This is an optimization exercise on Yosys and OpenROAD, whose aim is small area, not a production implementation. In this exercise RTL edits were held to simulation tests only and were not proved equivalent to the original. Power is estimated from default activity; no workload was simulated.

<file path="design.v">
`timescale 1ns/1ns
module BMD_GEN2 (
                      pl_directed_link_change,
                      pl_directed_link_width,
                      pl_directed_link_speed,
                      pl_directed_link_auton,
                      pl_sel_link_width,
                      pl_sel_link_rate,
                      pl_ltssm_state,
                      clk,
                      rst_n,
                      pl_speed_change_err,
                      pl_width_change_err,
                      clr_pl_width_change_err,
                      clr_pl_speed_change_err,
                      clear_directed_speed_change
);
input  [1:0]          pl_directed_link_change;
input  [1:0]          pl_directed_link_width;
input                 pl_directed_link_speed;
input                 pl_directed_link_auton;
input  [1:0]          pl_sel_link_width;
input                 pl_sel_link_rate;
input  [5:0]          pl_ltssm_state;
input                 clk;
input                 rst_n;
output                pl_speed_change_err;
output                pl_width_change_err;
input                 clr_pl_width_change_err;
input                 clr_pl_speed_change_err;
output                clear_directed_speed_change;
reg [2:0]             bmd_gen2_fsm;
reg                   pl_speed_change_err;
reg                   pl_width_change_err;
reg [1:0]             pl_sel_link_width_save;
reg                   pl_sel_link_rate_save;
reg                   polling_start;
reg                   clear_directed_WSC;
wire                  polling_exp;
wire                  clear_directed_speed_change;
reg [7:0]             poll_cntr_7_0;
reg [7:0]             poll_cntr_15_8;
reg [3:0]             poll_cntr_20_16;
assign polling_exp = poll_cntr_20_16[3] ? 1 : 0;
assign clear_directed_speed_change = polling_exp | clear_directed_WSC;
always @(posedge clk) begin
  if (!rst_n) begin
    pl_sel_link_width_save      <= 2'b0;
    pl_sel_link_rate_save       <= 1'b0;
    pl_speed_change_err         <= 1'b0;
    pl_width_change_err         <= 1'b0;
    polling_start               <= 1'b0;
    bmd_gen2_fsm                <= 3'b001;
    poll_cntr_7_0               <= 8'h0;
    poll_cntr_15_8              <= 8'h0;
    poll_cntr_20_16             <= 4'h0;
    clear_directed_WSC          <= 1'b0;
  end else begin
    if (polling_start == 1) begin
      poll_cntr_7_0    <=  poll_cntr_7_0 + 1'b1;
      poll_cntr_15_8   <=  (poll_cntr_7_0 == 8'hff) ?  (poll_cntr_15_8 + 1'b1) : poll_cntr_15_8;
      poll_cntr_20_16  <=  ((poll_cntr_15_8 == 8'hff) & (poll_cntr_7_0 == 8'hff)) ?  (poll_cntr_20_16 + 1'b1) : poll_cntr_20_16;
    end else begin
      poll_cntr_7_0         <= 8'h0;
      poll_cntr_15_8        <= 8'h0;
      poll_cntr_20_16       <= 4'h0;
    end
    case (bmd_gen2_fsm)
      3'b001: begin
        pl_sel_link_rate_save    <= pl_sel_link_rate;
        pl_sel_link_width_save   <= pl_sel_link_width;
        clear_directed_WSC       <= 0;
        if (!clear_directed_WSC) begin
          if (pl_directed_link_change == 2'h01) begin   
            polling_start         <= 1;
            bmd_gen2_fsm          <= 3'b100;
          end else if (pl_directed_link_change != 2'h00) begin   
            polling_start         <= 1;
            bmd_gen2_fsm          <= 3'b010;
          end else begin
            if (clr_pl_width_change_err)
              pl_width_change_err <= 0;
            if (clr_pl_speed_change_err)
              pl_speed_change_err <= 0;
            polling_start         <= 0;
          end
        end
      end
      3'b010: begin
        if (polling_exp == 0) begin
          if ((pl_sel_link_rate != pl_sel_link_rate_save) && 
              (pl_ltssm_state == 6'h20)) begin
            if (pl_directed_link_change == 2'b10)  begin  
              pl_speed_change_err          <= 1'b0;
              pl_width_change_err          <= 1'b0;
              clear_directed_WSC           <= 1;
              bmd_gen2_fsm                 <= 3'b001;
            end else if (pl_directed_link_change == 2'b11) begin  
              pl_speed_change_err          <= 1'b0;
              pl_width_change_err          <= 1'b0;
              clear_directed_WSC           <= 0;
              bmd_gen2_fsm                 <= 3'b100;
            end
          end
        end else begin  
          if (pl_directed_link_change == 2'b10)  begin  
            pl_speed_change_err    <= 1'b1;
            pl_width_change_err    <= 1'b0;
          end else if (pl_directed_link_change == 2'b11) begin  
            pl_speed_change_err    <= 1'b1;
            pl_width_change_err    <= 1'b1;
          end
          polling_start             <= 0;
          clear_directed_WSC        <= 1;
          bmd_gen2_fsm              <= 3'b001;
        end
      end
      3'b100: begin
        if (polling_exp == 0) begin
          if ((pl_sel_link_width != pl_sel_link_width_save) &&
              (pl_ltssm_state == 6'h15)) begin
            pl_speed_change_err           <= 1'b0;
            pl_width_change_err           <= 1'b0;
            clear_directed_WSC            <= 1;
            bmd_gen2_fsm                  <= 3'b001;
          end  
        end else begin  
          pl_speed_change_err           <= 1'b0;
          pl_width_change_err           <= 1'b1;
          polling_start                 <= 0;
          clear_directed_WSC            <= 0;
          bmd_gen2_fsm                  <= 3'b100;
        end
      end
    endcase
  end
end
endmodule
module BMD_INTR_CTRL_DELAY (
                expired,
                enable,
                simulation,
                rst,
                clk
                );
  output        expired;
  input         enable;
  input         simulation;
  input         rst;
  input         clk;
  parameter Tc2o = 1;
  reg    [22:0] reg_count;
  wire   [22:0] ns_count;    
  wire   [22:0] count;       
  always @ (posedge clk )
  begin : up_counter
    if (rst) reg_count <= 0;
    else if (!enable) reg_count <= 0;
    else reg_count <= ns_count + 1;
  end
  assign ns_count = reg_count;
  assign count = simulation ? (reg_count << 8) : reg_count;
  assign expired_2ms  = enable & ((|count[22:18]));
  assign expired_12ms = enable & ((|count[22:21]) | (&count[20:19]));
  assign expired_24ms = enable & ((count[22]) | (&count[21:20]));
  assign expired_48ms = enable & ((&count[22:21]));
  assign expired = expired_2ms;
endmodule
`timescale 1ns/1ns
module BMD_INTR_CTRL (
                      clk,                    
                      rst_n,                  
                      init_rst_i,             
                      mrd_done_i,             
                      mwr_done_i,             
                      msi_on,                 
                      cfg_interrupt_assert_n_o,  
                      cfg_interrupt_rdy_n_i,     
                      cfg_interrupt_n_o,         
                      cfg_interrupt_legacyclr    
                      );
    input             clk;
    input             rst_n;
    input             init_rst_i;
    input             mrd_done_i;
    input             mwr_done_i;
    input             msi_on;
    output            cfg_interrupt_assert_n_o;
    input             cfg_interrupt_rdy_n_i;
    output            cfg_interrupt_n_o;
    input             cfg_interrupt_legacyclr;
    reg [2:0]         intr_state;
    reg [2:0]         next_intr_state;
    reg [3:0]         rd_intr_state;
    reg [3:0]         next_rd_intr_state;
    reg [3:0]         wr_intr_state;
    reg [3:0]         next_wr_intr_state;
    reg               rd_intr_n;
    reg               rd_intr_assert_n;
    reg               wr_intr_n;
    reg               wr_intr_assert_n;
    reg               mrd_done;
    reg               mwr_done;
    wire              mrd_exp;
    wire              mwr_exp;
    parameter         Tcq = 1;
    assign cfg_interrupt_n_o = rd_intr_n  & wr_intr_n;
    assign cfg_interrupt_assert_n_o = rd_intr_assert_n & wr_intr_assert_n;
    always @(*) begin
      case (intr_state)    
        3'b001 : begin
          if (mrd_done_i)  begin
            mrd_done = 1'b1;
            mwr_done = 1'b0;
            next_intr_state = 3'b010;
          end else if (mwr_done_i) begin
            mrd_done = 1'b0;
            mwr_done = 1'b1;
            next_intr_state = 3'b100;
          end else begin
            mrd_done = 1'b0;
            mwr_done = 1'b0;
            next_intr_state = 3'b001;
          end
        end
        3'b010 : begin
          if (mwr_done_i && (rd_intr_state == 4'b1000)) begin
            mwr_done = 1'b1;
            mrd_done = 1'b1;
          end else begin
            mwr_done = 1'b0;
            mrd_done = 1'b1;
          end
          next_intr_state = 3'b010;
        end
        3'b100 : begin
          if (mrd_done_i && (wr_intr_state == 4'b1000)) begin
            mrd_done = 1'b1;
            mwr_done = 1'b1;
          end else begin
            mrd_done = 1'b0;
            mwr_done = 1'b1;
          end
          next_intr_state = 3'b100;
        end
        default : begin
          mrd_done = 1'b0;
          mwr_done = 1'b0;
          next_intr_state = 3'b001;
        end
      endcase
    end
    always @(*) begin
      case (rd_intr_state)    
        4'b0001 : begin
          if (mrd_done) begin
            rd_intr_n = 1'b0;
            rd_intr_assert_n = 1'b0;
            if (!cfg_interrupt_rdy_n_i)
               next_rd_intr_state = 4'b0010;
            else
               next_rd_intr_state = 4'b0001;
          end else begin
            rd_intr_n = 1'b1;
            rd_intr_assert_n = 1'b1;
            next_rd_intr_state = 4'b0001;
          end
        end
        4'b0010 : begin
          if (msi_on) begin
            rd_intr_n = 1'b1;
            rd_intr_assert_n = 1'b1;
            next_rd_intr_state = 4'b1000;
          end else begin
            rd_intr_n = 1'b1;
            rd_intr_assert_n = 1'b1;
            next_rd_intr_state = 4'b0100;
          end
        end
        4'b0100 : begin
          if (cfg_interrupt_legacyclr) begin
            rd_intr_n = 1'b0;
            rd_intr_assert_n = 1'b1;
            if (!cfg_interrupt_rdy_n_i)
               next_rd_intr_state = 4'b1000;
            else
               next_rd_intr_state = 4'b0100;
          end else begin
            rd_intr_n = 1'b1;
            rd_intr_assert_n = 1'b1;
            next_rd_intr_state = 4'b0100;
          end
        end
        4'b1000 : begin
          rd_intr_n = 1'b1;
          rd_intr_assert_n = 1'b1;
          next_rd_intr_state = 4'b1000;
        end
        default : begin
          rd_intr_n = 1'b1;
          rd_intr_assert_n = 1'b1;
          next_rd_intr_state = 4'b0001;
        end
      endcase
    end
    always @(*) begin
      case (wr_intr_state)    
        4'b0001 : begin
          if (mwr_done) begin
            wr_intr_n = 1'b0;
            wr_intr_assert_n = 1'b0;
            if (!cfg_interrupt_rdy_n_i)
               next_wr_intr_state = 4'b0010;
            else
               next_wr_intr_state = 4'b0001;
          end else begin
            wr_intr_n = 1'b1;
            wr_intr_assert_n = 1'b1;
            next_wr_intr_state = 4'b0001;
          end
        end
        4'b0010 : begin
          if (msi_on) begin
            wr_intr_n = 1'b1;
            wr_intr_assert_n = 1'b0;
            next_wr_intr_state = 4'b1000;
          end else begin
            wr_intr_n = 1'b1;
            wr_intr_assert_n = 1'b0;
            next_wr_intr_state = 4'b0100;
          end
        end
        4'b0100 : begin
          if (cfg_interrupt_legacyclr) begin
            wr_intr_n = 1'b0;
            wr_intr_assert_n = 1'b1;
            if (!cfg_interrupt_rdy_n_i)
               next_wr_intr_state = 4'b1000;
            else
               next_wr_intr_state = 4'b0100;
          end else begin
            wr_intr_n = 1'b1;
            wr_intr_assert_n = 1'b0;
            next_wr_intr_state = 4'b0100;
          end
        end
        4'b1000 : begin
          wr_intr_n = 1'b1;
          wr_intr_assert_n = 1'b1;
          next_wr_intr_state = 4'b1000;
        end
        default : begin
          wr_intr_n = 1'b1;
          wr_intr_assert_n = 1'b1;
          next_wr_intr_state = 4'b0001;
        end
      endcase
    end
    always @(posedge clk ) begin
        if ( !rst_n ) begin
          rd_intr_state <= 4'b0001;
          wr_intr_state <= 4'b0001;
          intr_state    <= 3'b001;
        end else begin
          if (init_rst_i) begin
            rd_intr_state <= 4'b0001;
            wr_intr_state <= 4'b0001;
            intr_state    <= 3'b001;
          end else begin
            rd_intr_state <= next_rd_intr_state;
            wr_intr_state <= next_wr_intr_state;
            intr_state <= next_intr_state;
          end
        end
    end
endmodule
`timescale 1ns/1ns
module BMD_EP_MEM# (
 parameter INTERFACE_TYPE = 4'b0010,
   parameter FPGA_FAMILY = 8'h14
)
(
                      clk,                    
                      rst_n,                  
                      cfg_cap_max_lnk_width,  
                      cfg_neg_max_lnk_width,  
                      cfg_cap_max_payload_size,   
                      cfg_prg_max_payload_size,   
                      cfg_max_rd_req_size,    
                      a_i,                    
                      wr_en_i,                
                      rd_d_o,                 
                      wr_d_i,                 
                      init_rst_o,             
                      mrd_start_o,            
                      mrd_int_dis_o,          
                      mrd_done_o,             
                      mrd_addr_o,             
                      mrd_len_o,              
                      mrd_tlp_tc_o,           
                      mrd_64b_en_o,           
                      mrd_phant_func_dis1_o,   
                      mrd_up_addr_o,          
                      mrd_count_o,            
                      mrd_relaxed_order_o,    
                      mrd_nosnoop_o,          
                      mrd_wrr_cnt_o,          
                      mwr_start_o,            
                      mwr_int_dis_o,          
                      mwr_done_i,             
                      mwr_addr_o,             
                      mwr_len_o,              
                      mwr_tlp_tc_o,           
                      mwr_64b_en_o,           
                      mwr_phant_func_dis1_o,   
                      mwr_up_addr_o,          
                      mwr_count_o,            
                      mwr_data_o,             
                      mwr_relaxed_order_o,    
                      mwr_nosnoop_o,          
                      mwr_wrr_cnt_o,          
                      cpl_ur_found_i,         
                      cpl_ur_tag_i,           
                      cpld_data_o,            
                      cpld_found_i,           
                      cpld_data_size_i,       
                      cpld_malformed_i,       
                      cpld_data_err_i,        
                      cpl_streaming_o,        
                      rd_metering_o,          
                      cfg_interrupt_di,       
                      cfg_interrupt_do,       
                      cfg_interrupt_mmenable,    
                      cfg_interrupt_msienable,   
                      cfg_interrupt_legacyclr,   
                      pl_directed_link_change,
                      pl_ltssm_state,
                      pl_directed_link_width,
                      pl_directed_link_speed,
                      pl_directed_link_auton,
                      pl_upstream_preemph_src,
                      pl_sel_link_width,
                      pl_sel_link_rate,
                      pl_link_gen2_capable,
                      pl_link_partner_gen2_supported,
                      pl_initial_link_width,
                      pl_link_upcfg_capable,
                      pl_lane_reversal_mode,
                      pl_width_change_err_i,
                      pl_speed_change_err_i,
                      clr_pl_width_change_err,
                      clr_pl_speed_change_err,
                      clear_directed_speed_change_i,
                      trn_rnp_ok_n_o,
                      trn_tstr_n_o
                      );
    input             clk;
    input             rst_n;
    input [5:0]       cfg_cap_max_lnk_width;
    input [5:0]       cfg_neg_max_lnk_width;
    input [2:0]       cfg_cap_max_payload_size;
    input [2:0]       cfg_prg_max_payload_size;
    input [2:0]       cfg_max_rd_req_size;
    input [6:0]       a_i;
    input             wr_en_i;
    output [31:0]     rd_d_o;
    input  [31:0]     wr_d_i;
    output            init_rst_o;
    output            mrd_start_o;
    output            mrd_int_dis_o;
    output            mrd_done_o;
    output [31:0]     mrd_addr_o;
    output [31:0]     mrd_len_o;
    output [2:0]      mrd_tlp_tc_o;
    output            mrd_64b_en_o;
    output            mrd_phant_func_dis1_o;
    output [7:0]      mrd_up_addr_o;
    output [31:0]     mrd_count_o;
    output            mrd_relaxed_order_o;
    output            mrd_nosnoop_o;
    output [7:0]      mrd_wrr_cnt_o;
    output            mwr_start_o;
    output            mwr_int_dis_o;
    input             mwr_done_i;
    output [31:0]     mwr_addr_o;
    output [31:0]     mwr_len_o;
    output [2:0]      mwr_tlp_tc_o;
    output            mwr_64b_en_o;
    output            mwr_phant_func_dis1_o;
    output [7:0]      mwr_up_addr_o;
    output [31:0]     mwr_count_o;
    output [31:0]     mwr_data_o;
    output            mwr_relaxed_order_o;
    output            mwr_nosnoop_o;
    output [7:0]      mwr_wrr_cnt_o;
    input  [7:0]      cpl_ur_found_i;
    input  [7:0]      cpl_ur_tag_i;
    output [31:0]     cpld_data_o;
    input  [31:0]     cpld_found_i;
    input  [31:0]     cpld_data_size_i;
    input             cpld_malformed_i;
    input             cpld_data_err_i;
    output            cpl_streaming_o;
    output            rd_metering_o;
    output            trn_rnp_ok_n_o;
    output            trn_tstr_n_o;
    output [7:0]      cfg_interrupt_di;
    input  [7:0]      cfg_interrupt_do;
    input  [2:0]      cfg_interrupt_mmenable;
    input             cfg_interrupt_msienable;
    output            cfg_interrupt_legacyclr;
    output [1:0]      pl_directed_link_change;
    input  [5:0]      pl_ltssm_state;
    output [1:0]      pl_directed_link_width;
    output            pl_directed_link_speed;
    output            pl_directed_link_auton;
    output            pl_upstream_preemph_src;
    input  [1:0]      pl_sel_link_width;
    input             pl_sel_link_rate;
    input             pl_link_gen2_capable;
    input             pl_link_partner_gen2_supported;
    input  [2:0]      pl_initial_link_width;
    input             pl_link_upcfg_capable;
    input  [1:0]      pl_lane_reversal_mode;
    input             pl_width_change_err_i;
    input             pl_speed_change_err_i;
    output            clr_pl_width_change_err;
    output            clr_pl_speed_change_err;
    input             clear_directed_speed_change_i;
    reg [31:0]        rd_d_o  ; 
    reg               init_rst_o;
    reg               mrd_start_o;
    reg               mrd_int_dis_o;
    reg [31:0]        mrd_addr_o;
    reg [31:0]        mrd_len_o;
    reg [31:0]        mrd_count_o;
    reg [2:0]         mrd_tlp_tc_o;
    reg               mrd_64b_en_o;
    reg               mrd_phant_func_dis1_o;
    reg [7:0]         mrd_up_addr_o;
    reg               mrd_relaxed_order_o;
    reg               mrd_nosnoop_o;
    reg [7:0]         mrd_wrr_cnt_o;
    reg               mwr_start_o;
    reg               mwr_int_dis_o;
    reg [31:0]        mwr_addr_o;
    reg [31:0]        mwr_len_o;
    reg [31:0]        mwr_count_o;
    reg [31:0]        mwr_data_o;
    reg [2:0]         mwr_tlp_tc_o;
    reg               mwr_64b_en_o;
    reg               mwr_phant_func_dis1_o;
    reg [7:0]         mwr_up_addr_o;
    reg               mwr_relaxed_order_o;
    reg               mwr_nosnoop_o;
    reg [7:0]         mwr_wrr_cnt_o;
    reg [31:0]        mrd_perf;
    reg [31:0]        mwr_perf;
    reg [31:0]        mrd_perf_post;
    reg [31:0]        mwr_perf_post;
    reg               mrd_done_o;
    reg [31:0]        cpld_data_o;
    reg [20:0]        expect_cpld_data_size;   
    reg [20:0]        cpld_data_size;          
    reg               cpld_done;
    reg               cpl_streaming_o;
    reg               rd_metering_o;
    reg               trn_rnp_ok_n_o;
    reg               trn_tstr_n_o;
    reg [7:0]         INTDI;
    reg               LEGACYCLR;
    reg [1:0]         pl_directed_link_change;
    reg [1:0]         pl_directed_link_width;
    wire              pl_directed_link_speed;
    reg [1:0]         pl_directed_link_speed_binary;
    reg               pl_directed_link_auton;
    reg               pl_upstream_preemph_src;
    reg               pl_width_change_err;
    reg               pl_speed_change_err;
    reg               clr_pl_width_change_err;
    reg               clr_pl_speed_change_err;
    wire [1:0]        pl_sel_link_rate_binary;
    wire [7:0]        fpga_family;
    wire [3:0]        interface_type;
    wire [7:0]        version_number;
    assign version_number = 8'h16;
    assign interface_type = INTERFACE_TYPE;
    assign fpga_family = FPGA_FAMILY;
assign cfg_interrupt_di[7:0] = INTDI[7:0];
assign cfg_interrupt_legacyclr = LEGACYCLR;
   assign pl_sel_link_rate_binary = (pl_sel_link_rate == 0) ? 2'b01 : 2'b10;
   assign pl_directed_link_speed = (pl_directed_link_speed_binary == 2'b01) ?
                                                0 : 1;
    always @(posedge clk ) begin
        if ( !rst_n ) begin
          init_rst_o  <= 1'b0;
          mrd_start_o <= 1'b0;
          mrd_int_dis_o <= 1'b0;
          mrd_addr_o  <= 32'b0;
          mrd_len_o   <= 32'b0;
          mrd_count_o <= 32'b0;
          mrd_tlp_tc_o <= 3'b0;
          mrd_64b_en_o <= 1'b0;
          mrd_up_addr_o <= 8'b0;
          mrd_relaxed_order_o <= 1'b0;
          mrd_nosnoop_o <= 1'b0;
          mrd_phant_func_dis1_o <= 1'b0;
          mwr_phant_func_dis1_o <= 1'b0;
          mwr_start_o <= 1'b0;
          mwr_int_dis_o <= 1'b0;
          mwr_addr_o  <= 32'b0;
          mwr_len_o   <= 32'b0;
          mwr_count_o <= 32'b0;
          mwr_data_o  <= 32'b0;
          mwr_tlp_tc_o <= 3'b0;
          mwr_64b_en_o <= 1'b0;
          mwr_up_addr_o <= 8'b0;
          mwr_relaxed_order_o <= 1'b0;
          mwr_nosnoop_o <= 1'b0;
          cpld_data_o <= 32'b0;
          cpl_streaming_o <= 1'b1;
          rd_metering_o <= 1'b0;
          trn_rnp_ok_n_o <= 1'b0;
          trn_tstr_n_o <= 1'b0;
          mwr_wrr_cnt_o <= 8'h08;
          mrd_wrr_cnt_o <= 8'h08;
          clr_pl_width_change_err <= 1'b0;
          clr_pl_speed_change_err <= 1'b0;
          pl_directed_link_change <= 2'h0;
          pl_directed_link_width  <= 2'h0;
          pl_directed_link_speed_binary  <= 2'b0; 
          pl_directed_link_auton  <= 1'b0;
          pl_upstream_preemph_src <= 1'b0;
          pl_width_change_err     <= 0;
          pl_speed_change_err     <= 0;
          INTDI   <= 8'h00;
          LEGACYCLR  <=  1'b0;     
        end else begin
         if (a_i[6:0] != 7'b010011)    
         begin
            pl_width_change_err <= pl_width_change_err_i;
            pl_speed_change_err <= pl_speed_change_err_i;
            pl_directed_link_change <=
                        clear_directed_speed_change_i ? 0 :     
                        pl_directed_link_change;                
         end
          case (a_i[6:0])
            7'b0000000: begin
              if (wr_en_i)
                init_rst_o  <= wr_d_i[0];
              rd_d_o <= {fpga_family, {4'b0}, interface_type, version_number, {7'b0}, init_rst_o};
              if (init_rst_o) begin
                mwr_start_o <= 1'b0;
                mrd_start_o <= 1'b0;
              end
            end
            7'b0000001: begin
              if (wr_en_i) begin
                mwr_start_o  <= wr_d_i[0];
                mwr_relaxed_order_o <=  wr_d_i[5];
                mwr_nosnoop_o <= wr_d_i[6];
                mwr_int_dis_o <= wr_d_i[7];
                mrd_start_o  <= wr_d_i[16];
                mrd_relaxed_order_o <=  wr_d_i[21];
                mrd_nosnoop_o <= wr_d_i[22];
                mrd_int_dis_o <= wr_d_i[23];
              end 
              rd_d_o <= {cpld_data_err_i, 6'b0, mrd_done_o,
                         mrd_int_dis_o, 4'b0, mrd_nosnoop_o, mrd_relaxed_order_o, mrd_start_o, 
                         7'b0, mwr_done_i,
                         mwr_int_dis_o, 4'b0, mwr_nosnoop_o, mwr_relaxed_order_o, mwr_start_o};
            end
            7'b0000010: begin
              if (wr_en_i)
                mwr_addr_o  <= wr_d_i;
              rd_d_o <= mwr_addr_o;
            end
            7'b0000011: begin
              if (wr_en_i) begin
                mwr_len_o  <= wr_d_i[15:0];
                mwr_tlp_tc_o  <= wr_d_i[18:16];
                mwr_64b_en_o <= wr_d_i[19];
                mwr_phant_func_dis1_o <= wr_d_i[20];
                mwr_up_addr_o <= wr_d_i[31:24];
              end
              rd_d_o <= {mwr_up_addr_o, 
                         3'b0, mwr_phant_func_dis1_o, mwr_64b_en_o, mwr_tlp_tc_o, 
                         mwr_len_o[15:0]};
            end
            7'b0000100: begin
              if (wr_en_i)
                mwr_count_o  <= wr_d_i;
              rd_d_o <= mwr_count_o;
            end
            7'b000101: begin
              if (wr_en_i)
                mwr_data_o  <= wr_d_i;
              rd_d_o <= mwr_data_o;
            end
            7'b000110: begin
              if (wr_en_i)
                cpld_data_o  <= wr_d_i;
              rd_d_o <= cpld_data_o;
            end
            7'b000111: begin
              if (wr_en_i)
                mrd_addr_o  <= wr_d_i;
              rd_d_o <= mrd_addr_o;
            end
            7'b001000: begin
              if (wr_en_i) begin
                mrd_len_o  <= wr_d_i[15:0];
                mrd_tlp_tc_o  <= wr_d_i[18:16];
                mrd_64b_en_o <= wr_d_i[19];
                mrd_phant_func_dis1_o <= wr_d_i[20];
                mrd_up_addr_o <= wr_d_i[31:24];
              end
              rd_d_o <= {mrd_up_addr_o, 
                         3'b0, mrd_phant_func_dis1_o, mrd_64b_en_o, mrd_tlp_tc_o, 
                         mrd_len_o[15:0]};
            end
            7'b001001: begin
              if (wr_en_i)
                mrd_count_o  <= wr_d_i;
              rd_d_o <= mrd_count_o;
            end
            7'b001010: begin
              rd_d_o <= mwr_perf_post;
            end
            7'b001011: begin
              rd_d_o <= mrd_perf_post;
            end
            7'b001100: begin
              rd_d_o <= {{15'b0}, cpld_malformed_i, cpl_ur_tag_i, cpl_ur_found_i};
            end
            7'b001101: begin
              rd_d_o <= {cpld_found_i};
            end
            7'b001110: begin
              rd_d_o <= {cpld_data_size_i};
            end
            7'b001111: begin
              rd_d_o <= {16'b0, 
                         2'b0, cfg_neg_max_lnk_width, 
                         2'b0, cfg_cap_max_lnk_width};
            end
            7'b010000: begin
              rd_d_o <= {8'b0,
                         5'b0, cfg_max_rd_req_size, 
                         5'b0, cfg_prg_max_payload_size, 
                         5'b0, cfg_cap_max_payload_size};
            end
            7'b010001: begin
              if (wr_en_i) begin
                cpl_streaming_o <= wr_d_i[0];
                rd_metering_o <= wr_d_i[1];
                trn_rnp_ok_n_o <= wr_d_i[8];
                trn_tstr_n_o <= wr_d_i[9];
                mwr_wrr_cnt_o <= wr_d_i[23:16];
                mrd_wrr_cnt_o <= wr_d_i[31:24];
              end
              rd_d_o <= {mrd_wrr_cnt_o, 
                         mwr_wrr_cnt_o, 
                         6'b0, trn_tstr_n_o, trn_rnp_ok_n_o, 
                         6'b0, rd_metering_o, cpl_streaming_o};
            end
            7'b010010: begin
               if (wr_en_i) begin
                  INTDI[7:0] <= wr_d_i[7:0];  
                  LEGACYCLR <= wr_d_i[8];
               end
               rd_d_o <= {4'h0, 
                          cfg_interrupt_msienable,
                          cfg_interrupt_mmenable[2:0],
                          cfg_interrupt_do[7:0],
                          7'h0,
                          LEGACYCLR,
                          INTDI[7:0]};
            end
            7'b010011: begin
               if (wr_en_i) begin
                   clr_pl_width_change_err       <= wr_d_i[29];
                   clr_pl_speed_change_err       <= wr_d_i[28];
                   pl_upstream_preemph_src       <= wr_d_i[15];     
                   pl_directed_link_auton        <= wr_d_i[14];     
                   pl_directed_link_speed_binary <= wr_d_i[13:12];  
                   pl_directed_link_width        <= wr_d_i[9:8];    
                   pl_directed_link_change       <= wr_d_i[1:0];    
               end else
               begin
                   clr_pl_width_change_err          <= 1'b0;
                   clr_pl_speed_change_err          <= 1'b0;
                   pl_directed_link_change <= clear_directed_speed_change_i ?
                                      0 : pl_directed_link_change;  
               end
               rd_d_o <= { 
                  pl_lane_reversal_mode[1:0],              
                  pl_width_change_err,                     
                  pl_speed_change_err,                     
                  pl_link_upcfg_capable,                   
                  pl_initial_link_width[2:0],              
                  pl_link_partner_gen2_supported,          
                  pl_link_gen2_capable,                    
                  pl_sel_link_rate_binary[1:0],            
                  2'b0,                                    
                  pl_sel_link_width[1:0],                  
                  pl_upstream_preemph_src,                 
                  pl_directed_link_auton,                  
                  pl_directed_link_speed_binary[1:0],      
                  2'b0,                                    
                  pl_directed_link_width[1:0],             
                  pl_ltssm_state[5:0],                     
                  pl_directed_link_change[1:0]             
                          };
            end
            default: begin
              rd_d_o <= 32'b0;
            end
          endcase
        end
    end
    always @(posedge clk ) begin
        if ( !rst_n ) begin
          mwr_perf <= 32'b0;
        end else begin
          if (init_rst_o)
            mwr_perf <= 32'b0;
          else if (mwr_start_o && !mwr_done_i)
            mwr_perf <= mwr_perf + 1'b1;
        end
    end
    always @(posedge clk ) begin
        if ( !rst_n ) begin
          mrd_perf <= 32'b0;
        end else begin
          if (init_rst_o)
            mrd_perf <= 32'b0;
          else if (mrd_start_o && !mrd_done_o)
            mrd_perf <= mrd_perf + 1'b1;
        end
    end
    always @(posedge clk ) begin
        if ( !rst_n ) begin
          mrd_perf_post <= 32'b0;
          mwr_perf_post <= 32'b0;
        end else if (interface_type == 4'b0011) begin
           mrd_perf_post <= mrd_perf << 1;
           mwr_perf_post <= mwr_perf << 1;
        end else begin
           mrd_perf_post <= mrd_perf;
           mwr_perf_post <= mwr_perf;
        end
    end
    always @(posedge clk ) begin
        if ( !rst_n ) begin
          expect_cpld_data_size  <=  21'b0;
          cpld_data_size         <=  21'b0;
          cpld_done              <=  1'b0;
        end else begin
          if (init_rst_o) begin
            expect_cpld_data_size <=  21'b0;
            cpld_data_size        <=  21'b0;
            cpld_done             <=  1'b0;
          end else begin
            expect_cpld_data_size <= mrd_len_o[15:0] * mrd_count_o[15:0];
            cpld_data_size        <= cpld_data_size_i[20:0];
            cpld_done             <= (expect_cpld_data_size == cpld_data_size);
          end
        end
    end
    always @(posedge clk ) begin
        if ( !rst_n )
          mrd_done_o <= 1'b0;
        else
          if (init_rst_o)
            mrd_done_o <= 1'b0;
          else if ( (mrd_start_o) && (!mrd_done_o) && (cpld_done) )
            mrd_done_o <= 1'b1;
    end
endmodule
`timescale 1ns/1ns
module BMD_RD_THROTTLE (
                         clk,
                         rst_n,
                         init_rst_i,
                         mrd_start_i,
                         mrd_len_i,
                         mrd_cur_rd_count_i,
                         cpld_found_i,               
                         cpld_data_size_i,           
                         cpld_malformed_i,
                         cpld_data_err_i,
                         cfg_rd_comp_bound_i,
                         cpld_data_size_hwm,
                         cur_rd_count_hwm,
                         rd_metering_i,
                         mrd_start_o    
                       );
input                    clk;
input                    rst_n;
input                    init_rst_i;
input                    mrd_start_i;             
input [31:0]             mrd_len_i;               
input [15:0]             mrd_cur_rd_count_i;      
input [31:0]             cpld_found_i;            
input [31:0]             cpld_data_size_i;        
input                    cpld_malformed_i;        
input                    cpld_data_err_i;         
input                    cfg_rd_comp_bound_i;     
output [31:0]            cpld_data_size_hwm;      
output [15:0]            cur_rd_count_hwm;        
input                    rd_metering_i;
output                   mrd_start_o;             
parameter                Tcq = 1;
wire                     mrd_start_o;
reg   [31:0]             cpld_data_size_hwm;      
reg   [15:0]             cur_rd_count_hwm;        
reg                      cpld_found;                 
always @ ( posedge clk ) begin
  if (!rst_n ) begin
    cpld_found <= 1'b0;
  end else begin
    if (init_rst_i)
      cpld_found <= 1'b0;
    else if ((mrd_cur_rd_count_i == (cur_rd_count_hwm + 1'b1)) &&
             (cpld_data_size_i >= cpld_data_size_hwm))
      cpld_found <= 1'b1;
    else
      cpld_found <= 1'b0;
  end
end
always @ ( posedge clk ) begin
  if (!rst_n ) begin
    cpld_data_size_hwm <= 32'hFFFF_FFFF;
    cur_rd_count_hwm <= 15'h0;
  end else begin    
    if (init_rst_i) begin
      cpld_data_size_hwm <= 32'hFFFF_FFFF;
      cur_rd_count_hwm <= 15'h0;
    end else begin
      if (mrd_start_i) begin
        if (cur_rd_count_hwm == 15'h0) begin    
          if (!cfg_rd_comp_bound_i) begin                    
            if ((mrd_len_i[10:0] == 1)) begin
              cur_rd_count_hwm <= 8;
              cpld_data_size_hwm <= mrd_len_i[10:0]; 
            end else if ((mrd_len_i[10:0] > 1) &&            
                         (mrd_len_i[10:0] <= 16))  begin     
              cur_rd_count_hwm <= 8/2;
              cpld_data_size_hwm <= mrd_len_i[10:0]; 
            end else if ((mrd_len_i[10:0] > 16) &&           
                         (mrd_len_i[10:0] <= 32))  begin     
              cur_rd_count_hwm <= 8/4;
              cpld_data_size_hwm <= mrd_len_i[10:0];
            end else if ((mrd_len_i[10:0] > 32) &&           
                         (mrd_len_i[10:0] <= 64))  begin     
              cur_rd_count_hwm <= 8/4;
              cpld_data_size_hwm <= mrd_len_i[10:0]; 
            end else if ((mrd_len_i[10:0] > 64) &&           
                         (mrd_len_i[10:0] <= 128))  begin    
              cur_rd_count_hwm <= 8/8;
              cpld_data_size_hwm <= mrd_len_i[10:0];
            end else begin
              cur_rd_count_hwm <= 8/8;
              cpld_data_size_hwm <= mrd_len_i[10:0];
            end
          end else begin                                   
            if ((mrd_len_i[10:0] == 1)) begin
              cur_rd_count_hwm <= 8;
              cpld_data_size_hwm <= mrd_len_i[10:0]; 
            end else if ((mrd_len_i[10:0] > 1) &&            
                         (mrd_len_i[10:0] <= 32))  begin     
              cur_rd_count_hwm <= 8/2;
              cpld_data_size_hwm <= mrd_len_i[10:0]; 
            end else if ((mrd_len_i[10:0] > 32) &&         
                         (mrd_len_i[10:0] <= 64))  begin   
              cur_rd_count_hwm <= 8/4;
              cpld_data_size_hwm <= mrd_len_i[10:0];
            end else if ((mrd_len_i[10:0] > 64) &&         
                         (mrd_len_i[10:0] <= 128))  begin  
              cur_rd_count_hwm <= 8/4;
              cpld_data_size_hwm <= mrd_len_i[10:0];
            end else begin
              cur_rd_count_hwm <= 8/8;
              cpld_data_size_hwm <= mrd_len_i[10:0];
            end
          end
        end else begin   
          if (cpld_malformed_i || cpld_data_err_i) begin
            cpld_data_size_hwm <= 32'hFFFF_FFFF;
            cur_rd_count_hwm <= 15'h0;
          end else if (cpld_found == 1'b1) begin
            cur_rd_count_hwm <= cur_rd_count_hwm + 1'b1;
            cpld_data_size_hwm <= cpld_data_size_hwm + mrd_len_i[10:0];
          end
        end
      end
    end
  end
end
assign mrd_start_o = mrd_start_i;
endmodule  
`timescale 1ns/1ns
module BMD_EP_MEM_ACCESS#
  (
   parameter INTERFACE_TYPE = 4'b0010,
   parameter FPGA_FAMILY = 8'h14
)
   (
                     clk,
                     rst_n,
                     cfg_cap_max_lnk_width,  
                     cfg_neg_max_lnk_width,  
                     cfg_cap_max_payload_size,   
                     cfg_prg_max_payload_size,   
                     cfg_max_rd_req_size,        
                     addr_i,         
                     rd_be_i,        
                     rd_data_o,      
                     wr_be_i,        
                     wr_data_i,      
                     wr_en_i,        
                     wr_busy_o,      
                     init_rst_o,     
                     mrd_start_o,    
                     mrd_int_dis_o,  
                     mrd_done_o,     
                     mrd_addr_o,     
                     mrd_len_o,      
                     mrd_count_o,    
                     mrd_tlp_tc_o,   
                     mrd_64b_en_o,   
                     mrd_phant_func_dis1_o,  
                     mrd_up_addr_o,  
                     mrd_relaxed_order_o,    
                     mrd_nosnoop_o,          
                     mrd_wrr_cnt_o,          
                     mwr_start_o,    
                     mwr_int_dis_o,  
                     mwr_done_i,     
                     mwr_addr_o,     
                     mwr_len_o,      
                     mwr_count_o,    
                     mwr_data_o,     
                     mwr_tlp_tc_o,   
                     mwr_64b_en_o,   
                     mwr_phant_func_dis1_o,  
                     mwr_up_addr_o,  
                     mwr_relaxed_order_o,    
                     mwr_nosnoop_o,          
                     mwr_wrr_cnt_o,          
                     pl_directed_link_change,
                     pl_ltssm_state,
                     pl_directed_link_width,
                     pl_directed_link_speed,
                     pl_directed_link_auton,
                     pl_upstream_preemph_src,
                     pl_sel_link_width,
                     pl_sel_link_rate,
                     pl_link_gen2_capable,
                     pl_link_partner_gen2_supported,
                     pl_initial_link_width,
                     pl_link_upcfg_capable,
                     pl_lane_reversal_mode,
                     pl_width_change_err,
                     pl_speed_change_err,
                     clr_pl_width_change_err,
                     clr_pl_speed_change_err,
                     clear_directed_speed_change,
                     cpl_ur_found_i,      
                     cpl_ur_tag_i,        
                     cpld_data_o,         
                     cpld_found_i,        
                     cpld_data_size_i,    
                     cpld_malformed_i,    
                     cpld_data_err_i,     
                     cpl_streaming_o,     
                     rd_metering_o,       
                     cfg_interrupt_di,    
                     cfg_interrupt_do,    
                     cfg_interrupt_mmenable,     
                     cfg_interrupt_msienable,    
                     cfg_interrupt_legacyclr,    
                     trn_rnp_ok_n_o,             
                     trn_tstr_n_o                
                     );
    input            clk;
    input            rst_n;
    input [5:0]      cfg_cap_max_lnk_width;
    input [5:0]      cfg_neg_max_lnk_width;
    input [2:0]      cfg_cap_max_payload_size;
    input [2:0]      cfg_prg_max_payload_size;
    input [2:0]      cfg_max_rd_req_size;
    input  [6:0]     addr_i;
    input  [3:0]     rd_be_i;
    output [31:0]    rd_data_o;
    input  [7:0]     wr_be_i;
    input  [31:0]    wr_data_i;
    input            wr_en_i;
    output           wr_busy_o;
    output           init_rst_o;
    output           mrd_start_o;
    output           mrd_int_dis_o;
    output           mrd_done_o;
    output [31:0]    mrd_addr_o;
    output [31:0]    mrd_len_o;
    output [2:0]     mrd_tlp_tc_o;
    output           mrd_64b_en_o;
    output           mrd_phant_func_dis1_o;
    output [7:0]     mrd_up_addr_o;
    output [31:0]    mrd_count_o;
    output           mrd_relaxed_order_o;
    output           mrd_nosnoop_o;
    output [7:0]     mrd_wrr_cnt_o;
    output           mwr_start_o;
    output           mwr_int_dis_o;
    input            mwr_done_i;
    output [31:0]    mwr_addr_o;
    output [31:0]    mwr_len_o;
    output [31:0]    mwr_count_o;
    output [31:0]    mwr_data_o;
    output [2:0]     mwr_tlp_tc_o;
    output           mwr_64b_en_o;
    output           mwr_phant_func_dis1_o;
    output [7:0]     mwr_up_addr_o;
    output           mwr_relaxed_order_o;
    output           mwr_nosnoop_o;
    output [7:0]     mwr_wrr_cnt_o;
    input  [7:0]     cpl_ur_found_i;
    input  [7:0]     cpl_ur_tag_i;
    output [31:0]    cpld_data_o;
    input  [31:0]    cpld_found_i;
    input  [31:0]    cpld_data_size_i;
    input            cpld_malformed_i;
    input            cpld_data_err_i;
    output           cpl_streaming_o;
    output           rd_metering_o;
    output           trn_rnp_ok_n_o;
    output           trn_tstr_n_o;
    output [7:0]     cfg_interrupt_di;
    input  [7:0]     cfg_interrupt_do;
    input  [2:0]     cfg_interrupt_mmenable;
    input            cfg_interrupt_msienable;
    output           cfg_interrupt_legacyclr;
    output [1:0]     pl_directed_link_change;
    input  [5:0]     pl_ltssm_state;
    output [1:0]     pl_directed_link_width;
    output           pl_directed_link_speed;
    output           pl_directed_link_auton;
    output           pl_upstream_preemph_src;
    input  [1:0]     pl_sel_link_width;
    input            pl_sel_link_rate;
    input            pl_link_gen2_capable;
    input            pl_link_partner_gen2_supported;
    input  [2:0]     pl_initial_link_width;
    input            pl_link_upcfg_capable;
    input  [1:0]     pl_lane_reversal_mode;
    input            pl_width_change_err;
    input            pl_speed_change_err;
    output           clr_pl_width_change_err;
    output           clr_pl_speed_change_err;
    input            clear_directed_speed_change;
    wire [31:0]      mem_rd_data;
    wire [31:0]      w_pre_wr_data;
    reg              mem_write_en;
    reg   [31:0]     pre_wr_data;
    reg   [31:0]     mem_wr_data;
    reg    [3:0]     wr_mem_state;  
    wire [6:0]       mem_addr = addr_i; 
    wire  [7:0]      w_pre_wr_data_b3 = pre_wr_data[31:24];
    wire  [7:0]      w_pre_wr_data_b2 = pre_wr_data[23:16];
    wire  [7:0]      w_pre_wr_data_b1 = pre_wr_data[15:08];
    wire  [7:0]      w_pre_wr_data_b0 = pre_wr_data[07:00];
    wire  [7:0]      w_wr_data_b3 = wr_data_i[07:00];
    wire  [7:0]      w_wr_data_b2 = wr_data_i[15:08];
    wire  [7:0]      w_wr_data_b1 = wr_data_i[23:16];
    wire  [7:0]      w_wr_data_b0 = wr_data_i[31:24];
    always @(posedge clk ) begin
        if ( !rst_n ) begin
          pre_wr_data    <= 32'b0;
          mem_write_en   <= 1'b0;
          mem_wr_data    <= 32'b0;
          wr_mem_state <= 3'b000;
        end else begin
          case ( wr_mem_state )
            3'b000 : begin
              mem_write_en <= 1'b0;
              if (wr_en_i) begin  
                wr_mem_state <= 3'b010 ;
              end else begin
                wr_mem_state <= 3'b000;
              end
            end
            3'b010 : begin
              mem_write_en <= 1'b0;
              pre_wr_data  <= mem_rd_data; 
              wr_mem_state <= 3'b100;
            end
            3'b100 : begin
              mem_wr_data  <= {{wr_be_i[3] ? w_wr_data_b3 : w_pre_wr_data_b3},
                               {wr_be_i[2] ? w_wr_data_b2 : w_pre_wr_data_b2},
                               {wr_be_i[1] ? w_wr_data_b1 : w_pre_wr_data_b1},
                               {wr_be_i[0] ? w_wr_data_b0 : w_pre_wr_data_b0}};
              mem_write_en <= 1'b1;
              wr_mem_state <= 3'b000;
            end
          endcase
        end
    end
    assign wr_busy_o = wr_en_i | (wr_mem_state != 3'b000);
    assign rd_data_o = {{rd_be_i[0] ? mem_rd_data[07:00] : 8'h0},
                        {rd_be_i[1] ? mem_rd_data[15:08] : 8'h0}, 
                        {rd_be_i[2] ? mem_rd_data[23:16] : 8'h0}, 
                        {rd_be_i[3] ? mem_rd_data[31:24] : 8'h0}};
    BMD_EP_MEM# (
        .INTERFACE_TYPE(INTERFACE_TYPE),
        .FPGA_FAMILY(FPGA_FAMILY)
    ) EP_MEM (
                      .clk(clk),
                      .rst_n(rst_n),
                      .cfg_cap_max_lnk_width(cfg_cap_max_lnk_width),  
                      .cfg_neg_max_lnk_width(cfg_neg_max_lnk_width),  
                      .cfg_cap_max_payload_size(cfg_cap_max_payload_size),  
                      .cfg_prg_max_payload_size(cfg_prg_max_payload_size),  
                      .cfg_max_rd_req_size(cfg_max_rd_req_size),            
                      .a_i(mem_addr[6:0]),                   
                      .wr_en_i(mem_write_en),                
                      .rd_d_o(mem_rd_data),                  
                      .wr_d_i(mem_wr_data),                  
                      .init_rst_o(init_rst_o),               
                      .mrd_start_o(mrd_start_o),             
                      .mrd_int_dis_o(mrd_int_dis_o),         
                      .mrd_done_o(mrd_done_o),               
                      .mrd_addr_o(mrd_addr_o),               
                      .mrd_len_o(mrd_len_o),                 
                      .mrd_count_o(mrd_count_o),             
                      .mrd_tlp_tc_o(mrd_tlp_tc_o),           
                      .mrd_64b_en_o(mrd_64b_en_o),           
                      .mrd_phant_func_dis1_o(mrd_phant_func_dis1_o),  
                      .mrd_up_addr_o(mrd_up_addr_o),         
                      .mrd_relaxed_order_o(mrd_relaxed_order_o),  
                      .mrd_nosnoop_o(mrd_nosnoop_o),         
                      .mrd_wrr_cnt_o(mrd_wrr_cnt_o),         
                      .mwr_start_o(mwr_start_o),             
                      .mwr_int_dis_o(mwr_int_dis_o),         
                      .mwr_done_i(mwr_done_i),               
                      .mwr_addr_o(mwr_addr_o),               
                      .mwr_len_o(mwr_len_o),                 
                      .mwr_count_o(mwr_count_o),             
                      .mwr_data_o(mwr_data_o),               
                      .mwr_tlp_tc_o(mwr_tlp_tc_o),           
                      .mwr_64b_en_o(mwr_64b_en_o),           
                      .mwr_phant_func_dis1_o(mwr_phant_func_dis1_o),  
                      .mwr_up_addr_o(mwr_up_addr_o),         
                      .mwr_relaxed_order_o(mwr_relaxed_order_o),  
                      .mwr_nosnoop_o(mwr_nosnoop_o),         
                      .mwr_wrr_cnt_o(mwr_wrr_cnt_o),         
                      .pl_directed_link_change( pl_directed_link_change ),
                      .pl_ltssm_state( pl_ltssm_state ),
                      .pl_directed_link_width( pl_directed_link_width ),
                      .pl_directed_link_speed( pl_directed_link_speed ),
                      .pl_directed_link_auton( pl_directed_link_auton ),
                      .pl_upstream_preemph_src( pl_upstream_preemph_src ),
                      .pl_sel_link_width( pl_sel_link_width ),
                      .pl_sel_link_rate( pl_sel_link_rate ),
                      .pl_link_gen2_capable( pl_link_gen2_capable ),
                      .pl_link_partner_gen2_supported( pl_link_partner_gen2_supported ),
                      .pl_initial_link_width( pl_initial_link_width ),
                      .pl_link_upcfg_capable( pl_link_upcfg_capable ),
                      .pl_lane_reversal_mode( pl_lane_reversal_mode ),
                      .pl_speed_change_err_i(pl_speed_change_err),
                      .pl_width_change_err_i(pl_width_change_err),
                      .clr_pl_width_change_err(clr_pl_width_change_err),
                      .clr_pl_speed_change_err(clr_pl_speed_change_err),
                      .clear_directed_speed_change_i( clear_directed_speed_change ),
                      .cpl_ur_found_i(cpl_ur_found_i),       
                      .cpl_ur_tag_i(cpl_ur_tag_i),           
                      .cpld_data_o(cpld_data_o),             
                      .cpld_found_i(cpld_found_i),           
                      .cpld_data_size_i(cpld_data_size_i),   
                      .cpld_malformed_i(cpld_malformed_i),   
                      .cpld_data_err_i(cpld_data_err_i),     
                      .cpl_streaming_o(cpl_streaming_o),     
                      .rd_metering_o(rd_metering_o),         
                      .cfg_interrupt_di(cfg_interrupt_di),   
                      .cfg_interrupt_do(cfg_interrupt_do),   
                      .cfg_interrupt_mmenable(cfg_interrupt_mmenable),     
                      .cfg_interrupt_msienable(cfg_interrupt_msienable),   
                      .cfg_interrupt_legacyclr(cfg_interrupt_legacyclr),   
                      .trn_rnp_ok_n_o(trn_rnp_ok_n_o),                     
                      .trn_tstr_n_o (trn_tstr_n_o)                         
                     );
endmodule
`timescale 1ns/1ns
module BMD_TX_ENGINE (
                        clk,
                        rst_n,
                        trn_td,
                        trn_tsof_n,
                        trn_teof_n,
                        trn_tsrc_rdy_n,
                        trn_tsrc_dsc_n,
                        trn_tdst_rdy_n,
                        trn_tdst_dsc_n,
                        trn_tbuf_av,
                        req_compl_i,    
                        compl_done_o,  
                        req_tc_i,     
                        req_td_i,    
                        req_ep_i,   
                        req_attr_i,
                        req_len_i,         
                        req_rid_i,        
                        req_tag_i,       
                        req_be_i,
                        req_addr_i,     
                        trn_trem_n,
                        rd_addr_o,   
                        rd_be_o,    
                        rd_data_i,
                        init_rst_i,
                        mwr_start_i,
                        mwr_int_dis_i,
                        mwr_len_i,
                        mwr_tag_i,
                        mwr_lbe_i,
                        mwr_fbe_i,
                        mwr_addr_i,
                        mwr_data_i,
                        mwr_count_i,
                        mwr_done_o,
                        mwr_tlp_tc_i,
                        mwr_64b_en_i,
                        mwr_phant_func_dis1_i,
                        mwr_up_addr_i,
                        mwr_relaxed_order_i,
                        mwr_nosnoop_i,
                        mwr_wrr_cnt_i,
                        mrd_start_i,
                        mrd_int_dis_i,
                        mrd_len_i,
                        mrd_tag_i,
                        mrd_lbe_i,
                        mrd_fbe_i,
                        mrd_addr_i,
                        mrd_count_i,
                        mrd_done_i,
                        mrd_tlp_tc_i,
                        mrd_64b_en_i,
                        mrd_phant_func_dis1_i,
                        mrd_up_addr_i,
                        mrd_relaxed_order_i,
                        mrd_nosnoop_i,
                        mrd_wrr_cnt_i,
                        cur_mrd_count_o,
                        cfg_msi_enable_i,
                        cfg_interrupt_n_o,
                        cfg_interrupt_rdy_n_i,
                        cfg_interrupt_assert_n_o,
                        cfg_interrupt_legacyclr,
                        completer_id_i,
                        cfg_ext_tag_en_i,
                        cfg_bus_mstr_enable_i,
                        cfg_phant_func_en_i,
                        cfg_phant_func_supported_i
                        );
    input               clk;
    input               rst_n;
    output [31:0]       trn_td;
    output              trn_tsof_n;
    output              trn_teof_n;
    output              trn_tsrc_rdy_n;
    output              trn_tsrc_dsc_n;
    input               trn_tdst_rdy_n;
    input               trn_tdst_dsc_n;
    input  [5:0]        trn_tbuf_av;
    input               req_compl_i;
    output              compl_done_o;
    output [7:0]         trn_trem_n;
    input [2:0]         req_tc_i;
    input               req_td_i;
    input               req_ep_i;
    input [1:0]         req_attr_i;
    input [9:0]         req_len_i;
    input [15:0]        req_rid_i;
    input [7:0]         req_tag_i;
    input [7:0]         req_be_i;
    input [10:0]        req_addr_i;
    output [6:0]        rd_addr_o;
    output [3:0]        rd_be_o;
    input  [31:0]       rd_data_i;
    input               init_rst_i;
    input               mwr_start_i;
    input               mwr_int_dis_i;
    input  [31:0]       mwr_len_i;
    input  [7:0]        mwr_tag_i;
    input  [3:0]        mwr_lbe_i;
    input  [3:0]        mwr_fbe_i;
    input  [31:0]       mwr_addr_i;
    input  [31:0]       mwr_data_i;
    input  [31:0]       mwr_count_i;
    output              mwr_done_o;
    input  [2:0]        mwr_tlp_tc_i;
    input               mwr_64b_en_i;
    input               mwr_phant_func_dis1_i;
    input  [7:0]        mwr_up_addr_i;
    input               mwr_relaxed_order_i;
    input               mwr_nosnoop_i;
    input  [7:0]        mwr_wrr_cnt_i;
    input               mrd_start_i;
    input               mrd_int_dis_i;
    input  [31:0]       mrd_len_i;
    input  [7:0]        mrd_tag_i;
    input  [3:0]        mrd_lbe_i;
    input  [3:0]        mrd_fbe_i;
    input  [31:0]       mrd_addr_i;
    input  [31:0]       mrd_count_i;
    input               mrd_done_i;
    input  [2:0]        mrd_tlp_tc_i;
    input               mrd_64b_en_i;
    input               mrd_phant_func_dis1_i;
    input  [7:0]        mrd_up_addr_i;
    input               mrd_relaxed_order_i;
    input               mrd_nosnoop_i;
    input  [7:0]        mrd_wrr_cnt_i;
    output [15:0]       cur_mrd_count_o;
    input               cfg_msi_enable_i;
    output              cfg_interrupt_n_o;
    input               cfg_interrupt_rdy_n_i;
    output              cfg_interrupt_assert_n_o;
    input               cfg_interrupt_legacyclr;
    input [15:0]        completer_id_i;
    input               cfg_ext_tag_en_i;
    input               cfg_bus_mstr_enable_i;
    input               cfg_phant_func_en_i;
    input [1:0]         cfg_phant_func_supported_i;
    reg [31:0]          trn_td;
    reg                 trn_tsof_n;
    reg                 trn_teof_n;
    reg                 trn_tsrc_rdy_n;
    reg                 trn_tsrc_dsc_n;
    reg [11:0]          byte_count;
    reg [06:0]          lower_addr;
    reg                 req_compl_q;                 
    reg [12:0]          bmd_32_tx_state;
    reg                 compl_done_o;
    reg                 mwr_done_o;
    reg                 mrd_done;
    reg [15:0]          cur_wr_count;
    reg [15:0]          cur_rd_count;
    reg [9:0]           cur_mwr_dw_count;
    reg [11:0]          mwr_len_byte;
    reg [11:0]          mrd_len_byte;
    reg [31:0]          pmwr_addr;
    reg [31:0]          pmrd_addr;
    reg [31:0]          tmwr_addr;
    reg [31:0]          tmrd_addr;
    reg [15:0]          rmwr_count;
    reg [15:0]          rmrd_count;
    reg                 serv_mwr;
    reg                 serv_mrd;
    reg  [7:0]          tmwr_wrr_cnt;
    reg  [7:0]          tmrd_wrr_cnt;
    wire                cfg_bm_en = cfg_bus_mstr_enable_i;
    wire [31:0]         mwr_addr  = mwr_addr_i;
    wire [31:0]         mrd_addr  = mrd_addr_i;
    wire [15:0]         cur_mrd_count_o = cur_rd_count;
    wire  [2:0]         mwr_func_num = (!mwr_phant_func_dis1_i && cfg_phant_func_en_i) ? 
                                       ((cfg_phant_func_supported_i == 2'b00) ? 3'b000 : 
                                        (cfg_phant_func_supported_i == 2'b01) ? {cur_wr_count[8], 2'b00} : 
                                        (cfg_phant_func_supported_i == 2'b10) ? {cur_wr_count[9:8], 1'b0} : 
                                        (cfg_phant_func_supported_i == 2'b11) ? {cur_wr_count[10:8]} : 3'b000) : 3'b000;
    wire  [2:0]         mrd_func_num = (!mrd_phant_func_dis1_i && cfg_phant_func_en_i) ? 
                                       ((cfg_phant_func_supported_i == 2'b00) ? 3'b000 : 
                                        (cfg_phant_func_supported_i == 2'b01) ? {cur_rd_count[8], 2'b00} : 
                                        (cfg_phant_func_supported_i == 2'b10) ? {cur_rd_count[9:8], 1'b0} : 
                                        (cfg_phant_func_supported_i == 2'b11) ? {cur_rd_count[10:8]} : 3'b000) : 3'b000;
    assign rd_addr_o = req_addr_i[10:2];
    assign rd_be_o =   req_be_i[3:0];
    always @(*) begin
      casex (rd_be_o[3:0])
        4'b1xx1 : byte_count = 12'h004;
        4'b01x1 : byte_count = 12'h003;
        4'b1x10 : byte_count = 12'h003;
        4'b0011 : byte_count = 12'h002;
        4'b0110 : byte_count = 12'h002;
        4'b1100 : byte_count = 12'h002;
        4'b0001 : byte_count = 12'h001;
        4'b0010 : byte_count = 12'h001;
        4'b0100 : byte_count = 12'h001;
        4'b1000 : byte_count = 12'h001;
        4'b0000 : byte_count = 12'h001;
      endcase
    end
    always @(*) begin
      casex (rd_be_o[3:0])
        4'b0000 : lower_addr = {req_addr_i[4:0], 2'b00};
        4'bxxx1 : lower_addr = {req_addr_i[4:0], 2'b00};
        4'bxx10 : lower_addr = {req_addr_i[4:0], 2'b01};
        4'bx100 : lower_addr = {req_addr_i[4:0], 2'b10};
        4'b1000 : lower_addr = {req_addr_i[4:0], 2'b11};
      endcase
    end
    always @ ( posedge clk or negedge rst_n ) begin
        if (!rst_n ) begin
          req_compl_q <= 1'b0;
        end else begin 
          req_compl_q <= req_compl_i;
        end
    end
    BMD_INTR_CTRL BMD_INTR_CTRL  (
       .clk( clk ),                                      
       .rst_n( rst_n ),                                  
       .init_rst_i( init_rst_i ),                        
       .mrd_done_i( mrd_done_i & !mrd_int_dis_i ),       
       .mwr_done_i( mwr_done_o & !mwr_int_dis_i ),       
       .msi_on(cfg_msi_enable_i),                        
       .cfg_interrupt_assert_n_o( cfg_interrupt_assert_n_o),  
       .cfg_interrupt_rdy_n_i( cfg_interrupt_rdy_n_i ),  
       .cfg_interrupt_n_o( cfg_interrupt_n_o ),          
       .cfg_interrupt_legacyclr( cfg_interrupt_legacyclr )    
       );
    always @ ( posedge clk or negedge rst_n ) begin
        if (!rst_n ) begin
          trn_tsof_n        <= 1'b1;
          trn_teof_n        <= 1'b1;
          trn_tsrc_rdy_n    <= 1'b1;
          trn_tsrc_dsc_n    <= 1'b1;
          trn_td            <= 32'b0;
          cur_mwr_dw_count  <= 10'b0;
          compl_done_o      <= 1'b0;
          mwr_done_o        <= 1'b0;
          mrd_done          <= 1'b0;
          cur_wr_count      <= 16'b0;
          cur_rd_count      <= 16'b1;
          mwr_len_byte      <= 12'b0;
          mrd_len_byte      <= 12'b0;
          pmwr_addr         <= 32'b0;
          pmrd_addr         <= 32'b0;
          rmwr_count        <= 16'b0;
          rmrd_count        <= 16'b0;
          serv_mwr          <= 1'b1;
          serv_mrd          <= 1'b1;
          tmwr_wrr_cnt      <= 8'h00;
          tmrd_wrr_cnt      <= 8'h00;
          bmd_32_tx_state   <= 13'b0000000000001;
        end else begin 
          if (init_rst_i ) begin
            trn_tsof_n        <= 1'b1;
            trn_teof_n        <= 1'b1;
            trn_tsrc_rdy_n    <= 1'b1;
            trn_tsrc_dsc_n    <= 1'b1;
            trn_td            <= 32'b0;
            cur_mwr_dw_count  <= 10'b0;
            compl_done_o      <= 1'b0;
            mwr_done_o        <= 1'b0;
            mrd_done          <= 1'b0;
            cur_wr_count      <= 16'b0;
            cur_rd_count      <= 16'b1;
            mwr_len_byte      <= 12'b0;
            mrd_len_byte      <= 12'b0;
            pmwr_addr         <= 32'b0;
            pmrd_addr         <= 32'b0;
            rmwr_count        <= 16'b0;
            rmrd_count        <= 16'b0;
            serv_mwr          <= 1'b1;
            serv_mrd          <= 1'b1;
            bmd_32_tx_state   <= 13'b0000000000001;
          end
          mwr_len_byte        <= 4 * mwr_len_i[9:0];
          mrd_len_byte        <= 4 * mrd_len_i[9:0];
          rmwr_count          <= mwr_count_i[15:0];
          rmrd_count          <= mrd_count_i[15:0];
          case ( bmd_32_tx_state ) 
            13'b0000000000001 : begin
              compl_done_o       <= 1'b0;
              if (req_compl_q && 
                  !compl_done_o &&
                  !trn_tdst_rdy_n &&
                  trn_tdst_dsc_n) begin
                trn_tsof_n       <= 1'b0;
                trn_teof_n       <= 1'b1;
                trn_tsrc_rdy_n   <= 1'b0;
                trn_td           <= { {1'b0}, 
                                      7'b10_01010, 
                                      {1'b0}, 
                                      req_tc_i, 
                                      {4'b0}, 
                                      req_td_i, 
                                      req_ep_i, 
                                      req_attr_i, 
                                      {2'b0}, 
                                      req_len_i };
                bmd_32_tx_state   <= 13'b0000000000010;
              end else if (mwr_start_i && 
                           !mwr_done_o &&
                           serv_mwr &&
                           !trn_tdst_rdy_n &&
                           trn_tdst_dsc_n && 
                           cfg_bm_en) begin
                trn_tsof_n       <= 1'b0;
                trn_teof_n       <= 1'b1;
                trn_tsrc_rdy_n   <= 1'b0;
                trn_td           <= { {1'b0}, 
                                      {mwr_64b_en_i ? 
                                       7'b11_00000 :  
                                       7'b10_00000}, 
                                      {1'b0}, 
                                      mwr_tlp_tc_i, 
                                      {4'b0}, 
                                      1'b0, 
                                      1'b0, 
                                      {mwr_relaxed_order_i, mwr_nosnoop_i},  
                                      {2'b0}, 
                                      mwr_len_i[9:0] };
                cur_mwr_dw_count  <= mwr_len_i[9:0];
                if (mwr_start_i && !mwr_done_o && (tmwr_wrr_cnt != mwr_wrr_cnt_i)) begin
                  serv_mwr        <= 1'b1;
                  serv_mrd        <= 1'b0;
                  tmwr_wrr_cnt    <= tmwr_wrr_cnt + 1'b1;
                end else if (mrd_start_i && !mrd_done) begin
                  serv_mwr        <= 1'b0;
                  serv_mrd        <= 1'b1;
                  tmwr_wrr_cnt    <= 8'h00;
                end else begin
                  serv_mwr        <= 1'b0;
                  serv_mrd        <= 1'b0;
                  tmwr_wrr_cnt    <= 8'h00;
                end
                if (mwr_64b_en_i)
				  bmd_32_tx_state   <= 13'b0000010000000;
                else
				  bmd_32_tx_state   <= 13'b0000000100000;
              end else if (mrd_start_i && 
                           !mrd_done &&
                           serv_mrd &&
                           !trn_tdst_rdy_n &&
                           trn_tdst_dsc_n && 
                           cfg_bm_en) begin
                trn_tsof_n       <= 1'b0;
                trn_teof_n       <= 1'b1;
                trn_tsrc_rdy_n   <= 1'b0;
                trn_td           <= { {1'b0}, 
                                      {mrd_64b_en_i ? 
                                       7'b01_00000 : 
                                       7'b00_00000}, 
                                      {1'b0}, 
                                      mrd_tlp_tc_i, 
                                      {4'b0}, 
                                      1'b0, 
                                      1'b0, 
                                      {mrd_relaxed_order_i, mrd_nosnoop_i},  
                                      {2'b0}, 
                                      mrd_len_i[9:0] };
                if (mrd_start_i && !mrd_done && (tmrd_wrr_cnt != mrd_wrr_cnt_i)) begin
                  serv_mrd        <= 1'b1;
                  serv_mwr        <= 1'b0;
                  tmrd_wrr_cnt    <= tmrd_wrr_cnt + 1'b1;
                end else if (mwr_start_i && !mwr_done_o) begin
                  serv_mrd        <= 1'b0;
                  serv_mwr        <= 1'b1;
                  tmrd_wrr_cnt    <= 8'h00;
                end else begin                         
                  serv_mrd        <= 1'b0;
                  serv_mwr        <= 1'b0;
                  tmrd_wrr_cnt    <= 8'h00;
                end
                bmd_32_tx_state   <= 13'b0001000000000;
              end else  begin
                if(!trn_tdst_rdy_n) begin
                  trn_tsof_n        <= 1'b1;
                  trn_teof_n        <= 1'b1;
                  trn_tsrc_rdy_n    <= 1'b1;
                  trn_tsrc_dsc_n    <= 1'b1;
                  trn_td            <= 32'b0;
                end
                if (mwr_start_i && !mwr_done_o) begin
                  serv_mwr        <= 1'b1;
                  serv_mrd        <= 1'b0;
                end else if (mrd_start_i && !mrd_done) begin
                  serv_mwr        <= 1'b0;
                  serv_mrd        <= 1'b1;
                end else begin                         
                  serv_mrd        <= 1'b0;
                  serv_mwr        <= 1'b0;
                end
                bmd_32_tx_state   <= 13'b0000000000001;
              end
            end
            13'b0000000000010 : begin
              if ((!trn_tdst_rdy_n) && (trn_tdst_dsc_n)) begin
                trn_tsof_n       <= 1'b1;
                trn_teof_n       <= 1'b1;
                trn_tsrc_rdy_n   <= 1'b0;
                trn_td           <= { {completer_id_i[15:3], mwr_func_num}, 
                                      3'b0, 
                                      1'b0, 
                                      byte_count };
                bmd_32_tx_state  <= 13'b0000000000100;
              end else if (!trn_tdst_dsc_n) begin
                trn_tsrc_dsc_n   <= 1'b0;
                bmd_32_tx_state  <= 13'b0000000010000;
              end else
                bmd_32_tx_state  <= 13'b0000000000010;
            end
            13'b0000000000100 : begin
              if ((!trn_tdst_rdy_n) && (trn_tdst_dsc_n)) begin
                trn_tsof_n       <= 1'b1;
                trn_teof_n       <= 1'b1;
                trn_tsrc_rdy_n   <= 1'b0;
                trn_td           <= { req_rid_i, 
                                      req_tag_i, 
                                      {1'b0}, 
                                      lower_addr};
                bmd_32_tx_state  <= 13'b0000000001000;
              end else if (!trn_tdst_dsc_n) begin
                trn_tsrc_dsc_n   <= 1'b0;
                bmd_32_tx_state  <= 13'b0000000010000;
              end else
                bmd_32_tx_state  <= 13'b0000000000100;
            end
            13'b0000000001000 : begin
              if ((!trn_tdst_rdy_n) && (trn_tdst_dsc_n)) begin
                trn_tsof_n       <= 1'b1;
                trn_teof_n       <= 1'b0;
                trn_tsrc_rdy_n   <= 1'b0;
                trn_td           <= { rd_data_i };
                compl_done_o     <= 1'b1;
                bmd_32_tx_state  <= 13'b0000000010000;
              end else if (!trn_tdst_dsc_n) begin
                trn_tsrc_dsc_n   <= 1'b0;
                bmd_32_tx_state  <= 13'b0000000010000;
              end else
                bmd_32_tx_state  <= 13'b0000000001000;
            end
            13'b0000000010000 : begin
              if ( (!trn_tdst_rdy_n) || (!trn_tdst_dsc_n) ) begin
                trn_tsof_n       <= 1'b1;
                trn_teof_n       <= 1'b1;
                trn_tsrc_rdy_n   <= 1'b1;
                trn_tsrc_dsc_n   <= 1'b1;
                bmd_32_tx_state  <= 13'b0000000000001;
              end else
                bmd_32_tx_state  <= 13'b0000000010000;
            end
            13'b0000000100000 : begin
              if ( (!trn_tdst_rdy_n) || (!trn_tdst_dsc_n) ) begin
                trn_tsof_n       <= 1'b1;
                trn_tsrc_rdy_n   <= 1'b0;
                trn_td           <= { {completer_id_i[15:3], mwr_func_num}, 
                                      cfg_ext_tag_en_i ? cur_wr_count[7:0] : {3'b0, cur_wr_count[4:0]},
                                      (mwr_len_i[9:0] == 1'b1) ? 4'b0 : mwr_lbe_i,
                                      mwr_fbe_i };
                if (mrd_64b_en_i)
                  bmd_32_tx_state  <= 13'b0000010000000;
                else
                  bmd_32_tx_state  <= 13'b0000001000000;
              end else if (!trn_tdst_dsc_n) begin
                bmd_32_tx_state    <= 13'b0000000000001;
                trn_tsrc_dsc_n     <= 1'b0;
              end else
                bmd_32_tx_state    <= 13'b0000000100000;
            end
            13'b0000010000000 : begin
              if ((!trn_tdst_rdy_n) && (trn_tdst_dsc_n)) begin
                trn_tsof_n       <= 1'b1;
                trn_tsrc_rdy_n   <= 1'b0;
                trn_td           <= { {24'b0},mwr_up_addr_i };
                bmd_32_tx_state  <= 13'b0000001000000;
              end else if (!trn_tdst_dsc_n) begin
                bmd_32_tx_state    <= 13'b0000000000001;
                trn_tsrc_dsc_n     <= 1'b0;
              end else
                bmd_32_tx_state    <= 13'b0000010000000;
            end
            13'b0000001000000 : begin
              if ((!trn_tdst_rdy_n) && (trn_tdst_dsc_n)) begin
                trn_tsof_n       <= 1'b1;
                trn_tsrc_rdy_n   <= 1'b0;
                if (cur_wr_count == 0)
                  tmwr_addr       = mwr_addr;
                else 
                  tmwr_addr       = pmwr_addr + mwr_len_byte;
                trn_td           <= {tmwr_addr[31:2], 2'b00};
                pmwr_addr        <= tmwr_addr; 
                bmd_32_tx_state    <= 13'b0000100000000;
              end else if (!trn_tdst_dsc_n) begin
                bmd_32_tx_state    <= 13'b0000000000001;
                trn_tsrc_dsc_n     <= 1'b0;
              end else
                bmd_32_tx_state    <= 13'b0000001000000;
            end
            13'b0000100000000 : begin
              if ((!trn_tdst_rdy_n) && (trn_tdst_dsc_n)) begin
                trn_tsrc_rdy_n   <= 1'b0;
                if (cur_mwr_dw_count == 1'h1) begin
                  trn_td           <= { mwr_data_i[7:0],
                                        mwr_data_i[15:8], 
                                        mwr_data_i[23:16], 
                                        mwr_data_i[31:24] };
                  trn_teof_n       <= 1'b0;
                  cur_mwr_dw_count <= cur_mwr_dw_count - 1'h1; 
                  if (cur_wr_count == (rmwr_count - 1'b1))  begin
                    cur_wr_count <= 0; 
                    mwr_done_o   <= 1'b1;
                  end else 
                    cur_wr_count <= cur_wr_count + 1'b1;
                  bmd_32_tx_state  <= 13'b0000000000001;
                end else begin
                  trn_td           <= { mwr_data_i[7:0],
                                        mwr_data_i[15:8], 
                                        mwr_data_i[23:16], 
                                        mwr_data_i[31:24] };
                  cur_mwr_dw_count <= cur_mwr_dw_count - 1'h1; 
                  bmd_32_tx_state  <= 13'b0000100000000;
                end
              end else if (!trn_tdst_dsc_n) begin
                bmd_32_tx_state    <= 13'b0000000000001;
                trn_tsrc_dsc_n     <= 1'b0;
              end else
                bmd_32_tx_state    <= 13'b0000100000000;
            end
            13'b0001000000000 : begin
              if ((!trn_tdst_rdy_n) && (trn_tdst_dsc_n)) begin
                trn_tsof_n       <= 1'b1;
                trn_teof_n       <= 1'b1;
                trn_tsrc_rdy_n   <= 1'b0;
                trn_td           <= { {completer_id_i[15:3], mrd_func_num}, 
                                      cfg_ext_tag_en_i ? cur_rd_count[7:0] : {3'b0, cur_rd_count[4:0]},
                                      (mrd_len_i[9:0] == 1'b1) ? 4'b0 : mrd_lbe_i,
                                      mrd_fbe_i };
                if (mrd_64b_en_i)
                  bmd_32_tx_state  <= 13'b0100000000000;
                else
                  bmd_32_tx_state  <= 13'b0010000000000;
              end else if (!trn_tdst_dsc_n) begin
                trn_tsrc_dsc_n   <= 1'b0;
                bmd_32_tx_state  <= 13'b0000000000001;
              end else
                bmd_32_tx_state  <= 13'b0001000000000;
            end
            13'b0100000000000 : begin
              if ((!trn_tdst_rdy_n) && (trn_tdst_dsc_n)) begin
                trn_tsof_n       <= 1'b1;
                trn_teof_n       <= 1'b1;
                trn_tsrc_rdy_n   <= 1'b0;
                trn_td           <= {{24'b0},{mrd_up_addr_i}};
                bmd_32_tx_state  <= 13'b0010000000000;
              end else if (!trn_tdst_dsc_n) begin
                trn_tsrc_dsc_n   <= 1'b0;
                bmd_32_tx_state  <= 13'b0000000000001;
              end else
                bmd_32_tx_state  <= 13'b0100000000000;
            end
            13'b0010000000000 : begin
              if ((!trn_tdst_rdy_n) && (trn_tdst_dsc_n)) begin
                trn_tsof_n       <= 1'b1;
                trn_teof_n       <= 1'b0;
                trn_tsrc_rdy_n   <= 1'b0;
                if (cur_rd_count == 1)
                  tmrd_addr       = mrd_addr;
                else 
                  tmrd_addr       = pmrd_addr + mrd_len_byte;
                trn_td           <= {tmrd_addr[31:2], 2'b00};
                pmrd_addr        <= tmrd_addr;
                if (cur_rd_count == rmrd_count) begin
                  cur_rd_count   <= 0; 
                  mrd_done       <= 1'b1;
                end else 
                  cur_rd_count <= cur_rd_count + 1'b1;
                bmd_32_tx_state  <= 13'b0000000000001;
              end else if (!trn_tdst_dsc_n) begin
                bmd_32_tx_state  <= 13'b0000000000001;
                trn_tsrc_dsc_n   <= 1'b0;
              end else
                bmd_32_tx_state  <= 13'b0010000000000;
            end
          endcase
        end
    end
endmodule  
`timescale 1ns/1ns
module BMD_RX_ENGINE (
                        clk,
                        rst_n,
                        init_rst_i,
                        trn_rd,  
                        trn_rsof_n,
                        trn_reof_n,
                        trn_rsrc_rdy_n,
                        trn_rsrc_dsc_n,
                        trn_rdst_rdy_n,
                        trn_rbar_hit_n,
                        trn_rrem_n,
                        req_compl_o,
                        compl_done_i,
                        addr_o,                     
                        req_tc_o,                   
                        req_td_o,                   
                        req_ep_o,                   
                        req_attr_o,                 
                        req_len_o,                  
                        req_rid_o,                  
                        req_tag_o,                  
                        req_be_o,                   
                        wr_be_o,                    
                        wr_data_o,                  
                        wr_en_o,                    
                        wr_busy_i,                   
                        cpl_ur_found_o,
                        cpl_ur_tag_o,
                        cpld_data_i,
                        cpld_found_o,
                        cpld_data_size_o,
                        cpld_malformed_o,
                        cpld_data_err_o
                       );
    input              clk;
    input              rst_n;
    input              init_rst_i;
    input [31:0]       trn_rd;
    input              trn_rsof_n;
    input              trn_reof_n;
    input              trn_rsrc_rdy_n;
    input              trn_rsrc_dsc_n;
    output             trn_rdst_rdy_n;
    input [6:0]        trn_rbar_hit_n;
    input  [7:0]       trn_rrem_n;
    output             req_compl_o;
    input              compl_done_i;
    output [10:0]      addr_o;
    output [2:0]       req_tc_o;
    output             req_td_o;
    output             req_ep_o;
    output [1:0]       req_attr_o;
    output [9:0]       req_len_o;
    output [15:0]      req_rid_o;
    output [7:0]       req_tag_o;
    output [7:0]       req_be_o;
    output [7:0]       wr_be_o;
    output [31:0]      wr_data_o;
    output             wr_en_o;
    input              wr_busy_i;
    output [7:0]       cpl_ur_found_o;
    output [7:0]       cpl_ur_tag_o;
    input  [31:0]      cpld_data_i;
    output [31:0]      cpld_found_o;
    output [31:0]      cpld_data_size_o;
    output             cpld_malformed_o;
    output             cpld_data_err_o;
    reg [14:0]         bmd_32_rx_state;
    reg                trn_rdst_rdy_n;
    reg                req_compl_o;
    reg [2:0]          req_tc_o;
    reg                req_td_o;
    reg                req_ep_o;
    reg [1:0]          req_attr_o;
    reg [9:0]          req_len_o;
    reg [15:0]         req_rid_o;
    reg [7:0]          req_tag_o;
    reg [7:0]          req_be_o;
    reg [10:0]         addr_o;
    reg [7:0]          wr_be_o;
    reg [31:0]         wr_data_o;
    reg                wr_en_o;
    reg [7:0]          cpl_ur_found_o;
    reg [7:0]          cpl_ur_tag_o;
    reg [31:0]         cpld_found_o;
    reg [31:0]         cpld_data_size_o;
    reg                cpld_malformed_o;
    reg                cpld_data_err_o;
    reg [9:0]          cpld_real_size;
    reg [9:0]          cpld_tlp_size;
    always @ ( posedge clk or negedge rst_n ) begin
        if (!rst_n ) begin
          bmd_32_rx_state   <= 15'b000000000000001;
          trn_rdst_rdy_n <= 1'b0;
          req_compl_o    <= 1'b0;
          req_tc_o       <= 2'b0;
          req_td_o       <= 1'b0;
          req_ep_o       <= 1'b0;
          req_attr_o     <= 2'b0;
          req_len_o      <= 10'b0;
          req_rid_o      <= 16'b0;
          req_tag_o      <= 8'b0;
          req_be_o       <= 8'b0;
          addr_o         <= 31'b0;
          wr_be_o        <= 8'b0;
          wr_data_o      <= 31'b0;
          wr_en_o        <= 1'b0;
          cpl_ur_found_o   <= 8'b0;
          cpl_ur_tag_o     <= 8'b0;
          cpld_found_o     <= 32'b0;
          cpld_data_size_o <= 32'b0;
          cpld_malformed_o <= 1'b0;
          cpld_data_err_o  <= 1'b0;
          cpld_real_size   <= 10'b0;
          cpld_tlp_size    <= 10'b0;
        end else begin
          wr_en_o        <= 1'b0;
          req_compl_o    <= 1'b0;
          trn_rdst_rdy_n <= 1'b0;
          if (init_rst_i) begin
            bmd_32_rx_state  <= 15'b000000000000001;
            cpl_ur_found_o   <= 8'b0;
            cpl_ur_tag_o     <= 8'b0;
            cpld_found_o     <= 32'b0;
            cpld_data_size_o <= 32'b0;
            cpld_malformed_o <= 1'b0;
            cpld_data_err_o  <= 1'b0;
            cpld_real_size   <= 10'b0;
            cpld_tlp_size    <= 10'b0;
         end
         case (bmd_32_rx_state)
           15'b000000000000001 : begin
             if ((!trn_rsof_n) && 
                 (!trn_rsrc_rdy_n) && 
                 (!trn_rdst_rdy_n)) begin
               case (trn_rd[30:24]) 
                 7'b00_00000 : begin
                   if (trn_rd[9:0] == 10'b1) begin
                     req_tc_o     <= trn_rd[22:20];  
                     req_td_o     <= trn_rd[15];
                     req_ep_o     <= trn_rd[14]; 
                     req_attr_o   <= trn_rd[13:12]; 
                     req_len_o    <= trn_rd[9:0]; 
                     bmd_32_rx_state <= 15'b000000000000010;
                   end else
                     bmd_32_rx_state <= 15'b000000000000001;
                 end
                 7'b10_00000 : begin
                   if (trn_rd[9:0] == 10'b1) begin
                     bmd_32_rx_state <= 15'b000000000010000;
                   end else
                     bmd_32_rx_state <= 15'b000000000000001;
                 end
                 7'b00_01010 : begin
                   bmd_32_rx_state   <= 15'b000000100000000;
                 end
                 7'b10_01010 : begin
                   cpld_data_size_o <= cpld_data_size_o + trn_rd[9:0];
                   cpld_tlp_size    <= trn_rd[9:0];
                   cpld_found_o     <= cpld_found_o  + 1'b1;
                   cpld_real_size   <= 10'b0;
                   bmd_32_rx_state  <= 15'b000100000000000;
                 end
                 default : begin
                   bmd_32_rx_state   <= 15'b000000000000001;
                 end
               endcase
             end else
               bmd_32_rx_state   <= 15'b000000000000001;
           end
           15'b000000000000010 : begin
             if ((!trn_rsrc_rdy_n) && 
                 (!trn_rdst_rdy_n)) begin
               req_rid_o    <= trn_rd[31:16]; 
               req_tag_o    <= trn_rd[15:08]; 
               req_be_o     <= trn_rd[07:00];
               bmd_32_rx_state   <= 15'b000000000000100;
             end else
               bmd_32_rx_state   <= 15'b000000000000010;
           end
           15'b000000000000100 : begin
             if ((!trn_reof_n) && 
                 (!trn_rsrc_rdy_n) && 
                 (!trn_rdst_rdy_n)) begin
               addr_o            <= trn_rd[31:2];
               req_compl_o       <= 1'b1;
               trn_rdst_rdy_n    <= 1'b1;
               bmd_32_rx_state   <= 15'b000000000001000;
             end else
               bmd_32_rx_state   <= 15'b000000000000100;
           end
           15'b000000000001000: begin
             trn_rdst_rdy_n <= 1'b1;
             if (compl_done_i)
               bmd_32_rx_state   <= 15'b000000000000001;
             else begin
               req_compl_o       <= 1'b1;
               trn_rdst_rdy_n    <= 1'b1;
               bmd_32_rx_state   <= 15'b000000000001000;
             end
           end
           15'b000000000010000 : begin
             if ((!trn_rsrc_rdy_n) && 
                 (!trn_rdst_rdy_n)) begin
               wr_be_o          <= trn_rd[07:00];
               bmd_32_rx_state  <= 15'b000000000100000;
             end else
               bmd_32_rx_state  <= 15'b000000000010000;
           end
           15'b000000000100000 : begin
             if ((!trn_rsrc_rdy_n) && 
                 (!trn_rdst_rdy_n)) begin
               addr_o           <= trn_rd[9:2];
               bmd_32_rx_state  <= 15'b000000001000000;
             end else
               bmd_32_rx_state  <= 15'b000000000100000;
           end
           15'b000000001000000 : begin
             if ((!trn_reof_n) && 
                 (!trn_rsrc_rdy_n) && 
                 (!trn_rdst_rdy_n)) begin
               wr_data_o        <= trn_rd[31:00];
               wr_en_o          <= 1'b1;
               trn_rdst_rdy_n   <= 1'b1;
               bmd_32_rx_state  <= 15'b000000010000000;
             end else
               bmd_32_rx_state  <= 15'b000000001000000;
           end
           15'b000000010000000: begin
             trn_rdst_rdy_n <= 1'b1;
             if (!wr_busy_i)
               bmd_32_rx_state  <= 15'b000000000000001;
             else
               bmd_32_rx_state  <= 15'b000000010000000;
           end
           15'b000000100000000 : begin
             if ((!trn_rsrc_rdy_n) && 
                 (!trn_rdst_rdy_n)) begin
               if (trn_rd[15:13] != 3'b000) begin
                 cpl_ur_found_o <= cpl_ur_found_o + 1'b1;
                 bmd_32_rx_state  <= 15'b000001000000000;
               end else
                 bmd_32_rx_state   <= 15'b000000000000001;
             end else
               bmd_32_rx_state  <= 15'b000000100000000;
           end
           15'b000001000000000 : begin
             if ((!trn_reof_n) && 
                 (!trn_rsrc_rdy_n) && 
                 (!trn_rdst_rdy_n)) begin
               cpl_ur_tag_o     <= trn_rd[15:8];
               bmd_32_rx_state  <= 15'b000000000000001;
             end else
               bmd_32_rx_state  <= 15'b000001000000000;
           end
           15'b000100000000000 : begin
             if ((!trn_rsrc_rdy_n) && 
                 (!trn_rdst_rdy_n)) begin
               bmd_32_rx_state  <= 15'b001000000000000;
             end else
               bmd_32_rx_state   <= 15'b000100000000000;
           end
           15'b001000000000000 : begin
             if ((!trn_rsrc_rdy_n) && 
                 (!trn_rdst_rdy_n)) begin
               bmd_32_rx_state  <= 15'b100000000000000;
             end else
               bmd_32_rx_state   <= 15'b001000000000000;
           end
           15'b100000000000000 : begin
             if ((!trn_reof_n) && 
                 (!trn_rsrc_rdy_n) && 
                 (!trn_rdst_rdy_n)) begin
               if (cpld_data_err_o == 1'b0) begin
                 if (trn_rd == {cpld_data_i[07:00], 
                                cpld_data_i[15:08], 
                                cpld_data_i[23:16], 
                                cpld_data_i[31:24]}) 
                   cpld_real_size   <= cpld_real_size  + 1'b1;
                 else
                   cpld_data_err_o <= 1'b1;
               end
               bmd_32_rx_state  <= 15'b000000000000001;
             end else if ((!trn_rsrc_rdy_n) && 
                          (!trn_rdst_rdy_n)) begin
               if (cpld_data_err_o == 1'b0) begin
                 if (trn_rd == {cpld_data_i[07:00], 
                                cpld_data_i[15:08], 
                                cpld_data_i[23:16], 
                                cpld_data_i[31:24]}) 
                   cpld_real_size   <= cpld_real_size  + 1'b1;
                 else
                   cpld_data_err_o <= 1'b1;
               end
               bmd_32_rx_state  <= 15'b100000000000000;
             end else
               bmd_32_rx_state   <= 15'b100000000000000;
           end
         endcase
      end   
    end       
endmodule  
`timescale 1ns/1ns
module BMD_TO_CTRL    (
                        clk,
                        rst_n,
                        req_compl_i,    
                        compl_done_i,  
                        cfg_to_turnoff_n,
                        cfg_turnoff_ok_n
                        );
    input               clk;
    input               rst_n;
    input               req_compl_i;
    input               compl_done_i;
    input               cfg_to_turnoff_n;
    output              cfg_turnoff_ok_n;
    reg                 trn_pending;
    reg                 cfg_turnoff_ok_n;
    always @ ( posedge clk ) begin
      if (!rst_n ) begin
        trn_pending <= 0;
      end else begin 
        if (!trn_pending && req_compl_i)
          trn_pending <= 1'b1;
        else if (compl_done_i)
          trn_pending <= 1'b0;
      end
    end
    always @ ( posedge clk ) begin
      if (!rst_n ) begin
        cfg_turnoff_ok_n <= 1'b1;
      end else begin
        if ( !cfg_to_turnoff_n  && !trn_pending ) 
          cfg_turnoff_ok_n <= 1'b0;
        else 
          cfg_turnoff_ok_n <= 1'b1;
      end
    end
endmodule  
`timescale 1ns/1ns
module BMD_EP#
  (
   parameter INTERFACE_WIDTH = 64,
   parameter INTERFACE_TYPE = 4'b0010,
   parameter FPGA_FAMILY = 8'h14
)
    (
                        clk,                 
                        rst_n,              
                        trn_td,
                        trn_trem_n,
                        trn_tsof_n,
                        trn_teof_n,
                        trn_tsrc_dsc_n,
                        trn_tsrc_rdy_n,
                        trn_tdst_dsc_n,
                        trn_tdst_rdy_n,
                        trn_tbuf_av,
                        trn_tstr_n,
                        trn_rd,
                        trn_rrem_n,
                        trn_rsof_n,
                        trn_reof_n,
                        trn_rsrc_rdy_n,
                        trn_rsrc_dsc_n,
                        trn_rdst_rdy_n,
                        trn_rbar_hit_n,
                        trn_rnp_ok_n,
                        trn_rcpl_streaming_n,
                        pl_directed_link_change,
                        pl_ltssm_state,
                        pl_directed_link_width,
                        pl_directed_link_speed,
                        pl_directed_link_auton,
                        pl_upstream_preemph_src,
                        pl_sel_link_width,
                        pl_sel_link_rate,
                        pl_link_gen2_capable,
                        pl_link_partner_gen2_supported,
                        pl_initial_link_width,
                        pl_link_upcfg_capable,
                        pl_lane_reversal_mode,
                        req_compl_o,
                        compl_done_o,
                        cfg_interrupt_n,
                        cfg_interrupt_rdy_n,
                        cfg_interrupt_assert_n,
                        cfg_interrupt_di,
                        cfg_interrupt_do,
                        cfg_interrupt_mmenable,
                        cfg_interrupt_msienable,
                        cfg_completer_id,
                        cfg_ext_tag_en,
                        cfg_cap_max_lnk_width,
                        cfg_neg_max_lnk_width,
                        cfg_cap_max_payload_size,
                        cfg_prg_max_payload_size,
                        cfg_max_rd_req_size,
                        cfg_msi_enable,
                        cfg_rd_comp_bound,
                        cfg_phant_func_en,
                        cfg_phant_func_supported,
                        cpld_data_size_hwm,
                        cpld_size,
                        cur_rd_count_hwm,
                        cur_mrd_count,
                        cfg_bus_mstr_enable
                       );
    input              clk;
    input              rst_n;
    output [INTERFACE_WIDTH-1:0]     trn_td;
    output [(INTERFACE_WIDTH/8)-1:0]      trn_trem_n;
    output            trn_tsof_n;
    output            trn_teof_n;
    output            trn_tsrc_dsc_n;
    output            trn_tsrc_rdy_n;
    input             trn_tdst_dsc_n;
    input             trn_tdst_rdy_n;
    input  [5:0]      trn_tbuf_av;
    output            trn_tstr_n;
    input [INTERFACE_WIDTH-1:0]      trn_rd;
    input [(INTERFACE_WIDTH/8)-1:0]       trn_rrem_n;
    input             trn_rsof_n;
    input             trn_reof_n;
    input             trn_rsrc_rdy_n;
    input             trn_rsrc_dsc_n;
    output            trn_rdst_rdy_n;
    input [6:0]       trn_rbar_hit_n;
    output            trn_rnp_ok_n;
    output            trn_rcpl_streaming_n;
    output [1:0]      pl_directed_link_change;
    input  [5:0]      pl_ltssm_state; 
    output [1:0]      pl_directed_link_width;
    output            pl_directed_link_speed;
    output            pl_directed_link_auton;
    output            pl_upstream_preemph_src;
    input  [1:0]      pl_sel_link_width;
    input             pl_sel_link_rate;
    input             pl_link_gen2_capable;
    input             pl_link_partner_gen2_supported;
    input  [2:0]      pl_initial_link_width;
    input             pl_link_upcfg_capable;
    input  [1:0]      pl_lane_reversal_mode;
    output            req_compl_o;
    output            compl_done_o;
    output            cfg_interrupt_n;
    input             cfg_interrupt_rdy_n;
    output            cfg_interrupt_assert_n;
    output [7:0]      cfg_interrupt_di;
    input  [7:0]      cfg_interrupt_do;
    input  [2:0]      cfg_interrupt_mmenable;
    input             cfg_interrupt_msienable;
    input [15:0]      cfg_completer_id;
    input             cfg_ext_tag_en;
    input             cfg_bus_mstr_enable;
    input [5:0]       cfg_cap_max_lnk_width;
    input [5:0]       cfg_neg_max_lnk_width;
    input [2:0]       cfg_cap_max_payload_size;
    input [2:0]       cfg_prg_max_payload_size;
    input [2:0]       cfg_max_rd_req_size;
    input             cfg_msi_enable;
    input             cfg_rd_comp_bound;
    input             cfg_phant_func_en;
    input [1:0]       cfg_phant_func_supported;
    output [31:0]     cpld_data_size_hwm;      
    output [15:0]     cur_rd_count_hwm;        
    output [31:0]     cpld_size;
    output [15:0]     cur_mrd_count;
    wire  [10:0]      rd_addr; 
    wire  [3:0]       rd_be; 
    wire  [31:0]      rd_data; 
    wire  [10:0]      req_addr; 
    wire  [7:0]       wr_be; 
    wire  [31:0]      wr_data; 
    wire              wr_en;
    wire              wr_busy;
    wire              req_compl;
    wire              compl_done;
    wire  [2:0]       req_tc;
    wire              req_td; 
    wire              req_ep; 
    wire  [1:0]       req_attr; 
    wire  [9:0]       req_len;
    wire  [15:0]      req_rid;
    wire  [7:0]       req_tag;
    wire  [7:0]       req_be;
    wire              init_rst;
    wire              mwr_start;
    wire              mwr_int_dis_o; 
    wire              mwr_done;
    wire  [31:0]      mwr_len;
    wire  [7:0]       mwr_tag;
    wire  [3:0]       mwr_lbe;
    wire  [3:0]       mwr_fbe;
    wire  [31:0]      mwr_addr;
    wire  [31:0]      mwr_count;
    wire  [31:0]      mwr_data;
    wire  [2:0]       mwr_tlp_tc_o;  
    wire              mwr_64b_en_o;
    wire              mwr_phant_func_en1;
    wire  [7:0]       mwr_up_addr_o;
    wire              mwr_relaxed_order;
    wire              mwr_nosnoop;
    wire  [7:0]       mwr_wrr_cnt;
    wire              mrd_start;
    wire              mrd_int_dis_o; 
    wire              mrd_done;
    wire  [31:0]      mrd_len;
    wire  [7:0]       mrd_tag;
    wire  [3:0]       mrd_lbe;
    wire  [3:0]       mrd_fbe;
    wire  [31:0]      mrd_addr;
    wire  [31:0]      mrd_count;
    wire  [2:0]       mrd_tlp_tc_o;  
    wire              mrd_64b_en_o;
    wire              mrd_phant_func_en1;
    wire  [7:0]       mrd_up_addr_o;
    wire              mrd_relaxed_order;
    wire              mrd_nosnoop;
    wire  [7:0]       mrd_wrr_cnt;
    wire  [7:0]       cpl_ur_found;
    wire  [7:0]       cpl_ur_tag;
    wire  [31:0]      cpld_data;
    wire  [31:0]      cpld_found;
    wire  [31:0]      cpld_size;
    wire              cpld_malformed;
    wire              cpld_data_err;
    wire              mrd_start_o;
    wire [15:0]       cur_mrd_count;
    wire              cpl_streaming;              
    wire              rd_metering;
    wire              trn_rnp_ok_n_o;
    wire              trn_tstr_n_o;
    wire              cfg_interrupt_legacyclr;
    wire [1:0]        pl_directed_link_change_o;
    wire [1:0]        pl_directed_link_width_o;
    wire              pl_directed_link_speed_o;
    wire              pl_directed_link_auton_o;
    reg  [5:0]        pl_ltssm_state_user; 
    reg  [1:0]        pl_sel_link_width_user;
    reg               pl_sel_link_rate_user;
    reg               pl_link_gen2_capable_user;
    reg               pl_link_partner_gen2_supported_user;
    reg  [2:0]        pl_initial_link_width_user;
    reg               pl_link_upcfg_capable_user;
    reg  [1:0]        pl_lane_reversal_mode_user;
    assign            trn_rnp_ok_n = trn_rnp_ok_n_o;
    assign            trn_tstr_n = trn_tstr_n_o;
    assign            trn_rcpl_streaming_n = ~cpl_streaming;
   always @(posedge clk) begin
     if (!rst_n) begin
       pl_ltssm_state_user <= 6'b0; 
       pl_sel_link_width_user <= 2'b0;
       pl_sel_link_rate_user <= 1'b0;
       pl_link_gen2_capable_user <= 1'b0;
       pl_link_partner_gen2_supported_user <= 1'b0;
       pl_initial_link_width_user <= 3'b0;
       pl_link_upcfg_capable_user <= 1'b0;
       pl_lane_reversal_mode_user <= 2'b0;
     end else begin
       pl_ltssm_state_user <= pl_ltssm_state; 
       pl_sel_link_width_user <= pl_sel_link_width;
       pl_sel_link_rate_user <= pl_sel_link_rate;
       pl_link_gen2_capable_user <= pl_link_gen2_capable;
       pl_link_partner_gen2_supported_user <= pl_link_partner_gen2_supported;
       pl_initial_link_width_user <= pl_initial_link_width;
       pl_link_upcfg_capable_user <= pl_link_upcfg_capable;
       pl_lane_reversal_mode_user <= pl_lane_reversal_mode;
     end
   end
    BMD_EP_MEM_ACCESS#(
         .INTERFACE_TYPE(INTERFACE_TYPE),
        .FPGA_FAMILY(FPGA_FAMILY)
    )
       EP_MEM (
                   .clk(clk),                            
                   .rst_n(rst_n),                        
                   .cfg_cap_max_lnk_width(cfg_cap_max_lnk_width),  
                   .cfg_neg_max_lnk_width(cfg_neg_max_lnk_width),  
                   .cfg_cap_max_payload_size(cfg_cap_max_payload_size),  
                   .cfg_prg_max_payload_size(cfg_prg_max_payload_size),  
                   .cfg_max_rd_req_size(cfg_max_rd_req_size),            
                   .addr_i(req_addr[6:0]),               
                   .rd_be_i(rd_be),                      
                   .rd_data_o(rd_data),                  
                   .wr_be_i(wr_be),                      
                   .wr_data_i(wr_data),                  
                   .wr_en_i(wr_en),                      
                   .wr_busy_o(wr_busy),                  
                   .init_rst_o(init_rst),                
                   .mrd_start_o(mrd_start),              
                   .mrd_int_dis_o(mrd_int_dis_o),        
                   .mrd_done_o(mrd_done),                
                   .mrd_addr_o(mrd_addr),                
                   .mrd_len_o(mrd_len),                  
                   .mrd_count_o(mrd_count),              
                   .mrd_tlp_tc_o(mrd_tlp_tc_o),          
                   .mrd_64b_en_o(mrd_64b_en_o),          
                   .mrd_phant_func_dis1_o(mrd_phant_func_dis1),  
                   .mrd_up_addr_o(mrd_up_addr_o),        
                   .mrd_relaxed_order_o(mrd_relaxed_order),  
                   .mrd_nosnoop_o(mrd_nosnoop),          
                   .mrd_wrr_cnt_o(mrd_wrr_cnt),          
                   .mwr_start_o(mwr_start),              
                   .mwr_int_dis_o(mwr_int_dis_o),        
                   .mwr_done_i(mwr_done),                
                   .mwr_addr_o(mwr_addr),                
                   .mwr_len_o(mwr_len),                  
                   .mwr_count_o(mwr_count),              
                   .mwr_data_o(mwr_data),                
                   .mwr_tlp_tc_o(mwr_tlp_tc_o),          
                   .mwr_64b_en_o(mwr_64b_en_o),          
                   .mwr_phant_func_dis1_o(mwr_phant_func_dis1),  
                   .mwr_up_addr_o(mwr_up_addr_o),        
                   .mwr_relaxed_order_o(mwr_relaxed_order),  
                   .mwr_nosnoop_o(mwr_nosnoop),          
                   .mwr_wrr_cnt_o(mwr_wrr_cnt),          
                   .cpl_ur_found_i(cpl_ur_found),        
                   .cpl_ur_tag_i(cpl_ur_tag),            
                   .pl_directed_link_change( pl_directed_link_change ),
                   .pl_ltssm_state( pl_ltssm_state_user ),
                   .pl_directed_link_width( pl_directed_link_width ),
                   .pl_directed_link_speed( pl_directed_link_speed ),
                   .pl_directed_link_auton( pl_directed_link_auton ),
                   .pl_upstream_preemph_src( pl_upstream_preemph_src ),
                   .pl_sel_link_width( pl_sel_link_width_user ),
                   .pl_sel_link_rate( pl_sel_link_rate_user ),
                   .pl_link_gen2_capable( pl_link_gen2_capable_user ),
                   .pl_link_partner_gen2_supported( pl_link_partner_gen2_supported_user ),
                   .pl_initial_link_width( pl_initial_link_width_user ),
                   .pl_link_upcfg_capable( pl_link_upcfg_capable_user ),
                   .pl_lane_reversal_mode( pl_lane_reversal_mode_user ),
                   .pl_width_change_err( pl_width_change_err ),
                   .pl_speed_change_err( pl_speed_change_err ),
                   .clr_pl_width_change_err( clr_pl_width_change_err ),
                   .clr_pl_speed_change_err( clr_pl_speed_change_err ),
                   .clear_directed_speed_change( clear_directed_speed_change ),
                   .cpld_data_o(cpld_data),              
                   .cpld_found_i(cpld_found),            
                   .cpld_data_size_i(cpld_size),         
                   .cpld_malformed_i(cpld_malformed),    
                   .cpld_data_err_i(cpld_data_err),      
                   .cpl_streaming_o(cpl_streaming),      
                   .rd_metering_o(rd_metering),          
                   .cfg_interrupt_di(cfg_interrupt_di),          
                   .cfg_interrupt_do(cfg_interrupt_do),          
                   .cfg_interrupt_mmenable(cfg_interrupt_mmenable),      
                   .cfg_interrupt_msienable(cfg_interrupt_msienable),    
                   .cfg_interrupt_legacyclr(cfg_interrupt_legacyclr),    
                   .trn_rnp_ok_n_o(trn_rnp_ok_n_o),       
                   .trn_tstr_n_o ( trn_tstr_n_o  )        
                   );
   BMD_GEN2 BMD_GEN2_I (
                   .pl_directed_link_change(pl_directed_link_change),
                   .pl_directed_link_width(pl_directed_link_width),
                   .pl_directed_link_speed(pl_directed_link_speed),
                   .pl_directed_link_auton(pl_directed_link_auton),
                   .pl_sel_link_width(pl_sel_link_width_user),
                   .pl_sel_link_rate(pl_sel_link_rate_user),
                   .pl_ltssm_state( pl_ltssm_state_user ),
                   .clk(clk),
                   .rst_n(rst_n),
                   .pl_width_change_err(pl_width_change_err),
                   .pl_speed_change_err(pl_speed_change_err),
                   .clr_pl_width_change_err(clr_pl_width_change_err),
                   .clr_pl_speed_change_err(clr_pl_speed_change_err),
                   .clear_directed_speed_change(clear_directed_speed_change)
                   );
    BMD_RX_ENGINE EP_RX (
                   .clk(clk),                            
                   .rst_n(rst_n),                        
                   .init_rst_i(init_rst),                
                   .trn_rd(trn_rd),                      
                   .trn_rrem_n(trn_rrem_n),              
                   .trn_rsof_n(trn_rsof_n),              
                   .trn_reof_n(trn_reof_n),              
                   .trn_rsrc_rdy_n(trn_rsrc_rdy_n),      
                   .trn_rsrc_dsc_n(trn_rsrc_dsc_n),      
                   .trn_rdst_rdy_n(trn_rdst_rdy_n),      
                   .trn_rbar_hit_n (trn_rbar_hit_n),     
                   .req_compl_o(req_compl),              
                   .compl_done_i(compl_done),            
                   .addr_o(req_addr),                    
                   .req_tc_o(req_tc),                    
                   .req_td_o(req_td),                    
                   .req_ep_o(req_ep),                    
                   .req_attr_o(req_attr),                
                   .req_len_o(req_len),                  
                   .req_rid_o(req_rid),                  
                   .req_tag_o(req_tag),                  
                   .req_be_o(req_be),                    
                   .wr_be_o(wr_be),                      
                   .wr_data_o(wr_data),                  
                   .wr_en_o(wr_en),                      
                   .wr_busy_i(wr_busy),                  
                   .cpl_ur_found_o(cpl_ur_found),        
                   .cpl_ur_tag_o(cpl_ur_tag),            
                   .cpld_data_i(cpld_data),              
                   .cpld_found_o(cpld_found),            
                   .cpld_data_size_o(cpld_size),         
                   .cpld_malformed_o(cpld_malformed),    
                   .cpld_data_err_o(cpld_data_err)       
                   );
    BMD_TX_ENGINE EP_TX (
                   .clk(clk),                          
                   .rst_n(rst_n),                      
                   .trn_td(trn_td),                    
                   .trn_trem_n(trn_trem_n),            
                   .trn_tsof_n(trn_tsof_n),            
                   .trn_teof_n(trn_teof_n),            
                   .trn_tsrc_dsc_n(trn_tsrc_dsc_n),    
                   .trn_tsrc_rdy_n(trn_tsrc_rdy_n),    
                   .trn_tdst_dsc_n(trn_tdst_dsc_n),    
                   .trn_tdst_rdy_n(trn_tdst_rdy_n),    
                   .trn_tbuf_av(trn_tbuf_av),          
                   .req_compl_i(req_compl),            
                   .compl_done_o(compl_done),          
                   .req_tc_i(req_tc),                  
                   .req_td_i(req_td),                  
                   .req_ep_i(req_ep),                  
                   .req_attr_i(req_attr),              
                   .req_len_i(req_len),                
                   .req_rid_i(req_rid),                
                   .req_tag_i(req_tag),                
                   .req_be_i(req_be),                  
                   .req_addr_i(req_addr),              
                   .rd_addr_o(rd_addr[6:0]),          
                   .rd_be_o(rd_be),                   
                   .rd_data_i(rd_data),               
                   .init_rst_i(init_rst),             
                   .mrd_start_i(mrd_start_o),         
                   .mrd_int_dis_i(mrd_int_dis_o),     
                   .mrd_done_i(mrd_done),             
                   .mrd_addr_i(mrd_addr),             
                   .mrd_len_i(mrd_len),               
                   .mrd_count_i(mrd_count),           
                   .mrd_tlp_tc_i(mrd_tlp_tc_o),       
                   .mrd_64b_en_i(mrd_64b_en_o),       
                   .mrd_phant_func_dis1_i(1'b1  ),  
                   .mrd_up_addr_i(mrd_up_addr_o),     
                   .mrd_lbe_i(4'hF),        
                   .mrd_fbe_i(4'hF),
                   .mrd_tag_i(8'h0),
                   .cur_mrd_count_o(cur_mrd_count),   
                   .mrd_relaxed_order_i(mrd_relaxed_order),  
                   .mrd_nosnoop_i(mrd_nosnoop),              
                   .mrd_wrr_cnt_i(mrd_wrr_cnt),       
                   .mwr_start_i(mwr_start),           
                   .mwr_int_dis_i(mwr_int_dis_o),     
                   .mwr_done_o(mwr_done),             
                   .mwr_addr_i(mwr_addr),             
                   .mwr_len_i(mwr_len),               
                   .mwr_count_i(mwr_count),           
                   .mwr_data_i(mwr_data),             
                   .mwr_tlp_tc_i(mwr_tlp_tc_o),       
                   .mwr_64b_en_i(mwr_64b_en_o),       
                   .mwr_phant_func_dis1_i(1'b1  ),  
                   .mwr_up_addr_i(mwr_up_addr_o),     
                   .mwr_lbe_i(4'hF),
                   .mwr_fbe_i(4'hF),
                   .mwr_tag_i(8'h0),
                   .mwr_relaxed_order_i(mwr_relaxed_order),  
                   .mwr_nosnoop_i(mwr_nosnoop),              
                   .mwr_wrr_cnt_i(mwr_wrr_cnt),        
                   .cfg_msi_enable_i(cfg_msi_enable),             
                   .cfg_interrupt_n_o(cfg_interrupt_n),           
                   .cfg_interrupt_assert_n_o(cfg_interrupt_assert_n),  
                   .cfg_interrupt_rdy_n_i(cfg_interrupt_rdy_n),   
                   .cfg_interrupt_legacyclr(cfg_interrupt_legacyclr),   
                   .completer_id_i(cfg_completer_id),             
                   .cfg_ext_tag_en_i(cfg_ext_tag_en),             
                   .cfg_bus_mstr_enable_i(cfg_bus_mstr_enable),   
                   .cfg_phant_func_en_i(cfg_phant_func_en),                   
                   .cfg_phant_func_supported_i(cfg_phant_func_supported)      
                   );
    assign req_compl_o  = req_compl;
    assign compl_done_o = compl_done;
    BMD_RD_THROTTLE RD_THR (
                    .clk(clk),                            
                    .rst_n(rst_n),                        
                    .init_rst_i(init_rst),                
                    .mrd_start_i(mrd_start),              
                    .mrd_len_i(mrd_len),                  
                    .mrd_cur_rd_count_i(cur_mrd_count),   
                    .cpld_found_i(cpld_found),            
                    .cpld_data_size_i(cpld_size),         
                    .cpld_malformed_i(cpld_malformed),    
                    .cpld_data_err_i(cpld_data_err),      
                    .cpld_data_size_hwm(cpld_data_size_hwm),  
                    .cur_rd_count_hwm(cur_rd_count_hwm),      
                    .cfg_rd_comp_bound_i(cfg_rd_comp_bound),  
                    .rd_metering_i(1'b0),              
                    .mrd_start_o(mrd_start_o)                 
                    );
endmodule  
`timescale 1ns/1ns
module BMD_CFG_CTRL (
                    clk,
                    rst_n,
                    cfg_bus_mstr_enable,
                    cfg_dwaddr,
                    cfg_rd_en_n,
                    cfg_do,
                    cfg_rd_wr_done_n,
                    cfg_cap_max_lnk_width,
                    cfg_cap_max_payload_size
                    );
input               clk;
input               rst_n;
input               cfg_bus_mstr_enable;
output [9:0]        cfg_dwaddr;
output              cfg_rd_en_n;
input  [31:0]       cfg_do;
input               cfg_rd_wr_done_n;
output [5:0]        cfg_cap_max_lnk_width;
output [2:0]        cfg_cap_max_payload_size;
reg [4:0]           cfg_intf_state;
reg                 cfg_bme_state;
reg [9:0]           cfg_dwaddr;
reg                 cfg_rd_en_n;
reg [15:0]          cfg_msi_control;
reg [5:0]           cfg_cap_max_lnk_width;
reg [2:0]           cfg_cap_max_payload_size;
always @(posedge clk ) begin
  if ( !rst_n ) begin
    cfg_dwaddr <= 0;
    cfg_rd_en_n <= 1'b1;
    cfg_msi_control <= 16'b0;
    cfg_cap_max_lnk_width <= 6'b0;
    cfg_cap_max_payload_size <= 3'b0;
    cfg_intf_state <= 5'b00001;
    cfg_bme_state <= cfg_bus_mstr_enable;
  end else begin
    case ( cfg_intf_state )
      5'b00001 : begin
        cfg_bme_state <= cfg_bus_mstr_enable;
        if (cfg_rd_wr_done_n == 1'b1 && cfg_bus_mstr_enable) begin
          cfg_dwaddr <= 10'h012;
          cfg_rd_en_n <= 1'b0;
          cfg_intf_state <= 5'b00010;
        end else begin
          cfg_intf_state <= 5'b00001;
          cfg_rd_en_n <= 1'b1;
        end
      end
      5'b00010 : begin
        if (cfg_rd_wr_done_n == 1'b0) begin
          cfg_msi_control <= cfg_do[31:16];
          cfg_dwaddr <= 10'h017;
          cfg_rd_en_n <= 1'b0;
          cfg_intf_state <= 5'b00100;
        end else begin
          cfg_intf_state <= 5'b00010;
        end
      end
      5'b00100 : begin
        if (cfg_rd_wr_done_n == 1'b0) begin
          cfg_cap_max_payload_size <= cfg_do[2:0];
          cfg_dwaddr <= 10'h019;
          cfg_rd_en_n <= 1'b0;
          cfg_intf_state <= 5'b01000;
        end else begin
          cfg_intf_state <= 5'b00100;
        end
      end
      5'b01000 : begin
        if (cfg_rd_wr_done_n == 1'b0) begin
          cfg_cap_max_lnk_width <= cfg_do[9:4];
          cfg_intf_state <= 5'b10000;
        end else begin
          cfg_intf_state <= 5'b01000;
        end
      end
      5'b10000 : begin
        cfg_dwaddr <= 0;
        cfg_rd_en_n <= 1'b1; 
        if (cfg_bme_state != cfg_bus_mstr_enable)
          cfg_intf_state <= 5'b00001;
        else
          cfg_intf_state <= 5'b10000;
      end
    endcase
  end
end
endmodule  
`timescale 1ps/1ps
module axi_trn_tx #(
  parameter C_DATA_WIDTH = 64,             
  parameter C_FAMILY = "X7",               
  parameter C_ROOT_PORT = "FALSE",         
  parameter C_PM_PRIORITY = "FALSE",       
  parameter TCQ = 1,                       
  parameter REM_WIDTH  = (C_DATA_WIDTH == 128) ? 2 : 1,  
  parameter KEEP_WIDTH = C_DATA_WIDTH / 8                
  ) (
  output   [C_DATA_WIDTH-1:0] s_axis_tx_tdata,         
  output                      s_axis_tx_tvalid,        
  input                       s_axis_tx_tready,        
  output     [KEEP_WIDTH-1:0] s_axis_tx_tkeep,         
  output                      s_axis_tx_tlast,         
  output                [3:0] s_axis_tx_tuser,         
  input [C_DATA_WIDTH-1:0] trn_td,                   
  input                    trn_tsof,                 
  input                    trn_teof,                 
  input                    trn_tsrc_rdy,             
  output                   trn_tdst_rdy,             
  input                    trn_tsrc_dsc,             
  input    [REM_WIDTH-1:0] trn_trem,                 
  input                    trn_terrfwd,              
  input                    trn_tstr,                 
  input                     trn_lnk_up,              
  input                     user_clk,                 
  input                     user_rst                  
  );
wire   [KEEP_WIDTH-1:0] tkeep;
reg                     trn_in_packet;
generate begin : s_axis_tdata
  if(C_DATA_WIDTH == 128) begin : td_DW_swap_128
    assign s_axis_tx_tdata    = {trn_td[31:0],
                                trn_td[63:32],
                                trn_td[95:64],
                                trn_td[127:96]};
  end
  else if(C_DATA_WIDTH == 64) begin : td_DW_swap_64
    assign s_axis_tx_tdata    = {trn_td[31:0], trn_td[63:32]};
  end
  else if(C_DATA_WIDTH == 32) begin : td_DW_swap_32
    assign s_axis_tx_tdata = trn_td;
  end
end  
endgenerate
    assign s_axis_tx_tvalid = trn_tsrc_rdy ||
                             (trn_tsrc_dsc && trn_in_packet);
    assign s_axis_tx_tlast  = trn_teof;
    assign s_axis_tx_tkeep  = tkeep;
    assign s_axis_tx_tuser  = {trn_tsrc_dsc,
                              1'b0,  
                              trn_terrfwd,
                              1'b0};       
generate begin : s_axis_tkeep
  if(C_DATA_WIDTH == 128) begin : trem_to_tkeep_128
    assign tkeep      = (trn_trem[1:0] == 2'b11) ? 16'hFFFF : 
                        (trn_trem[1:0] == 2'b10) ? 16'h0FFF :
                        (trn_trem[1:0] == 2'b01) ? 16'h00FF :
                        (trn_trem[1:0] == 2'b00) ? 16'h000F : 0 ;
  end
  else if(C_DATA_WIDTH == 64) begin : trem_to_tkeep_64
    assign tkeep      = trn_trem      ? 8'hFF : 8'h0F;
  end
  else begin : trem_to_tkeep_32
    assign tkeep      = 4'hF;
  end
 end  
endgenerate
    assign trn_tdst_rdy = s_axis_tx_tready;
always @(posedge user_clk) begin
  if(user_rst) begin
    trn_in_packet <= 1'b0;
  end
  else begin
    if(!trn_in_packet && trn_tsof && !trn_teof && trn_tsrc_rdy && trn_tdst_rdy)
    begin
      trn_in_packet <= 1'b1;
    end
    else if(trn_in_packet && trn_teof && !trn_tsof && trn_tsrc_rdy &&
                                                             trn_tdst_rdy) begin
      trn_in_packet <= 1'b0;
    end
  end
end
endmodule
`timescale 1ps/1ps
module axi_trn_rx #(
  parameter C_DATA_WIDTH = 64,            
  parameter C_FAMILY = "X7",               
  parameter C_ROOT_PORT = "FALSE",         
  parameter C_PM_PRIORITY = "FALSE",       
  parameter TCQ = 1,                       
  parameter REM_WIDTH  = (C_DATA_WIDTH == 128) ? 2 : 1,  
  parameter RBAR_WIDTH = (C_FAMILY == "X7") ? 8 : 7,     
  parameter KEEP_WIDTH = C_DATA_WIDTH / 8                
  ) (
  input  [C_DATA_WIDTH-1:0] m_axis_rx_tdata,         
  input                     m_axis_rx_tvalid,        
  output                    m_axis_rx_tready,        
  input    [KEEP_WIDTH-1:0] m_axis_rx_tkeep,         
  input                     m_axis_rx_tlast,         
  input              [21:0] m_axis_rx_tuser,         
  output  [C_DATA_WIDTH-1:0] trn_rd,                   
  output                     trn_rsof,                 
  output                     trn_reof,                 
  output                     trn_rsrc_rdy,             
  input                      trn_rdst_rdy,             
  output reg                 trn_rsrc_dsc,             
  output     [REM_WIDTH-1:0] trn_rrem,                 
  output                     trn_rerrfwd,              
  output    [RBAR_WIDTH-1:0] trn_rbar_hit,             
  input                     trn_lnk_up,               
  input                     user_clk,                 
  input                     user_rst                  
  );
reg                     trn_in_packet;
    assign trn_rbar_hit = m_axis_rx_tuser[9:2];
generate begin : m_axis_trn_rd
  if(C_DATA_WIDTH == 128) begin : rd_DW_swap_128
    assign trn_rd[127:0] = {m_axis_rx_tdata[31:0],
                     m_axis_rx_tdata[63:32],
                     m_axis_rx_tdata[95:64],
                     m_axis_rx_tdata[127:96]};
  end
  else if(C_DATA_WIDTH == 64) begin : rd_DW_swap_64
    assign trn_rd = {m_axis_rx_tdata[31:0], 
                     m_axis_rx_tdata[63:32]};
  end
  else if(C_DATA_WIDTH == 32) begin : rd_DW_swap_32
    assign trn_rd = m_axis_rx_tdata;
  end
 end  
endgenerate
always @(posedge user_clk) begin
  if(user_rst) begin
    trn_in_packet <= 1'b0;
  end
  else begin
    if(m_axis_rx_tvalid && trn_rdst_rdy) begin
      trn_in_packet <= !m_axis_rx_tlast;
    end
  end
end
generate begin : m_axis_to_trn_rsof
  if(C_DATA_WIDTH == 128) begin : rx_tuser_to_rsof 
    assign trn_rsof = m_axis_rx_tuser[14]; 
  end
  else begin : m_axis_to_trn_rsof
    assign trn_rsof = m_axis_rx_tvalid && !trn_in_packet;
  end
end  
endgenerate 
generate begin : m_axis_trn_rrem
  if(C_DATA_WIDTH == 128) begin : rkeep_to_rrem_128
    wire [4:0] is_sof  = m_axis_rx_tuser[14:10];
    wire [4:0] is_eof  = m_axis_rx_tuser[21:17];
        assign trn_rrem[1] = (is_eof[4] || is_sof[4] )  ?  ( (is_sof[4] && is_eof[4] && is_eof[3]) || 
                                                             (!is_sof[4] && is_eof[4] && is_eof[3]) || 
                                                             (is_sof[4] && !is_eof[4] && !is_sof[3]) )  
                                                        :   1'b1;
    assign trn_rrem[0] = is_eof[2];
  end
  else if(C_DATA_WIDTH == 64) begin : rkeep_to_rrem_64
    assign trn_rrem    = (m_axis_rx_tkeep[7:4] == 4'hF) ? 1 : 0;
  end
  else if(C_DATA_WIDTH == 32) begin : rkeep_to_rrem_32
    assign trn_rrem    =  1;
  end
end  
endgenerate
generate begin : m_axis_to_trn_reof
  if(C_DATA_WIDTH == 128) begin : rx_tuser_to_reof 
    assign trn_reof = m_axis_rx_tuser[21]; 
  end
  else begin : m_axis_to_trn_teof
    assign trn_reof         = m_axis_rx_tlast;
  end
end  
endgenerate 
assign trn_recrc_gen    = m_axis_rx_tuser[0];
assign trn_rerrfwd      = m_axis_rx_tuser[1];
assign trn_rsrc_rdy     = m_axis_rx_tvalid;
assign m_axis_rx_tready = trn_rdst_rdy;
always @(posedge user_clk) begin
 if(user_rst) begin
  trn_rsrc_dsc     <= 1'b0;
 end
 else begin 
   trn_rsrc_dsc     <= trn_lnk_up;
   end
end
endmodule
`timescale 1ns/1ns
module BMD #
  (
   parameter INTERFACE_WIDTH = 64,
   parameter INTERFACE_TYPE = 4'b0010,
   parameter FPGA_FAMILY = 8'h14
   )
    (
                  trn_clk,
                  trn_reset_n,
                  trn_lnk_up_n,
                  trn_td,
                  trn_trem_n,
                  trn_tsof_n,
                  trn_teof_n,
                  trn_tsrc_rdy_n,
                  trn_tsrc_dsc_n,
                  trn_tdst_rdy_n,
                  trn_tdst_dsc_n,
                  trn_tbuf_av,
                  trn_rd,
                  trn_rrem_n,
                  trn_rsof_n,
                  trn_reof_n,
                  trn_rsrc_rdy_n,
                  trn_rsrc_dsc_n,
                  trn_rdst_rdy_n,
                  trn_rbar_hit_n,
                  trn_rnp_ok_n,
                  trn_rcpl_streaming_n,  
                  cfg_to_turnoff_n,
                  cfg_turnoff_ok_n,
                  cfg_interrupt_n,
                  cfg_interrupt_rdy_n,
                  cfg_interrupt_assert_n,
                  cfg_interrupt_di,
                  cfg_interrupt_do,
                  cfg_interrupt_mmenable,
                  cfg_interrupt_msienable,
                  cfg_neg_max_lnk_width,
                  cfg_prg_max_payload_size,
                  cfg_max_rd_req_size,
                  cfg_rd_comp_bound,
                  cfg_phant_func_en,
                  cfg_phant_func_supported,
                  cfg_dwaddr,
                  cfg_rd_en_n,
                  cfg_do,
                  cfg_rd_wr_done_n,
                  trn_tstr_n,         
                  pl_directed_link_change,
                  pl_ltssm_state,
                  pl_directed_link_width,
                  pl_directed_link_speed,
                  pl_directed_link_auton,
                  pl_upstream_preemph_src,
                  pl_sel_link_width,
                  pl_sel_link_rate,
                  pl_link_gen2_capable,
                  pl_link_partner_gen2_supported,
                  pl_initial_link_width,
                  pl_link_upcfg_capable,
                  pl_lane_reversal_mode,
                  cpld_data_size_hwm,      
                  cur_rd_count_hwm,        
                  cpld_size,
                  cur_mrd_count,
                  cfg_completer_id,
                  cfg_ext_tag_en,
                  cfg_bus_mstr_enable
                  );  
    input         trn_clk;         
    input         trn_reset_n;
    input         trn_lnk_up_n;
    output [INTERFACE_WIDTH-1:0] trn_td;
    output [(INTERFACE_WIDTH/8)-1:0]  trn_trem_n;
    output        trn_tsof_n;
    output        trn_teof_n;
    output        trn_tsrc_rdy_n;
    output        trn_tsrc_dsc_n;
    input         trn_tdst_rdy_n;
    input         trn_tdst_dsc_n;
    input  [5:0]  trn_tbuf_av;
    output        trn_tstr_n;
    input [INTERFACE_WIDTH-1:0]  trn_rd;
    input [(INTERFACE_WIDTH/8)-1:0]   trn_rrem_n;
    input         trn_rsof_n;
    input         trn_reof_n;
    input         trn_rsrc_rdy_n;
    input         trn_rsrc_dsc_n;
    output        trn_rdst_rdy_n;
    input [6:0]   trn_rbar_hit_n;
    output        trn_rnp_ok_n;
    output        trn_rcpl_streaming_n;
    input         cfg_to_turnoff_n;
    output        cfg_turnoff_ok_n;
    output        cfg_interrupt_n;
    input         cfg_interrupt_rdy_n;
    output        cfg_interrupt_assert_n;
    output  [7:0] cfg_interrupt_di;
    input   [7:0] cfg_interrupt_do;
    input   [2:0] cfg_interrupt_mmenable;
    input         cfg_interrupt_msienable;
    input [15:0]  cfg_completer_id;
    input         cfg_ext_tag_en;
    input         cfg_bus_mstr_enable;
    input [5:0]   cfg_neg_max_lnk_width;
    input [2:0]   cfg_prg_max_payload_size;
    input [2:0]   cfg_max_rd_req_size;
    input         cfg_rd_comp_bound;
    input         cfg_phant_func_en;
    input [1:0]   cfg_phant_func_supported;
    output [9:0]  cfg_dwaddr;
    output        cfg_rd_en_n;
    input  [31:0] cfg_do;
    input         cfg_rd_wr_done_n;
    output [1:0]  pl_directed_link_change;
    input  [5:0]  pl_ltssm_state;
    output [1:0]  pl_directed_link_width;
    output        pl_directed_link_speed;
    output        pl_directed_link_auton;
    output        pl_upstream_preemph_src;
    input  [1:0]  pl_sel_link_width;
    input         pl_sel_link_rate;
    input         pl_link_gen2_capable;
    input         pl_link_partner_gen2_supported;
    input  [2:0]  pl_initial_link_width;
    input         pl_link_upcfg_capable;
    input  [1:0]  pl_lane_reversal_mode;
    output [31:0] cpld_data_size_hwm;      
    output [15:0] cur_rd_count_hwm;        
    output [31:0] cpld_size;
    output [15:0] cur_mrd_count;
    wire          req_compl;
    wire          compl_done;
    wire          bmd_reset_n = trn_reset_n & ~trn_lnk_up_n;
    wire [5:0]    cfg_cap_max_lnk_width;
    wire [2:0]    cfg_cap_max_payload_size;
    BMD_EP# 
       (
        .INTERFACE_WIDTH(INTERFACE_WIDTH),
        .INTERFACE_TYPE(INTERFACE_TYPE),
        .FPGA_FAMILY(FPGA_FAMILY)
        )
        BMD_EP (
                  .clk  ( trn_clk ),                            
                  .rst_n ( bmd_reset_n ),                       
                  .trn_td ( trn_td ),                           
                  .trn_trem_n ( trn_trem_n ),                   
                  .trn_tsof_n ( trn_tsof_n ),                   
                  .trn_teof_n ( trn_teof_n ),                   
                  .trn_tsrc_rdy_n ( trn_tsrc_rdy_n ),           
                  .trn_tsrc_dsc_n ( trn_tsrc_dsc_n ),           
                  .trn_tdst_rdy_n ( trn_tdst_rdy_n ),           
                  .trn_tdst_dsc_n ( trn_tdst_dsc_n ),           
                  .trn_tbuf_av ( trn_tbuf_av ),                 
                  .trn_tstr_n ( trn_tstr_n ),                   
                  .trn_rd ( trn_rd ),                           
                  .trn_rrem_n ( trn_rrem_n ),                   
                  .trn_rsof_n ( trn_rsof_n ),                   
                  .trn_reof_n ( trn_reof_n ),                   
                  .trn_rsrc_rdy_n ( trn_rsrc_rdy_n ),           
                  .trn_rsrc_dsc_n ( trn_rsrc_dsc_n ),           
                  .trn_rdst_rdy_n ( trn_rdst_rdy_n ),           
                  .trn_rbar_hit_n ( trn_rbar_hit_n ),           
                  .trn_rnp_ok_n ( trn_rnp_ok_n ),               
                  .trn_rcpl_streaming_n( trn_rcpl_streaming_n ),  
                  .pl_directed_link_change( pl_directed_link_change ),
                  .pl_ltssm_state( pl_ltssm_state ),
                  .pl_directed_link_width( pl_directed_link_width ),
                  .pl_directed_link_speed( pl_directed_link_speed ),
                  .pl_directed_link_auton( pl_directed_link_auton ),
                  .pl_upstream_preemph_src( pl_upstream_preemph_src ),
                  .pl_sel_link_width( pl_sel_link_width ),
                  .pl_sel_link_rate( pl_sel_link_rate ),
                  .pl_link_gen2_capable( pl_link_gen2_capable ),
                  .pl_link_partner_gen2_supported( pl_link_partner_gen2_supported ),
                  .pl_initial_link_width( pl_initial_link_width ),
                  .pl_link_upcfg_capable( pl_link_upcfg_capable ),
                  .pl_lane_reversal_mode( pl_lane_reversal_mode ),
                  .req_compl_o(req_compl),                      
                  .compl_done_o(compl_done),                    
                  .cfg_interrupt_n(cfg_interrupt_n),            
                  .cfg_interrupt_rdy_n(cfg_interrupt_rdy_n),    
                  .cfg_interrupt_assert_n(cfg_interrupt_assert_n),  
                  .cfg_interrupt_di ( cfg_interrupt_di ),       
                  .cfg_interrupt_do ( cfg_interrupt_do ),       
                  .cfg_interrupt_mmenable ( cfg_interrupt_mmenable ),      
                  .cfg_interrupt_msienable ( cfg_interrupt_msienable ),    
                  .cfg_completer_id ( cfg_completer_id ),       
                  .cfg_ext_tag_en ( cfg_ext_tag_en ),               
                  .cfg_cap_max_lnk_width( cfg_cap_max_lnk_width ),  
                  .cfg_neg_max_lnk_width( cfg_neg_max_lnk_width ),  
                  .cfg_cap_max_payload_size( cfg_cap_max_payload_size ),  
                  .cfg_prg_max_payload_size( cfg_prg_max_payload_size ),  
                  .cfg_max_rd_req_size( cfg_max_rd_req_size ),            
                  .cfg_msi_enable(cfg_interrupt_msienable),               
                  .cfg_rd_comp_bound( cfg_rd_comp_bound ),                
                  .cfg_phant_func_en(cfg_phant_func_en),                  
                  .cfg_phant_func_supported(cfg_phant_func_supported),    
                  .cpld_data_size_hwm(cpld_data_size_hwm),
                  .cur_rd_count_hwm(cur_rd_count_hwm),       
                  .cpld_size(cpld_size),
                  .cur_mrd_count(cur_mrd_count),
                  .cfg_bus_mstr_enable ( cfg_bus_mstr_enable )      
                  );
    BMD_TO_CTRL BMD_TO  (
                  .clk( trn_clk ),                              
                  .rst_n( bmd_reset_n ),                        
                  .req_compl_i( req_compl ),                    
                  .compl_done_i( compl_done ),                  
                  .cfg_to_turnoff_n( cfg_to_turnoff_n ),        
                  .cfg_turnoff_ok_n( cfg_turnoff_ok_n )         
                  );
    BMD_CFG_CTRL BMD_CF  (
                  .clk( trn_clk ),                              
                  .rst_n( bmd_reset_n ),                        
                  .cfg_bus_mstr_enable( cfg_bus_mstr_enable ),  
                  .cfg_dwaddr( cfg_dwaddr ),                     
                  .cfg_rd_en_n( cfg_rd_en_n ),                   
                  .cfg_do( cfg_do ),                             
                  .cfg_rd_wr_done_n( cfg_rd_wr_done_n ),         
                  .cfg_cap_max_lnk_width( cfg_cap_max_lnk_width ),        
                  .cfg_cap_max_payload_size( cfg_cap_max_payload_size )   
                  );
endmodule  
`timescale 1ps/1ps
module axi_trn_top #(
  parameter C_DATA_WIDTH = 64,             
  parameter C_FAMILY = "X7",               
  parameter C_ROOT_PORT = "FALSE",         
  parameter C_PM_PRIORITY = "FALSE",       
  parameter TCQ = 1,                       
  parameter REM_WIDTH  = (C_DATA_WIDTH == 128) ? 2 : 1,  
  parameter RBAR_WIDTH = (C_FAMILY == "X7") ? 8 : 7,     
  parameter KEEP_WIDTH = C_DATA_WIDTH / 8                
  ) (
  input                       s_axis_tx_tready,        
  output   [C_DATA_WIDTH-1:0] s_axis_tx_tdata,         
  output                      s_axis_tx_tvalid,        
  output     [KEEP_WIDTH-1:0] s_axis_tx_tkeep,         
  output                      s_axis_tx_tlast,         
  output                [3:0] s_axis_tx_tuser,         
  input  [C_DATA_WIDTH-1:0] m_axis_rx_tdata,         
  input                     m_axis_rx_tvalid,        
  output                    m_axis_rx_tready,        
  input    [KEEP_WIDTH-1:0] m_axis_rx_tkeep,         
  input                     m_axis_rx_tlast,         
  input              [21:0] m_axis_rx_tuser,         
  input [C_DATA_WIDTH-1:0] trn_td,                   
  input                    trn_tsof,                 
  input                    trn_teof,                 
  input                    trn_tsrc_rdy,             
  output                   trn_tdst_rdy,             
  input                    trn_tsrc_dsc,             
  input    [REM_WIDTH-1:0] trn_trem,                 
  input                    trn_terrfwd,              
  input                    trn_tstr,                 
  output  [C_DATA_WIDTH-1:0] trn_rd,                   
  output                     trn_rsof,                 
  output                     trn_reof,                 
  output                     trn_rsrc_rdy,             
  input                      trn_rdst_rdy,             
  output                     trn_rsrc_dsc,             
  output     [REM_WIDTH-1:0] trn_rrem,                 
  output    [RBAR_WIDTH-1:0] trn_rbar_hit,             
  input                       trn_lnk_up,              
  input                      user_clk,                 
  input                      user_rst                  
  );
  axi_trn_rx #(
    .C_DATA_WIDTH( C_DATA_WIDTH ),
    .C_FAMILY( C_FAMILY ),
    .REM_WIDTH( REM_WIDTH ),
    .RBAR_WIDTH( RBAR_WIDTH ),
    .KEEP_WIDTH( KEEP_WIDTH )
  ) rx_inst (
    .m_axis_rx_tdata( m_axis_rx_tdata ),
    .m_axis_rx_tvalid( m_axis_rx_tvalid ),
    .m_axis_rx_tready( m_axis_rx_tready ),
    .m_axis_rx_tkeep( m_axis_rx_tkeep ),
    .m_axis_rx_tlast( m_axis_rx_tlast ),
    .m_axis_rx_tuser( m_axis_rx_tuser ),
    .trn_rd( trn_rd ),
    .trn_rsof( trn_rsof ),
    .trn_reof( trn_reof ),
    .trn_rsrc_rdy( trn_rsrc_rdy ),
    .trn_rdst_rdy( trn_rdst_rdy ),
    .trn_rsrc_dsc( trn_rsrc_dsc ),
    .trn_rrem( trn_rrem ),
    .trn_rbar_hit( trn_rbar_hit ),
    .trn_rerrfwd(),
    .trn_lnk_up(trn_lnk_up),
    .user_clk( user_clk ),
    .user_rst( user_rst )
  );
  axi_trn_tx #(
    .C_DATA_WIDTH( C_DATA_WIDTH ),
    .C_FAMILY( C_FAMILY ),
    .C_ROOT_PORT( C_ROOT_PORT ),
    .C_PM_PRIORITY( C_PM_PRIORITY ),
    .REM_WIDTH( REM_WIDTH ),
    .KEEP_WIDTH( KEEP_WIDTH )
  ) tx_inst (
    .s_axis_tx_tdata( s_axis_tx_tdata ),
    .s_axis_tx_tvalid( s_axis_tx_tvalid ),
    .s_axis_tx_tready( s_axis_tx_tready ),
    .s_axis_tx_tkeep( s_axis_tx_tkeep ),
    .s_axis_tx_tlast( s_axis_tx_tlast ),
    .s_axis_tx_tuser( s_axis_tx_tuser ),
    .trn_td( trn_td ),
    .trn_tsof( trn_tsof ),
    .trn_teof( trn_teof ),
    .trn_tsrc_rdy( trn_tsrc_rdy ),
    .trn_tdst_rdy( trn_tdst_rdy ),
    .trn_tsrc_dsc( trn_tsrc_dsc ),
    .trn_trem( trn_trem ),
    .trn_terrfwd( trn_terrfwd ),
    .trn_tstr( trn_tstr ),
    .trn_lnk_up( trn_lnk_up ),
    .user_clk( user_clk ),
    .user_rst( user_rst )
  );
endmodule
`timescale 1ns / 1ps
module pcie_app_s6
(
  input            user_clk,
  input            user_reset,
  input            user_lnk_up,
  input  [5:0]     tx_buf_av,
  input            tx_cfg_req,
  output           tx_cfg_gnt,
  input            tx_err_drop,
  input            s_axis_tx_tready,
  output  [31:0]   s_axis_tx_tdata,
  output  [3:0]    s_axis_tx_tkeep,
  output  [3:0]    s_axis_tx_tuser,
  output           s_axis_tx_tlast,
  output           s_axis_tx_tvalid,
  output           rx_np_ok,
  input  [31:0]    m_axis_rx_tdata,
  input  [3:0]     m_axis_rx_tkeep,
  input            m_axis_rx_tlast,
  input            m_axis_rx_tvalid,
  output           m_axis_rx_tready,
  input  [21:0]    m_axis_rx_tuser,
  input  [11:0]    fc_cpld,
  input  [7:0]     fc_cplh,
  input  [11:0]    fc_npd,
  input  [7:0]     fc_nph,
  input  [11:0]    fc_pd,
  input  [7:0]     fc_ph,
  output [2:0]     fc_sel,
  input  [31:0]    cfg_do,
  input            cfg_rd_wr_done,
  output [9:0]     cfg_dwaddr,
  output           cfg_rd_en,
  output           cfg_err_cor,
  output           cfg_err_ur,
  output           cfg_err_ecrc,
  output           cfg_err_cpl_timeout,
  output           cfg_err_cpl_abort,
  output           cfg_err_posted,
  output           cfg_err_locked,
  output [47:0]    cfg_err_tlp_cpl_header,
  input            cfg_err_cpl_rdy,
  output           cfg_interrupt,
  input            cfg_interrupt_rdy,
  output           cfg_interrupt_assert,
  output [7:0]     cfg_interrupt_di,
  input  [7:0]     cfg_interrupt_do,
  input  [2:0]     cfg_interrupt_mmenable,
  input            cfg_interrupt_msienable,
  output           cfg_turnoff_ok,
  input            cfg_to_turnoff,
  output           cfg_trn_pending,
  output           cfg_pm_wake,
  input   [7:0]    cfg_bus_number,
  input   [4:0]    cfg_device_number,
  input   [2:0]    cfg_function_number,
  input  [15:0]    cfg_status,
  input  [15:0]    cfg_command,
  input  [15:0]    cfg_dstatus,
  input  [15:0]    cfg_dcommand,
  input  [15:0]    cfg_lstatus,
  input  [15:0]    cfg_lcommand,
  input   [2:0]    cfg_pcie_link_state,
  output [63:0]    cfg_dsn
);
localparam INTERFACE_WIDTH = 32;
localparam INTERFACE_TYPE = 4'b0010;
localparam FPGA_FAMILY = 8'h20;
localparam REM_WIDTH  = (INTERFACE_WIDTH == 128) ? 2 : 1;
   wire [2:0]              pl_initial_link_width = 3'b0;
   wire [1:0]              pl_lane_reversal_mode = 2'b0;
   wire                    pl_link_gen2_capable = 1'b0;
   wire                    pl_link_partner_gen2_supported = 1'b0;
   wire                    pl_link_upcfg_capable = 1'b0;
   wire [5:0]              pl_ltssm_state = 6'b0;
   wire [1:0]              pl_sel_link_width = 2'b0;
   wire                    pl_sel_link_rate = 1'b0;
   wire                    pl_directed_link_auton;
   wire [1:0]              pl_directed_link_change;
   wire                    pl_directed_link_speed;
   wire [1:0]              pl_directed_link_width;
   wire                    trn_tsrc_dsc_n;
   wire [REM_WIDTH-1:0]    trn_trem_n;
   wire [REM_WIDTH-1:0]    trn_rrem;
   wire [INTERFACE_WIDTH-1:0] trn_td;
   wire [INTERFACE_WIDTH-1:0] trn_rd;
   wire                    trn_tsof_n;
   wire                    trn_teof_n;
   wire                    trn_tsrc_rdy_n;
   wire                    trn_tdst_rdy;
   wire                    trn_tstr_n;
   wire                    trn_rsof;
   wire                    trn_reof;
   wire                    trn_rsrc_rdy;
   wire                    trn_rdst_rdy_n;
   wire                    trn_rsrc_dsc;
   wire  [7:0]             trn_rbar_hit;
   wire                    trn_rnp_ok_n;
  assign fc_sel               = 3'b0; 
  assign rx_np_ok             = 1'b1;
  assign rx_np_req            = 1'b1; 
  assign tx_cfg_gnt           = 1'b1;
  assign cfg_err_cor          = 1'b0;
  assign cfg_err_ur           = 1'b0;
  assign cfg_err_ecrc         = 1'b0;
  assign cfg_err_cpl_timeout  = 1'b0;
  assign cfg_err_cpl_abort    = 1'b0;
  assign cfg_err_cpl_unexpect = 1'b0;
  assign cfg_err_posted       = 1'b0;
  assign cfg_err_locked       = 1'b0;
  assign cfg_pm_wake          = 1'b0;
  assign cfg_trn_pending      = 1'b0;
  assign pl_upstream_prefer_deemph = 1'b1;   
  assign cfg_interrupt_di          = 8'b0;
  assign cfg_err_tlp_cpl_header    = 47'h0;
  assign cfg_di                    = 0;
  assign cfg_byte_en               = 4'h0;
  assign cfg_wr_en                 = 0;
  assign cfg_dsn                   = {32'h00000001, {{8'h1},24'h000A35}};
  wire [15:0] cfg_completer_id        = { cfg_bus_number, cfg_device_number, cfg_function_number };
  wire        cfg_bus_mstr_enable     = cfg_command[2];  
  wire        cfg_rd_en_n;
  wire        cfg_interrupt_n;
  wire        cfg_interrupt_assert_n;
  wire        cfg_turnoff_ok_n;
  assign      cfg_rd_en               = ~cfg_rd_en_n;
  assign      cfg_interrupt           = ~cfg_interrupt_n;
  assign      cfg_interrupt_assert    = ~cfg_interrupt_assert_n;
  assign      cfg_turnoff_ok          = ~cfg_turnoff_ok_n;
  wire        cfg_ext_tag_en          = cfg_dcommand[8];
  wire        cfg_phant_func_en       = cfg_dcommand[9];
  wire  [1:0] cfg_phant_func_supported= cfg_dstatus[4:3];
  wire  [5:0] cfg_neg_max_lnk_width   = cfg_lstatus[9:4];
  wire  [2:0] cfg_prg_max_payload_size= cfg_dcommand[7:5];
  wire  [2:0] cfg_max_rd_req_size     = cfg_dcommand[14:12];
  wire        cfg_rd_comp_bound       = cfg_lcommand[3];
BMD#
   (
   .INTERFACE_WIDTH(INTERFACE_WIDTH),
   .INTERFACE_TYPE(INTERFACE_TYPE),
   .FPGA_FAMILY(FPGA_FAMILY)
   ) BMD (
   .trn_clk     ( user_clk ),                          
   .trn_reset_n ( ~user_reset ),                       
   .trn_lnk_up_n (~user_lnk_up ),                      
   .trn_td ( trn_td ),                                 
   .trn_trem_n ( trn_trem_n ),                         
   .trn_tsof_n ( trn_tsof_n ),                         
   .trn_teof_n ( trn_teof_n ),                         
   .trn_tsrc_rdy_n ( trn_tsrc_rdy_n ),                 
   .trn_tsrc_dsc_n ( trn_tsrc_dsc_n ),                 
   .trn_tdst_rdy_n ( ~trn_tdst_rdy ),                  
   .trn_tdst_dsc_n ( 1'b1 ),                           
   .trn_tbuf_av ( tx_buf_av ),                         
   .trn_tstr_n (trn_tstr_n ),                          
   .trn_rd ( trn_rd ),                                 
   .trn_rrem_n ( ~trn_rrem),                           
   .trn_rsof_n ( ~trn_rsof ),                          
   .trn_reof_n ( ~trn_reof ),                          
   .trn_rsrc_rdy_n ( ~trn_rsrc_rdy ),                  
   .trn_rsrc_dsc_n ( ~trn_rsrc_dsc ),                  
   .trn_rdst_rdy_n ( trn_rdst_rdy_n ),                 
   .trn_rbar_hit_n ( ~trn_rbar_hit[6:0] ),             
   .trn_rnp_ok_n ( trn_rnp_ok_n ),                     
   .cfg_to_turnoff_n ( ~cfg_to_turnoff ),              
   .cfg_turnoff_ok_n ( cfg_turnoff_ok_n ),             
   .cfg_interrupt_n(cfg_interrupt_n),                  
   .cfg_interrupt_rdy_n(~cfg_interrupt_rdy),           
   .cfg_interrupt_msienable(cfg_interrupt_msienable),  
   .cfg_interrupt_do(cfg_interrupt_do),                
   .cfg_interrupt_mmenable(cfg_interrupt_mmenable),    
   .cfg_interrupt_assert_n(cfg_interrupt_assert_n),    
   .cfg_ext_tag_en(cfg_ext_tag_en),                    
   .cfg_phant_func_en(cfg_phant_func_en),              
   .cfg_phant_func_supported(cfg_phant_func_supported),    
   .cfg_interrupt_di( ),                                   
   .cfg_neg_max_lnk_width(cfg_neg_max_lnk_width),          
   .cfg_prg_max_payload_size(cfg_prg_max_payload_size),    
   .cfg_max_rd_req_size(cfg_max_rd_req_size),              
   .cfg_rd_comp_bound(cfg_rd_comp_bound),                  
   .cfg_dwaddr(cfg_dwaddr),                                
   .cfg_rd_en_n(cfg_rd_en_n),                              
   .cfg_do(cfg_do),                                        
   .cfg_rd_wr_done_n(~cfg_rd_wr_done),                     
   .pl_initial_link_width( pl_initial_link_width ),        
   .pl_lane_reversal_mode( pl_lane_reversal_mode ),        
   .pl_link_gen2_capable( pl_link_gen2_capable ),          
   .pl_link_partner_gen2_supported( pl_link_partner_gen2_supported ),  
   .pl_link_upcfg_capable( pl_link_upcfg_capable ),                    
   .pl_ltssm_state( pl_ltssm_state ),                                  
   .pl_sel_link_width( pl_sel_link_width ),                            
   .pl_sel_link_rate( pl_sel_link_rate ),                              
   .pl_directed_link_auton( pl_directed_link_auton ),                  
   .pl_directed_link_change( pl_directed_link_change ),                
   .pl_directed_link_speed( pl_directed_link_speed ),                  
   .pl_directed_link_width( pl_directed_link_width ),                  
   .pl_upstream_preemph_src( ),                                        
   .cpld_data_size_hwm( ),                                             
   .cur_rd_count_hwm( ),                                               
   .cpld_size( ),                                                      
   .cur_mrd_count( ),                                                  
   .cfg_completer_id ( cfg_completer_id ),                             
   .cfg_bus_mstr_enable (cfg_bus_mstr_enable )                         
);
axi_trn_top #(
  .C_DATA_WIDTH     (INTERFACE_WIDTH),     
  .C_FAMILY         ("S6"),                
  .C_ROOT_PORT      ("FALSE"),             
  .C_PM_PRIORITY    ("FALSE")              
  ) axi_trn_top (
  .s_axis_tx_tdata          (s_axis_tx_tdata),           
  .s_axis_tx_tvalid         (s_axis_tx_tvalid),          
  .s_axis_tx_tready         (s_axis_tx_tready),          
  .s_axis_tx_tkeep          (s_axis_tx_tkeep),           
  .s_axis_tx_tlast          (s_axis_tx_tlast),           
  .s_axis_tx_tuser          (s_axis_tx_tuser),           
  .m_axis_rx_tdata          (m_axis_rx_tdata),           
  .m_axis_rx_tvalid         (m_axis_rx_tvalid),          
  .m_axis_rx_tready         (m_axis_rx_tready),          
  .m_axis_rx_tkeep          (m_axis_rx_tkeep),           
  .m_axis_rx_tlast          (m_axis_rx_tlast),           
  .m_axis_rx_tuser          (m_axis_rx_tuser),           
  .trn_td                   (trn_td),                    
  .trn_tsof                 (~trn_tsof_n),               
  .trn_teof                 (~trn_teof_n),               
  .trn_tsrc_rdy             (~trn_tsrc_rdy_n),           
  .trn_tdst_rdy             (trn_tdst_rdy),              
  .trn_tsrc_dsc             (~trn_tsrc_dsc_n),           
  .trn_trem                 (~trn_trem_n),               
  .trn_terrfwd              (0),                         
  .trn_tstr                 (~trn_tstr_n),               
  .trn_rd                   (trn_rd),                    
  .trn_rsof                 (trn_rsof),                  
  .trn_reof                 (trn_reof),                  
  .trn_rsrc_rdy             (trn_rsrc_rdy),              
  .trn_rdst_rdy             (~trn_rdst_rdy_n),           
  .trn_rsrc_dsc             (trn_rsrc_dsc),              
  .trn_rrem                 (trn_rrem),                  
  .trn_rbar_hit             (trn_rbar_hit),              
  .trn_lnk_up               (user_lnk_up),               
  .user_clk                 (user_clk),                  
  .user_rst                 (user_reset)                 
);
endmodule  
</file>
<file path="run.sh">
#!/bin/bash
# synth_recipe.tcl (not shown) runs the flow's synth.tcl, then flattens the netlist and writes it again
# the make line also repeats each setting of config.mk as NAME=value (left out here)
make -C /OpenROAD-flow-scripts/flow DESIGN_CONFIG=/design/flow/config.mk WORK_HOME=/design/flow/orfs CLKGATE_MAP_FILE= SYNTH_SCRIPT=/design/flow/synth_recipe.tcl finish
</file>
<file path="config.mk">
export PLATFORM = sky130hd
export DESIGN_NAME = pcie_app_s6
export DESIGN_NICKNAME = pcie_app_s6
export VERILOG_FILES = /design/flow/design.v
export SDC_FILE = /design/flow/constraint.sdc
export NUM_CORES = 4
export LEC_CHECK = 0
export CAP_MARGIN = 20
export CORE_MARGIN = 2
export CORE_UTILIZATION = 40
export SLEW_MARGIN = 20
</file>
<file path="constraint.sdc">
create_clock -name core_clock -period 10.0 [get_ports {user_clk}]
set_input_delay 2.0000 -clock core_clock [delete_from_list [all_inputs] [get_ports {user_clk}]]
set_output_delay 2.0000 -clock core_clock [all_outputs]
set_load 0.01 [all_outputs]
</file>
Fig. 1: routed metal, one color a layer
Drawn at 1.5 px/um. Two of the layers only.
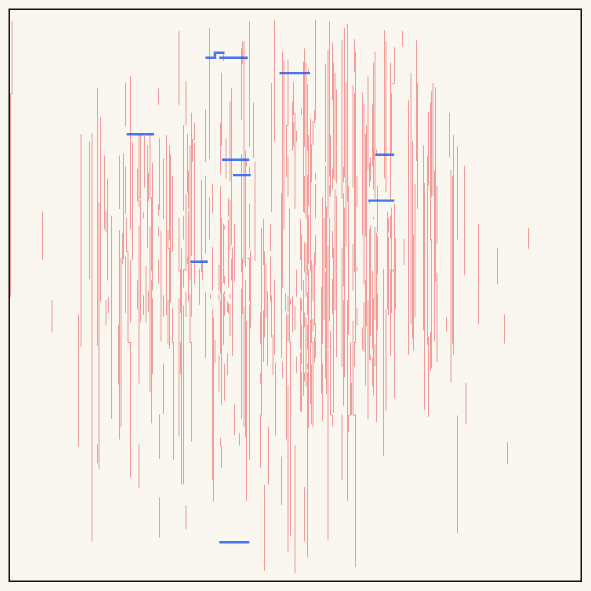
- M5: blue (wire length 149 um)
- M4: red (wire length 21.2 mm)

Fig. 2: top view of the die
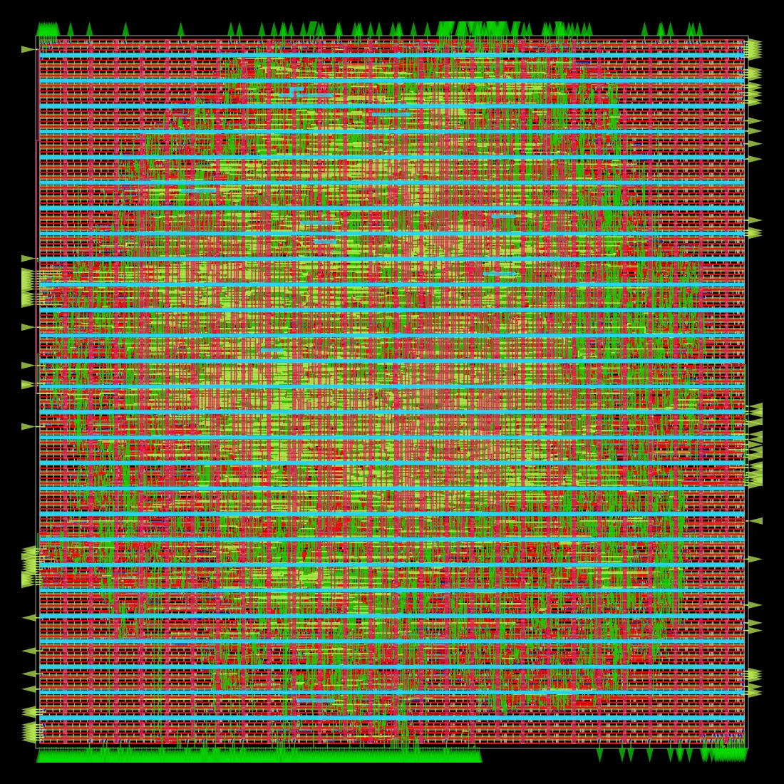
Top Ports: 486
row count: 138

Fig. 3: signal wires on met3
Drawn at 1 px/um.
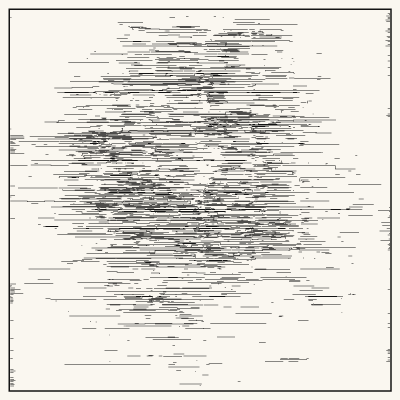
- main direction: horizontal
- share of all routed wire: 13%

Fig. 4: the metal 4 layer
Drawn at 1 px/um. Supply wires on this layer in gray.
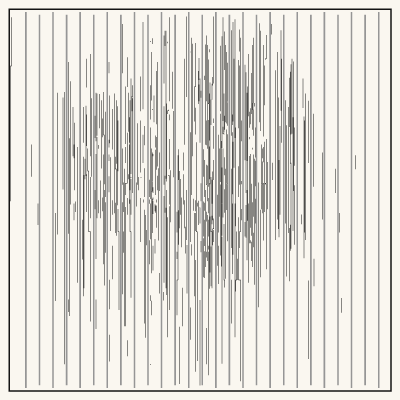
- wire length on this layer: 21.2 mm
- main direction: vertical
- nets with wire on the layer: 267
- longest straight run: 272 um
- share of all routed wire: 8.6%

==> flow_metrics.py <==
metrics = {
    "run_status": {
        "status": "no timing/DRC/antenna violations",
    },
    "route": {
        "wl_per_cell_um": 29.0,
        "vias": 51700,
        "routed_wl_mm": 246,
        "routed_via_density": 6.10,
    },
    "sta": {
        "setup_viol": 0,
        "period_share_pct": 63.7,
        "relSlewSlack_pct": 20.0,
    },
    "final_layout": {
        "fillers": 13600,
        "diodes": 17,
        "design_area_um2": 63100,
        "nMultiInputCombCells": 4806,
        "fin_nets": 7016,
        "nonClkBufAreaFrac_pct": 3.51,
        "drive_above_1_share_pct": 7.61,
    },
    "critical_path": {
        "critical_path.startpoint_type": "flop",
        "crit_path_frequent_cell": "fa_1",
        "worstPathMaxFanout": 19,
    },
    "floorplanning": {
        "nWellTaps": 1890,
    },
    "logic_synthesis": {
        "synth-simple-area-share_pct": 20.6,
        "postSynthAreaPerCell_um2": 8.65,
        "synthAdderAreaFrac_pct": 7.55,
        "synth_seq_cells": 1043,
    },
    "global_routing": {
        "grt-ovfl-total": 0,
        "grt_pass1_vias": 47900,
        "grt_max_degree": 149,
    },
    "placed_design": {
        "place_hpwl_mm": 176,
        "place_congestion": 1.05,
        "io_buffer_count": 133,
    },
    "pwr": {
        "ir_drop_uv": 146,
        "p_leak_nw": 25.1,
    },
    "clock_network": {
        "cts_resized": 0,
        "cts_tree": "done",
        "clock-sinks": 1043,
    },
    "worst_hold_path": {
        "min_path_type": "reg2reg",
    },
}
==> where the power goes <==
part           switching [W]  internal (W)  leakage, nW  total, W
combinational       0.000337      0.000146         12.5  0.000484
sequential         0.0000708       0.00424         10.7   0.00431
clock                0.00191       0.00254         1.93   0.00445
==> through the flow <==
step	hold slack [ns]	setup WS, ns	utilization, %	std cells	total power (W)
global route	0.382	3.32	44.7	8459	0.00947
global placement	0.362	3.77	41.9	8234	0.00486
CTS	0.375	3.68	44.7	8457	0.00924
floorplan	0.331	2.92	-	6694	0.00468
detailed placement	0.363	3.76	41.9	8236	0.00486
finish	0.372	3.63	44.8	8476	0.00925
==> per-layer routing <==
metal	vias to the layer above	wire (um)	GRT usage [%]
li1	22300	-	-
met1	25100	94300	42.8
met2	3444	99500	46.0
met3	830	31000	10.2
met4	20	21200	24.6
met5	-	148	0
==> critical path, delay by kind of cell (launching register included) <==
family	cells	cell delay (ns)
fa+ha+maj	7	3.30
compound gates	4	0.98
flops	1	0.94
simple gates	3	0.59
buf+inv	4	0.26
xor+xnor	1	0.17
==> path summary, 6_finish.rpt <==
check,start,depth (start not counted),endpoint
max,BMD.BMD_EP.EP_MEM.EP_MEM.mrd_count_o[4]$_SDFFE_PN0P_,19,flop
min,BMD.BMD_EP.EP_MEM.EP_MEM.mwr_count_o[8]$_SDFFE_PN0P_,0,BMD.BMD_EP.EP_TX.rmwr_count[8]$_DFF_PN0_
max reg2reg,BMD.BMD_EP.EP_MEM.EP_MEM.mrd_count_o[4]$_SDFFE_PN0P_,19,flop
min reg2reg,BMD.BMD_EP.EP_MEM.EP_MEM.mwr_count_o[8]$_SDFFE_PN0P_,0,BMD.BMD_EP.EP_TX.rmwr_count[8]$_DFF_PN0_
max in group asynchronous,user_reset,5,BMD.BMD_EP.EP_TX.rmrd_count[11]$_DFF_PN0_
min in group asynchronous,user_lnk_up,3,BMD.BMD_EP.EP_RX.cpld_data_size_o[16]$_DFF_PN0_
==> cell usage in the layout (no fill, tap or decap), drive strengths merged, types with 46 or more instances in the layout <==
cell	count
nand3	207
clkbuf	182
ha	110
nor2	440
xor2	171
a211oi	58
mux2i	97
and3	92
inv	254
dfrtp	400
xnor2	120
nor4	70
a22oi	145
buf	116
nand2	1107
a22o	50
nor3	84
mux2	85
a221oi	65
o21ai	252
nor2b	46
nand4	103
clkdlybuf4s50	132
conb	146
and2	169
a21o	57
a21oi	511
fa	145
or3	50
dfxtp	601

[static timing again, ports no longer ideal]
The flow's constraints put no driver on any port. The routed layout listed below was extracted and timed again, unchanged, in two steps. Step 1: set_driving_cell puts a clkbuf_16 on user_clk and a buf_2 on each other input, an assumption about the parent block. Step 2 adds t to the input delays and takes it off the output delays; t is the mean of the earliest and latest rising clock arrival at the registers after step 1. Input paths then give back, and output paths get back, about the clock's delay inside the block. Three values: ideal, step 1, step 2; two values: the first two.
t (ns): 0.845
setup WS [ns]: 3.634 / 3.634 / 3.634
worst setup path after step 2: register to register
After both steps setup and hold are still met in this run. The setup slack of this run moves by 0.000 ns with the drivers and by 0.000 ns with both steps.
